Background: an optimization exercise with open tools, aiming at small area. Do not read the settings as production practice. At most, simulation tests tie the RTL to the original design; equivalence was not proved. Some runs may be left out. An edit can pass the tests and still lose a function that they never use. Only the layout flow was run in run 3; the RTL was not checked for function there.

**Run 1: sequential cells coloured by instance or generate block**

Drawn at 1 px/um.
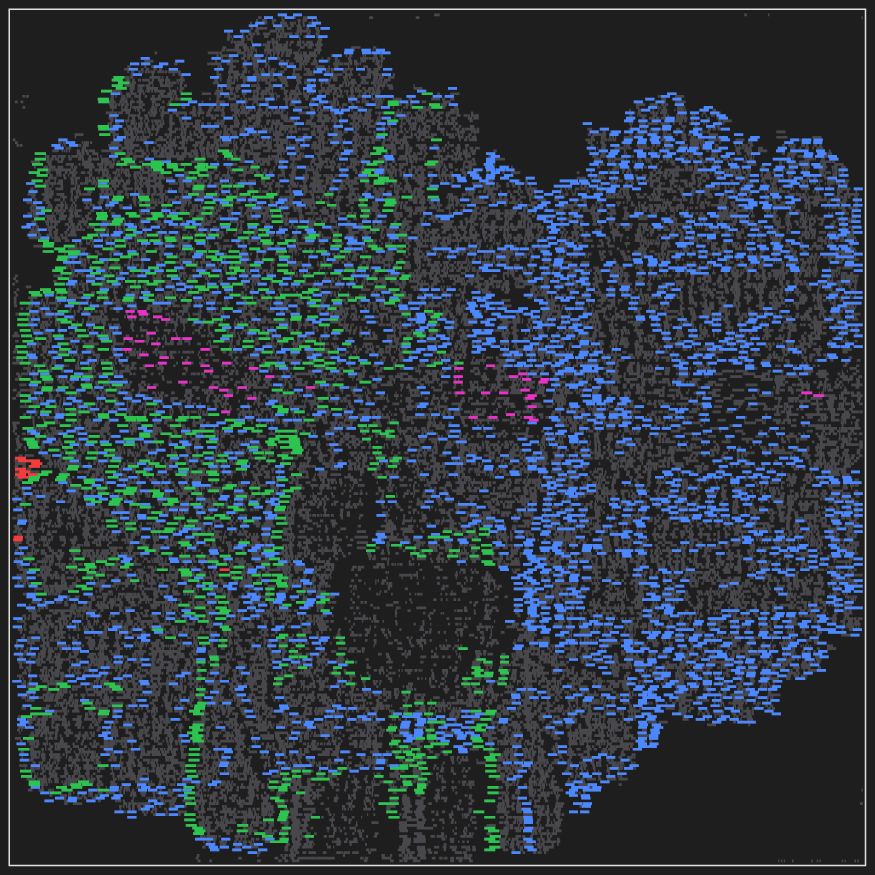
**Run 1: ports around the boundary**

Drawn at 0.5 px/um. Pins as bars across the die edge, other pins in grey.
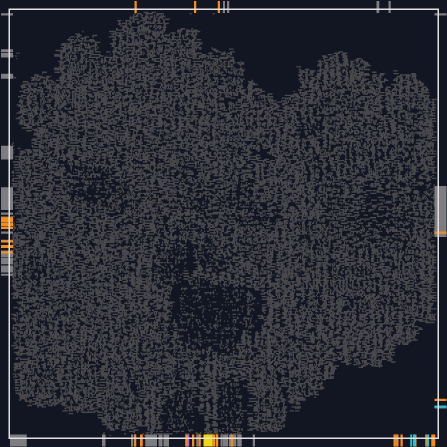
**Run 1: full-chip view from the flow's report step**

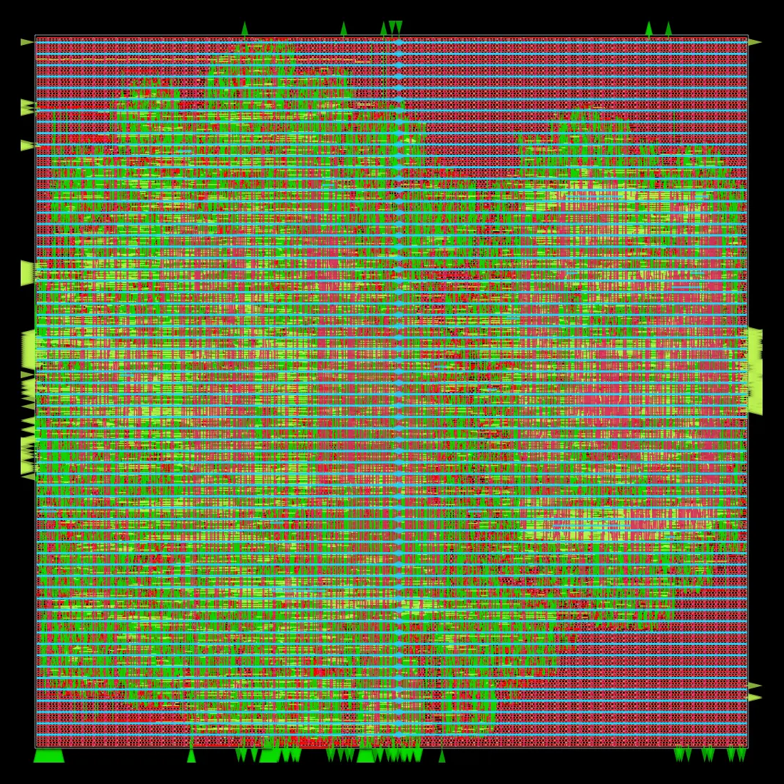
**design/flow/config.mk**
```make
export PLATFORM = sky130hd
export DESIGN_NAME = v_top
export DESIGN_NICKNAME = v_top
export VERILOG_FILES = /design/flow/design.v
export SDC_FILE = /design/flow/constraint.sdc
export NUM_CORES = 8
export LEC_CHECK = 0
export CAP_MARGIN = 20
export CORE_MARGIN = 2
export CORE_UTILIZATION = 40
export SLEW_MARGIN = 20
```
**design/flow/constraint.sdc**
```tcl
create_clock -name core_clock -period 12.0 [get_ports {hclk}]
set_input_delay 2.4000 -clock core_clock [delete_from_list [all_inputs] [get_ports {hclk}]]
set_output_delay 2.4000 -clock core_clock [all_outputs]
set_load 0.01 [all_outputs]
```
**design/flow/design.v**
```verilog
package ahb_lite;
  parameter [1:0] AHB_IDLE   = 2'b00,
                  AHB_BUSY   = 2'b01,
                  AHB_NONSEQ = 2'b10,
                  AHB_SEQ    = 2'b11;
  parameter [2:0] AHB_B8    = 3'b000,
                  AHB_B16   = 3'b001,
                  AHB_B32   = 3'b010,
                  AHB_B64   = 3'b011,
                  AHB_B128  = 3'b100, 
                  AHB_B256  = 3'b101, 
                  AHB_B512  = 3'b110,
                  AHB_B1024 = 3'b111,
                  AHB_BYTE  = AHB_B8,
                  AHB_HWORD = AHB_B16,
                  AHB_WORD  = AHB_B32,
                  AHB_DWORD = AHB_B64;
  parameter [2:0] AHB_SINGLE = 3'b000,
                  AHB_INCR   = 3'b001,
                  AHB_WRAP4  = 3'b010,
                  AHB_INCR4  = 3'b011,
                  AHB_WRAP8  = 3'b100,
                  AHB_INCR8  = 3'b101,
                  AHB_WRAP16 = 3'b110,
                  AHB_INCR16 = 3'b111;
  parameter [3:0] AHB_OPCODE         = 4'b0000,
                  AHB_DATA           = 4'b0001,
                  AHB_USER           = 4'b0000,
                  AHB_PRIVILEGED     = 4'b0010,
                  AHB_NON_BUFFERABLE = 4'b0000,
                  AHB_BUFFERABLE     = 4'b0100,
                  AHB_NON_CACHEABLE  = 4'b0000,
                  AHB_CACHEABLE      = 4'b1000;
  parameter       AHB_OKAY  = 1'b0,
                  AHB_ERROR = 1'b1;
endpackage
module v_arbiter #(
  parameter CH = 8)
(
  input  logic [CH-1:0] r_i,
  input  logic [CH-1:0][1:0] p_i,
  output logic [$clog2(CH)-1:0] c_o,
  output logic ready);
  always_comb begin c_o = '0;
    for (int j=0; j<4; j++)
      for (int i=0; i<CH; i++) 
         if (r_i[CH-i-1] & p_i[CH-i-1]==j) 
            c_o = CH-i-1;
  end
  assign ready = |r_i;
endmodule
module v_rux #(
  parameter CHANNEL_NUM = 8,
  parameter REQUEST_WIDTH = 16)
(
  input  logic [CHANNEL_NUM-1:0][$clog2(REQUEST_WIDTH)-1:0] rmux_i,
  input  logic [CHANNEL_NUM-1:0][$clog2(REQUEST_WIDTH)-1:0] wmux_i,
  input  logic [REQUEST_WIDTH-1:0] rreq_i,
  input  logic [REQUEST_WIDTH-1:0] wreq_i,
  output logic [REQUEST_WIDTH-1:0] rack_o,
  output logic [REQUEST_WIDTH-1:0] wack_o,
  output logic [CHANNEL_NUM-1:0] ch_rreq_o,
  output logic [CHANNEL_NUM-1:0] ch_wreq_o, 
  input  logic [CHANNEL_NUM-1:0] ch_rack_i,
  input  logic [CHANNEL_NUM-1:0] ch_wack_i); 
  logic [REQUEST_WIDTH-1:0][CHANNEL_NUM-1:0] m_rack;
  logic [REQUEST_WIDTH-1:0][CHANNEL_NUM-1:0] m_wack;
  genvar i,j;
  generate 
    for (i=0; i <CHANNEL_NUM; i++) begin: ireq_gen
      assign ch_rreq_o[i] = rreq_i[rmux_i[i]];
      assign ch_wreq_o[i] = wreq_i[wmux_i[i]];
    end 
    for (i=0; i <CHANNEL_NUM; i++) begin: mack_ch_gen
      for (j=0; j<REQUEST_WIDTH; j++) begin: mack_rq_gen
        assign m_rack[j][i] = rmux_i[i]==j ? ch_rack_i[i] : '0;
        assign m_wack[j][i] = wmux_i[i]==j ? ch_wack_i[i] : '0;
    end end 
    for (j=0; j<REQUEST_WIDTH; j++) begin: oack_rq_gen
      assign rack_o[j] = |m_rack[j];
      assign wack_o[j] = |m_wack[j];
    end 
  endgenerate
endmodule
module v_fifo #(
  parameter DATA_WIDTH = 32,
  parameter BUFFER_SIZE = 2,
  parameter HEAD = 2)
(
  input  logic  clk,
  input  logic  areset,
  input  logic [DATA_WIDTH-1:0]  data_i,
  input  logic                   read_i,
  input  logic                   write_i,
  output logic [DATA_WIDTH-1:0]  data_o);
  logic [DATA_WIDTH-1:0] memory [BUFFER_SIZE];
  logic [$clog2(BUFFER_SIZE)-1:0] num, num_next;
  logic [$clog2(BUFFER_SIZE)-1:0] read_ptr, write_ptr;
  logic [$clog2(BUFFER_SIZE)-1:0] read_ptr_next, write_ptr_next;
  logic full_next, empty_next, ready_next;
  logic full_o,empty_o,ready_o;
  always @(posedge clk or negedge areset)
    if (~areset) begin
      num <= '0;
      read_ptr <= '0;
      write_ptr <= '0;
      full_o <= '0;
      empty_o <= '1;
      ready_o <= '1;
    end
    else begin
      num <= num_next;
      read_ptr <= read_ptr_next;
      write_ptr <= write_ptr_next;
      full_o <= full_next;
      empty_o <= empty_next;
      ready_o <= ready_next;
    end
  always @(posedge clk or negedge areset)
    if (~areset) begin
      for (int i=0; i<BUFFER_SIZE; i++)
        memory[i] <= '0;
    end
    else if ((~read_i & write_i & ~full_o) | (read_i & write_i))
      memory[write_ptr] <= data_i;
  always_comb begin data_o = memory[read_ptr];
    if (read_i & ~write_i & ~empty_o) begin
      read_ptr_next = inc_pointer(read_ptr);
      write_ptr_next = write_ptr;
      full_next = '0;
      empty_next = (read_ptr_next == write_ptr);
      num_next = num-1;
    end
    else if (~read_i & write_i & ~full_o) begin
      read_ptr_next = read_ptr;
      write_ptr_next = inc_pointer(write_ptr);
      full_next = (write_ptr_next == read_ptr);
      empty_next = '0; 
      num_next = num+1;
    end
    else if (read_i & write_i & ~empty_o) begin
      read_ptr_next = inc_pointer(read_ptr);      
      write_ptr_next = inc_pointer(write_ptr);
      full_next = full_o;       
      empty_next = empty_o; 
      num_next = num;
    end
    else begin
      read_ptr_next = read_ptr;      
      write_ptr_next = write_ptr;
      full_next = full_o;       
      empty_next = empty_o; 
      num_next = num;      
    end  
  end
  always_comb begin
    if (num > num_next & num < HEAD) 
      ready_next = '1;
    else if (num < num_next & num_next > BUFFER_SIZE - HEAD) 
      ready_next = '0; 
    else ready_next = ready_o;  
  end
  function automatic logic [$clog2(BUFFER_SIZE)-1:0] inc_pointer(
    input logic [$clog2(BUFFER_SIZE)-1:0] pointer);
    inc_pointer = (pointer == BUFFER_SIZE-1) ? '0 : pointer + 1'b1;
  endfunction
endmodule
module v_ch_fifo #(
  parameter BUFFER_SIZE = 2)
(
  input  logic  clk,
  input  logic  areset,
  input  logic  en,
  input  logic [31:0] data_i,
  input  logic        read_i,
  input  logic        write_i,
  output logic [31:0] data_o,
  input  logic  [1:0] size_i,
  input  logic  [1:0] offset_i);
  logic [3:0] rd_en;
  logic [3:0] wr_en;
  logic [3:0][7:0] wr_data;
  logic [3:0][7:0] rd_data;
  logic [3:0][7:0] data_to_buffer;
  logic [3:0][7:0] data_from_buffer;
  logic [1:0] w_count, r_count;
  logic [2:0] n_lanes;
  genvar i;
  generate for (i=0; i<4; i++) begin : data_gen
    assign wr_data[i] = data_i[8*(i+1)-1:8*i];
    always @(posedge clk or negedge areset)
      if (~areset) data_o[8*(i+1)-1:8*i] <= '0;
      else if (en & read_i) 
        data_o[8*(i+1)-1:8*i] <= rd_data[i];
  end endgenerate
  always @(posedge clk or negedge areset)
    if (~areset) begin
      r_count <= '0;
      w_count <= '0;
    end
    else begin
      if (read_i) r_count <= r_count+2**size_i;
      if (write_i) w_count <= w_count+2**size_i;  
    end 
  always_comb
    case (size_i)
      2'd0:    n_lanes = 3'd1;
      2'd1:    n_lanes = 3'd2;
      2'd2:    n_lanes = 3'd4;
      default: n_lanes = 3'd0;
    endcase
  always_comb begin  
    rd_data = '0;
    rd_en = '0;
    wr_en = '0;
    data_to_buffer = '0;
    for (int k=0; k<4; k++)
      if (k < n_lanes) begin
        wr_en[2'(w_count+k)] = write_i;
        data_to_buffer[2'(w_count+k)] = wr_data[2'(offset_i+k)];
        rd_en[2'(r_count+k)] = read_i;
        rd_data[2'(offset_i+k)] = data_from_buffer[2'(r_count+k)];
      end
  end
  generate for (i =0; i<4; i++) begin : byte_fifos
    v_fifo #(8,BUFFER_SIZE)
    byte_fifo (
      .clk(clk),
      .areset(areset),
      .data_i(data_to_buffer[i]),
      .read_i(rd_en[i]),
      .write_i(wr_en[i]),
      .data_o(data_from_buffer[i]));  
  end endgenerate
endmodule
module v_channel #(
  parameter BUFFER_SIZE = 4)
(
  input  logic        clk,
  input  logic        areset,
  input  logic        en,
  input  logic        ch_enable_i,
  input  logic        ch_rd_mode_i, 
  input  logic        ch_wr_mode_i,
  input  logic        ch_rd_incr_i,  
  input  logic        ch_wr_incr_i,
  input  logic  [1:0] ch_rd_size_i,  
  input  logic  [1:0] ch_wr_size_i, 
  input  logic  [2:0] ch_rd_bsize_i,  
  input  logic  [2:0] ch_wr_bsize_i,  
  input  logic        ch_rack_en_i,  
  input  logic        ch_wack_en_i,
  input  logic [31:0] ch_data_len_i, 
  input  logic [31:0] ch_rd_addr_i,   
  input  logic [31:0] ch_wr_addr_i,
  input  logic        read_request_i,
  input  logic        write_request_i,
  input  logic        i_last_i,
  input  logic        i_last_write_i,
  input  logic        i_next_i,
  input  logic        i_resp_i,
  output logic        rush_read_o,
  output logic        rush_write_o,
  output logic [31:0] i_rd_addr_o,
  output logic [31:0] i_wr_addr_o, 
  output logic  [$clog2(4*BUFFER_SIZE):0] i_lenght_o,
  output logic  [1:0] i_size_o,
  output logic        i_incr_o,   
  output logic        i_mode_o,
  output logic        i_flow_o,
  output logic [31:0] i_rd_data_o, 
  input  logic [31:0] i_wr_data_i,
  input  logic  [1:0] i_buf_size_i,
  input  logic  [1:0] i_buf_offset_i,
  input  logic        i_read_i,
  input  logic        i_write_i,
  output logic        ch_error_o,
  output logic        ch_bus_error_o, 
  output logic        ch_interrupt_o,  
  input  logic        ch_rreq_i,
  input  logic        ch_wreq_i,
  output logic        ch_rack_o,
  output logic        ch_wack_o,
  output logic        ready);
  typedef enum {
    IDLE,
    READ,
    WRITE,
    WAIT_ACK_READ,
    WAIT_LAST_READ,
    WAIT_ACK_WRITE,
    WAIT_LAST_WRITE,
    LAST,
    BUS_ERROR} fsm_state;
  fsm_state state;
  logic [31:0] r_count, w_count;
  logic [32:0] l_count;
  assign rush_read_o = state == READ;
  assign rush_write_o = state == WRITE;
  always @(posedge clk or negedge areset)
    if (~areset) begin
      state <= IDLE;
      i_rd_addr_o <= '0;
      i_wr_addr_o <= '0;
      i_lenght_o <= '0;
      i_size_o <= '0;
      i_mode_o <= '0; 
      i_incr_o <= '0;
      r_count <= '0; 
      w_count <= '0;
      l_count <= '0;
      ch_bus_error_o <= '0;
      ch_interrupt_o <= '0;
    end
    else case (state)
      IDLE: begin 
        if (ch_enable_i) begin 
          state <= READ;
          i_rd_addr_o <= ch_rd_addr_i;
          i_wr_addr_o <= ch_wr_addr_i;
          i_incr_o <= ch_rd_incr_i;
          i_mode_o <= '0;
          i_size_o <= ch_rd_size_i; 
          i_lenght_o <= 2**ch_rd_bsize_i;
        end 
      end
      READ: begin
        if (i_resp_i) state <= BUS_ERROR;
        else begin
          if (i_next_i) begin
            r_count <= r_count + 2**ch_rd_bsize_i;
            i_rd_addr_o <= ch_rd_incr_i ? 
            i_rd_addr_o + 2**ch_rd_bsize_i : i_rd_addr_o; 
            if (ch_wr_bsize_i>=ch_rd_bsize_i) begin
              if (r_count>=2**ch_wr_bsize_i-2**ch_rd_bsize_i) begin
                if (ch_rack_en_i & ~ch_rd_mode_i) 
                  state <= WAIT_LAST_READ;
                else state <= WRITE;
                i_incr_o <= ch_wr_incr_i;
                i_mode_o <= '1;
                i_size_o <= ch_wr_size_i;
                i_lenght_o <= 2**ch_wr_bsize_i;
              end
              else if (ch_rack_en_i & ~ch_rd_mode_i)
                state <= WAIT_LAST_READ;
            end
            else begin
              if (ch_rack_en_i & ~ch_rd_mode_i) 
                state <= WAIT_LAST_READ;
              else state <= WRITE;
              i_incr_o <= ch_wr_incr_i;
              i_mode_o <= '1;
              i_size_o <= ch_wr_size_i;
              i_lenght_o <= 2**ch_wr_bsize_i;
            end 
          end 
        end   
      end    
      WAIT_LAST_READ: begin
        if (i_resp_i) state <= BUS_ERROR;
        if (i_last_i) begin
          state <= WAIT_ACK_READ;
        end
      end
      WAIT_ACK_READ: begin
        if (i_next_i) state <= BUS_ERROR;
        if (~ch_rreq_i) begin
          if (ch_wr_bsize_i>=ch_rd_bsize_i)
            if (r_count>=2**ch_wr_bsize_i) begin
              state <= WRITE;
            end 
            else state <= READ;
          else begin
            state <= WRITE;
          end
        end 
      end
      WRITE: begin
        if (i_resp_i) state <= BUS_ERROR;
        else begin
          if (i_next_i) begin
            if (l_count ==  ch_data_len_i-2**ch_wr_bsize_i+1) 
              state <= LAST;
            else begin
              i_wr_addr_o <= ch_wr_incr_i ? 
              i_wr_addr_o + 2**ch_wr_bsize_i : i_wr_addr_o;  
              i_mode_o <= '1;
              i_size_o <= ch_wr_size_i;
              i_incr_o <= ch_wr_incr_i;
              w_count <= w_count + 2**ch_wr_bsize_i;
              l_count <= l_count + 2**ch_wr_bsize_i;
              i_lenght_o <= 2**ch_wr_bsize_i;
              if (ch_wack_en_i & ~ch_wr_mode_i) begin
                state <= WAIT_LAST_WRITE;
                i_mode_o <= '0;
              end
              else if (w_count >= r_count-2**ch_wr_bsize_i | w_count >= r_count) begin
                  state <= READ;
                  r_count <= '0;
                  w_count <= '0;
                  i_mode_o <= '0;
                  i_size_o <= ch_rd_size_i;
                  i_incr_o <= ch_rd_incr_i; 
                  i_lenght_o <= 2**ch_rd_bsize_i;
              end 
            end
          end  
        end
      end
      WAIT_LAST_WRITE: begin
        if (i_resp_i) state <= BUS_ERROR;
        if (i_last_write_i) begin
          state <= WAIT_ACK_WRITE;
        end 
      end
      WAIT_ACK_WRITE: begin
        if (i_resp_i) state <= BUS_ERROR;
        if (~ch_wreq_i) begin       
          if (l_count == ch_data_len_i+1)
            state <= LAST;
          else begin
            if (w_count >= r_count) begin
              state <= READ;
              r_count <= '0;
              w_count <= '0;
              i_mode_o <= '0;
              i_size_o <= ch_rd_size_i;
              i_incr_o <= ch_rd_incr_i; 
              i_lenght_o <= 2**ch_rd_bsize_i;
            end
            else begin
              state <= WRITE;
              i_mode_o <= '1;
            end
          end  
        end
      end
      LAST: begin
        if (i_resp_i) state <= BUS_ERROR;
        if (i_last_write_i) begin
          ch_interrupt_o <= '1;
          state <= IDLE;
        end
      end 
      BUS_ERROR: begin
        ch_bus_error_o <= '1;
        state <= IDLE;
      end  
    endcase
  v_ch_fifo #(
    BUFFER_SIZE)
  channel_fifo (
    .clk(clk),
    .areset(areset),
    .en(en),
    .data_i(i_wr_data_i),
    .read_i(i_read_i),
    .write_i(i_write_i),
    .data_o(i_rd_data_o),
    .size_i(i_buf_size_i),
    .offset_i(i_buf_offset_i));  
  assign ch_rack_o = state == WAIT_LAST_READ ? i_last_i : '0;
  assign ch_wack_o = (state == WAIT_LAST_WRITE | state == LAST )? i_last_write_i : '0;
  assign ready = state == IDLE;
  assign ch_error_o = state == BUS_ERROR;
endmodule
module v_engine #(
  parameter CHANNEL_NUM  = 4,
  parameter REQUEST_LINE = 4,
  parameter BUFFER_SIZE  = 4)
(
  input  logic clk,
  input  logic areset,
  input  logic cg_te,
  input  logic [CHANNEL_NUM-1:0]       ch_enable_i, 
  input  logic [CHANNEL_NUM-1:0] [1:0] ch_prior_i,
  input  logic [CHANNEL_NUM-1:0]       ch_rd_mode_i, 
  input  logic [CHANNEL_NUM-1:0]       ch_wr_mode_i,
  input  logic [CHANNEL_NUM-1:0]       ch_rd_incr_i,  
  input  logic [CHANNEL_NUM-1:0]       ch_wr_incr_i,
  input  logic [CHANNEL_NUM-1:0] [1:0] ch_rd_size_i,  
  input  logic [CHANNEL_NUM-1:0] [1:0] ch_wr_size_i, 
  input  logic [CHANNEL_NUM-1:0] [2:0] ch_rd_bsize_i,  
  input  logic [CHANNEL_NUM-1:0] [2:0] ch_wr_bsize_i, 
  input  logic [CHANNEL_NUM-1:0]
      [$clog2(REQUEST_LINE)-1:0]       ch_rreq_sel_i, 
  input  logic [CHANNEL_NUM-1:0]
      [$clog2(REQUEST_LINE)-1:0]       ch_wreq_sel_i,
  input  logic [CHANNEL_NUM-1:0]       ch_rack_en_i,  
  input  logic [CHANNEL_NUM-1:0]       ch_wack_en_i,
  input  logic [CHANNEL_NUM-1:0][31:0] ch_data_len_i, 
  input  logic [CHANNEL_NUM-1:0][31:0] ch_rd_addr_i,   
  input  logic [CHANNEL_NUM-1:0][31:0] ch_wr_addr_i,
  output logic [CHANNEL_NUM-1:0]       ch_ready_o,
  output logic [CHANNEL_NUM-1:0]       ch_bus_error_o, 
  output logic                         grq_o,
  output logic [CHANNEL_NUM-1:0]       irq_o,  
  input  logic [REQUEST_LINE-1:0]      rreq_i,
  input  logic [REQUEST_LINE-1:0]      wreq_i,
  output logic [REQUEST_LINE-1:0]      rack_o,
  output logic [REQUEST_LINE-1:0]      wack_o,   
  input  logic                         i_next_i,
  input  logic                         i_last_i,
  input  logic                         i_last_write_i,
  input  logic                         i_resp_i,  
  output logic                         i_valid_o,  
  output logic                  [31:0] i_rd_addr_o,
  output logic                  [31:0] i_wr_addr_o, 
  output logic [$clog2(4*BUFFER_SIZE):0] i_lenght_o,
  output logic                   [1:0] i_size_o,
  output logic                         i_incr_o,
  output logic                         i_mode_o,
  input  logic                         i_ready_i,
  input  logic                         i_hready_i,
  output logic                  [31:0] i_rd_data_o, 
  input  logic                  [31:0] i_wr_data_i,
  input  logic                   [1:0] i_buf_size_i,
  input  logic                   [1:0] i_buf_offset_i,
  input  logic                         i_read_i,
  input  logic                         i_write_i,
  output logic                         race,
  output logic                         ready);
  logic [CHANNEL_NUM-1:0]      rreq;
  logic [CHANNEL_NUM-1:0]      wreq;
  logic [CHANNEL_NUM-1:0]       rack;
  logic [CHANNEL_NUM-1:0]       wack;
  logic [CHANNEL_NUM-1:0][31:0] i_rd_addr;
  logic [CHANNEL_NUM-1:0][31:0] i_wr_addr; 
  logic [CHANNEL_NUM-1:0][$clog2(4*BUFFER_SIZE):0] i_lenght;
  logic [CHANNEL_NUM-1:0] [1:0] i_size;
  logic [CHANNEL_NUM-1:0]       i_incr;
  logic [CHANNEL_NUM-1:0]       i_mode;
  logic [CHANNEL_NUM-1:0][31:0] i_rd_data; 
  logic [CHANNEL_NUM-1:0]       rush_read;
  logic [CHANNEL_NUM-1:0]       rush_write;
  logic [CHANNEL_NUM-1:0]       read_request;
  logic [CHANNEL_NUM-1:0]       write_request;
  logic [$clog2(CHANNEL_NUM)-1:0] read_channel;
  logic [$clog2(CHANNEL_NUM)-1:0] write_channel;
  logic [CHANNEL_NUM-1:0]         channel_error;
  logic [$clog2(CHANNEL_NUM)-1:0] channel_select;
  logic [$clog2(CHANNEL_NUM)-1:0] channel_select_next;
  logic [$clog2(CHANNEL_NUM)-1:0] channel_select_last;
  logic [$clog2(CHANNEL_NUM)-1:0] channel_select_last_write;
  logic race_i;
  logic channel_init;
  logic read_ready_from_arbiter;
  logic write_ready_from_arbiter; 
  typedef enum {
    IDLE,
    WAIT_REQUEST,
    HANDLING_REQUEST} fsm_state;
  fsm_state state;
  assign channel_select = 
    write_ready_from_arbiter ? 
    write_channel : read_channel;
  always @(posedge clk) if (|ch_enable_i) begin
    if (channel_init) channel_select_next <= channel_select;
    if (channel_init) channel_select_last <= channel_select;
    if (channel_init) channel_select_last_write <= channel_select;
    if (race)
      if (i_last_i | i_valid_o) channel_select_next <= channel_select;
    if (i_next_i) channel_select_last <= channel_select_next;
    if (i_last_write_i) channel_select_last_write <= channel_select_next;
  end
  assign race = race_i & (state != IDLE); 
  assign race_i = write_ready_from_arbiter | read_ready_from_arbiter;
  always @(posedge clk or negedge areset)
    if (~areset) begin
      state <= IDLE;
      channel_init <= '0;
      i_valid_o <= '0;
      grq_o <= '0;
    end 
    else case (state)
      IDLE: begin
        grq_o <= '0;
        if (|ch_enable_i) begin
          state <=  WAIT_REQUEST;
          channel_init <= '1;
        end
      end
      WAIT_REQUEST: begin
        channel_init <= '0;
        if (|ch_enable_i) begin
          if (race_i & i_ready_i) begin
            channel_init <= '0;
            i_valid_o <= '1;
            state <= HANDLING_REQUEST;
          end
        end else begin
          grq_o <= '1;
          state <= IDLE;
        end 
      end
      HANDLING_REQUEST: begin
        i_valid_o <= '0;
        if (|ch_enable_i) begin 
          if (i_hready_i) begin  
            if (i_resp_i) state <= IDLE;
            else if (~race_i)
              state <=  WAIT_REQUEST;
          end  
        end 
        else if (i_ready_i) begin
          grq_o <= '1;
          state <= IDLE;
        end 
      end
    endcase
  genvar i;
  generate for (i=0; i<CHANNEL_NUM; i++) begin : channels
    v_channel #(BUFFER_SIZE)
    v_channel (
      .clk(clk),
      .areset(areset & ch_enable_i[i]),
      .en(ch_enable_i[i] | cg_te),
      .ch_enable_i(ch_enable_i[i]),
      .ch_rd_mode_i(ch_rd_mode_i[i]), 
      .ch_wr_mode_i(ch_wr_mode_i[i]),
      .ch_rd_incr_i(ch_rd_incr_i[i]),  
      .ch_wr_incr_i(ch_wr_incr_i[i]),
      .ch_rd_size_i(ch_rd_size_i[i]),  
      .ch_wr_size_i(ch_wr_size_i[i]),  
      .ch_rd_bsize_i(ch_rd_bsize_i[i]),  
      .ch_wr_bsize_i(ch_wr_bsize_i[i]), 
      .ch_rack_en_i(ch_rack_en_i[i]),  
      .ch_wack_en_i(ch_wack_en_i[i]),
      .ch_data_len_i(ch_data_len_i[i]), 
      .ch_rd_addr_i(ch_rd_addr_i[i]),   
      .ch_wr_addr_i(ch_wr_addr_i[i]),
      .read_request_i(read_request[i]),
      .write_request_i(write_request[i]),
      .i_last_i(i_last_i & i==channel_select_next),
      .i_last_write_i(i_last_write_i),
      .i_next_i(i_next_i & i==channel_select_next),
      .i_resp_i(i_resp_i & i==channel_select_last),
      .rush_read_o(rush_read[i]),
      .rush_write_o(rush_write[i]),
      .i_rd_addr_o(i_rd_addr[i]),
      .i_wr_addr_o(i_wr_addr[i]), 
      .i_lenght_o(i_lenght[i]),
      .i_size_o(i_size[i]),
      .i_incr_o(i_incr[i]),
      .i_mode_o(i_mode[i]),
      .i_rd_data_o(i_rd_data[i]), 
      .i_wr_data_i(i_wr_data_i),
      .i_buf_size_i(i_buf_size_i),
      .i_buf_offset_i(i_buf_offset_i),
      .i_read_i(i_read_i & i==channel_select_next),
      .i_write_i(i_write_i & i==channel_select_next),
      .ch_interrupt_o(irq_o[i]),
      .ch_rreq_i(rreq[i]),
      .ch_wreq_i(wreq[i]),
      .ch_rack_o(rack[i]),
      .ch_wack_o(wack[i]),
      .ch_error_o(channel_error[i]), 
      .ch_bus_error_o(ch_bus_error_o[i]),         
      .ready(ch_ready_o[i]));
  end endgenerate
  assign i_rd_data_o = i_rd_data[channel_select_last];
  assign i_rd_addr_o = i_rd_addr[channel_select];
  assign i_wr_addr_o = i_wr_addr[channel_select];
  assign i_lenght_o = i_lenght[channel_select];
  assign i_size_o = i_size[channel_select];
  assign i_incr_o = i_incr[channel_select];
  assign i_mode_o = i_mode[channel_select];
  v_arbiter #(CHANNEL_NUM)
  read_arbiter (
    .r_i(read_request & ch_enable_i),
    .p_i(ch_prior_i), 
    .c_o(read_channel),
    .ready(read_ready_from_arbiter));
  v_arbiter #(CHANNEL_NUM)
  write_arbiter (
    .r_i(write_request & ch_enable_i),
    .p_i(ch_prior_i),
    .c_o(write_channel),
    .ready(write_ready_from_arbiter));
  v_rux #(CHANNEL_NUM, REQUEST_LINE)
  v_rux (
    .rmux_i(ch_rreq_sel_i),
    .wmux_i(ch_wreq_sel_i),
    .rreq_i(rreq_i),
    .wreq_i(wreq_i),
    .wack_o(wack_o),
    .rack_o(rack_o),
    .ch_rreq_o(rreq),
    .ch_wreq_o(wreq), 
    .ch_rack_i(rack),
    .ch_wack_i(wack)); 
  logic [CHANNEL_NUM-1:0] req_mask;
  always_comb begin
    read_request = '0;
    write_request = '0; 
    req_mask = '0;
    for (int i=0; i<CHANNEL_NUM; i++) begin
      req_mask[i] = i_last_i & (channel_select_next==i);  
      read_request[i] = rreq[i] & rush_read[i] & ~req_mask[i]; 
      write_request[i] = wreq[i] & rush_write[i] & ~req_mask[i]; 
      if (ch_rd_mode_i[i]) read_request[i] = rush_read[i] & ~req_mask[i];
      if (ch_wr_mode_i[i]) write_request[i] = rush_write[i] & ~req_mask[i];
  end end
  assign ready = state == IDLE;
endmodule
module v_control #(
  parameter CHANNEL_NUM   = 8,
  parameter REQUEST_LINE  = 4,
  parameter AHB_ADDR_SIZE = 32,
  parameter AHB_DATA_SIZE = 32)
(
  input  logic clk,
  input  logic areset,
  input  logic     [AHB_ADDR_SIZE-1:0] c_ad_i,
  input  logic                         c_we_i,
  input  logic                         c_cs_i,
  input  logic     [AHB_DATA_SIZE-1:0] c_wd_i,
  output logic     [AHB_DATA_SIZE-1:0] c_rd_o,
  output logic [CHANNEL_NUM-1:0]       ch_enable_o, 
  output logic [CHANNEL_NUM-1:0] [1:0] ch_prior_o,
  output logic [CHANNEL_NUM-1:0]       ch_rd_mode_o, 
  output logic [CHANNEL_NUM-1:0]       ch_wr_mode_o,
  output logic [CHANNEL_NUM-1:0]       ch_rd_incr_o,  
  output logic [CHANNEL_NUM-1:0]       ch_wr_incr_o,
  output logic [CHANNEL_NUM-1:0] [1:0] ch_rd_size_o,  
  output logic [CHANNEL_NUM-1:0] [1:0] ch_wr_size_o, 
  output logic [CHANNEL_NUM-1:0] [2:0] ch_rd_bsize_o,  
  output logic [CHANNEL_NUM-1:0] [2:0] ch_wr_bsize_o, 
  output logic [CHANNEL_NUM-1:0]
      [$clog2(REQUEST_LINE)-1:0]       ch_rreq_sel_o, 
  output logic [CHANNEL_NUM-1:0]
      [$clog2(REQUEST_LINE)-1:0]       ch_wreq_sel_o,
  output logic [CHANNEL_NUM-1:0]       ch_rack_en_o,  
  output logic [CHANNEL_NUM-1:0]       ch_wack_en_o,
  output logic [CHANNEL_NUM-1:0][31:0] ch_data_len_o, 
  output logic [CHANNEL_NUM-1:0][31:0] ch_rd_addr_o,   
  output logic [CHANNEL_NUM-1:0][31:0] ch_wr_addr_o,
  input  logic [CHANNEL_NUM-1:0]       ch_ready_i,
  output logic                         erq_o,
  output logic                         grq_o,
  output logic [CHANNEL_NUM-1:0]       irq_o,
  input  logic [CHANNEL_NUM-1:0]       ch_bus_errors_i,
  input  logic [CHANNEL_NUM-1:0]       ch_interrupt_i,  
  input  logic                         ch_g_interrupt_i);
  logic      grq_en, irq_en, erq_en;
  logic [CHANNEL_NUM-1:0] bus_error;
  logic [CHANNEL_NUM-1:0] ch_irq_ena;
  always @(posedge clk or negedge areset)
    if (~areset) begin
      erq_o         <= '0;
      grq_o         <= '0;
      irq_o         <= '0; 
      erq_en        <= '1;
      grq_en        <= '1;
      irq_en        <= '0; 
      bus_error     <= '0;
      ch_enable_o   <= '0;
      ch_prior_o    <= '0;
      ch_rd_mode_o  <= '0;
      ch_wr_mode_o  <= '0;
      ch_rd_incr_o  <= '0;  
      ch_wr_incr_o  <= '0;
      ch_rd_size_o  <= '0;  
      ch_wr_size_o  <= '0; 
      ch_rd_bsize_o <= '0;  
      ch_wr_bsize_o <= '0; 
      ch_rreq_sel_o <= '0;
      ch_wreq_sel_o <= '0;
      ch_rack_en_o  <= '0;
      ch_wack_en_o  <= '0;
      ch_irq_ena    <= '0;
    end
    else begin    
        for (int i=0; i <CHANNEL_NUM; i++) begin 
          if (ch_bus_errors_i[i]) begin
            bus_error[i] <= '1;
            if (erq_en) erq_o <= '1;
          end
          if (ch_interrupt_i[i]| 
              ch_bus_errors_i[i]) ch_enable_o[i] <= '0;
          if (ch_interrupt_i[i]&ch_irq_ena[i]) irq_o[i] <= '1;
          if (c_cs_i & c_we_i) begin
            for (int i=0; i <CHANNEL_NUM; i++) begin
              if (c_ad_i == 16*i+12) begin
                {ch_irq_ena[i],
                 ch_wack_en_o[i], 
                 ch_rack_en_o[i],
                 ch_wreq_sel_o[i],
                 ch_rreq_sel_o[i], 
                 ch_wr_bsize_o[i], 
                 ch_rd_bsize_o[i], 
                 ch_wr_size_o[i], 
                 ch_rd_size_o[i], 
                 ch_wr_incr_o[i],  
                 ch_rd_incr_o[i],  
                 ch_wr_mode_o[i],  
                 ch_rd_mode_o[i], 
                 ch_prior_o[i]}   
                 <= c_wd_i[AHB_DATA_SIZE-1:1];  
                if (c_wd_i[0])
                  if (ch_ready_i[i]) begin
                    ch_enable_o[i] <= '1;
                    {bus_error[i]} <= '0;
                  end 
                  else ch_enable_o[i] <= '0; 
                else ch_enable_o[i] <= '0;
              end  
              if (c_ad_i == 16*CHANNEL_NUM+0)
                if (c_wd_i[i] == '1) irq_o[i] <= '0;      
            end
          end
        end
        if (ch_g_interrupt_i & grq_en) grq_o <= '1;  
        if (c_cs_i & c_we_i) begin
          if (c_ad_i == 16*CHANNEL_NUM) begin  
            if (c_wd_i[CHANNEL_NUM+0] == '1 & 
                c_wd_i[CHANNEL_NUM+1] == '1) {grq_o,erq_o} <= '0;            
            if (c_wd_i[CHANNEL_NUM+0] == '1) grq_o  <= '0;            
            if (c_wd_i[CHANNEL_NUM+1] == '1) erq_o  <= '0;
            if (c_wd_i[CHANNEL_NUM+2] == '0) grq_en <= '0;
            if (c_wd_i[CHANNEL_NUM+2] == '1) grq_en <= '1; 
            if (c_wd_i[CHANNEL_NUM+3] == '0) erq_en <= '0;
            if (c_wd_i[CHANNEL_NUM+3] == '1) erq_en <= '1; 
            if (c_wd_i[CHANNEL_NUM+2] == '0&
                   c_wd_i[CHANNEL_NUM+3] == '0) {grq_en,erq_en} <= '0;
            if (c_wd_i[CHANNEL_NUM+2] == '1&
                   c_wd_i[CHANNEL_NUM+3] == '1) {grq_en,erq_en} <= '1;
          end     
        end         
      end
  always @(posedge clk)
    if (areset & c_cs_i & c_we_i)
      for (int i=0; i <CHANNEL_NUM; i++) begin
        if (c_ad_i == 16*i+0) 
          {ch_wr_addr_o[i]} <= c_wd_i;
        if (c_ad_i == 16*i+4) 
          {ch_rd_addr_o[i]} <= c_wd_i;
        if (c_ad_i == 16*i+8) 
          {ch_data_len_o[i]} <= c_wd_i;
      end
  always_comb begin c_rd_o = '0;
    if (c_cs_i & ~c_we_i) if (c_ad_i == 16*CHANNEL_NUM)    
      c_rd_o =  {{(AHB_DATA_SIZE-3*CHANNEL_NUM){1'b0}},bus_error,irq_o,ch_ready_i}; end
endmodule
import ahb_lite::*;
module v_ahb_slave #(
  parameter AHB_SLAVE_VOL = 64,
  parameter AHB_ADDR_SIZE = 32,
  parameter AHB_DATA_SIZE = 32)
(
  input  logic                     hclk,
  input  logic                     hresetn,
  input  logic                     s_hsel_i,
  input  logic [AHB_ADDR_SIZE-1:0] s_haddr_i,
  input  logic [AHB_DATA_SIZE-1:0] s_hwdata_i,
  output logic [AHB_DATA_SIZE-1:0] s_hrdata_o,
  input  logic                     s_hwrite_i,
  input  logic               [2:0] s_hsize_i,
  input  logic               [2:0] s_hburst_i,
  input  logic               [3:0] s_hprot_i,
  input  logic               [1:0] s_htrans_i,
  input  logic                     s_hmastlock_i ,
  output logic                     s_hreadyout_o, 
  input  logic                     s_hready_i, 
  output logic                     s_hresp_o,
  output logic [AHB_ADDR_SIZE-1:0] c_ad_o,
  output logic                     c_we_o,
  output logic                     c_cs_o,
  output logic [AHB_DATA_SIZE-1:0] c_wd_o,
  input  logic [AHB_DATA_SIZE-1:0] c_rd_i,
  input  logic                     flow_ready_i);
  localparam LAW = $clog2(AHB_SLAVE_VOL);
  logic we;
  logic [AHB_DATA_SIZE-1:0] data;
  logic [LAW-1:0] waddr;
  assign data = s_hwdata_i[AHB_DATA_SIZE-1:0];
  always @(posedge hclk)
    if (s_hready_i & s_hsel_i & (s_htrans_i != AHB_BUSY) & (s_htrans_i != AHB_IDLE)) begin
      we <= s_hwrite_i;
      waddr <= s_haddr_i[LAW-1:0];
    end
  assign c_ad_o = waddr;
  assign c_we_o = we;
  assign c_wd_o = data;
  assign s_hrdata_o = {c_rd_i};
  typedef enum logic [0:0] {IDLE, ERROR} fsm_state;
  fsm_state state;
  always @(posedge hclk or negedge hresetn) 
    if (~hresetn) begin 
      state <= IDLE;
      s_hreadyout_o <= '1;
      s_hresp_o <= AHB_OKAY;
      c_cs_o <= '0;
    end
    else case (state)
      IDLE: begin
        s_hresp_o <= AHB_OKAY;
        s_hreadyout_o <= '1;
        c_cs_o <= '0;
        if (s_hsel_i & s_htrans_i[1] & s_hready_i) begin
          c_cs_o <= '1;
          if (s_hsize_i!=AHB_WORD) begin
            c_cs_o <= '0;
            state <= ERROR;
            s_hresp_o <= AHB_ERROR;
            s_hreadyout_o <= '0;
          end
        end          
      end
      ERROR: begin
        c_cs_o <= '0;
        s_hreadyout_o <= '1;
        state <= IDLE;
      end
    endcase
endmodule
import ahb_lite::*;
module v_ahb_master #(
  parameter AHB_ADDR_SIZE  = 32,
  parameter AHB_DATA_SIZE  = 32,
  parameter BUFFER_SIZE = 4) 
(
  input  logic                     hclk,
  input  logic                     hresetn,
  output logic                     m_hsel_o,
  output logic [AHB_ADDR_SIZE-1:0] m_haddr_o,
  output logic [AHB_DATA_SIZE-1:0] m_hwdata_o,
  input  logic [AHB_DATA_SIZE-1:0] m_hrdata_i,
  output logic                     m_hwrite_o,
  output logic               [2:0] m_hsize_o,
  output logic               [2:0] m_hburst_o,
  output logic               [3:0] m_hprot_o,
  output logic               [1:0] m_htrans_o,
  output logic                     m_hmastlock_o ,
  input  logic                     m_hready_i, 
  input  logic                     m_hresp_i,
  output logic                     i_last_o,
  output logic                     i_last_write_o,
  output logic                     i_next_o,
  input  logic                     i_valid_i,   
  input  logic              [31:0] i_rd_addr_i,
  input  logic              [31:0] i_wr_addr_i, 
  input  logic [$clog2(4*BUFFER_SIZE):0] i_lenght_i,
  input  logic               [1:0] i_size_i,
  input  logic                     i_incr_i,
  input  logic                     i_mode_i,
  input  logic              [31:0] i_rd_data_i, 
  output logic              [31:0] i_wr_data_o,
  output logic               [1:0] i_buf_size_o,
  output logic               [1:0] i_buf_offset_o,
  output logic                     i_read_o,
  output logic                     i_write_o,
  input  logic                     channel_enable, 
  input  logic                     race,
  output logic                     ready);
  assign m_hprot_o = '0;
  assign m_hburst_o = '0;
  assign m_hmastlock_o = '0;
  logic write_last_f, i_last_write;
  assign i_last_write_o = write_last_f | i_last_write; 
  typedef enum {
    IDLE,
    READ_INIT,
    READ_NEXT,
    WRITE_INIT,
    WRITE_NEXT, 
    WAIT_LAST} fsm_state;
  fsm_state state;
  logic       t_incr_s;
  logic [$clog2(4*BUFFER_SIZE):0] t_count;
  logic [$clog2(4*BUFFER_SIZE):0] t_lenght_s;
  logic m_hsel_a;
  always_comb begin
    i_next_o = '0;
    if (m_hready_i) begin
      if (state == READ_INIT) i_next_o = '1;
      if (state == WRITE_INIT) i_next_o = '1;
    end
  end
  always @(posedge hclk or negedge hresetn)
    if (~hresetn) begin
      state <= IDLE;
      m_haddr_o <= '0;
      m_hsel_a <= '0;
      m_htrans_o <= AHB_IDLE;
      m_hsize_o <= '0;
      m_hwrite_o <= '0;
      t_count <= '0;
      t_incr_s <= '0;
      t_lenght_s <= '0; 
      write_last_f <= '0;
    end
    else case (state)
      IDLE: begin
        if (m_hresp_i) begin
          state <= IDLE;
          m_haddr_o <= '0;
          m_hsel_a <= '0;
          m_htrans_o <= AHB_IDLE;
          m_hsize_o <= '0;
          m_hwrite_o <= '0;
          write_last_f <= '0;
        end 
        else begin
          if (i_valid_i & channel_enable) begin 
            if (i_mode_i) begin
              state <= WRITE_INIT;
              m_htrans_o <= AHB_NONSEQ;
              m_hsel_a <= '1;
              m_hwrite_o <= '1;
              m_haddr_o <= i_wr_addr_i;
              m_hsize_o <= i_size_i; 
              t_count <= '0;
              t_incr_s <= i_incr_i;
              t_lenght_s <= i_lenght_i; 
            end
            else begin
              state <= READ_INIT;  
              m_htrans_o <= AHB_NONSEQ;
              m_hsel_a <= '1;
              m_haddr_o <= i_rd_addr_i;
              m_hsize_o <= i_size_i; 
              t_count <= '0;
              t_incr_s <= i_incr_i;
              t_lenght_s <= i_lenght_i; 
            end  
          end
        end
      end
      READ_INIT: begin
        write_last_f <= '0;
        if (m_hresp_i) begin
          state <= IDLE;
          m_haddr_o <= '0;
          m_hsel_a <= '0;
          m_htrans_o <= AHB_IDLE;
          m_hsize_o <= '0;
          m_hwrite_o <= '0;
        end 
        else if (m_hready_i) begin
          state <= READ_NEXT;
          if (t_lenght_s>2**m_hsize_o)
            m_haddr_o <= t_incr_s? m_haddr_o+2**m_hsize_o: m_haddr_o;
          if (t_lenght_s == 2**m_hsize_o) m_hsel_a <= '0;
        end
      end 
      READ_NEXT: begin
        if (m_hresp_i) begin
          state <= IDLE;
          m_haddr_o <= '0;
          m_hsel_a <= '0;
          m_htrans_o <= AHB_IDLE;
          m_hsize_o <= '0;
          m_hwrite_o <= '0;
        end 
        else if (m_hready_i) begin
          if (t_count < t_lenght_s-2**m_hsize_o) begin    
            t_count <= t_count+2**m_hsize_o; 
            if (t_count < t_lenght_s-2*2**m_hsize_o) begin   
              m_haddr_o <= t_incr_s ? t_count < t_lenght_s-2*2**m_hsize_o ? 
              m_haddr_o+2**m_hsize_o: m_haddr_o : m_haddr_o;
            end 
            else begin
              m_hsel_a<='0;
              m_htrans_o<=AHB_IDLE; 
            end
          end
          else begin
            m_hsel_a<='0;
            m_htrans_o<=AHB_IDLE;  
            if (race) begin
              if (i_mode_i) begin
                state <= WRITE_INIT;
                m_htrans_o <= AHB_NONSEQ;
                m_hsel_a <= '1;
                m_hwrite_o <= '1;
                m_haddr_o <= i_wr_addr_i;
                m_hsize_o <= i_size_i; 
                t_count <= '0;
                t_incr_s <= i_incr_i;
                t_lenght_s <= i_lenght_i; 
              end
              else begin
                state <= READ_INIT;
                m_htrans_o <= AHB_NONSEQ;
                m_hsel_a <= '1;
                m_haddr_o <= i_rd_addr_i;
                m_hsize_o <= i_size_i; 
                t_count <= '0;
                t_incr_s <= i_incr_i;
                t_lenght_s <= i_lenght_i; 
              end
            end else state <= IDLE;
          end        
        end
      end
      WRITE_INIT: begin
        write_last_f <= '0;
        if (m_hresp_i) begin
          state <= IDLE;
          m_haddr_o <= '0;
          m_hsel_a <= '0;
          m_htrans_o <= AHB_IDLE;
          m_hsize_o <= '0;
          m_hwrite_o <= '0;
        end 
        else 
          if (m_hready_i) begin
            state <= WRITE_NEXT;
            if (t_lenght_s>2**m_hsize_o) begin
              m_haddr_o <= t_incr_s? 
              m_haddr_o+2**m_hsize_o: m_haddr_o;
              t_count <= t_count+2**m_hsize_o;
            end 
            if (t_lenght_s == 2**m_hsize_o) begin
              m_hsel_a <= '0;
              m_hwrite_o <= '0;
            end  
          end
      end
      WRITE_NEXT: begin
        if (m_hresp_i) begin
          state <= IDLE;
          m_haddr_o <= '0;
          m_hsel_a <= '0;
          m_htrans_o <= AHB_IDLE;
          m_hsize_o <= '0;
          m_hwrite_o <= '0;
        end 
        else if (m_hready_i) begin
          if (t_count < t_lenght_s-2**m_hsize_o) begin    
            t_count <= t_count+2**m_hsize_o; 
            m_haddr_o <= t_incr_s ? 
            m_haddr_o+2**m_hsize_o : m_haddr_o;
          end
          else begin
            m_hsel_a<='0;
            m_hwrite_o<='0;
            m_htrans_o<=AHB_IDLE;  
            if (race) begin
              if (i_mode_i) begin
                write_last_f <= '1;
                state <= WRITE_INIT;
                m_htrans_o <= AHB_NONSEQ;
                m_hsel_a <= '1;
                m_hwrite_o <= '1;
                m_haddr_o <= i_wr_addr_i;
                m_hsize_o <= i_size_i; 
                t_count <= '0;
                t_incr_s <= i_incr_i;
                t_lenght_s <= i_lenght_i; 
              end
              else begin
                write_last_f <= '1;
                state <= READ_INIT;  
                m_htrans_o <= AHB_NONSEQ;
                m_hsel_a <= '1;
                m_haddr_o <= i_rd_addr_i;
                m_hsize_o <= i_size_i; 
                t_count <= '0;
                t_incr_s <= i_incr_i;
                t_lenght_s <= i_lenght_i; 
              end
            end
            else state <= WAIT_LAST;
          end
        end
      end
      WAIT_LAST: begin
        if (m_hready_i) state <= IDLE;
      end
    endcase
  assign m_hsel_o = channel_enable ? m_hsel_a : '0;
  logic [1:0] i_buf_size_s;
  logic [1:0] i_buf_offset_s;
  always @(posedge hclk)
    if (m_hsel_a & m_hready_i)
      i_buf_offset_s <= m_haddr_o;
  assign i_buf_size_o = m_hsize_o;
  always @(posedge hclk or negedge hresetn)
    if (~hresetn) i_buf_size_s <= '0;
    else if (m_hsel_a & m_hwrite_o & m_hready_i) i_buf_size_s <= i_buf_size_o;
  assign i_buf_offset_o = i_write_o ? i_buf_offset_s : m_haddr_o;
  always_comb begin
    i_wr_data_o = '0;
    i_write_o = '0;
    i_read_o = '0;
    i_last_o = '0;
    i_last_write = '0;
    m_hwdata_o = '0;
    if (state == READ_NEXT & m_hready_i) begin
      i_write_o = '1;
      if (t_count == t_lenght_s-2**m_hsize_o) 
        i_last_o = '1;
      case (m_hsize_o) 
        0: case (i_buf_offset_s[1:0])
             0: i_wr_data_o[7:0] = m_hrdata_i[7:0]; 
             1: i_wr_data_o[15:8] = m_hrdata_i[15:8];
             2: i_wr_data_o[23:16] = m_hrdata_i[23:16];
             3: i_wr_data_o[31:24] = m_hrdata_i[31:24];
           endcase
        1: case (i_buf_offset_s[1])
             0: i_wr_data_o[15:0] = m_hrdata_i[15:0]; 
             1: i_wr_data_o[31:16] = m_hrdata_i[31:16];
           endcase
        2: i_wr_data_o = m_hrdata_i;
      endcase
    end
    if ((state == WRITE_NEXT | state == WRITE_INIT) 
        & m_hready_i & m_hsel_a) i_read_o = '1;
    if (state == WRITE_NEXT & m_hready_i) begin
      if (t_count == t_lenght_s-2**m_hsize_o) 
        i_last_o = '1;
    end
    if (state == WAIT_LAST & m_hready_i) begin
      if (t_count == t_lenght_s-2**m_hsize_o) 
        i_last_write = '1;
    end
    case (i_buf_size_s) 
      0: case (i_buf_offset_s[1:0])
           0: m_hwdata_o[7:0] = i_rd_data_i[7:0]; 
           1: m_hwdata_o[15:8] = i_rd_data_i[15:8];
           2: m_hwdata_o[23:16] = i_rd_data_i[23:16];
           3: m_hwdata_o[31:24] = i_rd_data_i[31:24];
         endcase
      1: case (i_buf_offset_s[1])
           0: m_hwdata_o[15:0] = i_rd_data_i[15:0];
           1: m_hwdata_o[31:16] = i_rd_data_i[31:16];
         endcase
      2: m_hwdata_o = i_rd_data_i;
    endcase
  end
  assign ready = state == IDLE;
endmodule
module v_top #(
  parameter CHANNEL_NUM    = 8,
  parameter REQUEST_LINE   = 16,
  parameter CHANNEL_DEPTH  = 4,
  parameter AHB_ADDR_SIZE  = 32,
  parameter AHB_DATA_SIZE  = 32) 
(
  input  logic                     hclk,
  input  logic                     hresetn,
  input  logic                     cg_te,
  output logic                     m_hsel_o,
  output logic [AHB_ADDR_SIZE-1:0] m_haddr_o,
  output logic [AHB_DATA_SIZE-1:0] m_hwdata_o,
  input  logic [AHB_DATA_SIZE-1:0] m_hrdata_i,
  output logic                     m_hwrite_o,
  output logic               [2:0] m_hsize_o,
  output logic               [2:0] m_hburst_o,
  output logic               [3:0] m_hprot_o,
  output logic               [1:0] m_htrans_o,
  output logic                     m_hmastlock_o,
  input  logic                     m_hready_i, 
  input  logic                     m_hresp_i,
  input  logic                     s_hsel_i,
  input  logic [AHB_ADDR_SIZE-1:0] s_haddr_i,
  input  logic [AHB_DATA_SIZE-1:0] s_hwdata_i,
  output logic [AHB_DATA_SIZE-1:0] s_hrdata_o,
  input  logic                     s_hwrite_i,
  input  logic               [2:0] s_hsize_i,
  input  logic               [2:0] s_hburst_i,
  input  logic               [3:0] s_hprot_i,
  input  logic               [1:0] s_htrans_i,
  input  logic                     s_hmastlock_i ,
  output logic                     s_hreadyout_o, 
  input  logic                     s_hready_i, 
  output logic                     s_hresp_o,
  output logic                     grq_o,
  output logic                     erq_o, 
  output logic   [CHANNEL_NUM-1:0] irq_o,  
  input  logic  [REQUEST_LINE-1:0] rreq_i,
  input  logic  [REQUEST_LINE-1:0] wreq_i,
  output logic  [REQUEST_LINE-1:0] rack_o,
  output logic  [REQUEST_LINE-1:0] wack_o,
  output logic                     ready);
  logic                         channel_race;
  logic [CHANNEL_NUM-1:0]       ch_enable; 
  logic [CHANNEL_NUM-1:0] [1:0] ch_prior;
  logic [CHANNEL_NUM-1:0]       ch_rd_mode; 
  logic [CHANNEL_NUM-1:0]       ch_wr_mode;
  logic [CHANNEL_NUM-1:0]       ch_rd_incr;  
  logic [CHANNEL_NUM-1:0]       ch_wr_incr;
  logic [CHANNEL_NUM-1:0] [1:0] ch_rd_size;  
  logic [CHANNEL_NUM-1:0] [1:0] ch_wr_size; 
  logic [CHANNEL_NUM-1:0] [2:0] ch_rd_bsize;  
  logic [CHANNEL_NUM-1:0] [2:0] ch_wr_bsize;  
  logic [CHANNEL_NUM-1:0]
  [$clog2(REQUEST_LINE)-1:0]    ch_rreq_sel;
  logic [CHANNEL_NUM-1:0]
  [$clog2(REQUEST_LINE)-1:0]    ch_wreq_sel;
  logic [CHANNEL_NUM-1:0]       ch_rack_en;  
  logic [CHANNEL_NUM-1:0]       ch_wack_en;
  logic [CHANNEL_NUM-1:0][31:0] ch_data_len; 
  logic [CHANNEL_NUM-1:0][31:0] ch_rd_addr;   
  logic [CHANNEL_NUM-1:0][31:0] ch_wr_addr;
  logic [CHANNEL_NUM-1:0]       ch_ready;
  logic [CHANNEL_NUM-1:0]       ch_bus_error;
  logic [CHANNEL_NUM-1:0]       ch_irq;
  logic                         ch_grq;
  logic                         i_next;
  logic                         i_last;
  logic                         i_last_write;
  logic                         i_valid;  
  logic                  [31:0] i_rd_addr;
  logic                  [31:0] i_wr_addr; 
  logic [$clog2(4*CHANNEL_DEPTH):0] i_lenght;
  logic                   [1:0] i_size;
  logic                         i_incr;  
  logic                         i_mode;
  logic                  [31:0] i_wr_data; 
  logic                  [31:0] i_rd_data;
  logic                   [1:0] i_buf_size;
  logic                   [1:0] i_buf_offset;
  logic                         i_read;
  logic                         i_write;
  logic                   [8:0] c_ad;
  logic                         c_we, 
                                c_cs;
  logic     [AHB_DATA_SIZE-1:0] c_wd, 
                                c_rd;
  logic ready_from_master, ready_from_engine;
  v_ahb_slave #(16*(CHANNEL_NUM+1),9,AHB_DATA_SIZE)
  v_ahb_slave (
    .hclk(hclk),
    .hresetn(hresetn),
    .s_hsel_i(s_hsel_i),
    .s_haddr_i(s_haddr_i),
    .s_hwdata_i(s_hwdata_i),
    .s_hrdata_o(s_hrdata_o),
    .s_hwrite_i(s_hwrite_i),
    .s_hsize_i(s_hsize_i),
    .s_hburst_i(s_hburst_i),
    .s_hprot_i(s_hprot_i),
    .s_htrans_i(s_htrans_i),
    .s_hmastlock_i(s_hmastlock_i),
    .s_hreadyout_o(s_hreadyout_o), 
    .s_hready_i(s_hready_i), 
    .s_hresp_o(s_hresp_o),
    .c_ad_o(c_ad),
    .c_we_o(c_we),
    .c_cs_o(c_cs),
    .c_wd_o(c_wd),
    .c_rd_i(c_rd),
    .flow_ready_i());
  v_control #(
    CHANNEL_NUM,
    REQUEST_LINE,
    AHB_ADDR_SIZE,
    AHB_DATA_SIZE)
  v_control(
    .clk(hclk),
    .areset(hresetn),
    .c_ad_i(c_ad),
    .c_we_i(c_we),
    .c_cs_i(c_cs),
    .c_wd_i(c_wd),
    .c_rd_o(c_rd),
    .ch_enable_o(ch_enable), 
    .ch_prior_o(ch_prior),
    .ch_rd_mode_o(ch_rd_mode), 
    .ch_wr_mode_o(ch_wr_mode),
    .ch_rd_incr_o(ch_rd_incr),  
    .ch_wr_incr_o(ch_wr_incr),
    .ch_rd_size_o(ch_rd_size),  
    .ch_wr_size_o(ch_wr_size), 
    .ch_rd_bsize_o(ch_rd_bsize),  
    .ch_wr_bsize_o(ch_wr_bsize),
    .ch_rreq_sel_o(ch_rreq_sel),
    .ch_wreq_sel_o(ch_wreq_sel),
    .ch_rack_en_o(ch_rack_en),  
    .ch_wack_en_o(ch_wack_en),
    .ch_data_len_o(ch_data_len), 
    .ch_rd_addr_o(ch_rd_addr),   
    .ch_wr_addr_o(ch_wr_addr),
    .ch_ready_i(ch_ready),
    .erq_o(erq_o),
    .grq_o(grq_o),
    .irq_o(irq_o),
    .ch_bus_errors_i(ch_bus_error),
    .ch_interrupt_i(ch_irq),
    .ch_g_interrupt_i(ch_grq));
  v_engine #(
    CHANNEL_NUM,
    REQUEST_LINE,
    CHANNEL_DEPTH)
  v_engine (
    .clk(hclk),
    .areset(hresetn),
    .cg_te(cg_te),
    .ch_enable_i(ch_enable), 
    .ch_prior_i(ch_prior),
    .ch_rd_mode_i(ch_rd_mode), 
    .ch_wr_mode_i(ch_wr_mode),
    .ch_rd_incr_i(ch_rd_incr),  
    .ch_wr_incr_i(ch_wr_incr),
    .ch_rd_size_i(ch_rd_size),  
    .ch_wr_size_i(ch_wr_size), 
    .ch_rd_bsize_i(ch_rd_bsize),  
    .ch_wr_bsize_i(ch_wr_bsize),  
    .ch_rreq_sel_i(ch_rreq_sel),
    .ch_wreq_sel_i(ch_wreq_sel),
    .ch_rack_en_i(ch_rack_en),  
    .ch_wack_en_i(ch_wack_en),
    .ch_data_len_i(ch_data_len), 
    .ch_rd_addr_i(ch_rd_addr),   
    .ch_wr_addr_i(ch_wr_addr),
    .ch_ready_o(ch_ready),
    .ch_bus_error_o(ch_bus_error),      
    .grq_o(ch_grq),
    .irq_o(ch_irq),  
    .rreq_i(rreq_i),
    .wreq_i(wreq_i),
    .rack_o(rack_o),
    .wack_o(wack_o),
    .i_next_i(i_next),
    .i_last_i(i_last),
    .i_last_write_i(i_last_write),
    .i_valid_o(i_valid),  
    .i_rd_addr_o(i_rd_addr),
    .i_wr_addr_o(i_wr_addr), 
    .i_lenght_o(i_lenght),
    .i_size_o(i_size),
    .i_incr_o(i_incr),
    .i_mode_o(i_mode),
    .i_hready_i(m_hready_i),
    .i_ready_i(ready_from_master),
    .i_rd_data_o(i_rd_data), 
    .i_wr_data_i(i_wr_data),
    .i_buf_size_i(i_buf_size),
    .i_buf_offset_i(i_buf_offset),
    .i_read_i(i_read),
    .i_write_i(i_write),
    .i_resp_i(m_hresp_i),
    .race(channel_race), 
    .ready(ready_from_engine));
  v_ahb_master #(
    AHB_ADDR_SIZE,
    AHB_DATA_SIZE,
    CHANNEL_DEPTH) 
  v_ahb_master (
    .hclk(hclk),
    .hresetn(hresetn),
    .m_hsel_o(m_hsel_o),
    .m_haddr_o(m_haddr_o),
    .m_hwdata_o(m_hwdata_o),
    .m_hrdata_i(m_hrdata_i),
    .m_hwrite_o(m_hwrite_o),
    .m_hsize_o(m_hsize_o),
    .m_hburst_o(m_hburst_o),
    .m_hprot_o(m_hprot_o),
    .m_htrans_o(m_htrans_o),
    .m_hmastlock_o(m_hmastlock_o),
    .m_hready_i(m_hready_i), 
    .m_hresp_i(m_hresp_i),
    .i_next_o(i_next),
    .i_last_o(i_last),
    .i_last_write_o(i_last_write),
    .i_valid_i(i_valid),  
    .i_rd_addr_i(i_rd_addr),
    .i_wr_addr_i(i_wr_addr), 
    .i_lenght_i(i_lenght),
    .i_size_i(i_size),
    .i_incr_i(i_incr),
    .i_mode_i(i_mode),
    .i_rd_data_i(i_rd_data), 
    .i_wr_data_o(i_wr_data),
    .i_buf_size_o(i_buf_size),
    .i_buf_offset_o(i_buf_offset),
    .i_read_o(i_read),
    .i_write_o(i_write),
    .channel_enable(|ch_enable), 
    .race(channel_race),
    .ready(ready_from_master));
  assign ready = &ch_ready &ready_from_master &ready_from_engine;
endmodule
```
**design/flow/run.sh**
```bash
#!/bin/bash
# synth_recipe.tcl (not shown) runs the flow's synth.tcl, then flattens the netlist and writes it again
# the make line also repeats each setting of config.mk as NAME=value (left out here)
make -C /OpenROAD-flow-scripts/flow DESIGN_CONFIG=/design/flow/config.mk WORK_HOME=/design/flow/orfs CLKGATE_MAP_FILE= SYNTH_SCRIPT=/design/flow/synth_recipe.tcl finish
```
==> summary.md, run 1 <==
| Metric | Value |
|---|---|
| Initial Utilization | `40.1%` |
| Most common cell after layout, fill and taps aside | `dfrtp_1` |
| Register area | `110000 um2` |
| DP Cell Count | `40500` |
| Hold Path Depth | `0` |
| Post-DP HPWL | `876000 um` |
| Iteration-0 DRC Markers | `33500` |
| Number of global-route vias before repair | `245000` |
| Top-count cell post-synth | `dfrtp_1` |
| # setup viols final | `0` |
| Startpoint types | `register` |
| Critical path arrival | `8.63 ns` |
| WP data required | `9.60 ns` |
| Worst path bufs/invs | `5` |
| Post-cts gate resize count | `0` |
| Global route overflow | `0` |
| First-pass GRT wire length | `1730000 um` |
| F_max | `90.6 MHz` |
| Hold Path Class | `reg2reg` |
| Clk buf depth | `4` |
| CP Capture Type | `primary output` |
| Share of cells above drive strength 1 | `7.75%` |
| Clock Skew | `0.0558 ns` |
| Total vias in the final route | `261000` |
| Relative slew slack | `10.7%` |
| Top Usage Layer GRT | `met2` |
| WS Path Type | `reg2out` |
| Met1 WL | `473000 um` |
| Status | `complete, no violations` |
| Core area | `722000 um2` |
| CTS tree | `done` |
| Share of flip-flops with an asynchronous set or reset | `81.4%` |
| Root Buffer | `clkbuf_16` |
| Top Family by Delay on Critical Path | `simple AND/OR/NAND/NOR gates` |
| Synthesized area | `290000 um2` |
| Fin. max-slew vios | `0` |
| H-tree Lvls | `6` |
| R2R Path End | `v_ahb_master.m_haddr_o[30]` |
| Final worst path period need | `11.03 ns` |
| GR met3 Demand/Resource | `8.49%` |
| Vias/cell | `6.26` |
| Reg2reg setup slack | `2.05 ns` |
| Area of the multi-input gates | `168000 um2` |
| Dominant cells by area after synthesis | `dfrtp_1, ha_1, edfxtp_1` |
| Synth area leader | `dfrtp_1` |
| Post-synth top area share | `29.4%` |
| Num CTS Buffers | `523` |
| Slowest stage cell, crit path | `nor3_1` |
| Worst Tran Pin Value | `1.33 ns` |
| Number of synthesized flops with an enable pin | `785` |
| Worst-path clk slew | `0.06 ns` |
| Layout Nets | `33900` |
| DRC violations left | `0` |
| Syn-to-layout area delta | `10.7%` |
| DR WL/cell | `29.0 um` |
| DRT Pass-1 Iters | `14` |
| YS warnings | `11` |
| Syn avg cell area | `9.02 um2` |
## Picture notes: 'sequential cells coloured by instance or generate block'
legend:
  magenta:
    scope: `v_ahb_master`
    flops: 56
  green:
    scope: `v_control`
    flops: 1012
  red:
    scope: `v_ahb_slave`
    flops: 13
    where: left middle
  blue:
    scope: `v_engine`
    flops: 3147
    where: all over the die
final std cells w/o fill: 41700
DIE AREA: 731000 um2
post-layout utilization of the core: 44.4%

## Picture notes: 'ports around the boundary'
legend:
  cyan:
    port: `m_hprot_o`
    pins: 4
    direction: output
    edge: 3 bottom, 1 right
  orange:
    port: `s_hrdata_o`
    pins: 32
    direction: output
    edge: 16 bottom, 11 left, 3 top, 2 right
  yellow:
    port: `rreq_i`
    pins: 16
    direction: input
    edge: bottom
  purple:
    port: `erq_o`
    pins: 1
    direction: output
    edge: bottom

## Picture notes: 'full-chip view from the flow's report step'
die width: 855 um
Detailed Route WL: 1210000 um
Die Span Y: 855 um

run 1: metrics by stage:
stage	setup WS, ns	instance area [um2]	hold WS (ns)
after global placement	1.96	302000	0.357
final	0.967	321000	0.368
after detailed placement	1.92	302000	0.360
after global routing	0.943	320000	0.379
after floorplan	-3.10	290000	0.421
after CTS	1.10	320000	0.373
run 1: kinds of logic after synthesis:
| kind of cell | Yosys count | synth area share [%] |
|---|---|---|
| compound gates | 8894 | 19.4 |
| xor+xnor | 1743 | 5.27 |
| fa+ha+maj | 2235 | 9.85 |
| simple gates | 9712 | 16.0 |
| mux | 1733 | 6.81 |
| other cells | 1 | 0.00129 |
| flops | 4228 | 37.9 |
| buf+inv | 3550 | 4.72 |
run 1: area by class of cell:
class	instances	share of cell area [%]
Multi-Input combinational cell	24300	52.3
Antenna cell	167	0.130
Timing Repair Buffer	779	2.10
Sequential cell	4228	34.2
Inverter	1643	1.92
Clock buffer	727	4.67
Tap cell	9577	3.74
Clock inverter	217	0.890
==> run 1 -> run 2 <==
--- a/design/flow/design.v
+++ b/design/flow/design.v
@@ -58,186 +58,63 @@
   input  logic [REQUEST_WIDTH-1:0] rreq_i,
   input  logic [REQUEST_WIDTH-1:0] wreq_i,
-  output logic [REQUEST_WIDTH-1:0] rack_o,
   output logic [REQUEST_WIDTH-1:0] wack_o,
   output logic [CHANNEL_NUM-1:0] ch_rreq_o,
   output logic [CHANNEL_NUM-1:0] ch_wreq_o, 
-  input  logic [CHANNEL_NUM-1:0] ch_rack_i,
   input  logic [CHANNEL_NUM-1:0] ch_wack_i); 
-  logic [REQUEST_WIDTH-1:0][CHANNEL_NUM-1:0] m_rack;
-  logic [REQUEST_WIDTH-1:0][CHANNEL_NUM-1:0] m_wack;
-  genvar i,j;
-  generate 
-    for (i=0; i <CHANNEL_NUM; i++) begin: ireq_gen
-      assign ch_rreq_o[i] = rreq_i[rmux_i[i]];
-      assign ch_wreq_o[i] = wreq_i[wmux_i[i]];
-    end 
-    for (i=0; i <CHANNEL_NUM; i++) begin: mack_ch_gen
-      for (j=0; j<REQUEST_WIDTH; j++) begin: mack_rq_gen
-        assign m_rack[j][i] = rmux_i[i]==j ? ch_rack_i[i] : '0;
-        assign m_wack[j][i] = wmux_i[i]==j ? ch_wack_i[i] : '0;
-    end end 
-    for (j=0; j<REQUEST_WIDTH; j++) begin: oack_rq_gen
-      assign rack_o[j] = |m_rack[j];
-      assign wack_o[j] = |m_wack[j];
-    end 
-  endgenerate
+  always_comb begin
+    wack_o = '0;
+    for (int i=0; i<CHANNEL_NUM; i++) begin
+      ch_rreq_o[i] = rreq_i[rmux_i[i]];
+      ch_wreq_o[i] = wreq_i[wmux_i[i]];
+      if (ch_wack_i[i]) wack_o[wmux_i[i]] = 1'b1;
+    end
+  end
 endmodule
-module v_fifo #(
-  parameter DATA_WIDTH = 32,
-  parameter BUFFER_SIZE = 2,
-  parameter HEAD = 2)
-(
-  input  logic  clk,
-  input  logic  areset,
-  input  logic [DATA_WIDTH-1:0]  data_i,
-  input  logic                   read_i,
-  input  logic                   write_i,
-  output logic [DATA_WIDTH-1:0]  data_o);
-  logic [DATA_WIDTH-1:0] memory [BUFFER_SIZE];
-  logic [$clog2(BUFFER_SIZE)-1:0] num, num_next;
-  logic [$clog2(BUFFER_SIZE)-1:0] read_ptr, write_ptr;
-  logic [$clog2(BUFFER_SIZE)-1:0] read_ptr_next, write_ptr_next;
-  logic full_next, empty_next, ready_next;
-  logic full_o,empty_o,ready_o;
+module v_fifo (
+  input  logic       clk,
+  input  logic       areset,
+  input  logic [7:0] data_i,
+  input  logic       read_i,
+  input  logic       write_i,
+  output logic [7:0] data_o,
+  output logic       valid_o);
+  logic [7:0] memory [4];
+  logic [1:0] read_ptr, write_ptr;
+  logic full, empty, wrapped;
+  logic do_write, do_read;
+  assign do_write = write_i & ~full;
+  assign do_read  = read_i & ~empty;
   always @(posedge clk or negedge areset)
     if (~areset) begin
-      num <= '0;
       read_ptr <= '0;
       write_ptr <= '0;
-      full_o <= '0;
-      empty_o <= '1;
-      ready_o <= '1;
+      full <= '0;
+      empty <= '1;
+      wrapped <= '0;
     end
     else begin
-      num <= num_next;
-      read_ptr <= read_ptr_next;
-      write_ptr <= write_ptr_next;
-      full_o <= full_next;
-      empty_o <= empty_next;
-      ready_o <= ready_next;
-    end
-  always @(posedge clk or negedge areset)
-    if (~areset) begin
-      for (int i=0; i<BUFFER_SIZE; i++)
-        memory[i] <= '0;
-    end
-    else if ((~read_i & write_i & ~full_o) | (read_i & write_i))
-      memory[write_ptr] <= data_i;
-  always_comb begin data_o = memory[read_ptr];
-    if (read_i & ~write_i & ~empty_o) begin
-      read_ptr_next = inc_pointer(read_ptr);
-      write_ptr_next = write_ptr;
-      full_next = '0;
-      empty_next = (read_ptr_next == write_ptr);
-      num_next = num-1;
-    end
-    else if (~read_i & write_i & ~full_o) begin
-      read_ptr_next = read_ptr;
-      write_ptr_next = inc_pointer(write_ptr);
-      full_next = (write_ptr_next == read_ptr);
-      empty_next = '0; 
-      num_next = num+1;
-    end
-    else if (read_i & write_i & ~empty_o) begin
-      read_ptr_next = inc_pointer(read_ptr);      
-      write_ptr_next = inc_pointer(write_ptr);
-      full_next = full_o;       
-      empty_next = empty_o; 
-      num_next = num;
+      if (do_write) begin
+        write_ptr <= write_ptr + 2'd1;
+        full <= (2'(write_ptr + 2'd1) == read_ptr);
+        empty <= '0;
+        if (write_ptr == 2'd3) wrapped <= '1;
+      end
+      if (do_read) begin
+        read_ptr <= read_ptr + 2'd1;
+        empty <= (2'(read_ptr + 2'd1) == write_ptr);
+        full <= '0;
+      end
     end
-    else begin
-      read_ptr_next = read_ptr;      
-      write_ptr_next = write_ptr;
-      full_next = full_o;       
-      empty_next = empty_o; 
-      num_next = num;      
-    end  
-  end
-  always_comb begin
-    if (num > num_next & num < HEAD) 
-      ready_next = '1;
-    else if (num < num_next & num_next > BUFFER_SIZE - HEAD) 
-      ready_next = '0; 
-    else ready_next = ready_o;  
-  end
-  function automatic logic [$clog2(BUFFER_SIZE)-1:0] inc_pointer(
-    input logic [$clog2(BUFFER_SIZE)-1:0] pointer);
-    inc_pointer = (pointer == BUFFER_SIZE-1) ? '0 : pointer + 1'b1;
-  endfunction
-endmodule
-module v_ch_fifo #(
-  parameter BUFFER_SIZE = 2)
-(
-  input  logic  clk,
-  input  logic  areset,
-  input  logic  en,
-  input  logic [31:0] data_i,
-  input  logic        read_i,
-  input  logic        write_i,
-  output logic [31:0] data_o,
-  input  logic  [1:0] size_i,
-  input  logic  [1:0] offset_i);
-  logic [3:0] rd_en;
-  logic [3:0] wr_en;
-  logic [3:0][7:0] wr_data;
-  logic [3:0][7:0] rd_data;
-  logic [3:0][7:0] data_to_buffer;
-  logic [3:0][7:0] data_from_buffer;
-  logic [1:0] w_count, r_count;
-  logic [2:0] n_lanes;
   genvar i;
-  generate for (i=0; i<4; i++) begin : data_gen
-    assign wr_data[i] = data_i[8*(i+1)-1:8*i];
-    always @(posedge clk or negedge areset)
-      if (~areset) data_o[8*(i+1)-1:8*i] <= '0;
-      else if (en & read_i) 
-        data_o[8*(i+1)-1:8*i] <= rd_data[i];
-  end endgenerate
-  always @(posedge clk or negedge areset)
-    if (~areset) begin
-      r_count <= '0;
-      w_count <= '0;
-    end
-    else begin
-      if (read_i) r_count <= r_count+2**size_i;
-      if (write_i) w_count <= w_count+2**size_i;  
-    end 
-  always_comb
-    case (size_i)
-      2'd0:    n_lanes = 3'd1;
-      2'd1:    n_lanes = 3'd2;
-      2'd2:    n_lanes = 3'd4;
-      default: n_lanes = 3'd0;
-    endcase
-  always_comb begin  
-    rd_data = '0;
-    rd_en = '0;
-    wr_en = '0;
-    data_to_buffer = '0;
-    for (int k=0; k<4; k++)
-      if (k < n_lanes) begin
-        wr_en[2'(w_count+k)] = write_i;
-        data_to_buffer[2'(w_count+k)] = wr_data[2'(offset_i+k)];
-        rd_en[2'(r_count+k)] = read_i;
-        rd_data[2'(offset_i+k)] = data_from_buffer[2'(r_count+k)];
-      end
-  end
-  generate for (i =0; i<4; i++) begin : byte_fifos
-    v_fifo #(8,BUFFER_SIZE)
-    byte_fifo (
-      .clk(clk),
-      .areset(areset),
-      .data_i(data_to_buffer[i]),
-      .read_i(rd_en[i]),
-      .write_i(wr_en[i]),
-      .data_o(data_from_buffer[i]));  
+  generate for (i=0; i<4; i++) begin : mem
+    always @(posedge clk)
+      if (do_write & write_ptr == i) memory[i] <= data_i;
   end endgenerate
+  assign valid_o = wrapped | ~empty;
+  assign data_o = memory[read_ptr];
 endmodule
-module v_channel #(
-  parameter BUFFER_SIZE = 4)
-(
+module v_channel (
   input  logic        clk,
   input  logic        areset,
-  input  logic        en,
   input  logic        ch_enable_i,
   input  logic        ch_rd_mode_i, 
@@ -254,34 +131,48 @@
   input  logic [31:0] ch_rd_addr_i,   
   input  logic [31:0] ch_wr_addr_i,
-  input  logic        read_request_i,
-  input  logic        write_request_i,
+  input  logic        sel_i,
   input  logic        i_last_i,
   input  logic        i_last_write_i,
   input  logic        i_next_i,
   input  logic        i_resp_i,
+  input  logic [31:0] g_rd_addr_next_i,
+  input  logic [31:0] g_wr_addr_next_i,
+  input  logic [32:0] g_l_next_i,
+  input  logic        g_l_last_i,
+  input  logic  [7:0] g_r_next_i,
+  input  logic  [7:0] g_w_next_i,
+  input  logic        g_w_done_i,
+  input  logic        g_r_full_i,
+  input  logic        g_wb_ge_rb_i,
+  input  logic  [1:0] g_fr_next_i,
+  input  logic  [1:0] g_fw_next_i,
   output logic        rush_read_o,
   output logic        rush_write_o,
   output logic [31:0] i_rd_addr_o,
   output logic [31:0] i_wr_addr_o, 
-  output logic  [$clog2(4*BUFFER_SIZE):0] i_lenght_o,
+  output logic  [4:0] i_lenght_o,
   output logic  [1:0] i_size_o,
   output logic        i_incr_o,   
   output logic        i_mode_o,
-  output logic        i_flow_o,
-  output logic [31:0] i_rd_data_o, 
-  input  logic [31:0] i_wr_data_i,
-  input  logic  [1:0] i_buf_size_i,
-  input  logic  [1:0] i_buf_offset_i,
+  output logic  [7:0] r_count_o,
+  output logic  [7:0] w_count_o,
+  output logic [32:0] l_count_o,
   input  logic        i_read_i,
   input  logic        i_write_i,
-  output logic        ch_error_o,
+  input  logic  [3:0] g_rd_lanes_i,
+  input  logic  [3:0] g_wr_lanes_i,
+  input  logic [31:0] g_wr_data_i,
+  output logic  [1:0] f_r_count_o,
+  output logic  [1:0] f_w_count_o,
+  output logic [31:0] f_data_o,
+  output logic  [3:0] f_valid_o,
   output logic        ch_bus_error_o, 
   output logic        ch_interrupt_o,  
   input  logic        ch_rreq_i,
   input  logic        ch_wreq_i,
-  output logic        ch_rack_o,
-  output logic        ch_wack_o,
+  output logic        rack_state_o,
+  output logic        wack_state_o,
   output logic        ready);
-  typedef enum {
+  typedef enum logic [3:0] {
     IDLE,
     READ,
@@ -294,6 +185,17 @@
     BUS_ERROR} fsm_state;
   fsm_state state;
-  logic [31:0] r_count, w_count;
-  logic [32:0] l_count;
+  logic  [7:0] r_count, w_count;
+  logic [32:0] l_m;
+  logic  [4:0] rb_len, wb_len;
+  logic  [7:0] wb;
+  logic        next, last;
+  assign next = i_next_i & sel_i;
+  assign last = i_last_i & sel_i;
+  assign rb_len = 5'(8'd1 << ch_rd_bsize_i);
+  assign wb_len = 5'(8'd1 << ch_wr_bsize_i);
+  assign wb = 8'd1 << ch_wr_bsize_i;
+  assign r_count_o = r_count;
+  assign w_count_o = w_count;
+  assign l_count_o = l_m;
   assign rush_read_o = state == READ;
   assign rush_write_o = state == WRITE;
@@ -309,5 +211,5 @@
       r_count <= '0; 
       w_count <= '0;
-      l_count <= '0;
+      l_m <= '1;
       ch_bus_error_o <= '0;
       ch_interrupt_o <= '0;
@@ -322,116 +224,89 @@
           i_mode_o <= '0;
           i_size_o <= ch_rd_size_i; 
-          i_lenght_o <= 2**ch_rd_bsize_i;
+          i_lenght_o <= rb_len;
         end 
       end
       READ: begin
         if (i_resp_i) state <= BUS_ERROR;
-        else begin
-          if (i_next_i) begin
-            r_count <= r_count + 2**ch_rd_bsize_i;
-            i_rd_addr_o <= ch_rd_incr_i ? 
-            i_rd_addr_o + 2**ch_rd_bsize_i : i_rd_addr_o; 
-            if (ch_wr_bsize_i>=ch_rd_bsize_i) begin
-              if (r_count>=2**ch_wr_bsize_i-2**ch_rd_bsize_i) begin
-                if (ch_rack_en_i & ~ch_rd_mode_i) 
-                  state <= WAIT_LAST_READ;
-                else state <= WRITE;
-                i_incr_o <= ch_wr_incr_i;
-                i_mode_o <= '1;
-                i_size_o <= ch_wr_size_i;
-                i_lenght_o <= 2**ch_wr_bsize_i;
-              end
-              else if (ch_rack_en_i & ~ch_rd_mode_i)
-                state <= WAIT_LAST_READ;
-            end
-            else begin
-              if (ch_rack_en_i & ~ch_rd_mode_i) 
-                state <= WAIT_LAST_READ;
-              else state <= WRITE;
-              i_incr_o <= ch_wr_incr_i;
-              i_mode_o <= '1;
-              i_size_o <= ch_wr_size_i;
-              i_lenght_o <= 2**ch_wr_bsize_i;
-            end 
-          end 
+        else if (next) begin
+          r_count <= g_r_next_i;
+          if (ch_rd_incr_i) i_rd_addr_o <= g_rd_addr_next_i;
+          if (~g_wb_ge_rb_i | g_r_full_i) begin
+            if (ch_rack_en_i & ~ch_rd_mode_i) 
+              state <= WAIT_LAST_READ;
+            else state <= WRITE;
+            i_incr_o <= ch_wr_incr_i;
+            i_mode_o <= '1;
+            i_size_o <= ch_wr_size_i;
+            i_lenght_o <= wb_len;
+          end
+          else if (ch_rack_en_i & ~ch_rd_mode_i)
+            state <= WAIT_LAST_READ;
         end   
       end    
       WAIT_LAST_READ: begin
         if (i_resp_i) state <= BUS_ERROR;
-        if (i_last_i) begin
-          state <= WAIT_ACK_READ;
-        end
+        if (last) state <= WAIT_ACK_READ;
       end
       WAIT_ACK_READ: begin
-        if (i_next_i) state <= BUS_ERROR;
+        if (next) state <= BUS_ERROR;
         if (~ch_rreq_i) begin
-          if (ch_wr_bsize_i>=ch_rd_bsize_i)
-            if (r_count>=2**ch_wr_bsize_i) begin
-              state <= WRITE;
-            end 
-            else state <= READ;
-          else begin
+          if (ch_wr_bsize_i >= ch_rd_bsize_i && {1'b0, r_count} < {1'b0, wb})
+            state <= READ;
+          else
             state <= WRITE;
-          end
         end 
       end
       WRITE: begin
         if (i_resp_i) state <= BUS_ERROR;
-        else begin
-          if (i_next_i) begin
-            if (l_count ==  ch_data_len_i-2**ch_wr_bsize_i+1) 
-              state <= LAST;
-            else begin
-              i_wr_addr_o <= ch_wr_incr_i ? 
-              i_wr_addr_o + 2**ch_wr_bsize_i : i_wr_addr_o;  
-              i_mode_o <= '1;
-              i_size_o <= ch_wr_size_i;
-              i_incr_o <= ch_wr_incr_i;
-              w_count <= w_count + 2**ch_wr_bsize_i;
-              l_count <= l_count + 2**ch_wr_bsize_i;
-              i_lenght_o <= 2**ch_wr_bsize_i;
-              if (ch_wack_en_i & ~ch_wr_mode_i) begin
-                state <= WAIT_LAST_WRITE;
-                i_mode_o <= '0;
-              end
-              else if (w_count >= r_count-2**ch_wr_bsize_i | w_count >= r_count) begin
-                  state <= READ;
-                  r_count <= '0;
-                  w_count <= '0;
-                  i_mode_o <= '0;
-                  i_size_o <= ch_rd_size_i;
-                  i_incr_o <= ch_rd_incr_i; 
-                  i_lenght_o <= 2**ch_rd_bsize_i;
-              end 
+        else if (next) begin
+          if (g_l_last_i) 
+            state <= LAST;
+          else begin
+            if (ch_wr_incr_i) i_wr_addr_o <= g_wr_addr_next_i;
+            i_mode_o <= '1;
+            i_size_o <= ch_wr_size_i;
+            i_incr_o <= ch_wr_incr_i;
+            w_count <= g_w_next_i;
+            l_m <= g_l_next_i;
+            i_lenght_o <= wb_len;
+            if (ch_wack_en_i & ~ch_wr_mode_i) begin
+              state <= WAIT_LAST_WRITE;
+              i_mode_o <= '0;
             end
-          end  
+            else if (g_w_done_i) begin
+              state <= READ;
+              r_count <= '0;
+              w_count <= '0;
+              i_mode_o <= '0;
+              i_size_o <= ch_rd_size_i;
+              i_incr_o <= ch_rd_incr_i; 
+              i_lenght_o <= rb_len;
+            end 
+          end
         end
       end
       WAIT_LAST_WRITE: begin
         if (i_resp_i) state <= BUS_ERROR;
-        if (i_last_write_i) begin
-          state <= WAIT_ACK_WRITE;
-        end 
+        if (i_last_write_i) state <= WAIT_ACK_WRITE;
       end
       WAIT_ACK_WRITE: begin
         if (i_resp_i) state <= BUS_ERROR;
         if (~ch_wreq_i) begin       
-          if (l_count == ch_data_len_i+1)
+          if (l_m == {1'b0, ch_data_len_i})
             state <= LAST;
+          else if (w_count >= r_count) begin
+            state <= READ;
+            r_count <= '0;
+            w_count <= '0;
+            i_mode_o <= '0;
+            i_size_o <= ch_rd_size_i;
+            i_incr_o <= ch_rd_incr_i; 
+            i_lenght_o <= rb_len;
+          end
           else begin
-            if (w_count >= r_count) begin
-              state <= READ;
-              r_count <= '0;
-              w_count <= '0;
-              i_mode_o <= '0;
-              i_size_o <= ch_rd_size_i;
-              i_incr_o <= ch_rd_incr_i; 
-              i_lenght_o <= 2**ch_rd_bsize_i;
-            end
-            else begin
-              state <= WRITE;
-              i_mode_o <= '1;
-            end
-          end  
+            state <= WRITE;
+            i_mode_o <= '1;
+          end
         end
       end
@@ -447,25 +322,39 @@
         state <= IDLE;
       end  
+      default: ;
     endcase
-  v_ch_fifo #(
-    BUFFER_SIZE)
-  channel_fifo (
-    .clk(clk),
-    .areset(areset),
-    .en(en),
-    .data_i(i_wr_data_i),
-    .read_i(i_read_i),
-    .write_i(i_write_i),
-    .data_o(i_rd_data_o),
-    .size_i(i_buf_size_i),
-    .offset_i(i_buf_offset_i));  
-  assign ch_rack_o = state == WAIT_LAST_READ ? i_last_i : '0;
-  assign ch_wack_o = (state == WAIT_LAST_WRITE | state == LAST )? i_last_write_i : '0;
+  assign rack_state_o = state == WAIT_LAST_READ;
+  assign wack_state_o = state == WAIT_LAST_WRITE | state == LAST;
   assign ready = state == IDLE;
-  assign ch_error_o = state == BUS_ERROR;
+  logic [1:0] f_r_count, f_w_count;
+  logic rd, wr;
+  assign rd = i_read_i & sel_i;
+  assign wr = i_write_i & sel_i;
+  assign f_r_count_o = f_r_count;
+  assign f_w_count_o = f_w_count;
+  always @(posedge clk or negedge areset)
+    if (~areset) begin
+      f_r_count <= '0;
+      f_w_count <= '0;
+    end
+    else begin
+      if (rd) f_r_count <= g_fr_next_i;
+      if (wr) f_w_count <= g_fw_next_i;
+    end 
+  genvar i;
+  generate for (i=0; i<4; i++) begin : byte_fifos
+    v_fifo byte_fifo (
+      .clk(clk),
+      .areset(areset),
+      .data_i(g_wr_data_i[8*i+:8]),
+      .read_i(rd & g_rd_lanes_i[i]),
+      .write_i(wr & g_wr_lanes_i[i]),
+      .data_o(f_data_o[8*i+:8]),
+      .valid_o(f_valid_o[i]));
+  end endgenerate
 endmodule
 module v_engine #(
-  parameter CHANNEL_NUM  = 4,
-  parameter REQUEST_LINE = 4,
+  parameter CHANNEL_NUM  = 8,
+  parameter REQUEST_LINE = 16,
   parameter BUFFER_SIZE  = 4)
 (
@@ -521,31 +410,38 @@
   output logic                         race,
   output logic                         ready);
+  localparam CW = $clog2(CHANNEL_NUM);
   logic [CHANNEL_NUM-1:0]      rreq;
   logic [CHANNEL_NUM-1:0]      wreq;
-  logic [CHANNEL_NUM-1:0]       rack;
-  logic [CHANNEL_NUM-1:0]       wack;
+  logic [CHANNEL_NUM-1:0]      rack_state;
+  logic [CHANNEL_NUM-1:0]      wack_state;
   logic [CHANNEL_NUM-1:0][31:0] i_rd_addr;
   logic [CHANNEL_NUM-1:0][31:0] i_wr_addr; 
-  logic [CHANNEL_NUM-1:0][$clog2(4*BUFFER_SIZE):0] i_lenght;
+  logic [CHANNEL_NUM-1:0][4:0]  i_lenght;
   logic [CHANNEL_NUM-1:0] [1:0] i_size;
   logic [CHANNEL_NUM-1:0]       i_incr;
   logic [CHANNEL_NUM-1:0]       i_mode;
-  logic [CHANNEL_NUM-1:0][31:0] i_rd_data; 
+  logic [CHANNEL_NUM-1:0] [7:0] r_count;
+  logic [CHANNEL_NUM-1:0] [7:0] w_count;
+  logic [CHANNEL_NUM-1:0][32:0] l_count;
+  logic [CHANNEL_NUM-1:0] [1:0] f_r_count;
+  logic [CHANNEL_NUM-1:0] [1:0] f_w_count;
+  logic [CHANNEL_NUM-1:0][31:0] f_data;
+  logic [CHANNEL_NUM-1:0] [3:0] f_valid;
   logic [CHANNEL_NUM-1:0]       rush_read;
   logic [CHANNEL_NUM-1:0]       rush_write;
   logic [CHANNEL_NUM-1:0]       read_request;
   logic [CHANNEL_NUM-1:0]       write_request;
-  logic [$clog2(CHANNEL_NUM)-1:0] read_channel;
-  logic [$clog2(CHANNEL_NUM)-1:0] write_channel;
-  logic [CHANNEL_NUM-1:0]         channel_error;
-  logic [$clog2(CHANNEL_NUM)-1:0] channel_select;
-  logic [$clog2(CHANNEL_NUM)-1:0] channel_select_next;
-  logic [$clog2(CHANNEL_NUM)-1:0] channel_select_last;
-  logic [$clog2(CHANNEL_NUM)-1:0] channel_select_last_write;
+  logic [CW-1:0] read_channel;
+  logic [CW-1:0] write_channel;
+  logic [CW-1:0] channel_select;
+  logic [CW-1:0] channel_select_next;
+  logic [CW-1:0] channel_select_last;
+  logic [CW-1:0] channel_select_last_write;
+  logic [CHANNEL_NUM-1:0] sel;
   logic race_i;
   logic channel_init;
   logic read_ready_from_arbiter;
   logic write_ready_from_arbiter; 
-  typedef enum {
+  typedef enum logic [1:0] {
     IDLE,
     WAIT_REQUEST,
@@ -608,12 +504,102 @@
         end 
       end
+      default: ;
+    endcase
+  always_comb
+    for (int i=0; i<CHANNEL_NUM; i++) sel[i] = channel_select_next == i;
+  logic [31:0] g_rd_addr, g_wr_addr, g_len;
+  logic [32:0] g_l;
+  logic  [7:0] g_r, g_w;
+  logic  [2:0] g_rbs, g_wbs;
+  logic  [1:0] g_fr, g_fw;
+  logic [31:0] g_fdata;
+  logic  [3:0] g_fvalid;
+  always_comb begin
+    g_rd_addr = '0; g_wr_addr = '0; g_len = '0; g_l = '0; g_r = '0; g_w = '0;
+    g_rbs = '0; g_wbs = '0; g_fr = '0; g_fw = '0; g_fdata = '0; g_fvalid = '0;
+    for (int i=0; i<CHANNEL_NUM; i++) if (sel[i]) begin
+      g_rd_addr = g_rd_addr | i_rd_addr[i];
+      g_wr_addr = g_wr_addr | i_wr_addr[i];
+      g_len     = g_len     | ch_data_len_i[i];
+      g_l       = g_l       | l_count[i];
+      g_r       = g_r       | r_count[i];
+      g_w       = g_w       | w_count[i];
+      g_rbs     = g_rbs     | ch_rd_bsize_i[i];
+      g_wbs     = g_wbs     | ch_wr_bsize_i[i];
+      g_fr      = g_fr      | f_r_count[i];
+      g_fw      = g_fw      | f_w_count[i];
+      g_fdata   = g_fdata   | f_data[i];
+      g_fvalid  = g_fvalid  | f_valid[i];
+    end
+  end
+  logic  [7:0] g_rb, g_wb;
+  logic [31:0] g_rd_addr_next, g_wr_addr_next;
+  logic [32:0] g_l_next;
+  logic        g_l_last;
+  logic  [7:0] g_r_next, g_w_next;
+  logic        g_w_done, g_r_full, g_wb_ge_rb;
+  assign g_rb = 8'd1 << g_rbs;
+  assign g_wb = 8'd1 << g_wbs;
+  assign g_rd_addr_next = g_rd_addr + 32'(g_rb);
+  assign g_wr_addr_next = g_wr_addr + 32'(g_wb);
+  assign g_l_next = g_l + 33'(g_wb);
+  assign g_l_last = g_l_next == {1'b0, g_len};
+  assign g_r_next = g_r + g_rb;
+  assign g_w_next = g_w + g_wb;
+  assign g_wb_ge_rb = g_wbs >= g_rbs;
+  assign g_r_full = {1'b0, g_r} >= {1'b0, g_wb} - {1'b0, g_rb};
+  assign g_w_done = ({1'b0, g_r} >= {1'b0, g_wb}) ? ({1'b0, g_w} + {1'b0, g_wb} >= {1'b0, g_r})
+                                                  : (g_w >= g_r);
+  logic [3:0] lane_mask;
+  logic [1:0] lane_step;
+  logic [1:0] w_rot, r_rot;
+  logic [3:0] g_rd_lanes, g_wr_lanes;
+  logic [3:0][7:0] g_wr_data, wr_bytes;
+  logic [1:0] g_fr_next, g_fw_next;
+  always_comb
+    case (i_buf_size_i)
+      2'd0:    begin lane_mask = 4'b0001; lane_step = 2'd1; end
+      2'd1:    begin lane_mask = 4'b0011; lane_step = 2'd2; end
+      2'd2:    begin lane_mask = 4'b1111; lane_step = 2'd0; end
+      default: begin lane_mask = 4'b0000; lane_step = 2'd0; end
     endcase
+  assign wr_bytes = i_wr_data_i;
+  assign w_rot = 2'(i_buf_offset_i - g_fw);
+  assign r_rot = 2'(g_fr - i_buf_offset_i);
+  assign g_fr_next = 2'(g_fr + lane_step);
+  assign g_fw_next = 2'(g_fw + lane_step);
+  always_comb
+    for (int j=0; j<4; j++) begin
+      g_wr_lanes[j] = lane_mask[2'(j - g_fw)];
+      g_rd_lanes[j] = lane_mask[2'(j - g_fr)];
+      g_wr_data[j] = wr_bytes[2'(j + w_rot)];
+    end
+  logic [31:0] d_data;
+  logic [CW-1:0] d_owner;
+  logic d_valid;
+  always @(posedge clk or negedge areset)
+    if (~areset) begin
+      d_valid <= '0;
+    end
+    else if (i_read_i) begin
+      d_valid <= ch_enable_i[channel_select_next];
+    end
+    else if (~ch_enable_i[d_owner]) begin
+      d_valid <= '0;
+    end
+  always @(posedge clk)
+    if (i_read_i) begin
+      d_owner <= channel_select_next;
+      for (int j=0; j<4; j++)
+        d_data[8*j+:8] <= (lane_mask[2'(j - i_buf_offset_i)] & g_fvalid[2'(j + r_rot)]) ?
+                          g_fdata[8*(2'(j + r_rot))+:8] : 8'd0;
+    end
+  assign i_rd_data_o = (d_valid & ch_enable_i[d_owner] & d_owner == channel_select_last) ?
+                       d_data : '0;
   genvar i;
   generate for (i=0; i<CHANNEL_NUM; i++) begin : channels
-    v_channel #(BUFFER_SIZE)
-    v_channel (
+    v_channel v_channel (
       .clk(clk),
       .areset(areset & ch_enable_i[i]),
-      .en(ch_enable_i[i] | cg_te),
       .ch_enable_i(ch_enable_i[i]),
       .ch_rd_mode_i(ch_rd_mode_i[i]), 
@@ -630,10 +616,20 @@
       .ch_rd_addr_i(ch_rd_addr_i[i]),   
       .ch_wr_addr_i(ch_wr_addr_i[i]),
-      .read_request_i(read_request[i]),
-      .write_request_i(write_request[i]),
-      .i_last_i(i_last_i & i==channel_select_next),
+      .sel_i(sel[i]),
+      .i_last_i(i_last_i),
       .i_last_write_i(i_last_write_i),
-      .i_next_i(i_next_i & i==channel_select_next),
+      .i_next_i(i_next_i),
       .i_resp_i(i_resp_i & i==channel_select_last),
+      .g_rd_addr_next_i(g_rd_addr_next),
+      .g_wr_addr_next_i(g_wr_addr_next),
+      .g_l_next_i(g_l_next),
+      .g_l_last_i(g_l_last),
+      .g_r_next_i(g_r_next),
+      .g_w_next_i(g_w_next),
+      .g_w_done_i(g_w_done),
+      .g_r_full_i(g_r_full),
+      .g_wb_ge_rb_i(g_wb_ge_rb),
+      .g_fr_next_i(g_fr_next),
+      .g_fw_next_i(g_fw_next),
       .rush_read_o(rush_read[i]),
       .rush_write_o(rush_write[i]),
@@ -644,20 +640,24 @@
       .i_incr_o(i_incr[i]),
       .i_mode_o(i_mode[i]),
-      .i_rd_data_o(i_rd_data[i]), 
-      .i_wr_data_i(i_wr_data_i),
-      .i_buf_size_i(i_buf_size_i),
-      .i_buf_offset_i(i_buf_offset_i),
-      .i_read_i(i_read_i & i==channel_select_next),
-      .i_write_i(i_write_i & i==channel_select_next),
+      .r_count_o(r_count[i]),
+      .w_count_o(w_count[i]),
+      .l_count_o(l_count[i]),
+      .i_read_i(i_read_i),
+      .i_write_i(i_write_i),
+      .g_rd_lanes_i(g_rd_lanes),
+      .g_wr_lanes_i(g_wr_lanes),
+      .g_wr_data_i(g_wr_data),
+      .f_r_count_o(f_r_count[i]),
+      .f_w_count_o(f_w_count[i]),
+      .f_data_o(f_data[i]),
+      .f_valid_o(f_valid[i]),
+      .ch_bus_error_o(ch_bus_error_o[i]),
       .ch_interrupt_o(irq_o[i]),
       .ch_rreq_i(rreq[i]),
       .ch_wreq_i(wreq[i]),
-      .ch_rack_o(rack[i]),
-      .ch_wack_o(wack[i]),
-      .ch_error_o(channel_error[i]), 
-      .ch_bus_error_o(ch_bus_error_o[i]),         
+      .rack_state_o(rack_state[i]),
+      .wack_state_o(wack_state[i]),
       .ready(ch_ready_o[i]));
   end endgenerate
-  assign i_rd_data_o = i_rd_data[channel_select_last];
   assign i_rd_addr_o = i_rd_addr[channel_select];
   assign i_wr_addr_o = i_wr_addr[channel_select];
@@ -685,9 +685,16 @@
     .wreq_i(wreq_i),
     .wack_o(wack_o),
-    .rack_o(rack_o),
     .ch_rreq_o(rreq),
     .ch_wreq_o(wreq), 
-    .ch_rack_i(rack),
-    .ch_wack_i(wack)); 
+    .ch_wack_i(wack_state & {CHANNEL_NUM{i_last_write_i}})); 
+  logic [$clog2(REQUEST_LINE)-1:0] g_rsel;
+  always_comb begin
+    g_rsel = '0;
+    for (int i=0; i<CHANNEL_NUM; i++) if (sel[i]) g_rsel = g_rsel | ch_rreq_sel_i[i];
+  end
+  always_comb begin
+    rack_o = '0;
+    if (i_last_i & |(rack_state & sel)) rack_o[g_rsel] = 1'b1;
+  end
   logic [CHANNEL_NUM-1:0] req_mask;
   always_comb begin
@@ -696,5 +703,5 @@
     req_mask = '0;
     for (int i=0; i<CHANNEL_NUM; i++) begin
-      req_mask[i] = i_last_i & (channel_select_next==i);  
+      req_mask[i] = i_last_i & sel[i];  
       read_request[i] = rreq[i] & rush_read[i] & ~req_mask[i]; 
       write_request[i] = wreq[i] & rush_write[i] & ~req_mask[i]; 
@@ -756,18 +763,4 @@
       bus_error     <= '0;
       ch_enable_o   <= '0;
-      ch_prior_o    <= '0;
-      ch_rd_mode_o  <= '0;
-      ch_wr_mode_o  <= '0;
-      ch_rd_incr_o  <= '0;  
-      ch_wr_incr_o  <= '0;
-      ch_rd_size_o  <= '0;  
-      ch_wr_size_o  <= '0; 
-      ch_rd_bsize_o <= '0;  
-      ch_wr_bsize_o <= '0; 
-      ch_rreq_sel_o <= '0;
-      ch_wreq_sel_o <= '0;
-      ch_rack_en_o  <= '0;
-      ch_wack_en_o  <= '0;
-      ch_irq_ena    <= '0;
     end
     else begin    
@@ -783,19 +776,4 @@
             for (int i=0; i <CHANNEL_NUM; i++) begin
               if (c_ad_i == 16*i+12) begin
-                {ch_irq_ena[i],
-                 ch_wack_en_o[i], 
-                 ch_rack_en_o[i],
-                 ch_wreq_sel_o[i],
-                 ch_rreq_sel_o[i], 
-                 ch_wr_bsize_o[i], 
-                 ch_rd_bsize_o[i], 
-                 ch_wr_size_o[i], 
-                 ch_rd_size_o[i], 
-                 ch_wr_incr_o[i],  
-                 ch_rd_incr_o[i],  
-                 ch_wr_mode_o[i],  
-                 ch_rd_mode_o[i], 
-                 ch_prior_o[i]}   
-                 <= c_wd_i[AHB_DATA_SIZE-1:1];  
                 if (c_wd_i[0])
                   if (ch_ready_i[i]) begin
@@ -830,4 +808,23 @@
       end
   always @(posedge clk)
+    if (c_cs_i & c_we_i)
+      for (int i=0; i <CHANNEL_NUM; i++)
+        if (c_ad_i == 16*i+12)
+          {ch_irq_ena[i],
+           ch_wack_en_o[i], 
+           ch_rack_en_o[i],
+           ch_wreq_sel_o[i],
+           ch_rreq_sel_o[i], 
+           ch_wr_bsize_o[i], 
+           ch_rd_bsize_o[i], 
+           ch_wr_size_o[i], 
+           ch_rd_size_o[i], 
+           ch_wr_incr_o[i],  
+           ch_rd_incr_o[i],  
+           ch_wr_mode_o[i],  
+           ch_rd_mode_o[i], 
+           ch_prior_o[i]}   
+           <= c_wd_i[AHB_DATA_SIZE-1:1];  
+  always @(posedge clk)
     if (areset & c_cs_i & c_we_i)
       for (int i=0; i <CHANNEL_NUM; i++) begin
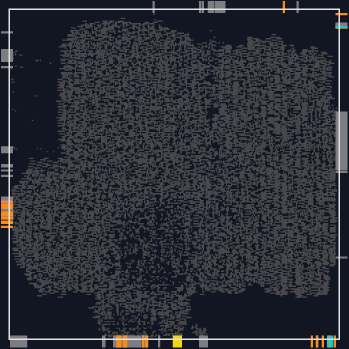
**Above:** run 2 (ports around the boundary).
Drawn at 0.5 px/um. Pins as bars across the die edge, other pins in grey.
legend:
  yellow:
    port: `rreq_i`
    pins: 16
    direction: input
    edge: bottom
  orange:
    port: `s_hrdata_o`
    pins: 32
    direction: output
    edge: 17 bottom, 12 left, 2 right, 1 top
  cyan:
    port: `m_hprot_o`
    pins: 4
    direction: output
    edge: 3 bottom, 1 right
  purple:
    port: `erq_o`
    pins: 1
    direction: output
    edge: left
all pins by edge: 128 bottom, 91 right, 64 left, 22 top

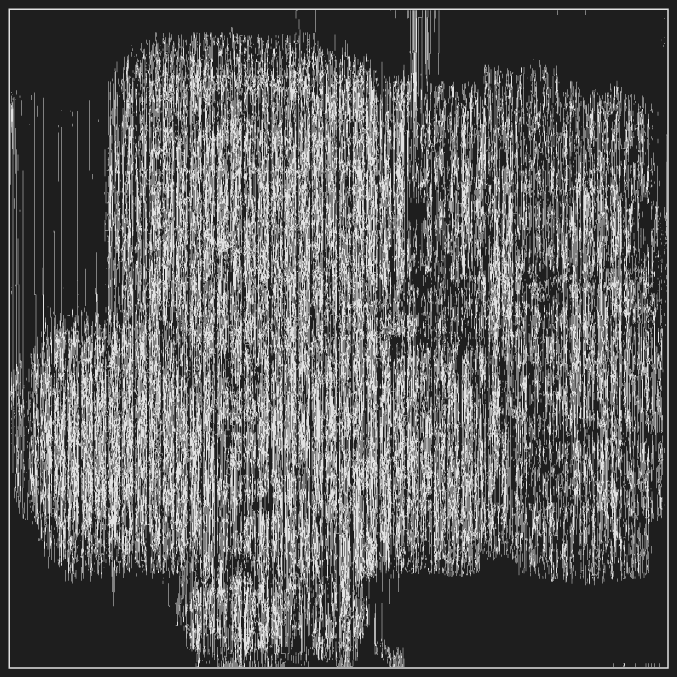
**Above:** run 2 (M2 wires).
Drawn at 1 px/um.
wire length on this layer: 297 mm
main direction: vertical
share of all routed wire: 44%
longest straight run: 364 um
nets with wire on the layer: 12585
met2 usage: 46.3%
Detailed Route WL: 680000 um
total vias in the final route: 131000

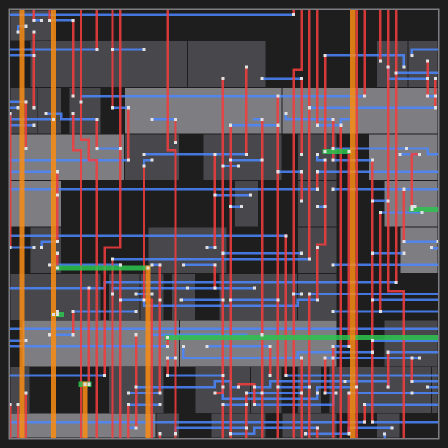
**Above:** run 2 (zoomed window).
Region (480, 480) to (505, 505) um. Cells in grey, sequential cells in the stronger grey; small squares are vias.
legend:
  orange:
    layer: metal 4
  red:
    layer: metal 2
  green:
    layer: metal 3
  blue:
    layer: metal 1
sequential cells in the window: 6
netlist names of flops here include: `v_engine.channels.v_channel.byte_fifos.byte_fifo.write_ptr` (2)
cells with their middle in the window: 40
most frequent: ha_1 (6)

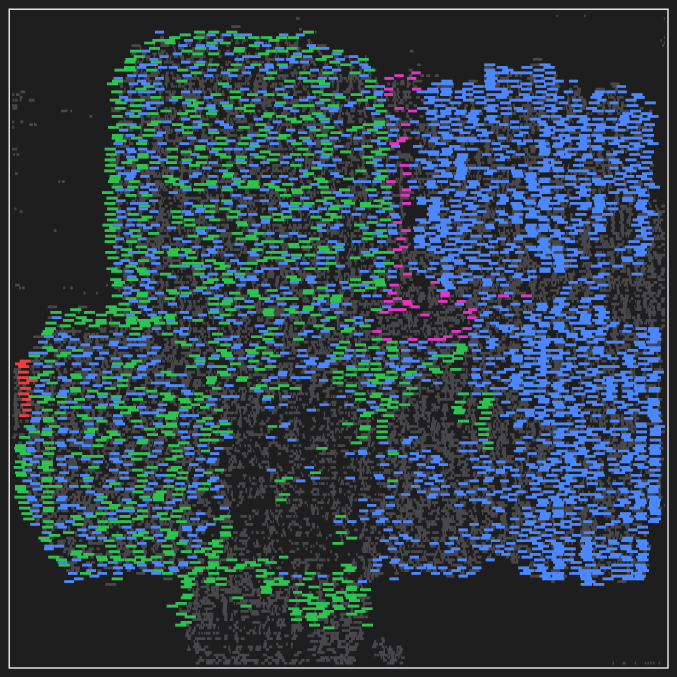
**Above:** run 2 (sequential cells coloured by instance or generate block).
Drawn at 1 px/um.
legend:
  magenta:
    scope: `v_ahb_master`
    flops: 56
  red:
    scope: `v_ahb_slave`
    flops: 13
    where: left middle
  green:
    scope: `v_control`
    flops: 1012
  blue:
    scope: `v_engine`
    flops: 2351
    where: all over the die
post-layout utilization of the core: 45.4%
DIE AREA: 432000 um2
final std cells w/o fill: 21000

==> run 2 against run 1 <==
First-iteration DRC count down 45%. Critical path depth rose by 3. Fmax is 4.2% higher. Critical path type is now reg2reg. Critical endpoint is now v_engine.channels[2].v_channel.w_count[5]. Largest cell class is now registers.
==> summary.md, run 2 <==
| Metric | Value |
|---|---|
| Status | `complete, no violations (unchanged)` |
| Share of cells above drive strength 1 | `15.3% (was 7.75%)` |
| Clock Skew | `0.0642 ns (was 0.0558 ns)` |
| YS warnings | `11 (unchanged)` |
| Root Buffer | `clkbuf_16 (unchanged)` |
| DRT Pass-1 Iters | `9 (was 14)` |
| FFs & Latches | `3432 (was 4228)` |
| Synth area leader | `edfxtp_1 (was dfrtp_1)` |
| WP data required | `12.88 ns (was 9.60 ns)` |
| H-tree Lvls | `5 (was 6)` |
| Multi-input comb cells | `10100 (was 24300)` |
| Worst-path clk slew | `0.06 ns (about the same)` |
| Signal buf overhead | `2.65% (was 2.10%)` |
| Die width | `657 um (was 855 um)` |
| CP Capture Type | `register (was primary output)` |
| DP Cell Count | `20200 (was 40500)` |
| Register area | `96600 um2 (was 110000 um2)` |
| Dominant cells by area after synthesis | `edfxtp_1, dfrtp_1, mux2_2 (was dfrtp_1, ha_1, edfxtp_1)` |
| Logic inverters | `441 (was 1643)` |
| Iteration-0 DRC Markers | `18500 (was 33500)` |
| Xor/xnor cell area share of the yosys netlist | `3.07% (was 5.27%)` |
| Multiplexer share of the synthesized area | `7.60% (was 6.81%)` |
| Number of clock buffers in the layout | `510 (was 727)` |
| Worst path bufs/invs | `4 (was 5)` |
| Number of synthesized flops with an enable pin | `2060 (was 785)` |
| Top Usage Layer GRT | `met2 (unchanged)` |
| CTS tree | `done (unchanged)` |
| Final clock-cell share | `6.36% (was 5.56%)` |
| Initial Utilization | `40.2% (was 40.1%)` |
| N_taps | `5663 (was 9577)` |
| GR met3 Demand/Resource | `8.40% (was 8.49%)` |
| Global route overflow | `0 (unchanged)` |
| Fin. max-slew vios | `0 (unchanged)` |
| Post-synth top area share | `36.2% (was 29.4%)` |
| Adder-Cell Fraction of Synth Area | `4.20% (was 9.85%)` |
| Largest area class, layout | `registers (was multi-input gates)` |
| Final worst path period need | `10.59 ns (was 11.03 ns)` |
| Top-count cell post-synth | `edfxtp_1 (was dfrtp_1)` |
| Num CTS Buffers | `371 (was 523)` |
| Hold Path Depth | `1 (was 0)` |
| DR WL/cell | `32.4 um (was 29.0 um)` |
| Post-synthesis simple-gate area fraction | `11.7% (was 16.0%)` |
| First-pass GRT wire length | `948000 um (was 1730000 um)` |
| Ant. Diodes | `31 (was 167)` |
| Vias/cell | `6.24 (was 6.26)` |
| Clk buf depth | `4 (unchanged)` |
| Layout Nets | `15700 (was 33900)` |
run 2: cell types whose count changed after synthesis, moves of 611 or more:
cell      delta
xnor2_1    -924
mux2i_1    -847
ha_1      -1601
a21o_1     -611
inv_1     -1190
a21oi_1   -1475
nor2_1    -1154
dfrtp_1   -2335
nand2_1   -1638
o21ai_0   -1284
clkbuf_1   -909
edfxtp_1  +1275
run 2: stage by stage:
stage | cell area, um2 | setup WS, ns | hold WS [ns]
after floorplan | 171000 | 3.38 | 0.424
after global placement | 180000 | 1.57 | 0.443
after detailed placement | 180000 | 1.62 | 0.448
after CTS | 192000 | 1.92 | 0.462
after global routing | 193000 | 1.35 | 0.473
final | 193000 | 1.41 | 0.458
run 2: metal layers:
metal	wire, um	vias up
met4	43000	36
met3	76700	1799
met2	297000	7738
met1	262000	65700
met5	231	-
li1	-	55400
==> run 2 -> run 3 <==
--- a/design/flow/design.v
+++ b/design/flow/design.v
@@ -62,12 +62,18 @@
   output logic [CHANNEL_NUM-1:0] ch_wreq_o, 
   input  logic [CHANNEL_NUM-1:0] ch_wack_i); 
-  always_comb begin
-    wack_o = '0;
-    for (int i=0; i<CHANNEL_NUM; i++) begin
-      ch_rreq_o[i] = rreq_i[rmux_i[i]];
-      ch_wreq_o[i] = wreq_i[wmux_i[i]];
-      if (ch_wack_i[i]) wack_o[wmux_i[i]] = 1'b1;
-    end
-  end
+  genvar i, j;
+  generate 
+    for (i=0; i <CHANNEL_NUM; i++) begin: ireq_gen
+      assign ch_rreq_o[i] = rreq_i[rmux_i[i]];
+      assign ch_wreq_o[i] = wreq_i[wmux_i[i]];
+    end 
+    for (j=0; j<REQUEST_WIDTH; j++) begin: oack_gen
+      logic [CHANNEL_NUM-1:0] hit;
+      for (i=0; i <CHANNEL_NUM; i++) begin: ch_gen
+        assign hit[i] = ch_wack_i[i] & (wmux_i[i] == j);
+      end
+      assign wack_o[j] = |hit;
+    end 
+  endgenerate
 endmodule
 module v_fifo (
@@ -77,9 +83,14 @@
   input  logic       read_i,
   input  logic       write_i,
+  input  logic       sel_i,
   output logic [7:0] data_o,
   output logic       valid_o);
   logic [7:0] memory [4];
   logic [1:0] read_ptr, write_ptr;
-  logic full, empty, wrapped;
+  logic last_write, wrapped;
+  logic same, full, empty;
+  assign same  = read_ptr == write_ptr;
+  assign full  = same & last_write;
+  assign empty = same & ~last_write;
   logic do_write, do_read;
   assign do_write = write_i & ~full;
@@ -89,19 +100,16 @@
       read_ptr <= '0;
       write_ptr <= '0;
-      full <= '0;
-      empty <= '1;
+      last_write <= '0;
       wrapped <= '0;
     end
     else begin
       if (do_write) begin
-        write_ptr <= write_ptr + 2'd1;
-        full <= (2'(write_ptr + 2'd1) == read_ptr);
-        empty <= '0;
-        if (write_ptr == 2'd3) wrapped <= '1;
+        write_ptr <= {write_ptr[0], ~write_ptr[1]};
+        last_write <= '1;
+        if (write_ptr == 2'b10) wrapped <= '1;
       end
       if (do_read) begin
-        read_ptr <= read_ptr + 2'd1;
-        empty <= (2'(read_ptr + 2'd1) == write_ptr);
-        full <= '0;
+        read_ptr <= {read_ptr[0], ~read_ptr[1]};
+        last_write <= '0;
       end
     end
@@ -112,5 +120,9 @@
   end endgenerate
   assign valid_o = wrapped | ~empty;
-  assign data_o = memory[read_ptr];
+  always_comb begin
+    data_o = '0;
+    for (int e=0; e<4; e++)
+      if (sel_i & read_ptr == e) data_o = data_o | memory[e];
+  end
 endmodule
 module v_channel (
@@ -136,10 +148,9 @@
   input  logic        i_next_i,
   input  logic        i_resp_i,
-  input  logic [31:0] g_rd_addr_next_i,
-  input  logic [31:0] g_wr_addr_next_i,
+  input  logic [31:0] g_addr_next_i,
   input  logic [32:0] g_l_next_i,
   input  logic        g_l_last_i,
-  input  logic  [7:0] g_r_next_i,
-  input  logic  [7:0] g_w_next_i,
+  input  logic  [8:0] g_d_next_i,
+  input  logic        g_r_ge_wb_next_i,
   input  logic        g_w_done_i,
   input  logic        g_r_full_i,
@@ -151,10 +162,10 @@
   output logic [31:0] i_rd_addr_o,
   output logic [31:0] i_wr_addr_o, 
-  output logic  [4:0] i_lenght_o,
+  output logic  [2:0] i_bsize_o,
   output logic  [1:0] i_size_o,
   output logic        i_incr_o,   
   output logic        i_mode_o,
-  output logic  [7:0] r_count_o,
-  output logic  [7:0] w_count_o,
+  output logic  [8:0] d_count_o,
+  output logic        r_ge_wb_o,
   output logic [32:0] l_count_o,
   input  logic        i_read_i,
@@ -173,4 +184,5 @@
   output logic        rack_state_o,
   output logic        wack_state_o,
+  output logic        loaded_o,
   output logic        ready);
   typedef enum logic [3:0] {
@@ -185,17 +197,18 @@
     BUS_ERROR} fsm_state;
   fsm_state state;
-  logic  [7:0] r_count, w_count;
+  logic  [8:0] d_count;
+  logic        r_ge_wb;
   logic [32:0] l_m;
-  logic  [4:0] rb_len, wb_len;
   logic  [7:0] wb;
-  logic        next, last;
+  logic        next, last, fresh, start;
   assign next = i_next_i & sel_i;
   assign last = i_last_i & sel_i;
-  assign rb_len = 5'(8'd1 << ch_rd_bsize_i);
-  assign wb_len = 5'(8'd1 << ch_wr_bsize_i);
+  assign fresh = ~ch_interrupt_o & ~ch_bus_error_o;
+  assign start = state == IDLE & ch_enable_i;
   assign wb = 8'd1 << ch_wr_bsize_i;
-  assign r_count_o = r_count;
-  assign w_count_o = w_count;
+  assign d_count_o = d_count;
+  assign r_ge_wb_o = r_ge_wb;
   assign l_count_o = l_m;
+  assign loaded_o = state != IDLE | ~fresh;
   assign rush_read_o = state == READ;
   assign rush_write_o = state == WRITE;
@@ -203,41 +216,17 @@
     if (~areset) begin
       state <= IDLE;
-      i_rd_addr_o <= '0;
-      i_wr_addr_o <= '0;
-      i_lenght_o <= '0;
-      i_size_o <= '0;
-      i_mode_o <= '0; 
-      i_incr_o <= '0;
-      r_count <= '0; 
-      w_count <= '0;
-      l_m <= '1;
       ch_bus_error_o <= '0;
       ch_interrupt_o <= '0;
     end
     else case (state)
-      IDLE: begin 
-        if (ch_enable_i) begin 
-          state <= READ;
-          i_rd_addr_o <= ch_rd_addr_i;
-          i_wr_addr_o <= ch_wr_addr_i;
-          i_incr_o <= ch_rd_incr_i;
-          i_mode_o <= '0;
-          i_size_o <= ch_rd_size_i; 
-          i_lenght_o <= rb_len;
-        end 
-      end
+      IDLE: 
+        if (ch_enable_i) state <= READ;
       READ: begin
         if (i_resp_i) state <= BUS_ERROR;
         else if (next) begin
-          r_count <= g_r_next_i;
-          if (ch_rd_incr_i) i_rd_addr_o <= g_rd_addr_next_i;
           if (~g_wb_ge_rb_i | g_r_full_i) begin
             if (ch_rack_en_i & ~ch_rd_mode_i) 
               state <= WAIT_LAST_READ;
             else state <= WRITE;
-            i_incr_o <= ch_wr_incr_i;
-            i_mode_o <= '1;
-            i_size_o <= ch_wr_size_i;
-            i_lenght_o <= wb_len;
           end
           else if (ch_rack_en_i & ~ch_rd_mode_i)
@@ -252,5 +241,5 @@
         if (next) state <= BUS_ERROR;
         if (~ch_rreq_i) begin
-          if (ch_wr_bsize_i >= ch_rd_bsize_i && {1'b0, r_count} < {1'b0, wb})
+          if (ch_wr_bsize_i >= ch_rd_bsize_i && ~r_ge_wb)
             state <= READ;
           else
@@ -263,26 +252,8 @@
           if (g_l_last_i) 
             state <= LAST;
-          else begin
-            if (ch_wr_incr_i) i_wr_addr_o <= g_wr_addr_next_i;
-            i_mode_o <= '1;
-            i_size_o <= ch_wr_size_i;
-            i_incr_o <= ch_wr_incr_i;
-            w_count <= g_w_next_i;
-            l_m <= g_l_next_i;
-            i_lenght_o <= wb_len;
-            if (ch_wack_en_i & ~ch_wr_mode_i) begin
-              state <= WAIT_LAST_WRITE;
-              i_mode_o <= '0;
-            end
-            else if (g_w_done_i) begin
-              state <= READ;
-              r_count <= '0;
-              w_count <= '0;
-              i_mode_o <= '0;
-              i_size_o <= ch_rd_size_i;
-              i_incr_o <= ch_rd_incr_i; 
-              i_lenght_o <= rb_len;
-            end 
-          end
+          else if (ch_wack_en_i & ~ch_wr_mode_i)
+            state <= WAIT_LAST_WRITE;
+          else if (g_w_done_i)
+            state <= READ;
         end
       end
@@ -296,17 +267,8 @@
           if (l_m == {1'b0, ch_data_len_i})
             state <= LAST;
-          else if (w_count >= r_count) begin
+          else if (w_ge_r)
             state <= READ;
-            r_count <= '0;
-            w_count <= '0;
-            i_mode_o <= '0;
-            i_size_o <= ch_rd_size_i;
-            i_incr_o <= ch_rd_incr_i; 
-            i_lenght_o <= rb_len;
-          end
-          else begin
+          else
             state <= WRITE;
-            i_mode_o <= '1;
-          end
         end
       end
@@ -324,4 +286,48 @@
       default: ;
     endcase
+  logic rd_next, wr_next, wr_last, to_read_w, to_read_a, ack_w, to_write_r;
+  logic w_ge_r;
+  assign w_ge_r = d_count[8] | d_count == '0;
+  assign rd_next   = state == READ & ~i_resp_i & next;
+  assign wr_next   = state == WRITE & ~i_resp_i & next;
+  assign wr_last   = wr_next & g_l_last_i;
+  assign to_read_w = wr_next & ~g_l_last_i & ~(ch_wack_en_i & ~ch_wr_mode_i) & g_w_done_i;
+  assign ack_w     = state == WAIT_ACK_WRITE & ~ch_wreq_i & l_m != {1'b0, ch_data_len_i};
+  assign to_read_a = ack_w & w_ge_r;
+  assign to_write_r = rd_next & (~g_wb_ge_rb_i | g_r_full_i);
+  always @(posedge clk) begin
+    if (start) begin
+      i_rd_addr_o <= ch_rd_addr_i;
+      i_wr_addr_o <= ch_wr_addr_i;
+    end
+    if (rd_next & ch_rd_incr_i) i_rd_addr_o <= g_addr_next_i;
+    if (wr_next & ~g_l_last_i & ch_wr_incr_i) i_wr_addr_o <= g_addr_next_i;
+    if (start) l_m <= '1;
+    if (wr_next & ~g_l_last_i) l_m <= g_l_next_i;
+    if (rd_next) begin
+      d_count <= g_d_next_i;
+      r_ge_wb <= g_r_ge_wb_next_i;
+    end
+    if (wr_next & ~g_l_last_i) d_count <= g_d_next_i;
+    if (start | to_read_w | to_read_a) begin
+      d_count <= '0;
+      r_ge_wb <= '0;
+    end
+    if (start | to_read_w | to_read_a) begin
+      i_incr_o <= ch_rd_incr_i;
+      i_size_o <= ch_rd_size_i; 
+      i_bsize_o <= ch_rd_bsize_i;
+    end
+    if (to_write_r | (wr_next & ~g_l_last_i & ~to_read_w)) begin
+      i_incr_o <= ch_wr_incr_i;
+      i_size_o <= ch_wr_size_i;
+      i_bsize_o <= ch_wr_bsize_i;
+    end
+    if (start | to_read_w | to_read_a | (wr_next & ~g_l_last_i & ch_wack_en_i & ~ch_wr_mode_i))
+      i_mode_o <= '0;
+    if (to_write_r | (wr_next & ~g_l_last_i & ~(ch_wack_en_i & ~ch_wr_mode_i) & ~g_w_done_i) |
+        (ack_w & ~w_ge_r))
+      i_mode_o <= '1;
+  end
   assign rack_state_o = state == WAIT_LAST_READ;
   assign wack_state_o = state == WAIT_LAST_WRITE | state == LAST;
@@ -350,4 +356,5 @@
       .read_i(rd & g_rd_lanes_i[i]),
       .write_i(wr & g_wr_lanes_i[i]),
+      .sel_i(sel_i),
       .data_o(f_data_o[8*i+:8]),
       .valid_o(f_valid_o[i]));
@@ -417,10 +424,11 @@
   logic [CHANNEL_NUM-1:0][31:0] i_rd_addr;
   logic [CHANNEL_NUM-1:0][31:0] i_wr_addr; 
-  logic [CHANNEL_NUM-1:0][4:0]  i_lenght;
+  logic [CHANNEL_NUM-1:0][2:0]  i_bsize;
+  logic [CHANNEL_NUM-1:0]       loaded;
   logic [CHANNEL_NUM-1:0] [1:0] i_size;
   logic [CHANNEL_NUM-1:0]       i_incr;
   logic [CHANNEL_NUM-1:0]       i_mode;
-  logic [CHANNEL_NUM-1:0] [7:0] r_count;
-  logic [CHANNEL_NUM-1:0] [7:0] w_count;
+  logic [CHANNEL_NUM-1:0] [8:0] d_count;
+  logic [CHANNEL_NUM-1:0]       r_ge_wb;
   logic [CHANNEL_NUM-1:0][32:0] l_count;
   logic [CHANNEL_NUM-1:0] [1:0] f_r_count;
@@ -508,7 +516,8 @@
   always_comb
     for (int i=0; i<CHANNEL_NUM; i++) sel[i] = channel_select_next == i;
-  logic [31:0] g_rd_addr, g_wr_addr, g_len;
+  logic [31:0] g_addr, g_len;
   logic [32:0] g_l;
-  logic  [7:0] g_r, g_w;
+  logic  [8:0] g_d;
+  logic        g_read, g_rge;
   logic  [2:0] g_rbs, g_wbs;
   logic  [1:0] g_fr, g_fw;
@@ -516,39 +525,38 @@
   logic  [3:0] g_fvalid;
   always_comb begin
-    g_rd_addr = '0; g_wr_addr = '0; g_len = '0; g_l = '0; g_r = '0; g_w = '0;
+    g_addr = '0; g_len = '0; g_l = '0; g_d = '0; g_read = '0; g_rge = '0;
     g_rbs = '0; g_wbs = '0; g_fr = '0; g_fw = '0; g_fdata = '0; g_fvalid = '0;
+    for (int i=0; i<CHANNEL_NUM; i++) g_fdata = g_fdata | f_data[i];
     for (int i=0; i<CHANNEL_NUM; i++) if (sel[i]) begin
-      g_rd_addr = g_rd_addr | i_rd_addr[i];
-      g_wr_addr = g_wr_addr | i_wr_addr[i];
+      g_addr    = g_addr    | (rush_read[i] ? i_rd_addr[i] : i_wr_addr[i]);
+      g_read    = g_read    | rush_read[i];
       g_len     = g_len     | ch_data_len_i[i];
       g_l       = g_l       | l_count[i];
-      g_r       = g_r       | r_count[i];
-      g_w       = g_w       | w_count[i];
+      g_d       = g_d       | d_count[i];
+      g_rge     = g_rge     | r_ge_wb[i];
       g_rbs     = g_rbs     | ch_rd_bsize_i[i];
       g_wbs     = g_wbs     | ch_wr_bsize_i[i];
       g_fr      = g_fr      | f_r_count[i];
       g_fw      = g_fw      | f_w_count[i];
-      g_fdata   = g_fdata   | f_data[i];
       g_fvalid  = g_fvalid  | f_valid[i];
     end
   end
   logic  [7:0] g_rb, g_wb;
-  logic [31:0] g_rd_addr_next, g_wr_addr_next;
+  logic [31:0] g_addr_next;
   logic [32:0] g_l_next;
   logic        g_l_last;
-  logic  [7:0] g_r_next, g_w_next;
-  logic        g_w_done, g_r_full, g_wb_ge_rb;
+  logic  [8:0] g_d_next, g_r_next;
+  logic        g_w_done, g_r_full, g_wb_ge_rb, g_rge_next;
   assign g_rb = 8'd1 << g_rbs;
   assign g_wb = 8'd1 << g_wbs;
-  assign g_rd_addr_next = g_rd_addr + 32'(g_rb);
-  assign g_wr_addr_next = g_wr_addr + 32'(g_wb);
+  assign g_addr_next = g_addr + 32'(g_read ? g_rb : g_wb);
   assign g_l_next = g_l + 33'(g_wb);
   assign g_l_last = g_l_next == {1'b0, g_len};
-  assign g_r_next = g_r + g_rb;
-  assign g_w_next = g_w + g_wb;
+  assign g_r_next = g_d + {1'b0, g_rb};
+  assign g_d_next = g_read ? g_r_next : g_d - {1'b0, g_wb};
+  assign g_rge_next = g_r_next >= {1'b0, g_wb};
   assign g_wb_ge_rb = g_wbs >= g_rbs;
-  assign g_r_full = {1'b0, g_r} >= {1'b0, g_wb} - {1'b0, g_rb};
-  assign g_w_done = ({1'b0, g_r} >= {1'b0, g_wb}) ? ({1'b0, g_w} + {1'b0, g_wb} >= {1'b0, g_r})
-                                                  : (g_w >= g_r);
+  assign g_r_full = g_d >= {1'b0, g_wb} - {1'b0, g_rb};
+  assign g_w_done = g_rge ? ($signed(g_d) <= $signed({1'b0, g_wb})) : ($signed(g_d) <= 0);
   logic [3:0] lane_mask;
   logic [1:0] lane_step;
@@ -575,4 +583,12 @@
       g_wr_data[j] = wr_bytes[2'(j + w_rot)];
     end
+  logic [3:0] hw_mask;
+  always_comb
+    case (i_buf_size_i)
+      2'd0:    hw_mask = 4'b0001 << i_buf_offset_i;
+      2'd1:    hw_mask = i_buf_offset_i[1] ? 4'b1100 : 4'b0011;
+      2'd2:    hw_mask = 4'b1111;
+      default: hw_mask = 4'b0000;
+    endcase
   logic [31:0] d_data;
   logic [CW-1:0] d_owner;
@@ -592,5 +608,5 @@
       d_owner <= channel_select_next;
       for (int j=0; j<4; j++)
-        d_data[8*j+:8] <= (lane_mask[2'(j - i_buf_offset_i)] & g_fvalid[2'(j + r_rot)]) ?
+        d_data[8*j+:8] <= (lane_mask[2'(j - i_buf_offset_i)] & hw_mask[j] & g_fvalid[2'(j + r_rot)]) ?
                           g_fdata[8*(2'(j + r_rot))+:8] : 8'd0;
     end
@@ -621,10 +637,9 @@
       .i_next_i(i_next_i),
       .i_resp_i(i_resp_i & i==channel_select_last),
-      .g_rd_addr_next_i(g_rd_addr_next),
-      .g_wr_addr_next_i(g_wr_addr_next),
+      .g_addr_next_i(g_addr_next),
       .g_l_next_i(g_l_next),
       .g_l_last_i(g_l_last),
-      .g_r_next_i(g_r_next),
-      .g_w_next_i(g_w_next),
+      .g_d_next_i(g_d_next),
+      .g_r_ge_wb_next_i(g_rge_next),
       .g_w_done_i(g_w_done),
       .g_r_full_i(g_r_full),
@@ -636,10 +651,10 @@
       .i_rd_addr_o(i_rd_addr[i]),
       .i_wr_addr_o(i_wr_addr[i]), 
-      .i_lenght_o(i_lenght[i]),
+      .i_bsize_o(i_bsize[i]),
       .i_size_o(i_size[i]),
       .i_incr_o(i_incr[i]),
       .i_mode_o(i_mode[i]),
-      .r_count_o(r_count[i]),
-      .w_count_o(w_count[i]),
+      .d_count_o(d_count[i]),
+      .r_ge_wb_o(r_ge_wb[i]),
       .l_count_o(l_count[i]),
       .i_read_i(i_read_i),
@@ -658,12 +673,16 @@
       .rack_state_o(rack_state[i]),
       .wack_state_o(wack_state[i]),
+      .loaded_o(loaded[i]),
       .ready(ch_ready_o[i]));
   end endgenerate
-  assign i_rd_addr_o = i_rd_addr[channel_select];
-  assign i_wr_addr_o = i_wr_addr[channel_select];
-  assign i_lenght_o = i_lenght[channel_select];
-  assign i_size_o = i_size[channel_select];
-  assign i_incr_o = i_incr[channel_select];
-  assign i_mode_o = i_mode[channel_select];
+  logic cs_loaded;
+  assign cs_loaded = loaded[channel_select];
+  assign i_rd_addr_o = ~cs_loaded ? '0 :
+                       i_mode[channel_select] ? i_wr_addr[channel_select] : i_rd_addr[channel_select];
+  assign i_wr_addr_o = i_rd_addr_o;
+  assign i_lenght_o = cs_loaded ? 5'(8'd1 << i_bsize[channel_select]) : '0;
+  assign i_size_o = cs_loaded ? i_size[channel_select] : '0;
+  assign i_incr_o = cs_loaded & i_incr[channel_select];
+  assign i_mode_o = cs_loaded & i_mode[channel_select];
   v_arbiter #(CHANNEL_NUM)
   read_arbiter (
@@ -1169,5 +1188,4 @@
     endcase
   assign m_hsel_o = channel_enable ? m_hsel_a : '0;
-  logic [1:0] i_buf_size_s;
   logic [1:0] i_buf_offset_s;
   always @(posedge hclk)
@@ -1175,7 +1193,4 @@
       i_buf_offset_s <= m_haddr_o;
   assign i_buf_size_o = m_hsize_o;
-  always @(posedge hclk or negedge hresetn)
-    if (~hresetn) i_buf_size_s <= '0;
-    else if (m_hsel_a & m_hwrite_o & m_hready_i) i_buf_size_s <= i_buf_size_o;
   assign i_buf_offset_o = i_write_o ? i_buf_offset_s : m_haddr_o;
   always_comb begin
@@ -1214,17 +1229,5 @@
         i_last_write = '1;
     end
-    case (i_buf_size_s) 
-      0: case (i_buf_offset_s[1:0])
-           0: m_hwdata_o[7:0] = i_rd_data_i[7:0]; 
-           1: m_hwdata_o[15:8] = i_rd_data_i[15:8];
-           2: m_hwdata_o[23:16] = i_rd_data_i[23:16];
-           3: m_hwdata_o[31:24] = i_rd_data_i[31:24];
-         endcase
-      1: case (i_buf_offset_s[1])
-           0: m_hwdata_o[15:0] = i_rd_data_i[15:0];
-           1: m_hwdata_o[31:16] = i_rd_data_i[31:16];
-         endcase
-      2: m_hwdata_o = i_rd_data_i;
-    endcase
+    m_hwdata_o = i_rd_data_i;
   end
   assign ready = state == IDLE;
--- a/design/flow/config.mk
+++ b/design/flow/config.mk
@@ -9,3 +9,4 @@
 export CORE_MARGIN = 2
 export CORE_UTILIZATION = 40
+export CTS_BUF_LIST = sky130_fd_sc_hd__clkbuf_4
 export SLEW_MARGIN = 20
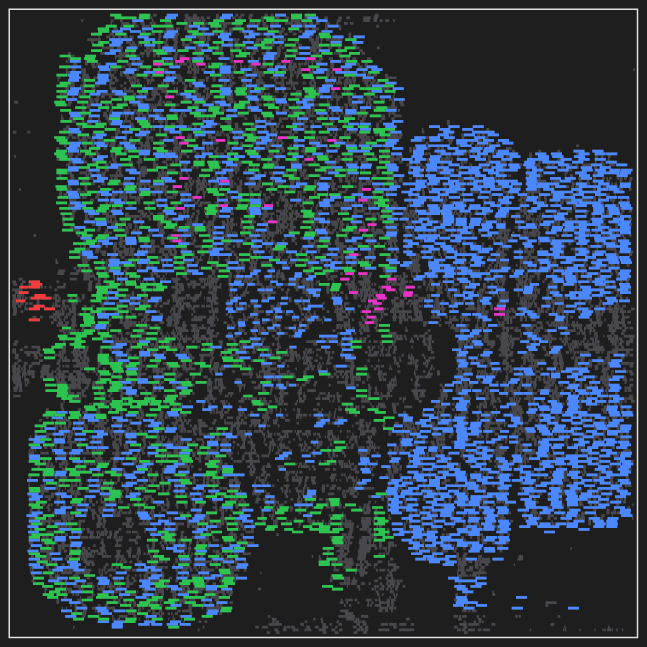
**Above:** run 3 (sequential cells coloured by instance or generate block).
Drawn at 1 px/um.
legend:
  red:
    scope: `v_ahb_slave`
    flops: 13
    where: left middle
  magenta:
    scope: `v_ahb_master`
    flops: 54
  blue:
    scope: `v_engine`
    flops: 2255
    where: all over the die
  green:
    scope: `v_control`
    flops: 1012
DIE AREA: 393000 um2
post-layout utilization of the core: 46.1%
final std cells w/o fill: 18800

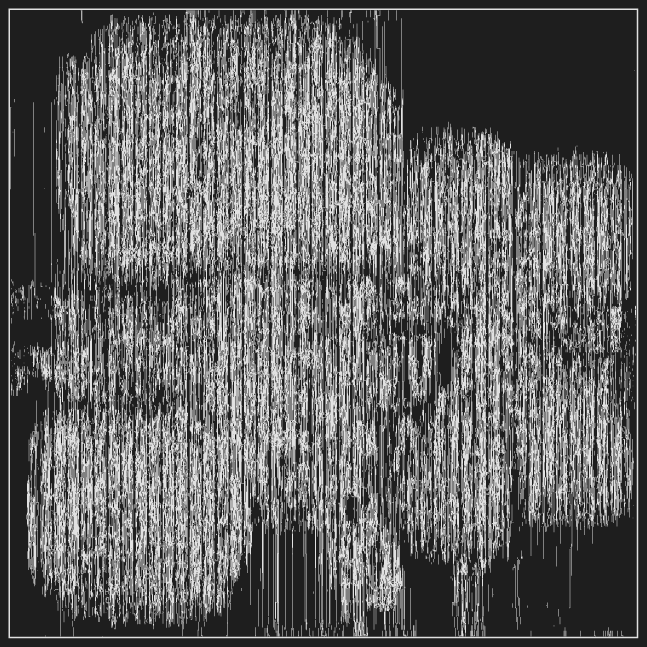
**Above:** run 3 (M2 wires).
Drawn at 1 px/um.
share of all routed wire: 44%
nets with wire on the layer: 11466
main direction: vertical
longest straight run: 254 um
total vias in the final route: 120000
Detailed Route WL: 663000 um
met2 usage: 50.2%

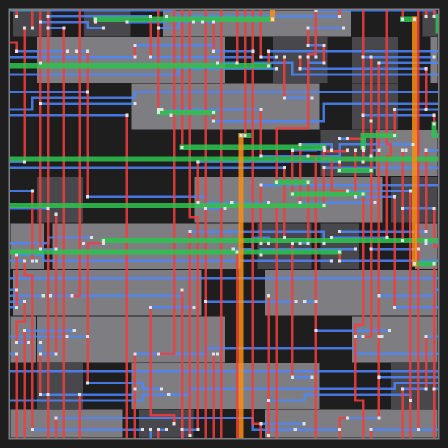
**Above:** run 3 (zoomed window).
Region (458, 458) to (483, 483) um. Cells in grey, sequential cells in the stronger grey; small squares are vias.
legend:
  green:
    layer: metal 3
  red:
    layer: metal 2
  blue:
    layer: metal 1
  orange:
    layer: metal 4
sequential cells in the window: 11
cells with their middle in the window: 24
most frequent: edfxtp_1 (11), clkbuf_4 (7), a221oi_1 (4)
netlist names of flops here include: `v_engine.channels.v_channel.byte_fifos.byte_fifo.memory` (11)

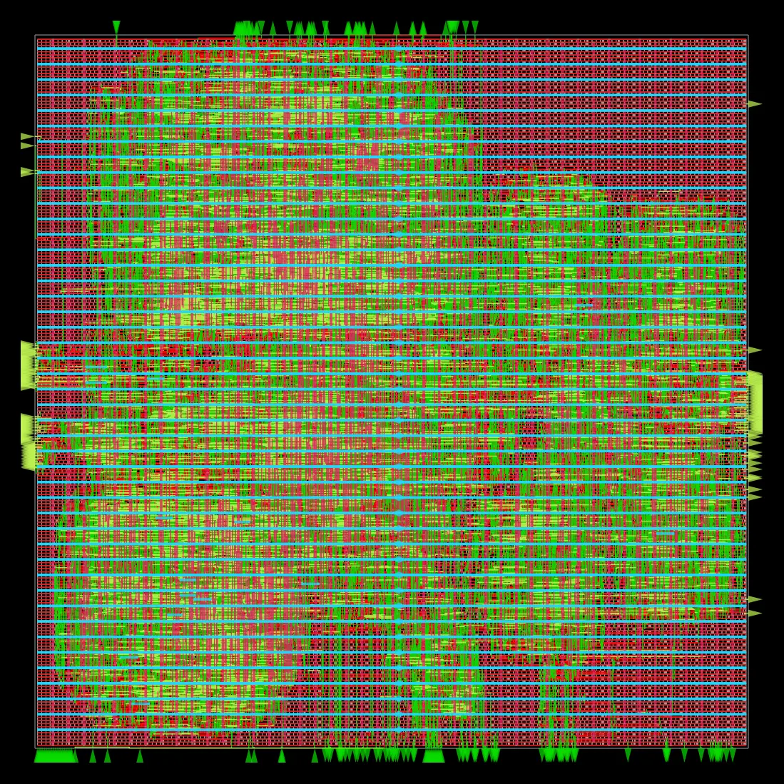
**Above:** run 3 (full-chip view from the flow's report step).
Die Span Y: 627 um
fin area: 178000 um2
row cnt: 228
die width: 627 um

==> run 3 against run 2 <==
Still clean on timing, DRC and antenna. Routed wire length is 2.4% lower. Die area shrank 9.1%. Global-route usage increased by 2.3 points. Register-to-register slack gained 0.40 ns. Critical path type is now reg2out. Synthesized cell count down 20%. Worst hold slack gained 0.0065 ns.
==> summary.md, run 3 <==
| Metric | Value |
|---|---|
| Syn-to-layout area delta | `14.7% (was 12.9%)` |
| Number of synthesized flops with an enable pin | `2884 (was 2060)` |
| WS Path Type | `reg2out (was reg2reg)` |
| Final hold violations | `0 (unchanged)` |
| Area of the multi-input gates | `55800 um2 (was 69900 um2)` |
| Relative slew slack | `11.4% (was 13.8%)` |
| Xor/xnor cell area share of the yosys netlist | `2.66% (was 3.07%)` |
| Share of flip-flops with an asynchronous set or reset | `10.9% (was 40.0%)` |
| Core area | `386000 um2 (was 424000 um2)` |
| Post-synth top area share | `55.8% (was 36.2%)` |
| Reg2reg setup slack | `1.81 ns (was 1.41 ns)` |
| Clock Skew | `0.213 ns (was 0.0642 ns)` |
| Largest family of logic cells by synthesized area | `compound AO/OA/AOI/OAI gates (unchanged)` |
| Synthesized area | `155000 um2 (was 171000 um2)` |
| # setup viols final | `0 (unchanged)` |
| H-tree Lvls | `6 (was 5)` |
| Worst path bufs/invs | `4 (unchanged)` |
| Global route overflow | `0 (unchanged)` |
| Critical path origin | `v_ahb_master.m_hsize_o[1] (was v_engine.channel_select_next[0])` |
| Status | `complete, no violations (unchanged)` |
| Post-synthesis simple-gate area fraction | `10.7% (was 11.7%)` |
| Worst-path clk slew | `0.07 ns (was 0.06 ns)` |
| Clk buf depth | `4 (unchanged)` |
| Vias/cell | `6.39 (was 6.24)` |
| Register area | `97400 um2 (was 96600 um2)` |
| Fin. max-slew vios | `0 (unchanged)` |
| DRT Pass-1 Iters | `6 (was 9)` |
| Syn avg cell area | `13.0 um2 (was 11.5 um2)` |
| F_max | `89.4 MHz (was 94.5 MHz)` |
| Slowest stage cell, crit path | `ha_1 (was nor2_1)` |
| Post-DP Area | `166000 um2 (was 180000 um2)` |
| Share of cells above drive strength 1 | `21.9% (was 15.3%)` |
| Hold path startpoint | `v_ahb_slave.state` |
| R2R Path End | `v_engine.channels[5].v_channel.i_wr_addr_o[23] (was v_engine.channels[2].v_channel.w_count[5])` |
| YS warnings | `10 (was 11)` |
| Hold Path Depth | `1 (unchanged)` |
| Synth area leader | `edfxtp_1 (unchanged)` |
| Number of global-route vias before repair | `115000 (was 125000)` |
| Hold slack | `0.465 ns (was 0.458 ns)` |
| Most common cell after layout, fill and taps aside | `edfxtp_1 (unchanged)` |
| Adder-Cell Fraction of Synth Area | `1.16% (was 4.20%)` |
| DP Cell Count | `17200 (was 20200)` |
| Root Buffer | `clkbuf_4 (was clkbuf_16)` |
| Initial Utilization | `40.2% (about the same)` |
| Top Family by Delay on Critical Path | `simple AND/OR/NAND/NOR gates (unchanged)` |
| DP Worst Slack | `1.99 ns (was 1.62 ns)` |
| Reg2Reg Depth | `23 (was 24)` |
| Iteration-0 DRC Markers | `18500 (about the same)` |
| Setup TNS | `0 ns (unchanged)` |
| Seq cells post-synth | `3334 (was 3432)` |
| Synth Area in Compound Gates | `10.9% (was 13.7%)` |
| Post-DP HPWL | `432000 um (was 450000 um)` |
| Layout Nets | `13200 (was 15700)` |
| CTS tree | `done (unchanged)` |
| Startpoint types | `register (unchanged)` |
| Dominant cells by area after synthesis | `edfxtp_1, dfrtp_1, mux2_2 (unchanged)` |
| Final Worst Setup Slack | `0.820 ns (was 1.41 ns)` |
| DR WL/cell | `35.3 um (was 32.4 um)` |
| Num CTS Buffers | `863 (was 371)` |
| CP Capture Type | `primary output (was register)` |
| Hold Path Class | `reg2reg (unchanged)` |
| Final worst path period need | `11.18 ns (was 10.59 ns)` |
| Top-count cell post-synth | `edfxtp_1 (unchanged)` |
| DRC violations left | `0 (unchanged)` |
| WP data required | `9.60 ns (was 12.88 ns)` |
| Post-cts gate resize count | `0 (unchanged)` |
| Critical path arrival | `8.78 ns (was 11.46 ns)` |
| Worst Tran Pin Value | `1.32 ns (was 1.29 ns)` |
| First-pass GRT wire length | `899000 um (was 948000 um)` |
| Multiplexer share of the synthesized area | `9.55% (was 7.60%)` |
run 3: cell types whose count changed after synthesis, moves of 220 or more:
cell,before,now
dfstp_2,299,3
o21ai_0,891,490
nand2_1,1366,1143
nor2_1,1243,687
dfrtp_1,1073,359
edfxtp_1,2060,2884
a21oi_1,978,266
ha_1,555,128
a222oi_1,262,1
inv_1,438,218
mux2i_1,257,544
run 3: cell type report:
type                            count  area share (%)
Clock buffer                     1302            5.49
Clock inverter                    242           0.793
Multi-Input combinational cell   7774            31.4
Timing Repair Buffer              699            3.37
Sequential cell                  3334            54.8
Inverter                          224           0.473
Antenna cell                       45          0.0633
Tap cell                         5175            3.64
run 3: routing by layer:
metal | part of all wire (%) | track usage (%)
met1 | 36 | 40.7
met3 | 12 | 9.19
met5 | 0.028 | 0
met2 | 44 | 50.2
met4 | 7.6 | 21.1
==> run 3 -> run 4 <==
--- a/design/flow/design.v
+++ b/design/flow/design.v
@@ -558,5 +558,5 @@
   assign g_wb_ge_rb = g_wbs >= g_rbs;
   assign g_r_full = g_d >= {1'b0, g_wb} - {1'b0, g_rb};
-  assign g_w_done = g_rge ? ($signed(g_d) <= $signed({1'b0, g_wb})) : ($signed(g_d) <= 0);
+  assign g_w_done = g_d[8] | (g_rge ? g_d[7:0] <= g_wb : g_d[7:0] == '0);
   logic [3:0] lane_mask;
   logic [1:0] lane_step;
--- a/design/flow/config.mk
+++ b/design/flow/config.mk
@@ -8,5 +8,4 @@
 export CAP_MARGIN = 20
 export CORE_MARGIN = 2
-export CORE_UTILIZATION = 40
-export CTS_BUF_LIST = sky130_fd_sc_hd__clkbuf_4
+export CORE_UTILIZATION = 65
 export SLEW_MARGIN = 20
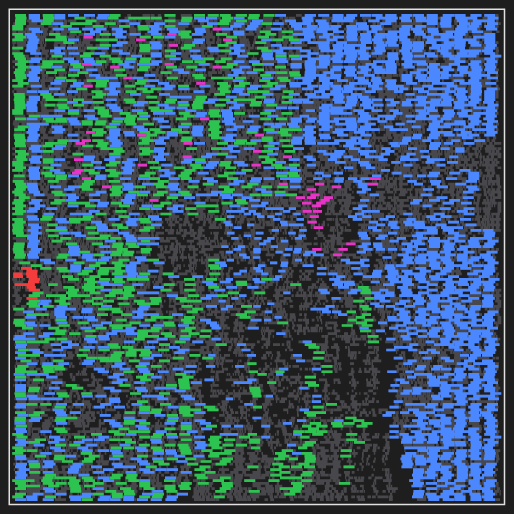
**Above:** run 4 (sequential cells coloured by instance or generate block).
Drawn at 1 px/um.
legend:
  green:
    scope: `v_control`
    flops: 1012
  blue:
    scope: `v_engine`
    flops: 2255
    where: all over the die
  red:
    scope: `v_ahb_slave`
    flops: 13
    where: left middle
  magenta:
    scope: `v_ahb_master`
    flops: 54

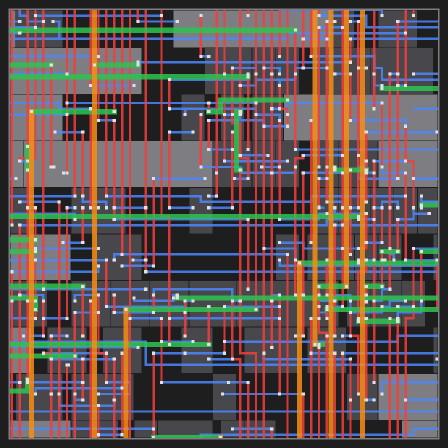
**Above:** run 4 (zoomed window).
Region (358, 358) to (383, 383) um. Cells in grey, sequential cells in the stronger grey; small squares are vias.
legend:
  red:
    layer: metal 2
  green:
    layer: metal 3
  blue:
    layer: metal 1
  orange:
    layer: metal 4
netlist names of flops here include: `v_engine.channels.v_channel.byte_fifos.byte_fifo.memory` (2)
cells with their middle in the window: 52
most frequent: nand2_1 (9), nor2_1 (6)
sequential cells in the window: 4

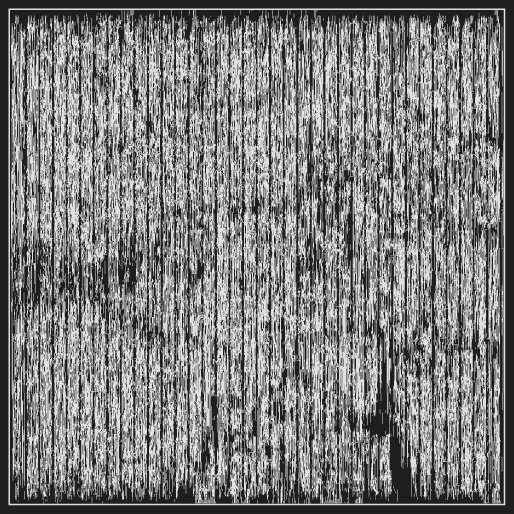
**Above:** run 4 (M2 wires).
Drawn at 1 px/um.
wire length on this layer: 258 mm
share of all routed wire: 43%
longest straight run: 305 um
Detailed Route WL: 597000 um
total vias in the final route: 118000
met2 usage: 71.6%

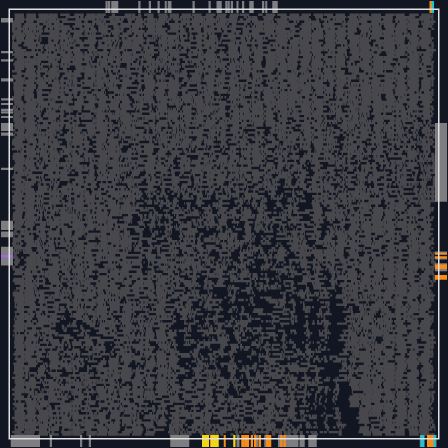
**Above:** run 4 (ports around the boundary).
Pins as bars across the die edge, other pins in grey.
legend:
  purple:
    port: `erq_o`
    pins: 1
    direction: output
    edge: left
  orange:
    port: `s_hrdata_o`
    pins: 32
    direction: output
    edge: 22 bottom, 8 right, 2 top
  yellow:
    port: `rreq_i`
    pins: 16
    direction: input
    edge: bottom
  cyan:
    port: `m_hprot_o`
    pins: 4
    direction: output
    edge: 3 bottom, 1 top
all pins by edge: 145 bottom, 79 right, 44 left, 37 top
die width: 494 um
Die Span Y: 494 um
port buffer count: 252

==> run 4 against run 3 <==
Final cell count decreased by 16%. Clock skew shrank 0.11 ns. Routed wire length fell by 9.9%. Still clean. Area after synthesis up 0.48%. Critical path type is now reg2reg.
==> summary.md, run 4 <==
| Metric | Value |
|---|---|
| Status | `complete, no violations (unchanged)` |
| CP Capture Type | `register (was primary output)` |
| DRT Pass-1 Iters | `10 (was 6)` |
| Most common cell after layout, fill and taps aside | `edfxtp_1 (unchanged)` |
| Post-DP Area | `163000 um2 (was 166000 um2)` |
| Final worst path period need | `10.43 ns (was 11.18 ns)` |
| Share of cells above drive strength 1 | `15.1% (was 21.9%)` |
| Clk buf depth | `4 (unchanged)` |
| Largest area class, layout | `registers (unchanged)` |
| Synth area leader | `edfxtp_1 (unchanged)` |
| Global route overflow | `0 (unchanged)` |
| Clock Skew | `0.102 ns (was 0.213 ns)` |
| DP Cell Count | `15100 (was 17200)` |
| Worst-path clk slew | `0.06 ns (was 0.07 ns)` |
| Initial Utilization | `65.5% (was 40.2%)` |
| Top Usage Layer GRT | `met2 (unchanged)` |
| Worst Tran Pin Value | `1.29 ns (was 1.32 ns)` |
| Area of the multi-input gates | `56100 um2 (was 55800 um2)` |
| Signal buffers | `603 (was 699)` |
| Routed length on met2 | `258000 um (was 292000 um)` |
| GR Util met1 | `59.5% (was 40.7%)` |
| Fin area | `174000 um2 (was 178000 um2)` |
| Final Worst Setup Slack | `1.57 ns (was 0.820 ns)` |
| Final hold violations | `0 (unchanged)` |
| CTS tree | `done (unchanged)` |
| WS Path Type | `reg2reg (was reg2out)` |
| Final std cells w/o fill | `15700 (was 18800)` |
| Logic inverters | `221 (was 224)` |
| Critical path arrival | `11.15 ns (was 8.78 ns)` |
| Layout Nets | `12600 (was 13200)` |
| DIE AREA | `244000 um2 (was 393000 um2)` |
| Post-cts gate resize count | `0 (unchanged)` |
| Fraction of area in multi-input gates | `32.2% (was 31.4%)` |
| Reg2Reg Depth | `25 (was 23)` |
| DRC violations left | `0 (unchanged)` |
| # setup viols final | `0 (unchanged)` |
| DP Worst Slack | `2.25 ns (was 1.99 ns)` |
| Number of global-route vias before repair | `113000 (was 115000)` |
| Final clock-cell share | `6.21% (was 6.29%)` |
| Met3 WL post-DR | `91900 um (was 81900 um)` |
| Hold Path Depth | `1 (unchanged)` |
| DR WL/cell | `38.0 um (was 35.3 um)` |
| Relative slew slack | `11.6% (was 11.4%)` |
| WP data required | `12.71 ns (was 9.60 ns)` |
| Multi-input comb cells | `7772 (was 7774)` |
| Num CTS Buffers | `348 (was 863)` |
| Top Family by Delay on Critical Path | `simple AND/OR/NAND/NOR gates (unchanged)` |
| Number of clock buffers in the layout | `434 (was 1302)` |
-- run 4: kinds of logic (layout without fill, tap and decap cells) --
| logic type | after synthesis | in the layout | synth area share (%) |
|---|---|---|---|
| AOI/OAI and AO/OA | 2329 | 2329 | 10.5 |
| xor gates and xnor gates | 451 | 451 | 2.63 |
| adders and majority gates | 139 | 139 | 1.16 |
| buffers and inverters | 850 | 1441 | 2.36 |
| DFF | 3334 | 3334 | 62.5 |
| muxes | 1328 | 1328 | 9.99 |
| other | 1 | 41 | 0.00241 |
| and+or+nand+nor | 3507 | 3507 | 10.9 |
-- run 4: path summary, 6_finish.rpt --
check | to | startpoint
setup / recovery | v_engine.channels[3].v_channel.i_wr_addr_o[1] | v_engine.channel_select_next[2]
max in group asynchronous | asynchronous set/reset pin | hresetn
setup reg to reg | v_engine.channels[3].v_channel.i_wr_addr_o[1] | v_engine.channel_select_next[2]
hold / removal | register | register
hold reg to reg | register | register
min in group asynchronous | v_engine.channels[0].v_channel.ch_interrupt_o | v_control.ch_enable_o[0]
==> run 4 -> run 5 <==
--- a/design/flow/config.mk
+++ b/design/flow/config.mk
@@ -8,4 +8,4 @@
 export CAP_MARGIN = 20
 export CORE_MARGIN = 2
-export CORE_UTILIZATION = 65
+export CORE_UTILIZATION = 40
 export SLEW_MARGIN = 20
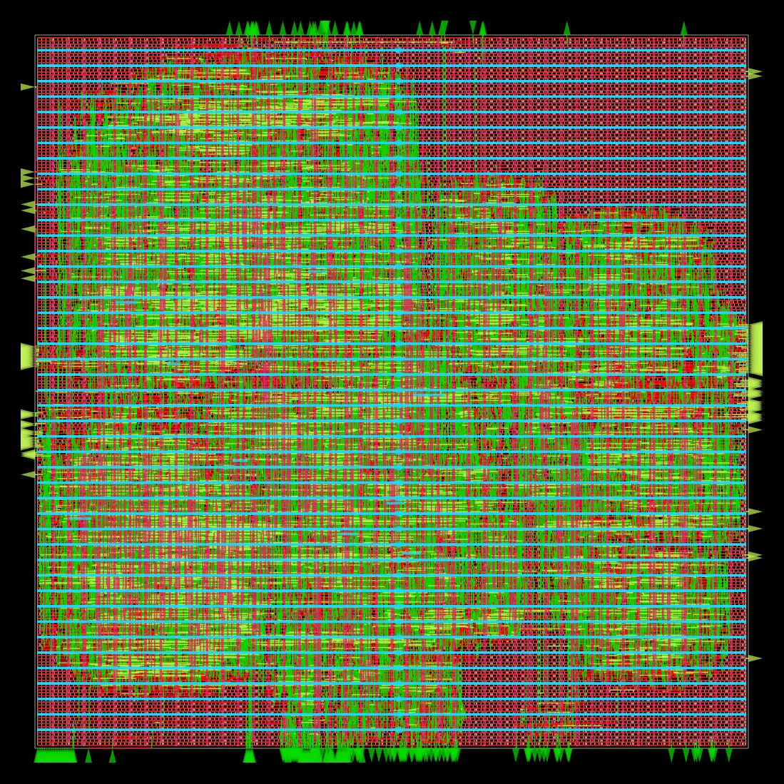
**Above:** run 5 (full-chip view from the flow's report step).
die width: 628 um
post-layout utilization of the core: 45.8%

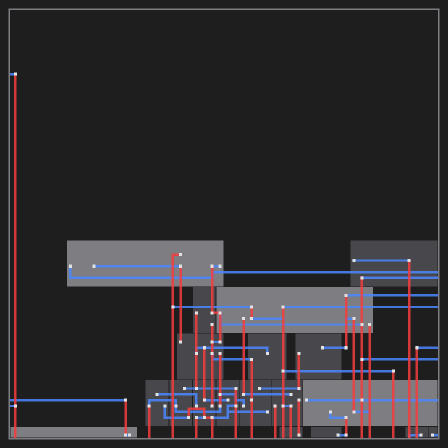
**Above:** run 5 (zoomed window).
Region (459, 459) to (484, 484) um. Cells in grey, sequential cells in the stronger grey; small squares are vias.
legend:
  red:
    layer: metal 2
  blue:
    layer: metal 1
most frequent: nand2_1 (3), dfrtp_1 (3)
cells with their middle in the window: 14
sequential cells in the window: 3
netlist names of flops here include: `v_engine.channels.v_channel.byte_fifos.byte_fifo.read_ptr` (2), `v_engine.channels.v_channel.byte_fifos.byte_fifo.write_ptr` (1)

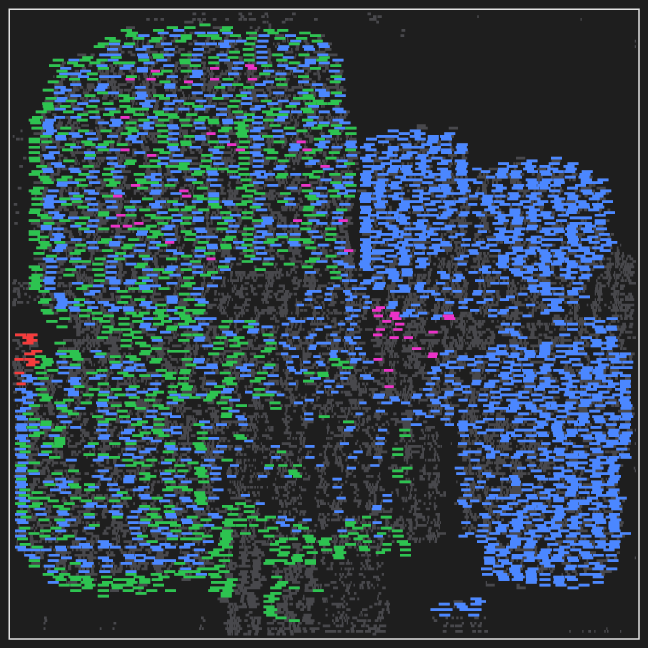
**Above:** run 5 (sequential cells coloured by instance or generate block).
Drawn at 1 px/um.
legend:
  blue:
    scope: `v_engine`
    flops: 2255
    where: all over the die
  magenta:
    scope: `v_ahb_master`
    flops: 54
  green:
    scope: `v_control`
    flops: 1012
  red:
    scope: `v_ahb_slave`
    flops: 13
    where: left middle

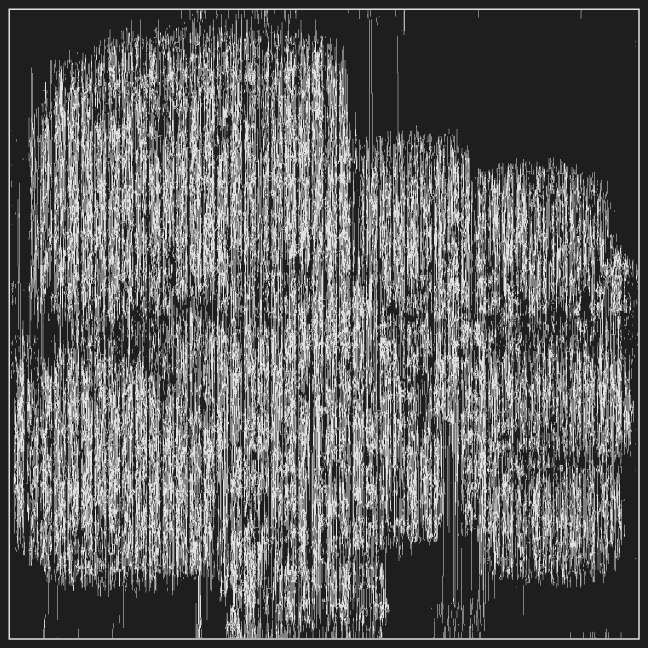
**Above:** run 5 (M2 wires).
Drawn at 1 px/um.
wire length on this layer: 287 mm
nets with wire on the layer: 10815
share of all routed wire: 45%

==> run 5 against run 4 <==
Still clean on timing, DRC and antenna. Die area grew 62%. Sequential share of layout area shrank 1.1 points. Design area grew 2.1%. Routed wire length grew 5.5%. Clock skew grew 0.016 ns.
==> summary.md, run 5 <==
| Metric | Value |
|---|---|
| Status | `complete, no violations (unchanged)` |
| H-tree Lvls | `5 (unchanged)` |
| Fin area | `178000 um2 (was 174000 um2)` |
| GR met3 Demand/Resource | `6.80% (was 15.7%)` |
| N_taps | `5197 (was 3167)` |
| YS warnings | `10 (unchanged)` |
| Met2 usage | `48.6% (was 71.6%)` |
| Port buffer count | `252 (unchanged)` |
| DRC violations left | `0 (unchanged)` |
| Largest family of logic cells by synthesized area | `simple AND/OR/NAND/NOR gates (unchanged)` |
| Top-count cell post-synth | `edfxtp_1 (unchanged)` |
| CP Capture Type | `primary output (was register)` |
| Fin. max-slew vios | `0 (unchanged)` |
| Layout Nets | `12600 (about the same)` |
| Area of the multi-input gates | `56200 um2 (was 56100 um2)` |
| Detailed Route WL | `630000 um (was 597000 um)` |
| Core area | `389000 um2 (was 238000 um2)` |
| Share of flip-flops with an asynchronous set or reset | `10.9% (unchanged)` |
| Critical path arrival | `7.59 ns (was 11.15 ns)` |
| Final Worst Setup Slack | `2.01 ns (was 1.57 ns)` |
| FFs & Latches | `3334 (unchanged)` |
| GR Util met1 | `39.6% (was 59.5%)` |
| Final worst path period need | `9.99 ns (was 10.43 ns)` |
| Post-cts gate resize count | `0 (unchanged)` |
| Top Usage Layer GRT | `met2 (unchanged)` |
| Multi-input comb cells | `7772 (unchanged)` |
| Ant. Diodes | `17 (was 23)` |
| Setup TNS | `0 ns (unchanged)` |
| Total vias in the final route | `114000 (was 118000)` |
| Top Family by Delay on Critical Path | `simple AND/OR/NAND/NOR gates (unchanged)` |
| Signal buf overhead | `3.02% (was 2.96%)` |
| WP data required | `9.60 ns (was 12.71 ns)` |
| Hold Path Class | `reg2reg (unchanged)` |
| Iteration-0 DRC Markers | `17100 (was 20800)` |
| Reg-to-Reg Start | `v_engine.channel_select_next[0] (was v_engine.channel_select_next[2])` |
| Worst Tran Pin Value | `1.29 ns (about the same)` |
| Initial Utilization | `40.1% (was 65.5%)` |
| DP Worst Slack | `2.50 ns (was 2.25 ns)` |
| Fraction of area in registers | `54.7% (was 55.9%)` |
| Worst path bufs/invs | `4 (was 5)` |
| Startpoint types | `register (unchanged)` |
| Fraction of area in multi-input gates | `31.5% (was 32.2%)` |
| Xor/xnor cell area share of the yosys netlist | `2.63% (unchanged)` |
## run 5: metrics by stage
stage | hold WS [ns] | utilization [%] | cells
floorplan | 0.428 | - | 12000
global placement | 0.443 | 42.7 | 17200
detailed placement | 0.444 | 42.8 | 17200
CTS | 0.460 | 45.8 | 17800
global route | 0.482 | 45.8 | 17800
finish | 0.460 | 45.8 | 17800
## run 5: metal layers
layer / part of all wire (%) / up-vias / routed length, um
met1: 37 / 57800 / 235000
met3: 11 / 1615 / 68200
met2: 45 / 7494 / 287000
met4: 6.4 / 18 / 40700
met5: 0.021 / - / 133
li1: - / 46700 / -
## run 5: how the worst max path moves through the flow
stage,endpoint,slack [ns],depth (start not counted)
2_1_floorplan,v_engine.channels[1].v_channel.l_m[0],2.19,39
3_3_place_gp,v_ahb_master.m_haddr_o[31],2.55,17
3_5_place_dp,v_ahb_master.m_haddr_o[31],2.50,17
4_1_cts,wack_o[0],2.05,20
5_1_grt,wack_o[0],1.73,20
6_report,wack_o[0],2.01,20
==> run 5 -> run 6 <==
==> design/flow/flow/run.sh (new file) <==
#!/bin/bash
# The standard layout (standard.sh), with clock tree synthesis told not to
# add dummy loads. make's output goes to standard.log; ORFS keeps each step's
# log under orfs/logs.
set -euo pipefail
export CTS_ARGS="-sink_clustering_enable -repair_clock_nets -dont_use_dummy_load"
bash standard.sh > standard.log 2>&1
==> design/flow/standard.sh (new file) <==
#!/bin/bash
# synth_recipe.tcl (not shown) runs the flow's synth.tcl, then flattens the netlist and writes it again
# the make line also repeats each setting of config.mk as NAME=value (left out here)
make -C /OpenROAD-flow-scripts/flow DESIGN_CONFIG=/design/flow/config.mk WORK_HOME=/design/flow/orfs CLKGATE_MAP_FILE= SYNTH_SCRIPT=/design/flow/synth_recipe.tcl "${@:-finish}"
removed: design/flow/run.sh
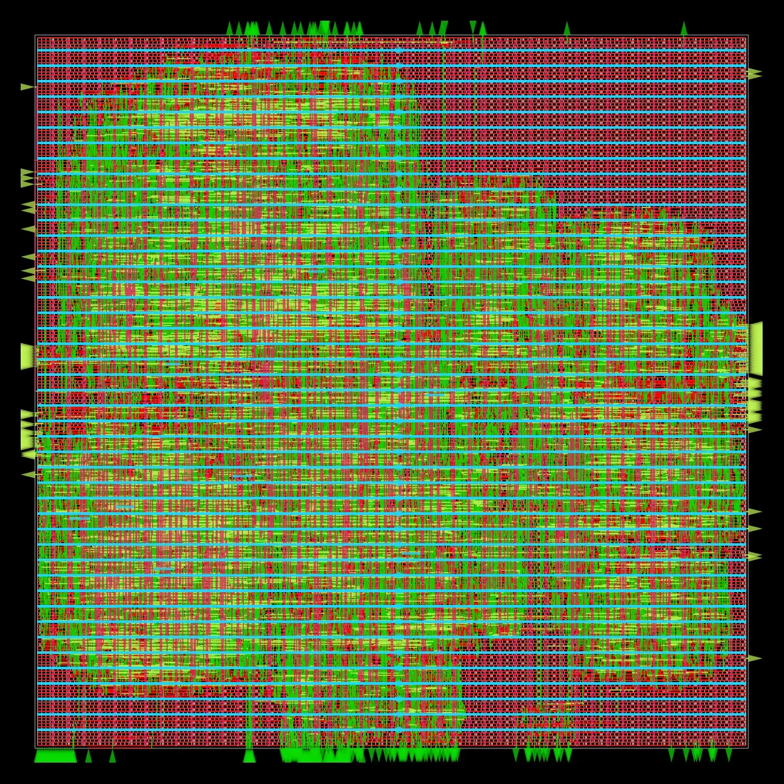
**Above:** run 6 (full-chip view from the flow's report step).
DIE AREA: 395000 um2
Die Span Y: 628 um
final std cells w/o fill: 17500
row cnt: 229

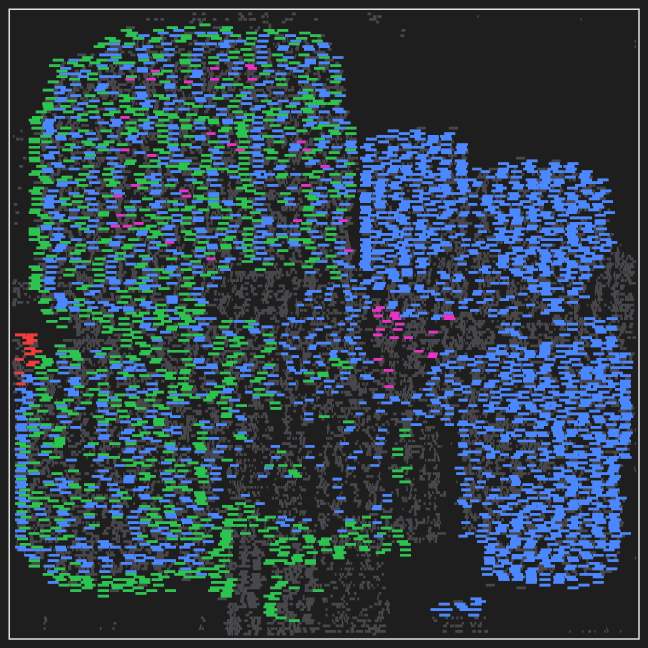
**Above:** run 6 (sequential cells coloured by instance or generate block).
Drawn at 1 px/um.
legend:
  red:
    scope: `v_ahb_slave`
    flops: 13
    where: left middle
  green:
    scope: `v_control`
    flops: 1012
  blue:
    scope: `v_engine`
    flops: 2255
    where: all over the die
  magenta:
    scope: `v_ahb_master`
    flops: 54
post-layout utilization of the core: 45.2%

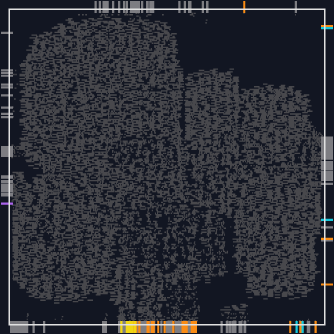
**Above:** run 6 (ports around the boundary).
Drawn at 0.5 px/um. Pins as bars across the die edge, other pins in grey.
legend:
  orange:
    port: `s_hrdata_o`
    pins: 32
    direction: output
    edge: 28 bottom, 3 right, 1 top
  yellow:
    port: `rreq_i`
    pins: 16
    direction: input
    edge: bottom
  purple:
    port: `erq_o`
    pins: 1
    direction: output
    edge: left
  cyan:
    port: `m_hprot_o`
    pins: 4
    direction: output
    edge: 2 right, 2 bottom
all pins by edge: 165 bottom, 60 right, 43 left, 37 top

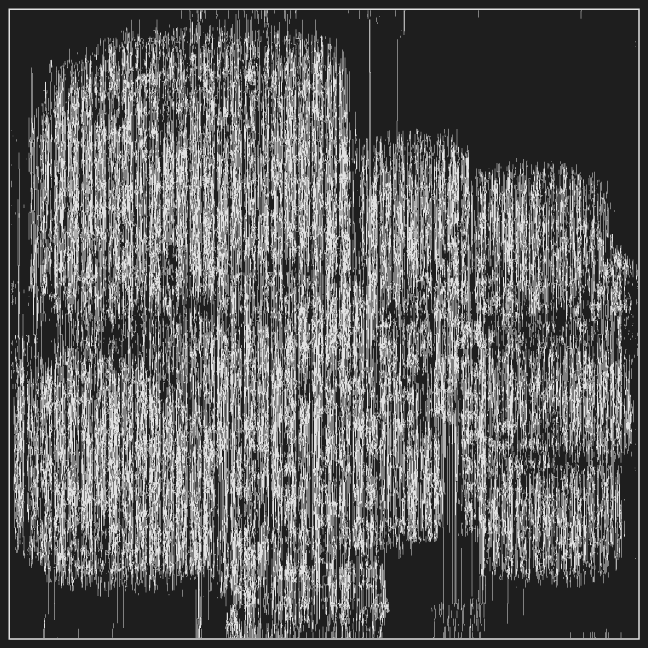
**Above:** run 6 (M2 wires).
Drawn at 1 px/um.
main direction: vertical
nets with wire on the layer: 10807
wire length on this layer: 287 mm
share of all routed wire: 46%

==> run 6 against run 5 <==
Still clean. Design area is 1.5% lower. Routed wire length is 0.17% lower. Critical path type unchanged. Highest routed layer unchanged.
==> summary.md, run 6 <==
| Metric | Value |
|---|---|
| Post-synthesis simple-gate area fraction | `10.9% (unchanged)` |
| Detailed Route WL | `629000 um (was 630000 um)` |
| Fin. max-slew vios | `0 (unchanged)` |
| Top-count cell post-synth | `edfxtp_1 (unchanged)` |
| Final hold violations | `0 (unchanged)` |
| First-pass GRT wire length | `858000 um (was 860000 um)` |
| Post-cts gate resize count | `0 (unchanged)` |
| # setup viols final | `0 (unchanged)` |
| Seq cells post-synth | `3334 (unchanged)` |
| Met1 WL | `234000 um (was 235000 um)` |
| H-tree Lvls | `5 (unchanged)` |
| Critical path origin | `v_ahb_master.m_hsize_o[0] (unchanged)` |
| Iteration-0 DRC Markers | `17100 (about the same)` |
| Worst-path clk slew | `0.06 ns (about the same)` |
| DP Worst Slack | `2.50 ns (unchanged)` |
| Met2 usage | `48.7% (was 48.6%)` |
| Synth Area in Compound Gates | `10.5% (unchanged)` |
| Reg2reg setup slack | `2.26 ns (was 2.25 ns)` |
| WHS Endpoint | `v_engine.channels[0].v_channel.i_rd_addr_o[8]` |
| Status | `complete, no violations (unchanged)` |
| CTS tree | `done (unchanged)` |
| Hold path startpoint | `v_control.ch_rd_addr_o[8]` |
| Core area | `389000 um2 (unchanged)` |
| Fin area | `175000 um2 (was 178000 um2)` |
| Vias/cell | `6.45 (was 6.37)` |
| WS Path Type | `reg2out (unchanged)` |
| Post-DP Area | `166000 um2 (unchanged)` |
| Adder-Cell Fraction of Synth Area | `1.16% (unchanged)` |
| Most common cell after layout, fill and taps aside | `edfxtp_1 (unchanged)` |
| Startpoint types | `register (unchanged)` |
| Number of global-route vias before repair | `108000 (was 109000)` |
| Worst Setup EP | `wack_o[0] (unchanged)` |
| Routed length on met2 | `287000 um (about the same)` |
| Total vias in the final route | `113000 (was 114000)` |
| DRT Pass-1 Iters | `8 (was 6)` |
| Synth area leader | `edfxtp_1 (unchanged)` |
| Global route overflow | `0 (unchanged)` |
| Xor/xnor cell area share of the yosys netlist | `2.63% (unchanged)` |
| Post-synth top area share | `55.6% (unchanged)` |
| Clock Skew | `0.124 ns (was 0.118 ns)` |
| Port buffer count | `252 (unchanged)` |
| Layout Nets | `12600 (unchanged)` |
| Top Usage Layer GRT | `met2 (unchanged)` |
| Clk buf depth | `4 (unchanged)` |
| YS warnings | `10 (unchanged)` |
| Dominant cells by area after synthesis | `edfxtp_1, dfrtp_1, mux2i_1 (unchanged)` |
| GR Util met1 | `39.5% (was 39.6%)` |
| Largest family of logic cells by synthesized area | `simple AND/OR/NAND/NOR gates (unchanged)` |
| Post-DP HPWL | `418000 um (unchanged)` |
| GR met3 Demand/Resource | `6.68% (was 6.80%)` |
| Hold slack | `0.453 ns (was 0.460 ns)` |
==> run 6: cell types whose count changed in the layout (fill, tap and decap cells not counted), moves of 4 or more <==
cell        previous run  this run
bufinv_16             26         0
clkbuf_1              81         0
clkbuf_16            367       363
clkbuf_8              28         0
clkinv_1              58         0
clkinv_16              4         0
clkinv_2              68         1
clkinv_4               5         0
clkinv_8               8         0
clkinvlp_4             9         0
inv_6                 12         0
==> run 6: critical path, cell delays in order (launching register included) <==
cell and delay, ns:
dfrtp_1 0.46, inv_1 0.15, ha_1 0.62, ha_1 0.29, inv_1 0.06, fa_1 0.46
a21o_1 0.20, a21oi_1 0.14, ha_1 0.26, ha_1 0.30, and4b_1 0.22, nand4_1 0.24
nor2_1 0.33, a31o_2 0.50, buf_4 0.31, and3_1 0.46, or3b_2 0.56, nor3_1 0.23
a221oi_1 0.10, nand3_1 0.18, clkdlybuf4s50_1 0.55
==> run 6: area by class of cell <==
| class | count | area (um2) |
|---|---|---|
| diodes | 16 | 40.0 |
| clock buffers | 363 | 9080 |
| fillers | 34600 | 213000 |
| inverters | 221 | 831 |
| multi-input cells | 7772 | 56200 |
| flip-flops and latches | 3334 | 97400 |
| well taps | 5197 | 6500 |
| repair buffers | 636 | 5380 |
==> run 6 -> run 7 <==
==> design/flow/flow/run.sh (replaced) <==
#!/bin/bash
# The standard layout (standard.sh), with clock tree synthesis told not to
# add dummy loads and given its buffer and sink clustering. make's output goes
# to standard.log; ORFS keeps each step's log under orfs/logs.
set -euo pipefail
export CTS_ARGS="-sink_clustering_enable -repair_clock_nets -dont_use_dummy_load -buf_list sky130_fd_sc_hd__clkbuf_8 -sink_clustering_size 12 -sink_clustering_max_diameter 80"
bash standard.sh > standard.log 2>&1
--- a/design/flow/config.mk
+++ b/design/flow/config.mk
@@ -8,4 +8,4 @@
 export CAP_MARGIN = 20
 export CORE_MARGIN = 2
-export CORE_UTILIZATION = 40
+export CORE_UTILIZATION = 65
 export SLEW_MARGIN = 20
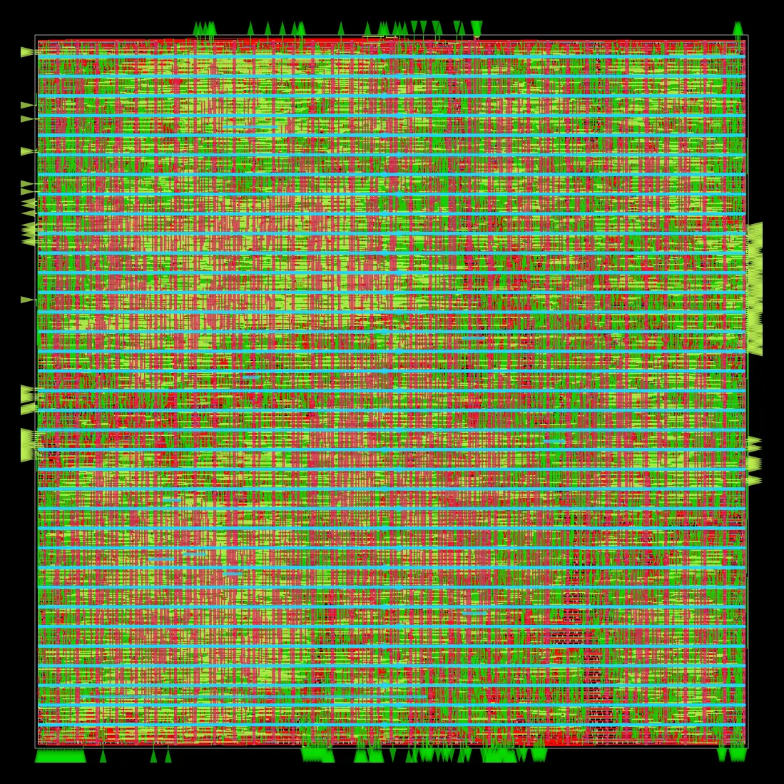
**Above:** run 7 (full-chip view from the flow's report step).
final std cells w/o fill: 15500
row cnt: 179
post-layout utilization of the core: 70.6%
Die Span Y: 494 um
IO Count: 305

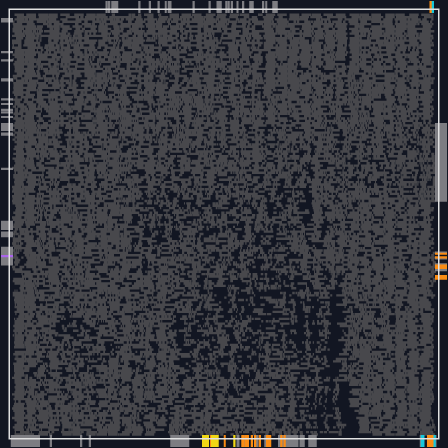
**Above:** run 7 (ports around the boundary).
Pins as bars across the die edge, other pins in grey.
legend:
  yellow:
    port: `rreq_i`
    pins: 16
    direction: input
    edge: bottom
  cyan:
    port: `m_hprot_o`
    pins: 4
    direction: output
    edge: 3 bottom, 1 top
  purple:
    port: `erq_o`
    pins: 1
    direction: output
    edge: left
  orange:
    port: `s_hrdata_o`
    pins: 32
    direction: output
    edge: 22 bottom, 8 right, 2 top

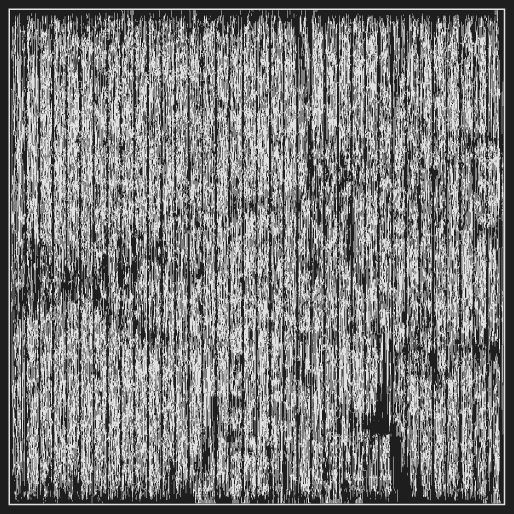
**Above:** run 7 (M2 wires).
Drawn at 1 px/um.
wire length on this layer: 254 mm
share of all routed wire: 43%
longest straight run: 304 um
nets with wire on the layer: 10867
total vias in the final route: 116000
met2 usage: 70.0%
Detailed Route WL: 587000 um

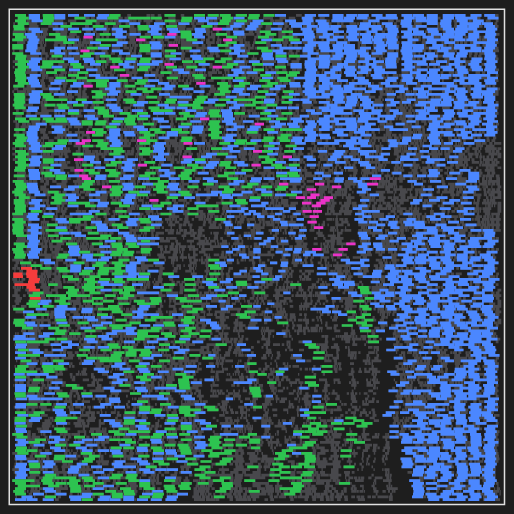
**Above:** run 7 (sequential cells coloured by instance or generate block).
Drawn at 1 px/um.
legend:
  magenta:
    scope: `v_ahb_master`
    flops: 54
  blue:
    scope: `v_engine`
    flops: 2255
    where: all over the die
  green:
    scope: `v_control`
    flops: 1012
  red:
    scope: `v_ahb_slave`
    flops: 13
    where: left middle
DIE AREA: 244000 um2

==> run 7 against run 6 <==
Worst setup slack worse by 0.42 ns. Utilization is 25 points higher. Area after synthesis stayed put. Highest routed layer unchanged. Die area is 38% lower. Final cell count decreased by 12%. Critical path type is now reg2reg.
==> summary.md, run 7 <==
| Metric | Value |
|---|---|
| DP Cell Count | `15100 (was 17200)` |
| Die width | `494 um (was 628 um)` |
| YS warnings | `10 (unchanged)` |
| Startpoint types | `register (unchanged)` |
| Post-cts gate resize count | `0 (unchanged)` |
| Largest family of logic cells by synthesized area | `simple AND/OR/NAND/NOR gates (unchanged)` |
| Top-count cell post-synth | `edfxtp_1 (unchanged)` |
| Worst-path clk slew | `0.08 ns (was 0.06 ns)` |
| Layout Nets | `12500 (was 12600)` |
| Post-synth top area share | `55.6% (unchanged)` |
| Final hold violations | `0 (unchanged)` |
| Share of cells above drive strength 1 | `14.2% (was 14.7%)` |
| Multiplexer share of the synthesized area | `9.99% (unchanged)` |
| Fillers | `16100 (was 34600)` |
| Number of synthesized flops with an enable pin | `2884 (unchanged)` |
| Fin. max-slew vios | `0 (unchanged)` |
| Iteration-0 DRC Markers | `20800 (was 17100)` |
| Post-synthesis simple-gate area fraction | `10.9% (unchanged)` |
| Xor/xnor cell area share of the yosys netlist | `2.63% (unchanged)` |
| Most common cell after layout, fill and taps aside | `edfxtp_1 (unchanged)` |
| H-tree Lvls | `5 (unchanged)` |
| Register area | `97400 um2 (unchanged)` |
| Setup TNS | `0 ns (unchanged)` |
| Ant. Diodes | `26 (was 16)` |
| Status | `complete, no violations (unchanged)` |
| CP Capture Type | `register (was primary output)` |
| Initial Utilization | `65.5% (was 40.1%)` |
| Hold Path Class | `reg2reg (unchanged)` |
| Adder-Cell Fraction of Synth Area | `1.16% (unchanged)` |
| CP dominant cell by count | `buf_4 (was ha_1)` |
| Port buffer count | `252 (unchanged)` |
| Worst path bufs/invs | `6 (was 4)` |
| Dominant cells by area after synthesis | `edfxtp_1, dfrtp_1, mux2i_1 (unchanged)` |
| Reg2Reg Depth | `25 (was 26)` |
| Final worst path period need | `10.36 ns (was 9.94 ns)` |
## run 7: cell types whose count changed in the layout (fill, tap and decap cells not counted), sizes merged
cell    delta
diode     +10
buf       -35
clkbuf    -34
## run 7: worst paths after layout
path,endpoint,start,slack (ns)
min,register,register,0.47
min in group asynchronous,v_engine.channels[0].v_channel.ch_bus_error_o,v_control.ch_enable_o[0],0.66
min reg2reg,register,register,0.47
max,v_engine.channels[6].v_channel.i_bsize_o[0],v_engine.channel_select_next[2],1.64
max in group asynchronous,asynchronous set/reset pin,hresetn,8.61
max reg2reg,v_engine.channels[6].v_channel.i_bsize_o[0],v_engine.channel_select_next[2],1.64
## run 7: through the flow
step | utilization, % | cell area, um2 | setup slack (ns)
3_5_place_dp | 68.6 | 163000 | 2.25
4_1_cts | 70.5 | 168000 | 1.93
2_1_floorplan | - | 156000 | 2.19
5_1_grt | 70.6 | 168000 | 1.53
6_report | 70.6 | 168000 | 1.64
3_3_place_gp | 68.5 | 163000 | 2.36
## run 7: metal layers
metal	wire length [um]	GRT usage (%)
met3	90400	15.9
met1	190000	59.0
met5	374	0.822
met2	254000	70.0
met4	52200	33.9
==> run 7 -> run 8 <==
==> design/flow/flow/run.sh (replaced) <==
#!/bin/bash
# The standard layout (standard.sh), with clock tree synthesis told not to
# add dummy loads and given its buffer and sink clustering. make's output goes
# to standard.log; ORFS keeps each step's log under orfs/logs.
set -euo pipefail
export CTS_ARGS="-sink_clustering_enable -repair_clock_nets -dont_use_dummy_load -buf_list sky130_fd_sc_hd__clkbuf_16 -sink_clustering_size 24 -sink_clustering_max_diameter 120"
bash standard.sh > standard.log 2>&1
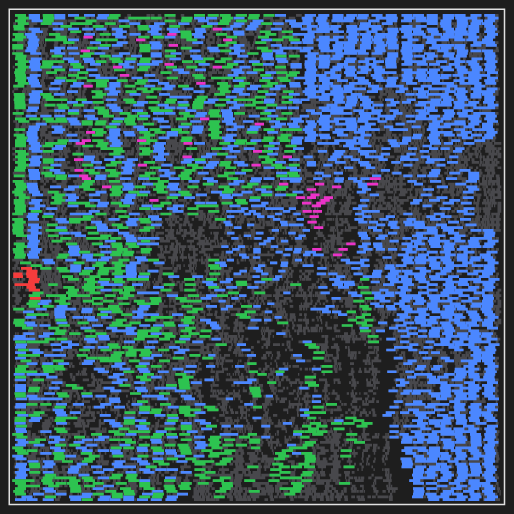
**Above:** run 8 (sequential cells coloured by instance or generate block).
Drawn at 1 px/um.
legend:
  blue:
    scope: `v_engine`
    flops: 2255
    where: all over the die
  red:
    scope: `v_ahb_slave`
    flops: 13
    where: left middle
  green:
    scope: `v_control`
    flops: 1012
  magenta:
    scope: `v_ahb_master`
    flops: 54

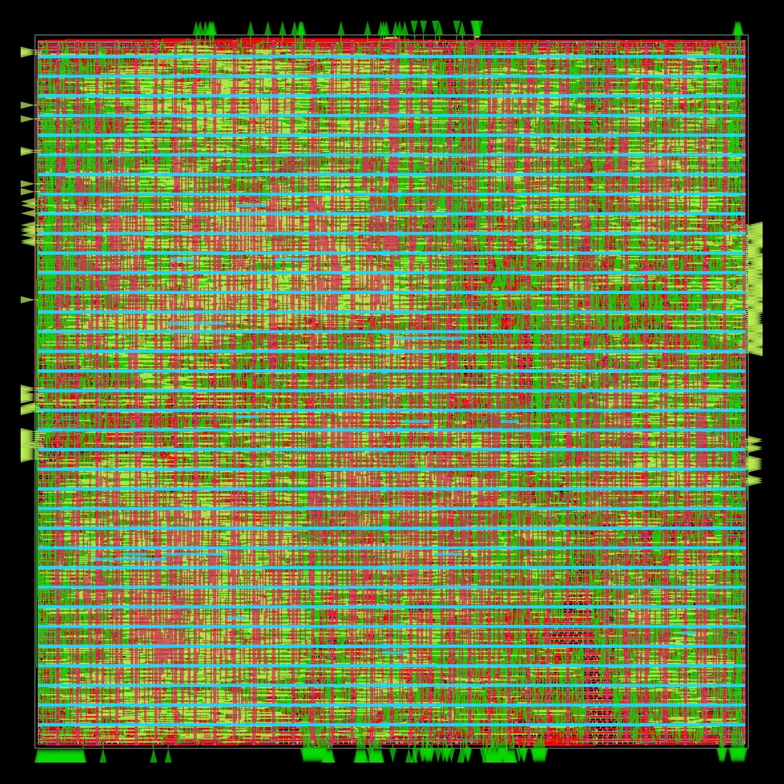
**Above:** run 8 (full-chip view from the flow's report step).
die width: 494 um
post-layout utilization of the core: 70.3%
Detailed Route WL: 585000 um

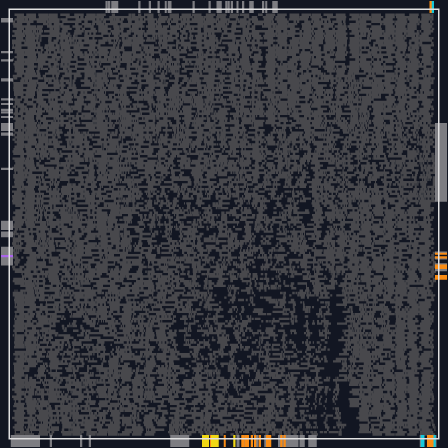
**Above:** run 8 (ports around the boundary).
Pins as bars across the die edge, other pins in grey.
legend:
  purple:
    port: `erq_o`
    pins: 1
    direction: output
    edge: left
  cyan:
    port: `m_hprot_o`
    pins: 4
    direction: output
    edge: 3 bottom, 1 top
  orange:
    port: `s_hrdata_o`
    pins: 32
    direction: output
    edge: 22 bottom, 8 right, 2 top
  yellow:
    port: `rreq_i`
    pins: 16
    direction: input
    edge: bottom
all pins by edge: 145 bottom, 79 right, 44 left, 37 top

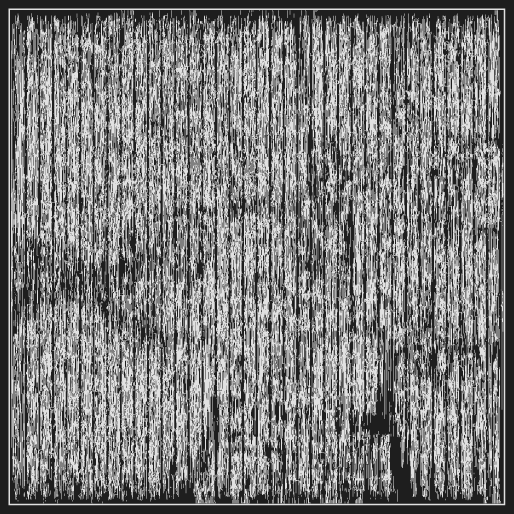
**Above:** run 8 (M2 wires).
Drawn at 1 px/um.
main direction: vertical
wire length on this layer: 255 mm
share of all routed wire: 44%
nets with wire on the layer: 10715
total vias in the final route: 115000
met2 usage: 70.2%

==> run 8 against run 7 <==
Worst setup slack worse by 0.012 ns. Area after synthesis unchanged. Routed wire length down 0.23%. Global-route usage down 0.17 points. Still clean. Design area down 0.39%. Final cell count down 1.2%. First-iteration DRC count up 0.13%. Clock-buffer cell count down 173.
==> summary.md, run 8 <==
| Metric | Value |
|---|---|
| Top-count cell post-synth | `edfxtp_1 (unchanged)` |
| Reg2Reg Depth | `27 (was 25)` |
| Most common cell after layout, fill and taps aside | `edfxtp_1 (unchanged)` |
| Syn-to-layout area delta | `7.42% (was 7.84%)` |
| Layout Nets | `12400 (was 12500)` |
| DRT Pass-1 Iters | `10 (was 9)` |
| Iteration-0 DRC Markers | `20800 (about the same)` |
| Clock Skew | `0.0879 ns (was 0.121 ns)` |
| Sequential fraction of the synthesis area | `62.5% (unchanged)` |
| Reg with most FFs | `v_engine.channels.v_channel.byte_fifos.byte_fifo.memory (unchanged)` |
| Adder-Cell Fraction of Synth Area | `1.16% (unchanged)` |
| F_max | `96.4 MHz (was 96.5 MHz)` |
| DR WL/cell | `38.3 um (was 38.0 um)` |
| Status | `complete, no violations (unchanged)` |
| Crit path largest cell delay | `1.18 ns (was 1.19 ns)` |
| # setup viols final | `0 (unchanged)` |
| Root Buffer | `clkbuf_16 (was clkbuf_8)` |
| Post-synth top area share | `55.6% (unchanged)` |
| Most frequent cells in the layout | `edfxtp_1, nand2_1, mux2i_1 (unchanged)` |
| Post-cts gate resize count | `0 (unchanged)` |
| Num CTS Buffers | `156 (was 329)` |
| ANT nets after route | `0 (unchanged)` |
| Share of flip-flops with an asynchronous set or reset | `10.9% (unchanged)` |
| Syn avg cell area | `13.1 um2 (unchanged)` |
| Dominant cells by area after synthesis | `edfxtp_1, dfrtp_1, mux2i_1 (unchanged)` |
| Multiplexer share of the synthesized area | `9.99% (unchanged)` |
| Worst Setup EP | `v_engine.channels[6].v_channel.i_bsize_o[1] (was v_engine.channels[6].v_channel.i_bsize_o[0])` |
| Fin. max-slew vios | `0 (unchanged)` |
| DIE AREA | `244000 um2 (unchanged)` |
| DRC violations left | `0 (unchanged)` |
| Initial antenna violation count | `36 (was 34)` |
| Slowest stage cell, crit path | `edfxtp_1 (unchanged)` |
| R2R Path End | `v_engine.channels[6].v_channel.i_bsize_o[1] (was v_engine.channels[6].v_channel.i_bsize_o[0])` |
| Largest family of logic cells by synthesized area | `simple AND/OR/NAND/NOR gates (unchanged)` |
| Setup TNS | `0 ns (unchanged)` |
| Row cnt | `179 (unchanged)` |
| WS Path Type | `reg2reg (unchanged)` |
| First-pass GRT wire length | `807000 um (was 811000 um)` |
| Reg-to-Reg Start | `v_engine.channel_select_next[2] (unchanged)` |
| Cells after Synth | `11900 (unchanged)` |
| Reg2reg setup slack | `1.63 ns (was 1.64 ns)` |
| Synth area leader | `edfxtp_1 (unchanged)` |
| Critical path arrival | `10.94 ns (was 11.13 ns)` |
| Worst-path clk slew | `0.10 ns (was 0.08 ns)` |
| Worst Tran Pin Value | `1.32 ns (was 1.23 ns)` |
| Global route overflow | `0 (unchanged)` |
| Worst path bufs/invs | `6 (unchanged)` |
| Vias/cell | `7.54 (was 7.50)` |
| Worst-Skew Late Latency | `0.92 ns (was 1.17 ns)` |
| Number of global-route vias before repair | `110000 (was 111000)` |
| CP Capture Type | `register (unchanged)` |
| Share of cells above drive strength 1 | `13.0% (was 14.2%)` |
| Post-DP HPWL | `380000 um (unchanged)` |
| Xor/xnor cell area share of the yosys netlist | `2.63% (unchanged)` |
| IO Count | `305 (unchanged)` |
| Final worst path period need | `10.37 ns (was 10.36 ns)` |
| Initial Utilization | `65.5% (unchanged)` |
| Seq cells post-synth | `3334 (unchanged)` |
| YS warnings | `10 (unchanged)` |
| Synthesized area | `156000 um2 (unchanged)` |
| Hold Path Depth | `1 (unchanged)` |
| RSZ-0062 raised after global routing | `no (unchanged)` |
| Synth cell count leaders | `edfxtp_1, nand2_1, nor2_1 (unchanged)` |
| Startpoint types | `register (unchanged)` |
| H-tree Lvls | `4 (was 5)` |
| Core area | `238000 um2 (unchanged)` |
| Most used DFF post-synth | `edfxtp_1 (unchanged)` |
| CTS tree | `done (unchanged)` |
| Hold Path Class | `reg2reg (unchanged)` |
| Post-synthesis simple-gate area fraction | `10.9% (unchanged)` |
| Relative slew slack | `10.5% (was 15.3%)` |
| Top Family by Delay on Critical Path | `simple AND/OR/NAND/NOR gates (unchanged)` |
| WP data required | `12.56 ns (was 12.77 ns)` |
| CP dominant cell by count | `buf_4 (unchanged)` |
| Synth Area in Compound Gates | `10.5% (unchanged)` |
| Critical path origin | `v_engine.channel_select_next[2] (unchanged)` |
| Port buffer count | `252 (unchanged)` |
| Number of synthesized flops with an enable pin | `2884 (unchanged)` |
| Worst path depth | `27 (was 25)` |
| Final hold violations | `0 (unchanged)` |
| Clk buf depth | `3 (was 4)` |
## run 8: changes by cell type in the layout (fill, tap and decap cells not counted), sizes merged
cell | before | now
buf | 368 | 367
clkbuf | 329 | 157
diode | 26 | 19
## run 8: final cells by class
class / instances / area, um2
flip-flops and latches: 3334 / 97400
fillers: 16100 / 70700
multi-input cells: 7772 / 56100
repair buffers: 601 / 5140
well taps: 3167 / 3960
clock buffers: 156 / 3900
inverters: 221 / 831
diodes: 19 / 47.5
## run 8: metal layers
| layer | up-vias | part of all wire [%] | global-route usage (%) |
|---|---|---|---|
| met4 | 32 | 8.9 | 33.9 |
| met1 | 56200 | 32 | 58.8 |
| met3 | 2565 | 15 | 15.3 |
| li1 | 45900 | - | - |
| met2 | 10500 | 44 | 70.2 |
| met5 | - | 0.058 | 0.117 |
## run 8: per-stage QoR
step           hold slack (ns)  setup slack (ns)  cells  cell area [um2]
6_report                 0.475              1.63  15300           167000
5_1_grt                  0.493              1.57  15300           167000
4_1_cts                  0.474              2.17  15200           167000
3_5_place_dp             0.451              2.25  15100           163000
3_3_place_gp             0.447              2.36  15100           163000
2_1_floorplan            0.428              2.19  12000           156000
==> run 8 -> run 9 <==
==> design/flow/flow/run.sh (replaced) <==
#!/bin/bash
# Layout flow: the standard flow (standard.sh) with these changes.
#  2. Clock tree synthesis adds no dummy loads, and uses clkbuf_8 buffers on
#     sink clusters of 12.
#  3. The buffers that placement puts on every input and output port are
#     buf_2 cells.
# Each tool's output goes to a log file of its own in this folder.
set -uo pipefail
R=orfs/results/sky130hd/v_top/base
YOSYS=$FLOW_HOME/../tools/install/yosys/bin/yosys
YABC=$FLOW_HOME/../tools/install/yosys/bin/yosys-abc
LIB=$FLOW_HOME/platforms/sky130hd/lib/sky130_fd_sc_hd__tt_025C_1v80.lib
export BUFFER_PORTS_ARGS="-buffer_cell sky130_fd_sc_hd__buf_2"
export CTS_ARGS="-sink_clustering_enable -repair_clock_nets -dont_use_dummy_load -buf_list sky130_fd_sc_hd__clkbuf_8 -sink_clustering_size 12 -sink_clustering_max_diameter 80"

bash standard.sh synth > synth.log 2>&1 || exit 1
cp $R/1_2_yosys.v standard_netlist.v

DU=""
for c in probe_p_8 probec_p_8 lpflow_bleeder_1 lpflow_clkbufkapwr_1 lpflow_clkbufkapwr_16 \
  lpflow_clkbufkapwr_2 lpflow_clkbufkapwr_4 lpflow_clkbufkapwr_8 lpflow_clkinvkapwr_1 \
  lpflow_clkinvkapwr_16 lpflow_clkinvkapwr_2 lpflow_clkinvkapwr_4 lpflow_clkinvkapwr_8 \
  lpflow_decapkapwr_12 lpflow_decapkapwr_3 lpflow_decapkapwr_4 lpflow_decapkapwr_6 \
  lpflow_decapkapwr_8 lpflow_inputiso0n_1 lpflow_inputiso0p_1 lpflow_inputiso1n_1 \
  lpflow_inputiso1p_1 lpflow_inputisolatch_1 lpflow_isobufsrc_1 lpflow_isobufsrc_16 \
  lpflow_isobufsrc_2 lpflow_isobufsrc_4 lpflow_isobufsrc_8 lpflow_isobufsrckapwr_16 \
  lpflow_lsbuf_lh_hl_isowell_tap_1 lpflow_lsbuf_lh_hl_isowell_tap_2 \
  lpflow_lsbuf_lh_hl_isowell_tap_4 lpflow_lsbuf_lh_isowell_4 lpflow_lsbuf_lh_isowell_tap_1 \
  lpflow_lsbuf_lh_isowell_tap_2 lpflow_lsbuf_lh_isowell_tap_4; do
  DU="$DU -dont_use sky130_fd_sc_hd__$c"
done

cat > remap.ys <<EOT
read_liberty -ignore_miss_func $LIB
read_verilog standard_netlist.v
hierarchy -top v_top
setattr -mod -set keep_hierarchy 1 sky130_fd_sc_hd__df* sky130_fd_sc_hd__edf* sky130_fd_sc_hd__sdf* sky130_fd_sc_hd__sedf* sky130_fd_sc_hd__dl*
flatten
blackbox sky130_fd_sc_hd__*
delete t:\$scopeinfo
opt -purge
abc -script flow/area.abc -liberty $LIB $DU
opt_clean -purge
setundef -zero
hilomap -singleton -hicell sky130_fd_sc_hd__conb_1 HI -locell sky130_fd_sc_hd__conb_1 LO
insbuf -buf sky130_fd_sc_hd__buf_4 A X
splitnets
opt_clean -purge
stat -liberty $LIB
write_verilog -noattr -noexpr -nohex -nodec remapped_netlist.v
EOT
$YOSYS -s remap.ys > remap.log 2>&1

ok=0
if [[ -s remapped_netlist.v ]]; then
  python3 flow/cutff.py standard_netlist.v gold_cut.v > cut.log 2>&1 &&
  python3 flow/cutff.py remapped_netlist.v gate_cut.v >> cut.log 2>&1 &&
  cat > equiv.ys <<EOT &&
read_liberty -ignore_miss_func $LIB
read_verilog gold_cut.v
rename v_top gold
read_verilog gate_cut.v
rename v_top gate
hierarchy -check
flatten gold gate
delete t:\$scopeinfo
opt_clean
miter -equiv -flatten gold gate miter
hierarchy -top miter
opt -fast
techmap
aigmap
write_aiger miter.aig
EOT
  $YOSYS -s equiv.ys > equiv.log 2>&1 &&
  $YABC -c "read_aiger miter.aig; strash; iprove" > iprove.log 2>&1 &&
  grep -q "UNSATISFIABLE" iprove.log && ok=1
fi
if [[ $ok == 1 ]]; then
  echo "remapped netlist proven equal; using it" > remap_result.log
  cp remapped_netlist.v $R/1_2_yosys.v
else
  echo "remapped netlist not proven equal; using the standard netlist" > remap_result.log
fi
rm -f gold_cut.v gate_cut.v miter.aig

bash standard.sh > standard.log 2>&1
==> design/flow/flow/area.abc (new file) <==
&get -n
&st
&deepsyn -T 120
&dch -f
&nf -a -R 1000
&st
&syn2
&dch -f
&nf -a -R 1000
&put
topo
==> design/flow/flow/cutff.py (new file) <==
#!/usr/bin/env python3
"""Cut the flip-flops out of a mapped netlist: each flip-flop's Q becomes a top
input and each of its input pins a top output, named after the instance, so two
netlists with the same flip-flops can be compared as combinational logic."""
import re, sys
src, dst = sys.argv[1], sys.argv[2]
t = open(src).read()
m = re.search(r'module\s+v_top\s*\((.*?)\);', t, re.S)
body_start = m.end()
end = t.index('endmodule', body_start)
body = t[body_start:end]
inst_re = re.compile(r'\n(\s*)(sky130_fd_sc_hd__\w+)\s+(\\\S+|\S+)\s*\((.*?)\);', re.S)
newports = []
decls = []
assigns = []
def ident(s):
    s = re.sub(r'[^A-Za-z0-9_]', '_', s)
    return s
out = []
pos = 0
for mm in inst_re.finditer(body):
    cell, name, pins = mm.group(2), mm.group(3), mm.group(4)
    if not re.match(r'sky130_fd_sc_hd__(df|edf|sdf|sedf|dl)', cell):
        continue
    out.append(body[pos:mm.start()])
    pos = mm.end()
    base = ident(name.lstrip('\\'))
    for p, n in re.findall(r'\.(\w+)\(([^()]*)\)', pins):
        n = n.strip()
        if not n:
            continue
        if p in ('Q', 'Q_N'):
            pn = 'q__' + base + '__' + p
            newports.append(pn); decls.append(f'  input {pn};')
            assigns.append(f'  assign {n} = {pn};')
        else:
            pn = 'd__' + base + '__' + p
            newports.append(pn); decls.append(f'  output {pn};')
            assigns.append(f'  assign {pn} = {n} ;')
out.append(body[pos:])
ports = m.group(1).strip()
res = t[:m.start()] + 'module v_top(' + ports + ', ' + ', '.join(newports) + ');\n' + \
      '\n'.join(decls) + '\n' + ''.join(out) + '\n'.join(assigns) + '\n' + t[end:]
open(dst, 'w').write(res)
--- a/design/flow/config.mk
+++ b/design/flow/config.mk
@@ -8,4 +8,4 @@
 export CAP_MARGIN = 20
 export CORE_MARGIN = 2
-export CORE_UTILIZATION = 65
+export CORE_UTILIZATION = 55
 export SLEW_MARGIN = 20
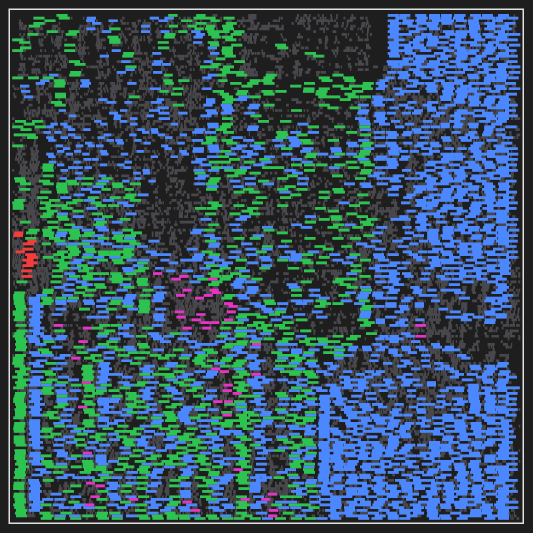
**Above:** run 9 (sequential cells coloured by instance or generate block).
Drawn at 1 px/um.
legend:
  red:
    scope: `v_ahb_slave`
    flops: 13
    where: left middle
  magenta:
    scope: `v_ahb_master`
    flops: 54
  green:
    scope: `v_control`
    flops: 1012
  blue:
    scope: `v_engine`
    flops: 2255
    where: all over the die
final std cells w/o fill: 15600
DIE AREA: 263000 um2
post-layout utilization of the core: 61.4%

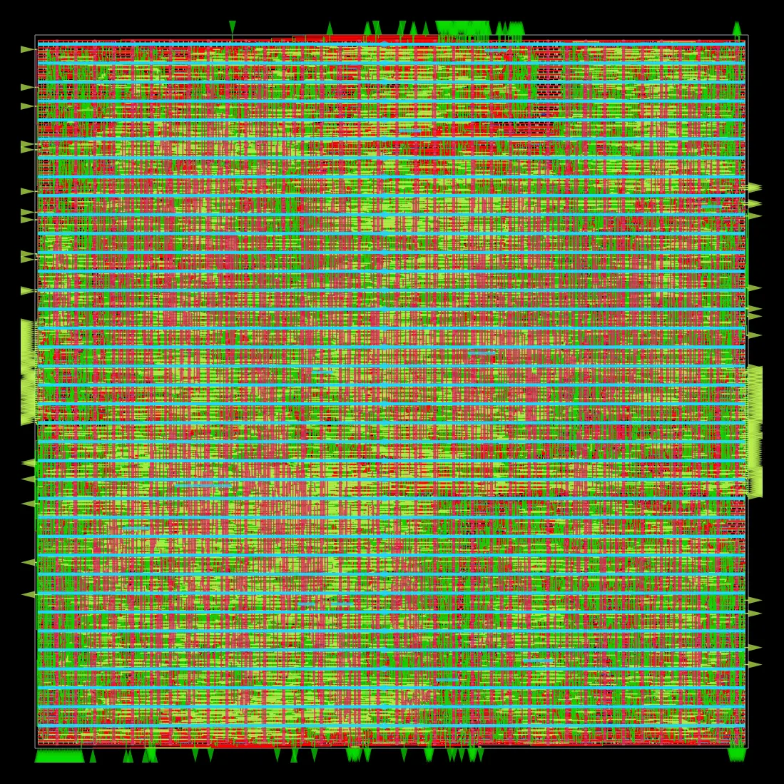
**Above:** run 9 (full-chip view from the flow's report step).
Detailed Route WL: 628000 um
Die Span Y: 513 um
fin area: 158000 um2

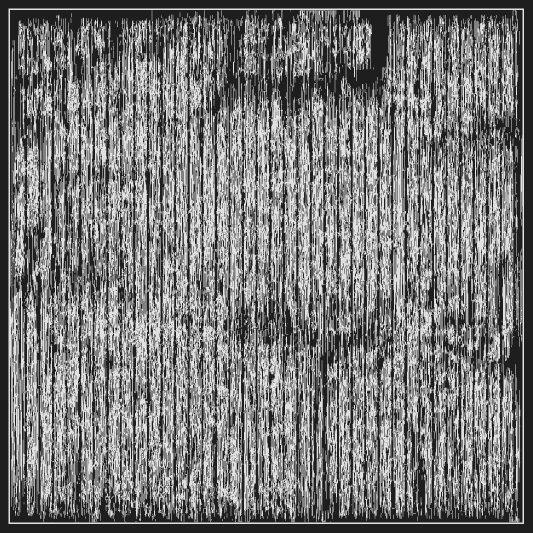
**Above:** run 9 (M2 wires).
Drawn at 1 px/um.
nets with wire on the layer: 10454
share of all routed wire: 42%
met2 usage: 67.4%
total vias in the final route: 116000

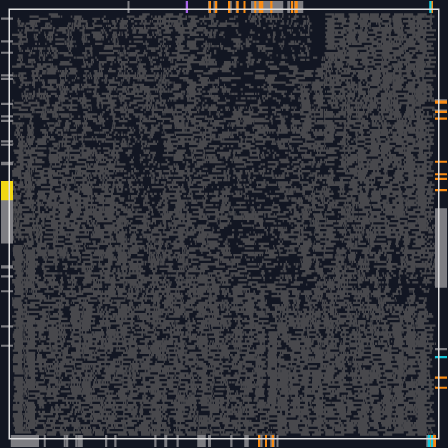
**Above:** run 9 (ports around the boundary).
Pins as bars across the die edge, other pins in grey.
legend:
  cyan:
    port: `m_hprot_o`
    pins: 4
    direction: output
    edge: 2 bottom, 1 top, 1 right
  purple:
    port: `erq_o`
    pins: 1
    direction: output
    edge: top
  yellow:
    port: `rreq_i`
    pins: 16
    direction: input
    edge: left
  orange:
    port: `s_hrdata_o`
    pins: 32
    direction: output
    edge: 15 top, 10 right, 7 bottom
die width: 513 um

==> run 9 against run 8 <==
Routed wire length is 7.2% higher. Sequential share of layout area is 3.5 points higher. Flip-flop and latch count stayed put. Via count is 0.84% higher. Clock-buffer cell count is 168 higher. Still clean on timing, DRC and antenna. Non-clock buffer count is 192 higher. Worst hold slack worse by 0.11 ns. Design area is 5.7% lower. Fmax is 8.2% lower. Highest routed layer unchanged.
==> summary.md, run 9 <==
| Metric | Value |
|---|---|
| DP Cell Count | `15300 (was 15100)` |
| Global route overflow | `0 (unchanged)` |
| Number of global-route vias before repair | `108000 (was 110000)` |
| Initial antenna violation count | `60 (was 36)` |
| Hold slack | `0.369 ns (was 0.475 ns)` |
| Share of cells above drive strength 1 | `11.6% (was 13.0%)` |
| Ant. Diodes | `62 (was 19)` |
| Largest area class, layout | `registers (unchanged)` |
| CP dominant cell by count | `buf_4 (unchanged)` |
| Post-cts gate resize count | `0 (unchanged)` |
| CTS tree | `done (unchanged)` |
| FFs & Latches | `3334 (unchanged)` |
| Initial Utilization | `55.4% (was 65.5%)` |
| Syn avg cell area | `12.8 um2 (was 13.1 um2)` |
| Final clock-cell share | `2.83% (was 2.33%)` |
| DRC violations left | `0 (unchanged)` |
| Reg2reg setup slack | `0.70 ns (was 1.63 ns)` |
| Most common cell after layout, fill and taps aside | `edfxtp_1 (unchanged)` |
| Syn-to-layout area delta | `10.9% (was 7.42%)` |
| Startpoint types | `register (unchanged)` |
| WS Path Type | `reg2reg (unchanged)` |
| H-tree Lvls | `5 (was 4)` |
| Fillers | `20100 (was 16100)` |
| Fraction of area in registers | `61.7% (was 58.2%)` |
| DRT Pass-1 Iters | `14 (was 10)` |
| Root Buffer | `clkbuf_8 (was clkbuf_16)` |
| WP data required | `12.62 ns (was 12.56 ns)` |
| Register area | `97400 um2 (unchanged)` |
| Num CTS Buffers | `324 (was 156)` |
| Fraction of area in multi-input gates | `28.3% (was 33.5%)` |
| Reg with most FFs | `v_engine.channels.v_channel.byte_fifos.byte_fifo.memory (unchanged)` |
| Layout Nets | `12300 (was 12400)` |
| Area of the multi-input gates | `44600 um2 (was 56100 um2)` |
| Vias/cell | `7.42 (was 7.54)` |
| Top Family by Delay on Critical Path | `simple AND/OR/NAND/NOR gates (unchanged)` |
| Final hold violations | `0 (unchanged)` |
| F_max | `88.5 MHz (was 96.4 MHz)` |
| Relative slew slack | `9.52% (was 10.5%)` |
| Status | `complete, no violations (unchanged)` |
| IO Count | `305 (unchanged)` |
| Hold Path Class | `reg2async (was reg2reg)` |
| Synthesized area | `142000 um2 (was 156000 um2)` |
| Signal buf overhead | `3.51% (was 3.07%)` |
| Final worst path period need | `11.30 ns (was 10.37 ns)` |
| Signal buffers | `793 (was 601)` |
| Cells after Synth | `11100 (was 11900)` |
| DR WL/cell | `40.1 um (was 38.3 um)` |
| Multi-input comb cells | `7372 (was 7772)` |
| Port buffer count | `252 (unchanged)` |
| Worst-Skew Late Latency | `1.05 ns (was 0.92 ns)` |
| Critical path arrival | `11.92 ns (was 10.94 ns)` |
| Slowest stage cell, crit path | `edfxtp_1 (unchanged)` |
| YS warnings | `10 (unchanged)` |
| # setup viols final | `0 (unchanged)` |
| Worst path bufs/invs | `6 (unchanged)` |
| First-pass GRT wire length | `849000 um (was 807000 um)` |
| Logic inverters | `372 (was 221)` |
| CP Capture Type | `register (unchanged)` |
## run 9: stage by stage
stage | worst slack (ns) | instance area (um2) | utilization, % | TNS [ns]
after global placement | 0.832 | 153000 | 59.5 | 0
after floorplan | -0.0435 | 143000 | - | -1.24
after detailed placement | 0.817 | 153000 | 59.6 | 0
after global routing | 0.675 | 158000 | 61.4 | 0
after CTS | 1.16 | 158000 | 61.3 | 0
final | 0.696 | 158000 | 61.4 | 0
## run 9: per-layer routing
metal	GRT usage, %	part of all wire, %	vias to the layer above
li1	-	-	45800
met1	59.5	33	56400
met2	67.4	42	11200
met3	15.9	16	2633
met4	32.5	8.7	22
met5	0	0.029	-
## run 9: worst paths after layout
kind	start	endpoint	cells after the start
max reg2reg	v_engine.channel_select_next[2]	v_engine.channels[6].v_channel.l_m[3]	39
max in group asynchronous	hresetn	v_ahb_master.m_haddr_o[2]	3
min in group core_clock	v_control.ch_rd_addr_o[3]	v_engine.channels[0].v_channel.i_rd_addr_o[3]	2
min reg2reg	v_control.ch_enable_o[5]	v_engine.channels[5].v_channel.state[0]	2
min	v_control.ch_enable_o[5]	v_engine.channels[5].v_channel.state[0]	2
max	v_engine.channel_select_next[2]	v_engine.channels[6].v_channel.l_m[3]	39
==> run 9 -> run 10 <==
==> design/flow/flow/area.abc (replaced) <==
&get -n
&st
&deepsyn -T 300
&dch -f
&nf -a -R 1000
&st
&syn2
&dch -f
&nf -a -R 1000
&put
topo
--- a/design/flow/config.mk
+++ b/design/flow/config.mk
@@ -9,3 +9,4 @@
 export CORE_MARGIN = 2
 export CORE_UTILIZATION = 55
+export SETUP_SLACK_MARGIN = 0.4
 export SLEW_MARGIN = 20
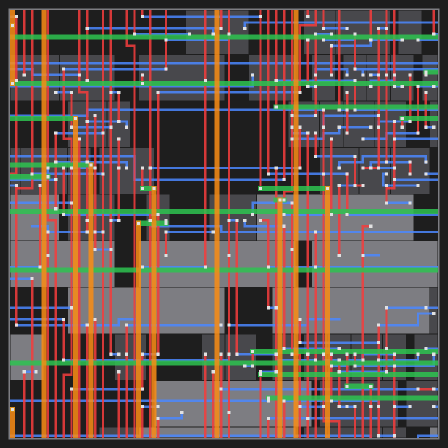
**Above:** run 10 (zoomed window).
Region (372, 372) to (397, 397) um. Cells in grey, sequential cells in the stronger grey; small squares are vias.
legend:
  green:
    layer: metal 3
  orange:
    layer: metal 4
  red:
    layer: metal 2
  blue:
    layer: metal 1
cells with their middle in the window: 46
netlist names of flops here include: `v_engine.channels.v_channel.byte_fifos.byte_fifo.last_write` (2), `v_engine.channels.v_channel.byte_fifos.byte_fifo.wrapped` (2), `v_engine.channels.v_channel.byte_fifos.byte_fifo.write_ptr` (2)
sequential cells in the window: 7
most frequent: nor2_1 (8), dfrtp_1 (7)

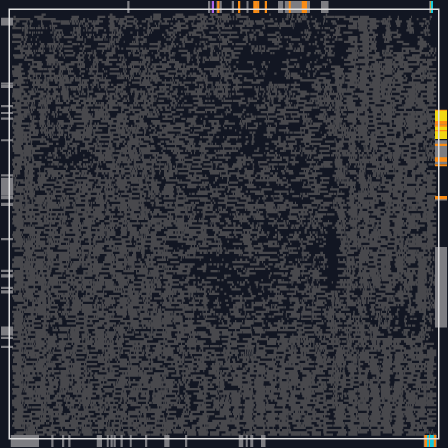
**Above:** run 10 (ports around the boundary).
Pins as bars across the die edge, other pins in grey.
legend:
  orange:
    port: `s_hrdata_o`
    pins: 32
    direction: output
    edge: 13 right, 12 top, 7 bottom
  yellow:
    port: `rreq_i`
    pins: 16
    direction: input
    edge: right
  purple:
    port: `erq_o`
    pins: 1
    direction: output
    edge: top
  cyan:
    port: `m_hprot_o`
    pins: 4
    direction: output
    edge: 3 bottom, 1 top
die width: 513 um
Die Span Y: 513 um

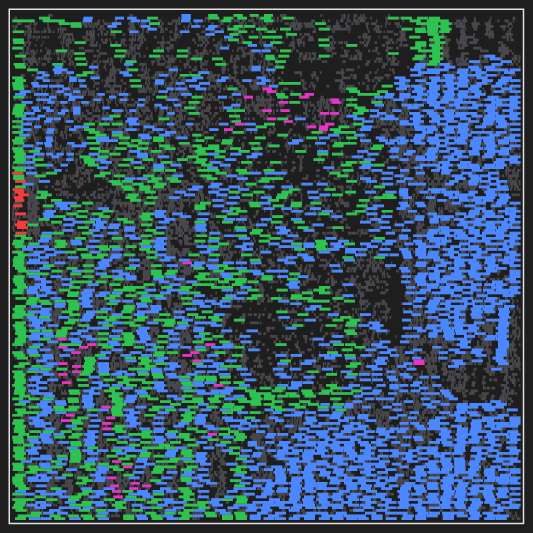
**Above:** run 10 (sequential cells coloured by instance or generate block).
Drawn at 1 px/um.
legend:
  green:
    scope: `v_control`
    flops: 1012
    where: all over the die
  magenta:
    scope: `v_ahb_master`
    flops: 54
  blue:
    scope: `v_engine`
    flops: 2255
    where: all over the die
  red:
    scope: `v_ahb_slave`
    flops: 13
final std cells w/o fill: 15700
DIE AREA: 263000 um2
post-layout utilization of the core: 61.5%

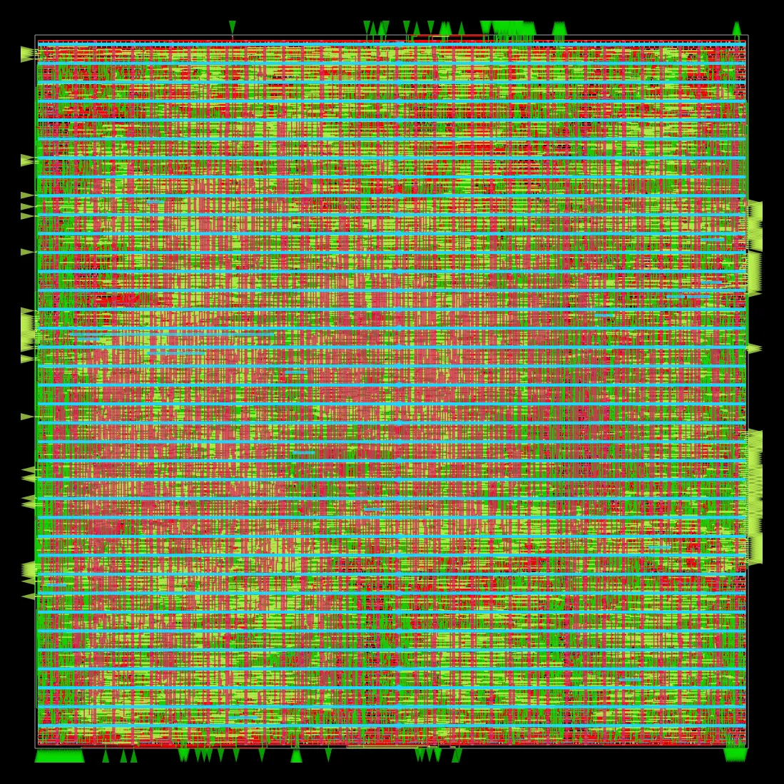
**Above:** run 10 (full-chip view from the flow's report step).
Detailed Route WL: 661000 um
row cnt: 186
fin area: 158000 um2

==> run 10 against run 9 <==
Worst setup slack improved by 0.41 ns. Area after synthesis barely moved. Register-to-register slack improved by 0.41 ns. Still clean on timing, DRC and antenna.
==> summary.md, run 10 <==
| Metric | Value |
|---|---|
| Top Usage Layer GRT | `met2 (unchanged)` |
| Most frequent cells in the layout | `edfxtp_1, nand2_1, nor2_1 (unchanged)` |
| F_max | `91.8 MHz (was 88.5 MHz)` |
| Layout Nets | `12400 (was 12300)` |
| Met2 usage | `69.1% (was 67.4%)` |
| Fraction of area in multi-input gates | `28.0% (was 28.3%)` |
| Post-cts gate resize count | `0 (unchanged)` |
| FFs & Latches | `3334 (unchanged)` |
| DRC violations left | `0 (unchanged)` |
| Post-DP HPWL | `447000 um (was 423000 um)` |
| Slowest stage cell, crit path | `or3_1 (was edfxtp_1)` |
| Syn avg cell area | `12.8 um2 (about the same)` |
| Critical path arrival | `11.73 ns (was 11.92 ns)` |
| ANT nets after route | `0 (unchanged)` |
| Num CTS Buffers | `319 (was 324)` |
| Most common cell after layout, fill and taps aside | `edfxtp_1 (unchanged)` |
| Clk buf depth | `4 (unchanged)` |
| Fraction of area in registers | `61.6% (was 61.7%)` |
| Syn-to-layout area delta | `11.2% (was 10.9%)` |
| Worst Tran Pin Value | `1.31 ns (was 1.33 ns)` |
| Hold Path Class | `reg2reg (was reg2async)` |
| Setup TNS | `0 ns (unchanged)` |
| DRT Pass-1 Iters | `14 (unchanged)` |
| Reg2reg setup slack | `1.11 ns (was 0.70 ns)` |
| Worst-Skew Late Latency | `1.15 ns (was 1.05 ns)` |
| N_taps | `3384 (unchanged)` |
| Multi-input comb cells | `7351 (was 7372)` |
| Reg with most FFs | `v_engine.channels.v_channel.byte_fifos.byte_fifo.memory (unchanged)` |
| Status | `complete, no violations (unchanged)` |
| Number of clock buffers in the layout | `319 (was 324)` |
| Port buffer count | `252 (unchanged)` |
| IO Count | `305 (unchanged)` |
| Signal buffers | `823 (was 793)` |
| CP Capture Type | `register (unchanged)` |
| DR WL/cell | `42.1 um (was 40.1 um)` |
| Relative slew slack | `12.3% (was 9.52%)` |
| Logic inverters | `415 (was 372)` |
| WP data required | `12.84 ns (was 12.62 ns)` |
| Register area | `97400 um2 (unchanged)` |
| Largest area class, layout | `registers (unchanged)` |
| Initial antenna violation count | `70 (was 60)` |
| Worst path bufs/invs | `4 (was 6)` |
| Share of cells above drive strength 1 | `11.5% (was 11.6%)` |
| Area of the multi-input gates | `44200 um2 (was 44600 um2)` |
| Top Family by Delay on Critical Path | `simple AND/OR/NAND/NOR gates (unchanged)` |
| Total vias in the final route | `118000 (was 116000)` |
| Ant. Diodes | `51 (was 62)` |
| Iteration-0 DRC Markers | `26000 (was 24100)` |
| YS warnings | `10 (unchanged)` |
| Global route overflow | `0 (unchanged)` |
| First-pass GRT wire length | `886000 um (was 849000 um)` |
| Routed length on met2 | `269000 um (was 264000 um)` |
-- run 10: through the flow --
| stage | cell area (um2) | worst slack, ns | utilization [%] | hold WS (ns) | instances |
|---|---|---|---|---|---|
| detailed placement | 154000 | 1.02 | 59.7 | 0.457 | 15300 |
| floorplan | 142000 | 0.309 | - | 0.433 | 11200 |
| finish | 158000 | 1.11 | 61.5 | 0.475 | 15700 |
| global placement | 153000 | 1.16 | 59.7 | 0.446 | 15300 |
| CTS | 158000 | 1.86 | 61.4 | 0.455 | 15600 |
| global route | 158000 | 1.03 | 61.5 | 0.490 | 15700 |
-- run 10: worst paths after layout --
| check | from | end | cells after the start |
|---|---|---|---|
| worst max-delay path | v_engine.channels[4].v_channel.state[3] | v_engine.channels[7].v_channel.i_rd_addr_o[31] | 42 |
| worst min-delay path | register | register | 1 |
| worst max register to register | v_engine.channels[4].v_channel.state[3] | v_engine.channels[7].v_channel.i_rd_addr_o[31] | 42 |
| worst min register to register | register | register | 1 |
| max in group asynchronous | hresetn | asynchronous set/reset pin | 4 |
| min in group asynchronous | v_control.ch_enable_o[7] | v_engine.channels[7].v_channel.state[0] | 1 |
==> run 10 -> run 11 <==
==> design/flow/flow/area.abc (replaced) <==
&get -n
&st
&deepsyn -T 120
&dch -f
&nf -a -R 1000
&st
&syn2
&dch -f
&nf -a -R 1000
&put
topo
--- a/design/flow/config.mk
+++ b/design/flow/config.mk
@@ -9,4 +9,5 @@
 export CORE_MARGIN = 2
 export CORE_UTILIZATION = 55
+export GPL_TIMING_DRIVEN = 0
 export SETUP_SLACK_MARGIN = 0.4
 export SLEW_MARGIN = 20
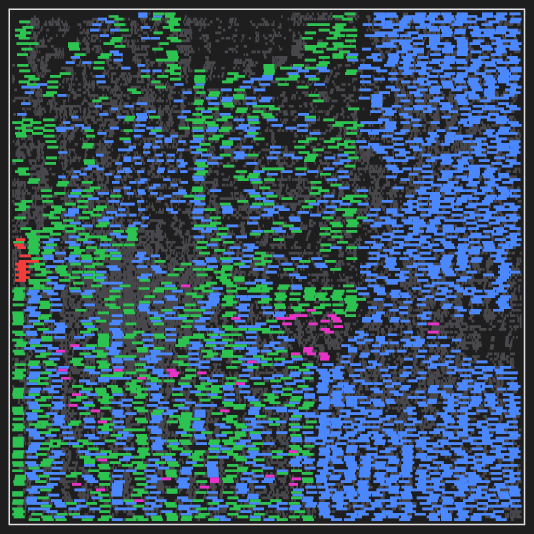
**Above:** run 11 (sequential cells coloured by instance or generate block).
Drawn at 1 px/um.
legend:
  red:
    scope: `v_ahb_slave`
    flops: 13
    where: left middle
  magenta:
    scope: `v_ahb_master`
    flops: 54
  green:
    scope: `v_control`
    flops: 1012
  blue:
    scope: `v_engine`
    flops: 2255
    where: all over the die

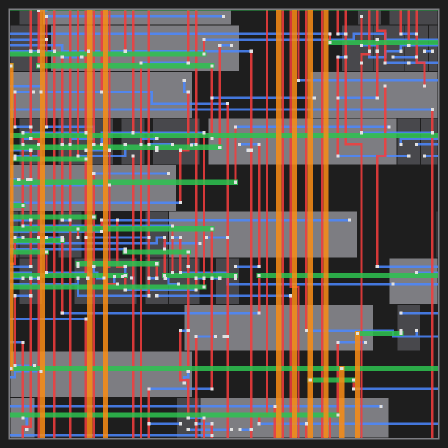
**Above:** run 11 (zoomed window).
Region (373, 373) to (398, 398) um. Cells in grey, sequential cells in the stronger grey; small squares are vias.
legend:
  green:
    layer: metal 3
  blue:
    layer: metal 1
  red:
    layer: metal 2
  orange:
    layer: metal 4
netlist names of flops here include: `v_engine.channels.v_channel.l_m` (8), `v_engine.channels.v_channel.byte_fifos.byte_fifo.write_ptr` (1)
most frequent: nand2_1 (9), edfxtp_1 (8), a21oi_1 (3)
cells with their middle in the window: 28
sequential cells in the window: 9

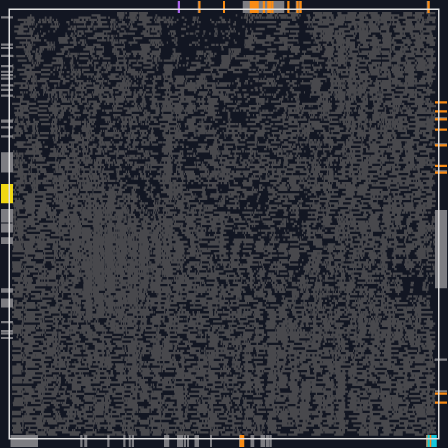
**Above:** run 11 (ports around the boundary).
Pins as bars across the die edge, other pins in grey.
legend:
  cyan:
    port: `m_hprot_o`
    pins: 4
    direction: output
    edge: bottom
  yellow:
    port: `rreq_i`
    pins: 16
    direction: input
    edge: left
  purple:
    port: `erq_o`
    pins: 1
    direction: output
    edge: top
  orange:
    port: `s_hrdata_o`
    pins: 32
    direction: output
    edge: 16 top, 9 right, 7 bottom

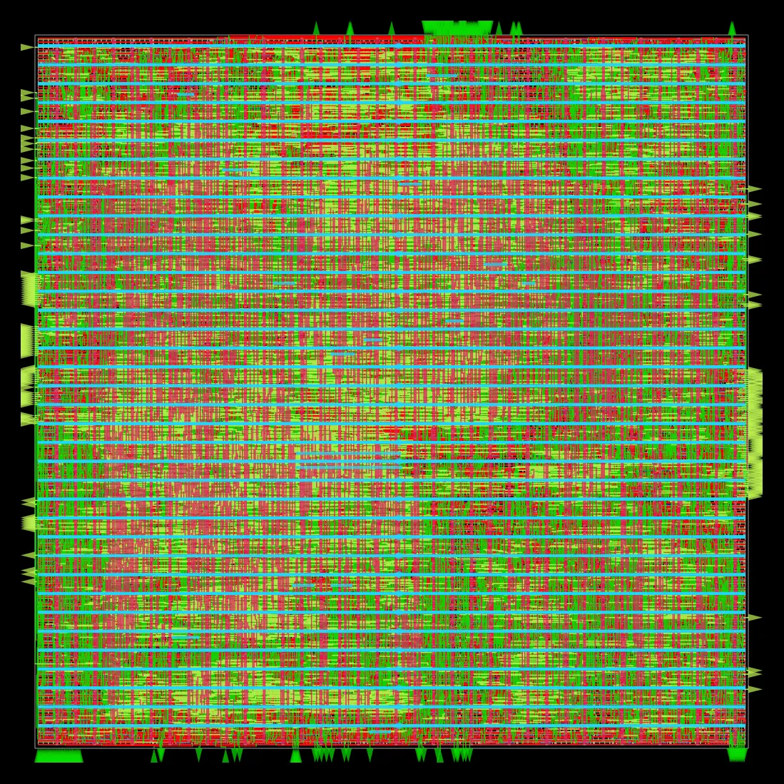
**Above:** run 11 (full-chip view from the flow's report step).
row cnt: 187
DIE AREA: 264000 um2
Die Span Y: 514 um
die width: 514 um
final std cells w/o fill: 15700

==> run 11 against run 10 <==
Routed wire length fell by 2.2%. Still clean on timing, DRC and antenna. Die area rose by 0.42%. Design area grew 3.4%. Utilization grew 1.7 points. Worst hold slack got worse by 0.0081 ns. Critical endpoint is now v_engine.channels[0].v_channel.i_wr_addr_o[22]. Area after synthesis is 0.42% higher. Clock skew increased by 0.040 ns.
==> summary.md, run 11 <==
| Metric | Value |
|---|---|
| Routed length on met2 | `272000 um (was 269000 um)` |
| Final Worst Setup Slack | `0.354 ns (was 1.11 ns)` |
| Register area | `97400 um2 (about the same)` |
| YS warnings | `10 (unchanged)` |
| DRC violations left | `0 (unchanged)` |
| Cells after Synth | `11200 (was 11100)` |
| CP dominant cell by count | `nor2_1 (was nand2b_1)` |
| Post-DP HPWL | `453000 um (was 447000 um)` |
| DRT Pass-1 Iters | `14 (unchanged)` |
| Root Buffer | `clkbuf_8 (unchanged)` |
| DR WL/cell | `41.1 um (was 42.1 um)` |
| ANT nets after route | `0 (unchanged)` |
| CTS tree | `done (unchanged)` |
| Post-DP Area | `158000 um2 (was 154000 um2)` |
| Post-cts gate resize count | `58 (was 0)` |
| Detailed Route WL | `646000 um (was 661000 um)` |
| Critical path arrival | `12.38 ns (was 11.73 ns)` |
| H-tree Lvls | `5 (unchanged)` |
| Relative slew slack | `4.29% (was 12.3%)` |
| RSZ-0062 raised after global routing | `yes (was no)` |
| Layout Nets | `12400 (about the same)` |
| Status | `complete, no violations (unchanged)` |
| GR Util met1 | `58.5% (was 60.7%)` |
| Initial Utilization | `55.2% (was 55.3%)` |
| Clock Skew | `0.134 ns (was 0.0942 ns)` |
| Post-layout utilization of the core | `63.2% (was 61.5%)` |
| Num CTS Buffers | `332 (was 319)` |
| F_max | `85.9 MHz (was 91.8 MHz)` |
| Top Usage Layer GRT | `met2 (unchanged)` |
| Hold slack | `0.467 ns (was 0.475 ns)` |
| Met3 WL post-DR | `100000 um (was 112000 um)` |
| IO Count | `305 (unchanged)` |
| Slowest stage cell, crit path | `nor4_4 (was or3_1)` |
| WS Path Type | `reg2reg (unchanged)` |
| Setup TNS | `0 ns (unchanged)` |
| Syn avg cell area | `12.8 um2 (about the same)` |
| Area of the multi-input gates | `46600 um2 (was 44200 um2)` |
| Fin area | `164000 um2 (was 158000 um2)` |
| Worst-Skew Late Latency | `1.15 ns (about the same)` |
| Total vias in the final route | `118000 (about the same)` |
| Most common cell after layout, fill and taps aside | `edfxtp_1 (unchanged)` |
| Syn-to-layout area delta | `14.5% (was 11.2%)` |
| Global route overflow | `0 (unchanged)` |
| Critical path origin | `v_engine.channel_select_next[2] (was v_engine.channels[4].v_channel.state[3])` |
| DP Cell Count | `15300 (about the same)` |
| Final worst path period need | `11.65 ns (was 10.89 ns)` |
| Worst Tran Pin Value | `1.43 ns (was 1.31 ns)` |
| Vias/cell | `7.48 (was 7.53)` |
| Iteration-0 DRC Markers | `22500 (was 26000)` |
| # setup viols final | `0 (unchanged)` |
| DP Worst Slack | `-2.57 ns (was 1.02 ns)` |
| Met1 WL | `211000 um (was 213000 um)` |
| Top Layer Used | `met5 (unchanged)` |
| Initial antenna violation count | `51 (was 70)` |
| Clk buf depth | `4 (unchanged)` |
[run 11: path summary, 6_finish.rpt]
path	endpoint	slack, ns	cells past startpoint
worst max register to register	v_engine.channels[0].v_channel.i_wr_addr_o[22]	0.35	39
min in group asynchronous	v_engine.channels[7].v_channel.state[1]	0.49	1
worst min register to register	v_engine.channels[5].v_channel.i_rd_addr_o[13]	0.47	2
worst max-delay path	v_engine.channels[0].v_channel.i_wr_addr_o[22]	0.35	39
max in group asynchronous	asynchronous set/reset pin	9.59	2
worst min-delay path	v_engine.channels[5].v_channel.i_rd_addr_o[13]	0.47	2
[run 11: critical path, delay by kind of cell (launching register included)]
family	cells	cell delay [ns]
DFF	1	0.48
adders and majority gates	1	0.29
and+or+nand+nor	26	7.46
xor gates and xnor gates	2	0.74
buffers and inverters	4	0.70
AOI/OAI and AO/OA	6	1.43
[run 11: cell type report]
cell class              count  area share (%)
multi-input cells        7379            28.5
clock buffers             332            2.79
plain buffers              61           0.280
repair buffers            723            5.22
well taps                3402            2.60
flip-flops and latches   3334            59.5
diodes                     47          0.0719
inverters                 449            1.04
==> run 11 -> run 12 <==
--- a/design/flow/config.mk
+++ b/design/flow/config.mk
@@ -9,5 +9,4 @@
 export CORE_MARGIN = 2
 export CORE_UTILIZATION = 55
-export GPL_TIMING_DRIVEN = 0
 export SETUP_SLACK_MARGIN = 0.4
 export SLEW_MARGIN = 20
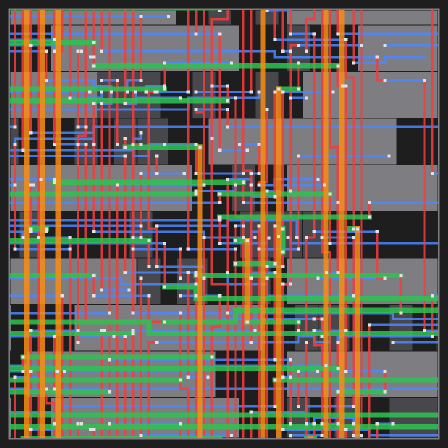
**Above:** run 12 (zoomed window).
Region (373, 373) to (398, 398) um. Cells in grey, sequential cells in the stronger grey; small squares are vias.
legend:
  blue:
    layer: metal 1
  red:
    layer: metal 2
  green:
    layer: metal 3
  orange:
    layer: metal 4
sequential cells in the window: 12
cells with their middle in the window: 32
netlist names of flops here include: `v_engine.channels.v_channel.l_m` (11), `v_engine.channels.v_channel.byte_fifos.byte_fifo.last_write` (1)
most frequent: nand2_1 (11), edfxtp_1 (11), clkinv_1 (4)

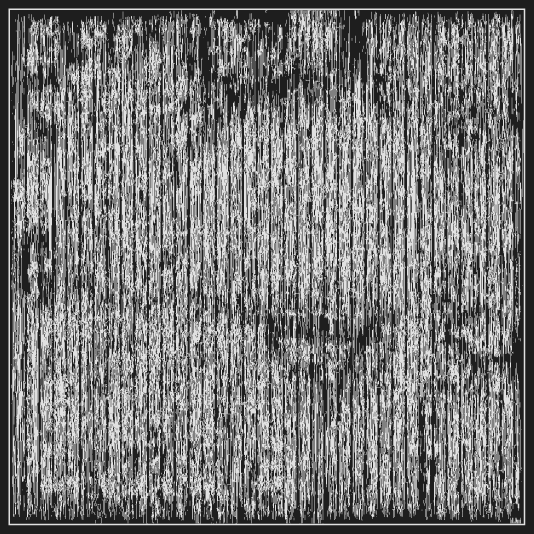
**Above:** run 12 (M2 wires).
Drawn at 1 px/um.
longest straight run: 239 um
share of all routed wire: 42%
nets with wire on the layer: 10442

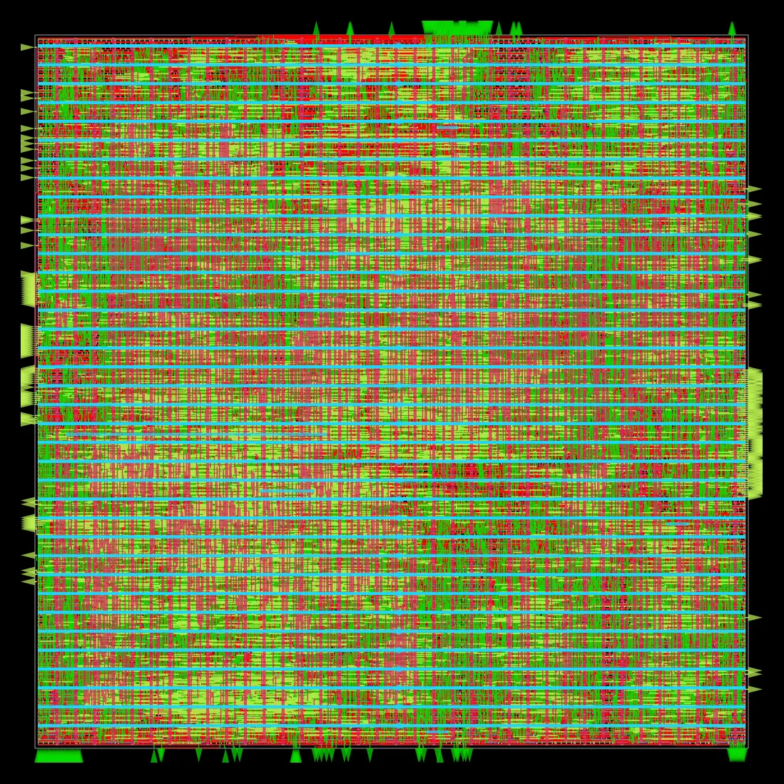
**Above:** run 12 (full-chip view from the flow's report step).
fin area: 158000 um2
post-layout utilization of the core: 61.1%
Detailed Route WL: 631000 um

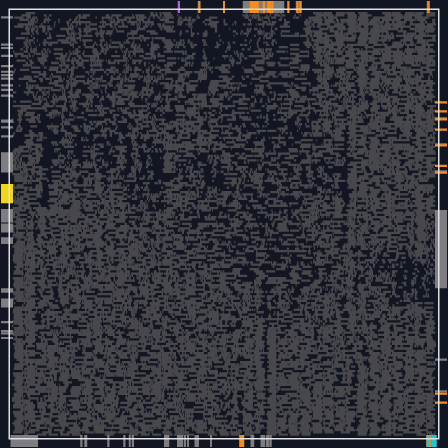
**Above:** run 12 (ports around the boundary).
Pins as bars across the die edge, other pins in grey.
legend:
  purple:
    port: `erq_o`
    pins: 1
    direction: output
    edge: top
  cyan:
    port: `m_hprot_o`
    pins: 4
    direction: output
    edge: bottom
  orange:
    port: `s_hrdata_o`
    pins: 32
    direction: output
    edge: 16 top, 9 right, 7 bottom
  yellow:
    port: `rreq_i`
    pins: 16
    direction: input
    edge: left
all pins by edge: 83 left, 82 right, 77 bottom, 63 top

==> run 12 against run 11 <==
Clock-buffer cell count is 13 lower. Global-route usage is 1.1 points lower. Fmax is 3.5% higher. Routed wire length is 2.3% lower. Area after synthesis stayed put. Worst hold slack worse by 0.0083 ns. Largest cell class unchanged. Sequential share of layout area is 2.0 points higher. Utilization is 2.1 points lower. Non-clock buffer count is 10 lower.
==> summary.md, run 12 <==
| Metric | Value |
|---|---|
| N_taps | `3402 (unchanged)` |
| Fin. max-slew vios | `0 (unchanged)` |
| CP Capture Type | `register (unchanged)` |
| Syn avg cell area | `12.8 um2 (unchanged)` |
| Largest area class, layout | `registers (unchanged)` |
| Fillers | `20100 (was 19600)` |
| Largest registers | `v_engine.channels.v_channel.byte_fifos.byte_fifo.memory (1024), v_engine.channels.v_channel.l_m (264) (unchanged)` |
| Global route overflow | `0 (unchanged)` |
| Hold Path Class | `reg2async (was reg2reg)` |
| First-pass GRT wire length | `850000 um (was 869000 um)` |
| Initial antenna violation count | `41 (was 51)` |
| ANT nets after route | `0 (unchanged)` |
| Slowest stage cell, crit path | `a221oi_2 (was nor4_4)` |
| WP data required | `12.83 ns (was 12.73 ns)` |
| Row cnt | `187 (unchanged)` |
| Area of the multi-input gates | `45000 um2 (was 46600 um2)` |
| Worst-path clk slew | `0.09 ns (was 0.08 ns)` |
| Post-cts gate resize count | `0 (was 58)` |
| Signal buffers | `774 (was 784)` |
| DR WL/cell | `40.2 um (was 41.1 um)` |
| Port buffer count | `252 (unchanged)` |
| # setup viols final | `0 (unchanged)` |
| Final clock-cell share | `2.77% (was 2.79%)` |
| Clk buf depth | `4 (unchanged)` |
| Ant. Diodes | `48 (was 47)` |
| Post-DP Area | `153000 um2 (was 158000 um2)` |
| Final worst path period need | `11.26 ns (was 11.65 ns)` |
| Worst-path fanout max | `76 (was 66)` |
| RSZ-0062 raised after global routing | `no (was yes)` |
| Cells after Synth | `11200 (unchanged)` |
| YS warnings | `10 (unchanged)` |
| Post-DP HPWL | `426000 um (was 453000 um)` |
| Final Worst Setup Slack | `0.745 ns (was 0.354 ns)` |
| Multi-input comb cells | `7366 (was 7379)` |
| Max FFs per register | `1024 (unchanged)` |
| Logic inverters | `449 (unchanged)` |
| Final hold violations | `0 (unchanged)` |
| Worst Tran Pin Value | `1.40 ns (was 1.43 ns)` |
| WS Path Type | `reg2reg (unchanged)` |
| CTS tree | `done (unchanged)` |
| Root Buffer | `clkbuf_8 (unchanged)` |
| DRC violations left | `0 (unchanged)` |
| Layout Nets | `12400 (about the same)` |
| Synthesized area | `143000 um2 (unchanged)` |
| Fraction of area in multi-input gates | `28.4% (was 28.5%)` |
| Register area | `97400 um2 (about the same)` |
| Syn-to-layout area delta | `10.7% (was 14.5%)` |
| Signal buf overhead | `3.43% (was 5.50%)` |
| Num CTS Buffers | `319 (was 332)` |
| Share of cells above drive strength 1 | `11.4% (was 13.5%)` |
| Iteration-0 DRC Markers | `23800 (was 22500)` |
| Largest net degree at the start of global routing | `77 (was 67)` |
| Most common cell after layout, fill and taps aside | `edfxtp_1 (unchanged)` |
| Most frequent cells in the layout | `edfxtp_1, nand2_1, nor2_1 (unchanged)` |
| Relative slew slack | `5.79% (was 4.29%)` |
| Startpoint types | `register (unchanged)` |
| Number of global-route vias before repair | `107000 (was 109000)` |
| Reg with most FFs | `v_engine.channels.v_channel.byte_fifos.byte_fifo.memory (unchanged)` |
| Clock Sink Count | `3334 (unchanged)` |
| DP Worst Slack | `0.858 ns (was -2.57 ns)` |
| Clock Skew | `0.177 ns (was 0.134 ns)` |
| Total vias in the final route | `116000 (was 118000)` |
| Initial Utilization | `55.2% (unchanged)` |
| FFs & Latches | `3334 (unchanged)` |
| Vias/cell | `7.41 (was 7.48)` |
| Top Family by Delay on Critical Path | `simple AND/OR/NAND/NOR gates (unchanged)` |
| DIE AREA | `264000 um2 (unchanged)` |
| Die Span Y | `514 um (unchanged)` |
| H-tree Lvls | `5 (unchanged)` |
| DRT Pass-1 Iters | `13 (was 14)` |
| Worst-Skew Late Latency | `1.19 ns (was 1.15 ns)` |
| F_max | `88.8 MHz (was 85.9 MHz)` |
| Setup TNS | `0 ns (unchanged)` |
| IO Count | `305 (unchanged)` |
| Core area | `259000 um2 (unchanged)` |
| Reg2reg setup slack | `0.74 ns (was 0.35 ns)` |
| Status | `complete, no violations (unchanged)` |
| Number of clock buffers in the layout | `319 (was 332)` |
| Die width | `514 um (unchanged)` |
| Fraction of area in registers | `61.6% (was 59.5%)` |
| Crit path largest cell delay | `0.55 ns (was 0.65 ns)` |
| Worst path bufs/invs | `5 (was 4)` |
| CP dominant cell by count | `nand2b_1 (was nor2_1)` |
| Critical path arrival | `12.08 ns (was 12.38 ns)` |
| Setup Fix Bufs, Post-CTS | `0 (was 23)` |
## run 12: stage by stage
step | std cells | hold WS [ns]
CTS | 15600 | 0.430
finish | 15700 | 0.459
global route | 15700 | 0.468
detailed placement | 15300 | 0.454
floorplan | 11200 | 0.433
global placement | 15300 | 0.449
## run 12: path summary, 6_finish.rpt
kind                                                                   to  cells after the start                             from
max                        v_engine.channels[5].v_channel.i_rd_addr_o[31]                     45  v_engine.channel_select_next[1]
min                               v_engine.channels[7].v_channel.state[0]                      1         v_control.ch_enable_o[7]
max reg2reg                v_engine.channels[5].v_channel.i_rd_addr_o[31]                     45  v_engine.channel_select_next[1]
min reg2reg                       v_engine.channels[7].v_channel.state[0]                      1         v_control.ch_enable_o[7]
max in group asynchronous     v_engine.channels[6].v_channel.f_w_count[1]                      4                          hresetn
min in group core_clock        v_engine.channels[7].v_channel.i_size_o[0]                      1       v_control.ch_rd_size_o[14]
## run 12: routing by layer
metal,GRT usage (%),up-vias,wire [um]
li1,-,46000,-
met1,59.4,56400,211000
met2,66.8,11300,264000
met3,15.8,2596,99100
met4,33.7,10,56500
met5,0,-,264
==> run 12 -> run 13 <==
--- a/design/flow/design.v
+++ b/design/flow/design.v
@@ -304,10 +304,10 @@
     if (wr_next & ~g_l_last_i & ch_wr_incr_i) i_wr_addr_o <= g_addr_next_i;
     if (start) l_m <= '1;
-    if (wr_next & ~g_l_last_i) l_m <= g_l_next_i;
+    if (wr_next) l_m <= g_l_next_i;
     if (rd_next) begin
       d_count <= g_d_next_i;
       r_ge_wb <= g_r_ge_wb_next_i;
     end
-    if (wr_next & ~g_l_last_i) d_count <= g_d_next_i;
+    if (wr_next) d_count <= g_d_next_i;
     if (start | to_read_w | to_read_a) begin
       d_count <= '0;
@@ -319,5 +319,5 @@
       i_bsize_o <= ch_rd_bsize_i;
     end
-    if (to_write_r | (wr_next & ~g_l_last_i & ~to_read_w)) begin
+    if (to_write_r) begin
       i_incr_o <= ch_wr_incr_i;
       i_size_o <= ch_wr_size_i;
@@ -326,6 +326,5 @@
     if (start | to_read_w | to_read_a | (wr_next & ~g_l_last_i & ch_wack_en_i & ~ch_wr_mode_i))
       i_mode_o <= '0;
-    if (to_write_r | (wr_next & ~g_l_last_i & ~(ch_wack_en_i & ~ch_wr_mode_i) & ~g_w_done_i) |
-        (ack_w & ~w_ge_r))
+    if (to_write_r | (ack_w & ~w_ge_r))
       i_mode_o <= '1;
   end
@@ -459,4 +458,10 @@
     write_ready_from_arbiter ? 
     write_channel : read_channel;
+  logic [CHANNEL_NUM-1:0] cs_oh;
+  always_comb
+    for (int i=0; i<CHANNEL_NUM; i++) cs_oh[i] = channel_select == i;
+  always @(posedge clk) if (|ch_enable_i) begin
+    if (channel_init | race & (i_last_i | i_valid_o)) sel <= cs_oh;
+  end
   always @(posedge clk) if (|ch_enable_i) begin
     if (channel_init) channel_select_next <= channel_select;
@@ -514,6 +519,4 @@
       default: ;
     endcase
-  always_comb
-    for (int i=0; i<CHANNEL_NUM; i++) sel[i] = channel_select_next == i;
   logic [31:0] g_addr, g_len;
   logic [32:0] g_l;
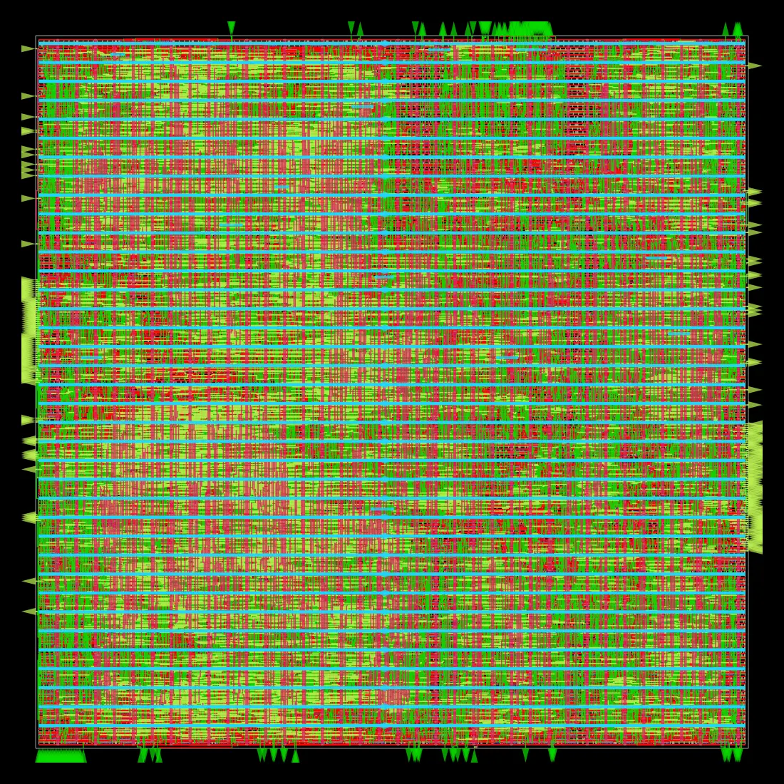
**Above:** run 13 (full-chip view from the flow's report step).
fin area: 156000 um2
Detailed Route WL: 607000 um
Die Span Y: 512 um
final std cells w/o fill: 15400

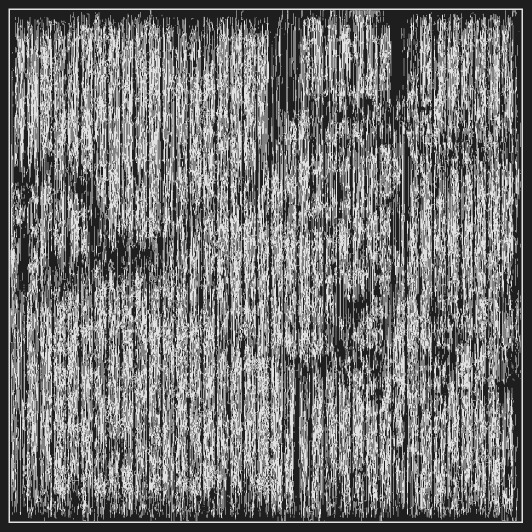
**Above:** run 13 (M2 wires).
Drawn at 1 px/um.
wire length on this layer: 257 mm
main direction: vertical
longest straight run: 238 um
share of all routed wire: 42%
nets with wire on the layer: 10122

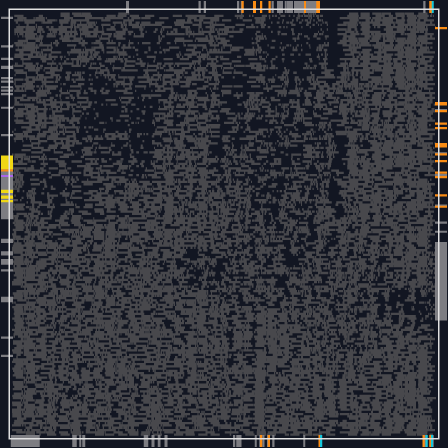
**Above:** run 13 (ports around the boundary).
Pins as bars across the die edge, other pins in grey.
legend:
  purple:
    port: `erq_o`
    pins: 1
    direction: output
    edge: left
  yellow:
    port: `rreq_i`
    pins: 16
    direction: input
    edge: left
  orange:
    port: `s_hrdata_o`
    pins: 32
    direction: output
    edge: 14 right, 11 top, 6 bottom, 1 left
  cyan:
    port: `m_hprot_o`
    pins: 4
    direction: output
    edge: 3 bottom, 1 top
die width: 512 um

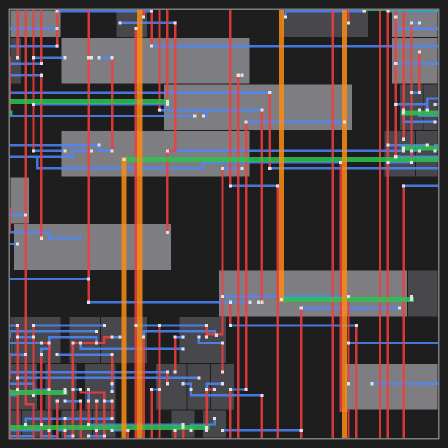
**Above:** run 13 (zoomed window).
Region (371, 371) to (396, 396) um. Cells in grey, sequential cells in the stronger grey; small squares are vias.
legend:
  red:
    layer: metal 2
  green:
    layer: metal 3
  orange:
    layer: metal 4
  blue:
    layer: metal 1
cells with their middle in the window: 27
netlist names of flops here include: `v_control.ch_prior_o` (4)
most frequent: nand2_1 (6), a21oi_1 (4), edfxtp_1 (4)
sequential cells in the window: 6

==> run 13 against run 12 <==
Clock-buffer cell count increased by 12. Die area decreased by 0.86%. Critical path depth decreased by 9. Final cell count decreased by 2.2%. Fmax decreased by 1.5%. Sequential share of layout area increased by 0.88 points.
==> summary.md, run 13 <==
| Metric | Value |
|---|---|
| DR WL/cell | `39.5 um (was 40.2 um)` |
| DP Cell Count | `15000 (was 15300)` |
| Setup Fix Bufs, Post-CTS | `0 (unchanged)` |
| YS warnings | `10 (unchanged)` |
| Most common cell after layout, fill and taps aside | `edfxtp_1 (unchanged)` |
| Post-layout utilization of the core | `61.0% (was 61.1%)` |
| Synthesized area | `142000 um2 (was 143000 um2)` |
| Final worst path period need | `11.42 ns (was 11.26 ns)` |
| Top Family by Delay on Critical Path | `simple AND/OR/NAND/NOR gates (unchanged)` |
| Post-cts gate resize count | `0 (unchanged)` |
| Post-DP HPWL | `401000 um (was 426000 um)` |
| H-tree Lvls | `5 (unchanged)` |
| Worst-path fanout max | `41 (was 76)` |
| GR met3 Demand/Resource | `15.3% (was 15.8%)` |
| Root Buffer | `clkbuf_8 (unchanged)` |
| Reg2Reg Depth | `36 (was 45)` |
| DRC violations left | `0 (unchanged)` |
| Hold slack | `0.478 ns (was 0.459 ns)` |
| Met1 WL | `205000 um (was 211000 um)` |
| Worst-path clk slew | `0.08 ns (was 0.09 ns)` |
| Met3 WL post-DR | `96100 um (was 99100 um)` |
| Initial Utilization | `55.2% (about the same)` |
| Cells after Synth | `10900 (was 11200)` |
| Worst path depth | `36 (was 45)` |
| Routed length on met2 | `257000 um (was 264000 um)` |
| Final hold violations | `0 (unchanged)` |
| Global route overflow | `0 (unchanged)` |
| Row cnt | `186 (was 187)` |
| Max FFs per register | `1024 (unchanged)` |
| Fin. max-slew vios | `0 (unchanged)` |
| WP data required | `12.88 ns (was 12.83 ns)` |
| Largest net degree at the start of global routing | `66 (was 77)` |
| Relative slew slack | `11.5% (was 5.79%)` |
| Number of global-route vias before repair | `106000 (was 107000)` |
| Syn-to-layout area delta | `10.4% (was 10.7%)` |
| Clock Sink Count | `3342 (was 3334)` |
| Startpoint types | `register (unchanged)` |
| Hold Path Class | `reg2reg (was reg2async)` |
| Num CTS Buffers | `331 (was 319)` |
| Layout Nets | `12100 (was 12400)` |
| GR Util met1 | `58.5% (was 59.4%)` |
| Iteration-0 DRC Markers | `24100 (was 23800)` |
| Fillers | `19800 (was 20100)` |
| Post-DP Area | `152000 um2 (was 153000 um2)` |
| Core area | `256000 um2 (was 259000 um2)` |
| First-pass GRT wire length | `825000 um (was 850000 um)` |
| Reg with most FFs | `v_engine.channels.v_channel.byte_fifos.byte_fifo.memory (unchanged)` |
| Most frequent cells in the layout | `edfxtp_1, nand2_1, nor2_1 (unchanged)` |
| Status | `complete, no violations (unchanged)` |
| IO Count | `305 (unchanged)` |
| DP Worst Slack | `1.02 ns (was 0.858 ns)` |
| CP Capture Type | `register (unchanged)` |
| Initial antenna violation count | `47 (was 41)` |
| CP dominant cell by count | `nand3_1 (was nand2b_1)` |
| DRT Pass-1 Iters | `14 (was 13)` |
| Port buffer count | `252 (unchanged)` |
| Met2 usage | `65.8% (was 66.8%)` |
| F_max | `87.5 MHz (was 88.8 MHz)` |
| RSZ-0062 raised after global routing | `no (unchanged)` |
| DIE AREA | `262000 um2 (was 264000 um2)` |
| CTS tree | `done (unchanged)` |
| Hold Path Depth | `1` |
| Critical path arrival | `12.30 ns (was 12.08 ns)` |
| Clock Skew | `0.186 ns (was 0.177 ns)` |
| Slowest stage cell, crit path | `nor2b_4 (was a221oi_2)` |
| Top Usage Layer GRT | `met2 (unchanged)` |
| Vias/cell | `7.39 (was 7.41)` |
| Setup TNS | `0 ns (unchanged)` |
| Worst-Skew Late Latency | `1.22 ns (was 1.19 ns)` |
| Largest registers | `v_engine.channels.v_channel.byte_fifos.byte_fifo.memory (1024), v_engine.channels.v_channel.l_m (264) (unchanged)` |
| Syn avg cell area | `12.9 um2 (was 12.8 um2)` |
| Crit path largest cell delay | `0.81 ns (was 0.55 ns)` |
| Top Layer Used | `met5 (unchanged)` |
| Worst path bufs/invs | `3 (was 5)` |
[run 13: area by class of cell]
cell class	instances	area, um2	share of cell area (%)
clock buffers	331	4560	2.91
repair buffers	713	5090	3.26
inverters	400	1500	0.960
well taps	3384	4230	2.71
multi-input cells	7156	43300	27.7
diodes	27	67.6	0.0432
flip-flops and latches	3342	97700	62.4
[run 13: worst register-to-register path, delay by kind of cell (launching register included)]
| family | cells | cell delay (ns) |
|---|---|---|
| xor+xnor | 1 | 0.33 |
| flops | 1 | 0.57 |
| compound gates | 8 | 2.29 |
| simple gates | 22 | 6.04 |
| fa+ha+maj | 2 | 0.73 |
| buf+inv | 3 | 1.24 |
[run 13: worst paths after layout]
| check | slack, ns | startpoint | to |
|---|---|---|---|
| worst max-delay path | 0.58 | v_engine.sel[7] | v_engine.channels[3].v_channel.i_rd_addr_o[31] |
| worst min-delay path | 0.48 | register | register |
| worst max register to register | 0.58 | v_engine.sel[7] | v_engine.channels[3].v_channel.i_rd_addr_o[31] |
| worst min register to register | 0.48 | register | register |
| max in group asynchronous | 8.83 | hresetn | asynchronous set/reset pin |
| min in group asynchronous | 0.62 | v_control.ch_enable_o[0] | v_engine.channels[0].v_channel.ch_interrupt_o |
==> run 13 -> run 14 <==
--- a/design/flow/flow/run.sh
+++ b/design/flow/flow/run.sh
@@ -2,7 +2,7 @@
 # Layout flow: the standard flow (standard.sh) with these changes.
 #  2. Clock tree synthesis adds no dummy loads, and uses clkbuf_8 buffers on
-#     sink clusters of 12.
+#     sink clusters of 14.
 #  3. The buffers that placement puts on every input and output port are
-#     buf_2 cells.
+#     buf_1 cells.
 # Each tool's output goes to a log file of its own in this folder.
 set -uo pipefail
@@ -11,6 +11,6 @@
 YABC=$FLOW_HOME/../tools/install/yosys/bin/yosys-abc
 LIB=$FLOW_HOME/platforms/sky130hd/lib/sky130_fd_sc_hd__tt_025C_1v80.lib
-export BUFFER_PORTS_ARGS="-buffer_cell sky130_fd_sc_hd__buf_2"
-export CTS_ARGS="-sink_clustering_enable -repair_clock_nets -dont_use_dummy_load -buf_list sky130_fd_sc_hd__clkbuf_8 -sink_clustering_size 12 -sink_clustering_max_diameter 80"
+export BUFFER_PORTS_ARGS="-buffer_cell sky130_fd_sc_hd__buf_1"
+export CTS_ARGS="-sink_clustering_enable -repair_clock_nets -dont_use_dummy_load -buf_list sky130_fd_sc_hd__clkbuf_8 -sink_clustering_size 14 -sink_clustering_max_diameter 60"
 
 bash standard.sh synth > synth.log 2>&1 || exit 1
--- a/design/flow/config.mk
+++ b/design/flow/config.mk
@@ -8,5 +8,5 @@
 export CAP_MARGIN = 20
 export CORE_MARGIN = 2
-export CORE_UTILIZATION = 55
+export CORE_UTILIZATION = 62
 export SETUP_SLACK_MARGIN = 0.4
 export SLEW_MARGIN = 20
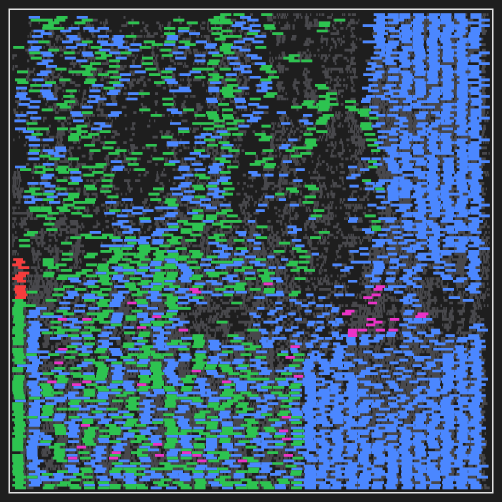
**Above:** run 14 (sequential cells coloured by instance or generate block).
Drawn at 1 px/um.
legend:
  blue:
    scope: `v_engine`
    flops: 2263
    where: all over the die
  green:
    scope: `v_control`
    flops: 1012
  red:
    scope: `v_ahb_slave`
    flops: 13
    where: left middle
  magenta:
    scope: `v_ahb_master`
    flops: 54

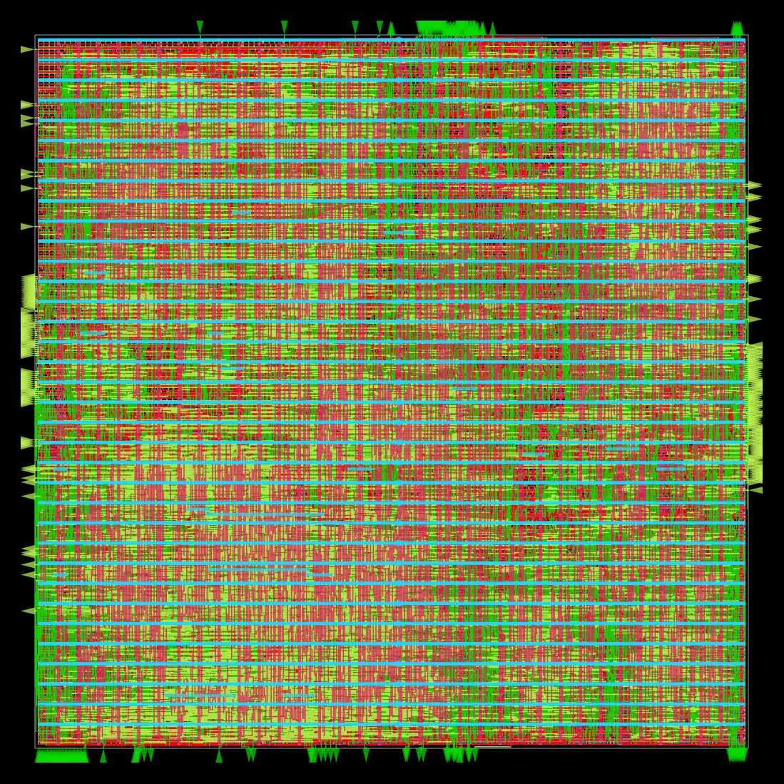
**Above:** run 14 (full-chip view from the flow's report step).
post-layout utilization of the core: 68.2%
DIE AREA: 232000 um2
Die Span Y: 482 um
Detailed Route WL: 617000 um
fin area: 155000 um2

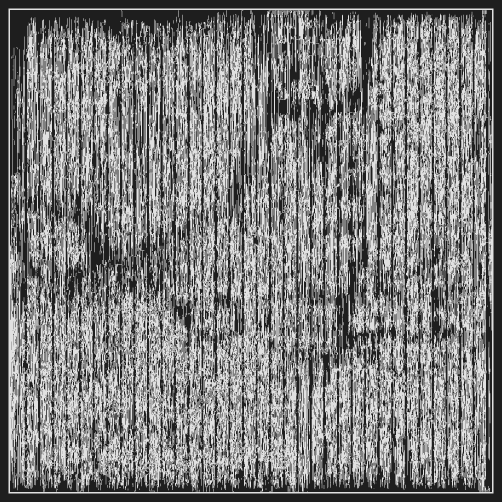
**Above:** run 14 (M2 wires).
Drawn at 1 px/um.
longest straight run: 145 um
share of all routed wire: 40%
wire length on this layer: 249 mm
main direction: vertical

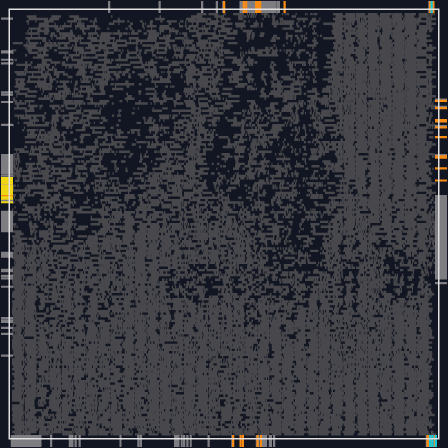
**Above:** run 14 (ports around the boundary).
Pins as bars across the die edge, other pins in grey.
legend:
  purple:
    port: `erq_o`
    pins: 1
    direction: output
    edge: left
  orange:
    port: `s_hrdata_o`
    pins: 32
    direction: output
    edge: 12 top, 10 right, 9 bottom, 1 left
  cyan:
    port: `m_hprot_o`
    pins: 4
    direction: output
    edge: 3 bottom, 1 top
  yellow:
    port: `rreq_i`
    pins: 16
    direction: input
    edge: left

==> run 14 against run 13 <==
Area after synthesis did not move. Worst setup slack improved by 0.084 ns. Clock skew fell by 0.015 ns. Largest cell class unchanged. Sequential share of layout area rose by 0.57 points. Non-clock buffer count fell by 35. Synthesized cell count did not move.
==> summary.md, run 14 <==
| Metric | Value |
|---|---|
| Max cap viols | `0 (unchanged)` |
| Initial antenna violation count | `47 (unchanged)` |
| Hold path startpoint | `v_control.ch_rd_size_o[7]` |
| Cells after Synth | `10900 (unchanged)` |
| Worst path bufs/invs | `3 (unchanged)` |
| Max FFs per register | `1024 (unchanged)` |
| Clk buf depth | `4 (unchanged)` |
| Iteration-0 DRC Markers | `27800 (was 24100)` |
| Global route overflow | `0 (unchanged)` |
| YS warnings | `10 (unchanged)` |
| Cts hold-fix bufs | `0 (unchanged)` |
| DRC violations left | `0 (unchanged)` |
| Post-DP Area | `150000 um2 (was 152000 um2)` |
| Worst path depth | `37 (was 36)` |
| First-pass GRT wire length | `838000 um (was 825000 um)` |
| Startpoint types | `register (unchanged)` |
| DP Cell Count | `14600 (was 15000)` |
| ANT nets after route | `0 (unchanged)` |
| Largest registers | `v_engine.channels.v_channel.byte_fifos.byte_fifo.memory (1024), v_engine.channels.v_channel.l_m (264) (unchanged)` |
| Critical path origin | `v_engine.sel[1] (was v_engine.sel[7])` |
| Die width | `482 um (was 512 um)` |
| Worst-path clk slew | `0.10 ns (was 0.08 ns)` |
| Fin. max-slew vios | `0 (unchanged)` |
| WHS Endpoint | `v_engine.channels[3].v_channel.i_size_o[1]` |
| # setup viols final | `0 (unchanged)` |
| Largest net degree at the start of global routing | `66 (unchanged)` |
| Hold Path Depth | `1 (unchanged)` |
| Reg2Reg Depth | `37 (was 36)` |
| R2R Path End | `v_engine.channels[3].v_channel.i_rd_addr_o[31] (unchanged)` |
| Status | `complete, no violations (unchanged)` |
| DR WL/cell | `41.4 um (was 39.5 um)` |
| Hold Path Class | `reg2reg (unchanged)` |
| RSZ-0062 raised after global routing | `no (unchanged)` |
| DP Worst Slack | `0.464 ns (was 1.02 ns)` |
| Worst-path fanout max | `42 (was 41)` |
| Worst Setup EP | `v_engine.channels[3].v_channel.i_rd_addr_o[31] (unchanged)` |
| Clock Skew | `0.170 ns (was 0.186 ns)` |
| Vias/cell | `7.96 (was 7.39)` |
| Port buffer count | `252 (unchanged)` |
| DRT Pass-1 Iters | `22 (was 14)` |
| Synthesized area | `142000 um2 (unchanged)` |
| Reg with most FFs | `v_engine.channels.v_channel.byte_fifos.byte_fifo.memory (unchanged)` |
| Num CTS Buffers | `304 (was 331)` |
| F_max | `88.2 MHz (was 87.5 MHz)` |
| Number of global-route vias before repair | `112000 (was 106000)` |
| Final Cycle Share | `94.5% (was 95.2%)` |
| CTS tree | `done (unchanged)` |
| Layout Nets | `12000 (was 12100)` |
| Worst Tran Pin Value | `1.29 ns (was 1.33 ns)` |
| Final hold violations | `0 (unchanged)` |
| Final worst path period need | `11.34 ns (was 11.42 ns)` |
| Most frequent cells in the layout | `edfxtp_1, nand2_1, nor2_1 (unchanged)` |
| CP Capture Type | `register (unchanged)` |
| Core area | `227000 um2 (was 256000 um2)` |
| Row cnt | `175 (was 186)` |
| Final std cells w/o fill | `14900 (was 15400)` |
| Syn avg cell area | `12.9 um2 (unchanged)` |
| Clock Sink Count | `3342 (unchanged)` |
| Crit path largest cell delay | `0.69 ns (was 0.81 ns)` |
| Hold slack | `0.478 ns (about the same)` |
| WS Path Type | `reg2reg (unchanged)` |
| Final Worst Setup Slack | `0.661 ns (was 0.577 ns)` |
| Most common cell after layout, fill and taps aside | `edfxtp_1 (unchanged)` |
| Total vias in the final route | `119000 (was 113000)` |
| Setup TNS | `0 ns (unchanged)` |
| Root Buffer | `clkbuf_8 (unchanged)` |
| Slowest stage cell, crit path | `buf_4 (was nor2b_4)` |
| Reg-to-Reg Start | `v_engine.sel[1] (was v_engine.sel[7])` |
| WP data required | `12.86 ns (was 12.88 ns)` |
| Critical path arrival | `12.20 ns (was 12.30 ns)` |
| Reg2reg setup slack | `0.66 ns (was 0.58 ns)` |
| Initial Utilization | `62.3% (was 55.2%)` |
| IO Count | `305 (unchanged)` |
| Top Family by Delay on Critical Path | `simple AND/OR/NAND/NOR gates (unchanged)` |
| RePlAce Congestion | `1.06 (was 1.08)` |
| Post-DP HPWL | `402000 um (was 401000 um)` |
| H-tree Lvls | `5 (unchanged)` |
| Share of cells above drive strength 1 | `8.46% (was 10.8%)` |
| Relative slew slack | `13.9% (was 11.5%)` |
| Syn-to-layout area delta | `9.41% (was 10.4%)` |
| Worst-Skew Late Latency | `1.23 ns (was 1.22 ns)` |
| Gr usage total | `52.0% (was 45.3%)` |
-- run 14: layer usage --
| layer | global-route usage (%) | up-vias | share of wire, % |
|---|---|---|---|
| li1 | - | 45000 | - |
| met1 | 62.7 | 55600 | 30 |
| met2 | 73.0 | 14000 | 40 |
| met3 | 23.0 | 4082 | 19 |
| met4 | 40.5 | 38 | 11 |
| met5 | 0.551 | - | 0.067 |
-- run 14: layout make-up --
cell class,instances,area [um2]
inverters,400,1500
multi-input cells,7156,43300
diodes,39,97.6
repair buffers,678,4490
well taps,3009,3760
fillers,15300,72300
clock buffers,304,4180
flip-flops and latches,3342,97700
-- run 14: timing repair --
item / 4_1_cts / 5_1_grt
buffers inserted: 0 / 4
resized for setup: 0 / 6
setup endpoints to repair: 0 / 391

-- afterwards: timing with drivers on the ports --
The flow's constraints put no driver on any port. The routed layouts listed below were extracted and timed again, unchanged, in two steps. Step 1, drivers: a clkbuf_16 drives hclk and a buf_2 each remaining input, both assumed. Step 2, shift: input delay + t, output delay - t, t = (earliest + latest rising clock arrival at the registers) / 2. This alone moves slack from input paths to output paths. Three values: ideal, step 1, step 2; two values: the first two.
run | t (ns) | setup slack, ns | hold slack, ns | clock arrival spread, ns | worst slew at a driven data input, ns
run 1 | 1.245 | 0.967 / 0.823 / 1.351 | 0.368 / 0.368 / 0.368 | 0.073 / 0.074 | 0.38
run 2 | 1.096 | 1.414 / 1.414 / 0.889 | 0.458 / 0.458 / 0.458 | 0.066 / 0.066 | 0.26
run 3 | 1.796 | 0.820 / 0.712 / 1.504 | 0.465 / 0.465 / 0.465 | 0.213 / 0.213 | 0.12
run 4 | 1.092 | 1.567 / 1.567 / 1.567 | 0.463 / 0.463 / 0.463 | 0.124 / 0.124 | 0.15
run 5 | 1.067 | 2.012 / 1.906 / 2.244 | 0.460 / 0.460 / 0.460 | 0.129 / 0.129 | 0.14
run 6 | 1.039 | 2.061 / 1.957 / 2.164 | 0.453 / 0.453 / 0.453 | 0.148 / 0.148 | 0.13
run 7 | 1.213 | 1.639 / 1.639 / 1.639 | 0.472 / 0.472 / 0.472 | 0.135 / 0.135 | 0.15
run 8 | 0.980 | 1.627 / 1.627 / 1.627 | 0.475 / 0.475 / 0.475 | 0.096 / 0.096 | 0.16
run 9 | 1.122 | 0.696 / 0.696 / 0.333 | 0.369 / 0.369 / 0.369 | 0.155 / 0.154 | 0.35
run 10 | 1.224 | 1.105 / 1.105 / 0.489 | 0.475 / 0.475 / 0.475 | 0.099 / 0.099 | 0.42
run 11 | 1.196 | 0.354 / 0.354 / -0.383 | 0.467 / 0.467 / 0.467 | 0.143 / 0.143 | 0.13
run 12 | 1.208 | 0.745 / 0.745 / 0.745 | 0.459 / 0.459 / 0.459 | 0.177 / 0.177 | 0.12
run 13 | 1.228 | 0.577 / 0.577 / 0.577 | 0.478 / 0.478 / 0.478 | 0.186 / 0.186 | 0.18
run 14 | 1.239 | 0.661 / 0.661 / -0.143 | 0.478 / 0.478 / 0.478 | 0.172 / 0.172 | 0.16
With both steps, setup timing fails in run 11 and run 14, where it was met with ideal ports. For run 14, which loses most, drivers alone change the setup slack by 0.000 ns; drivers and shift together by -0.804 ns.
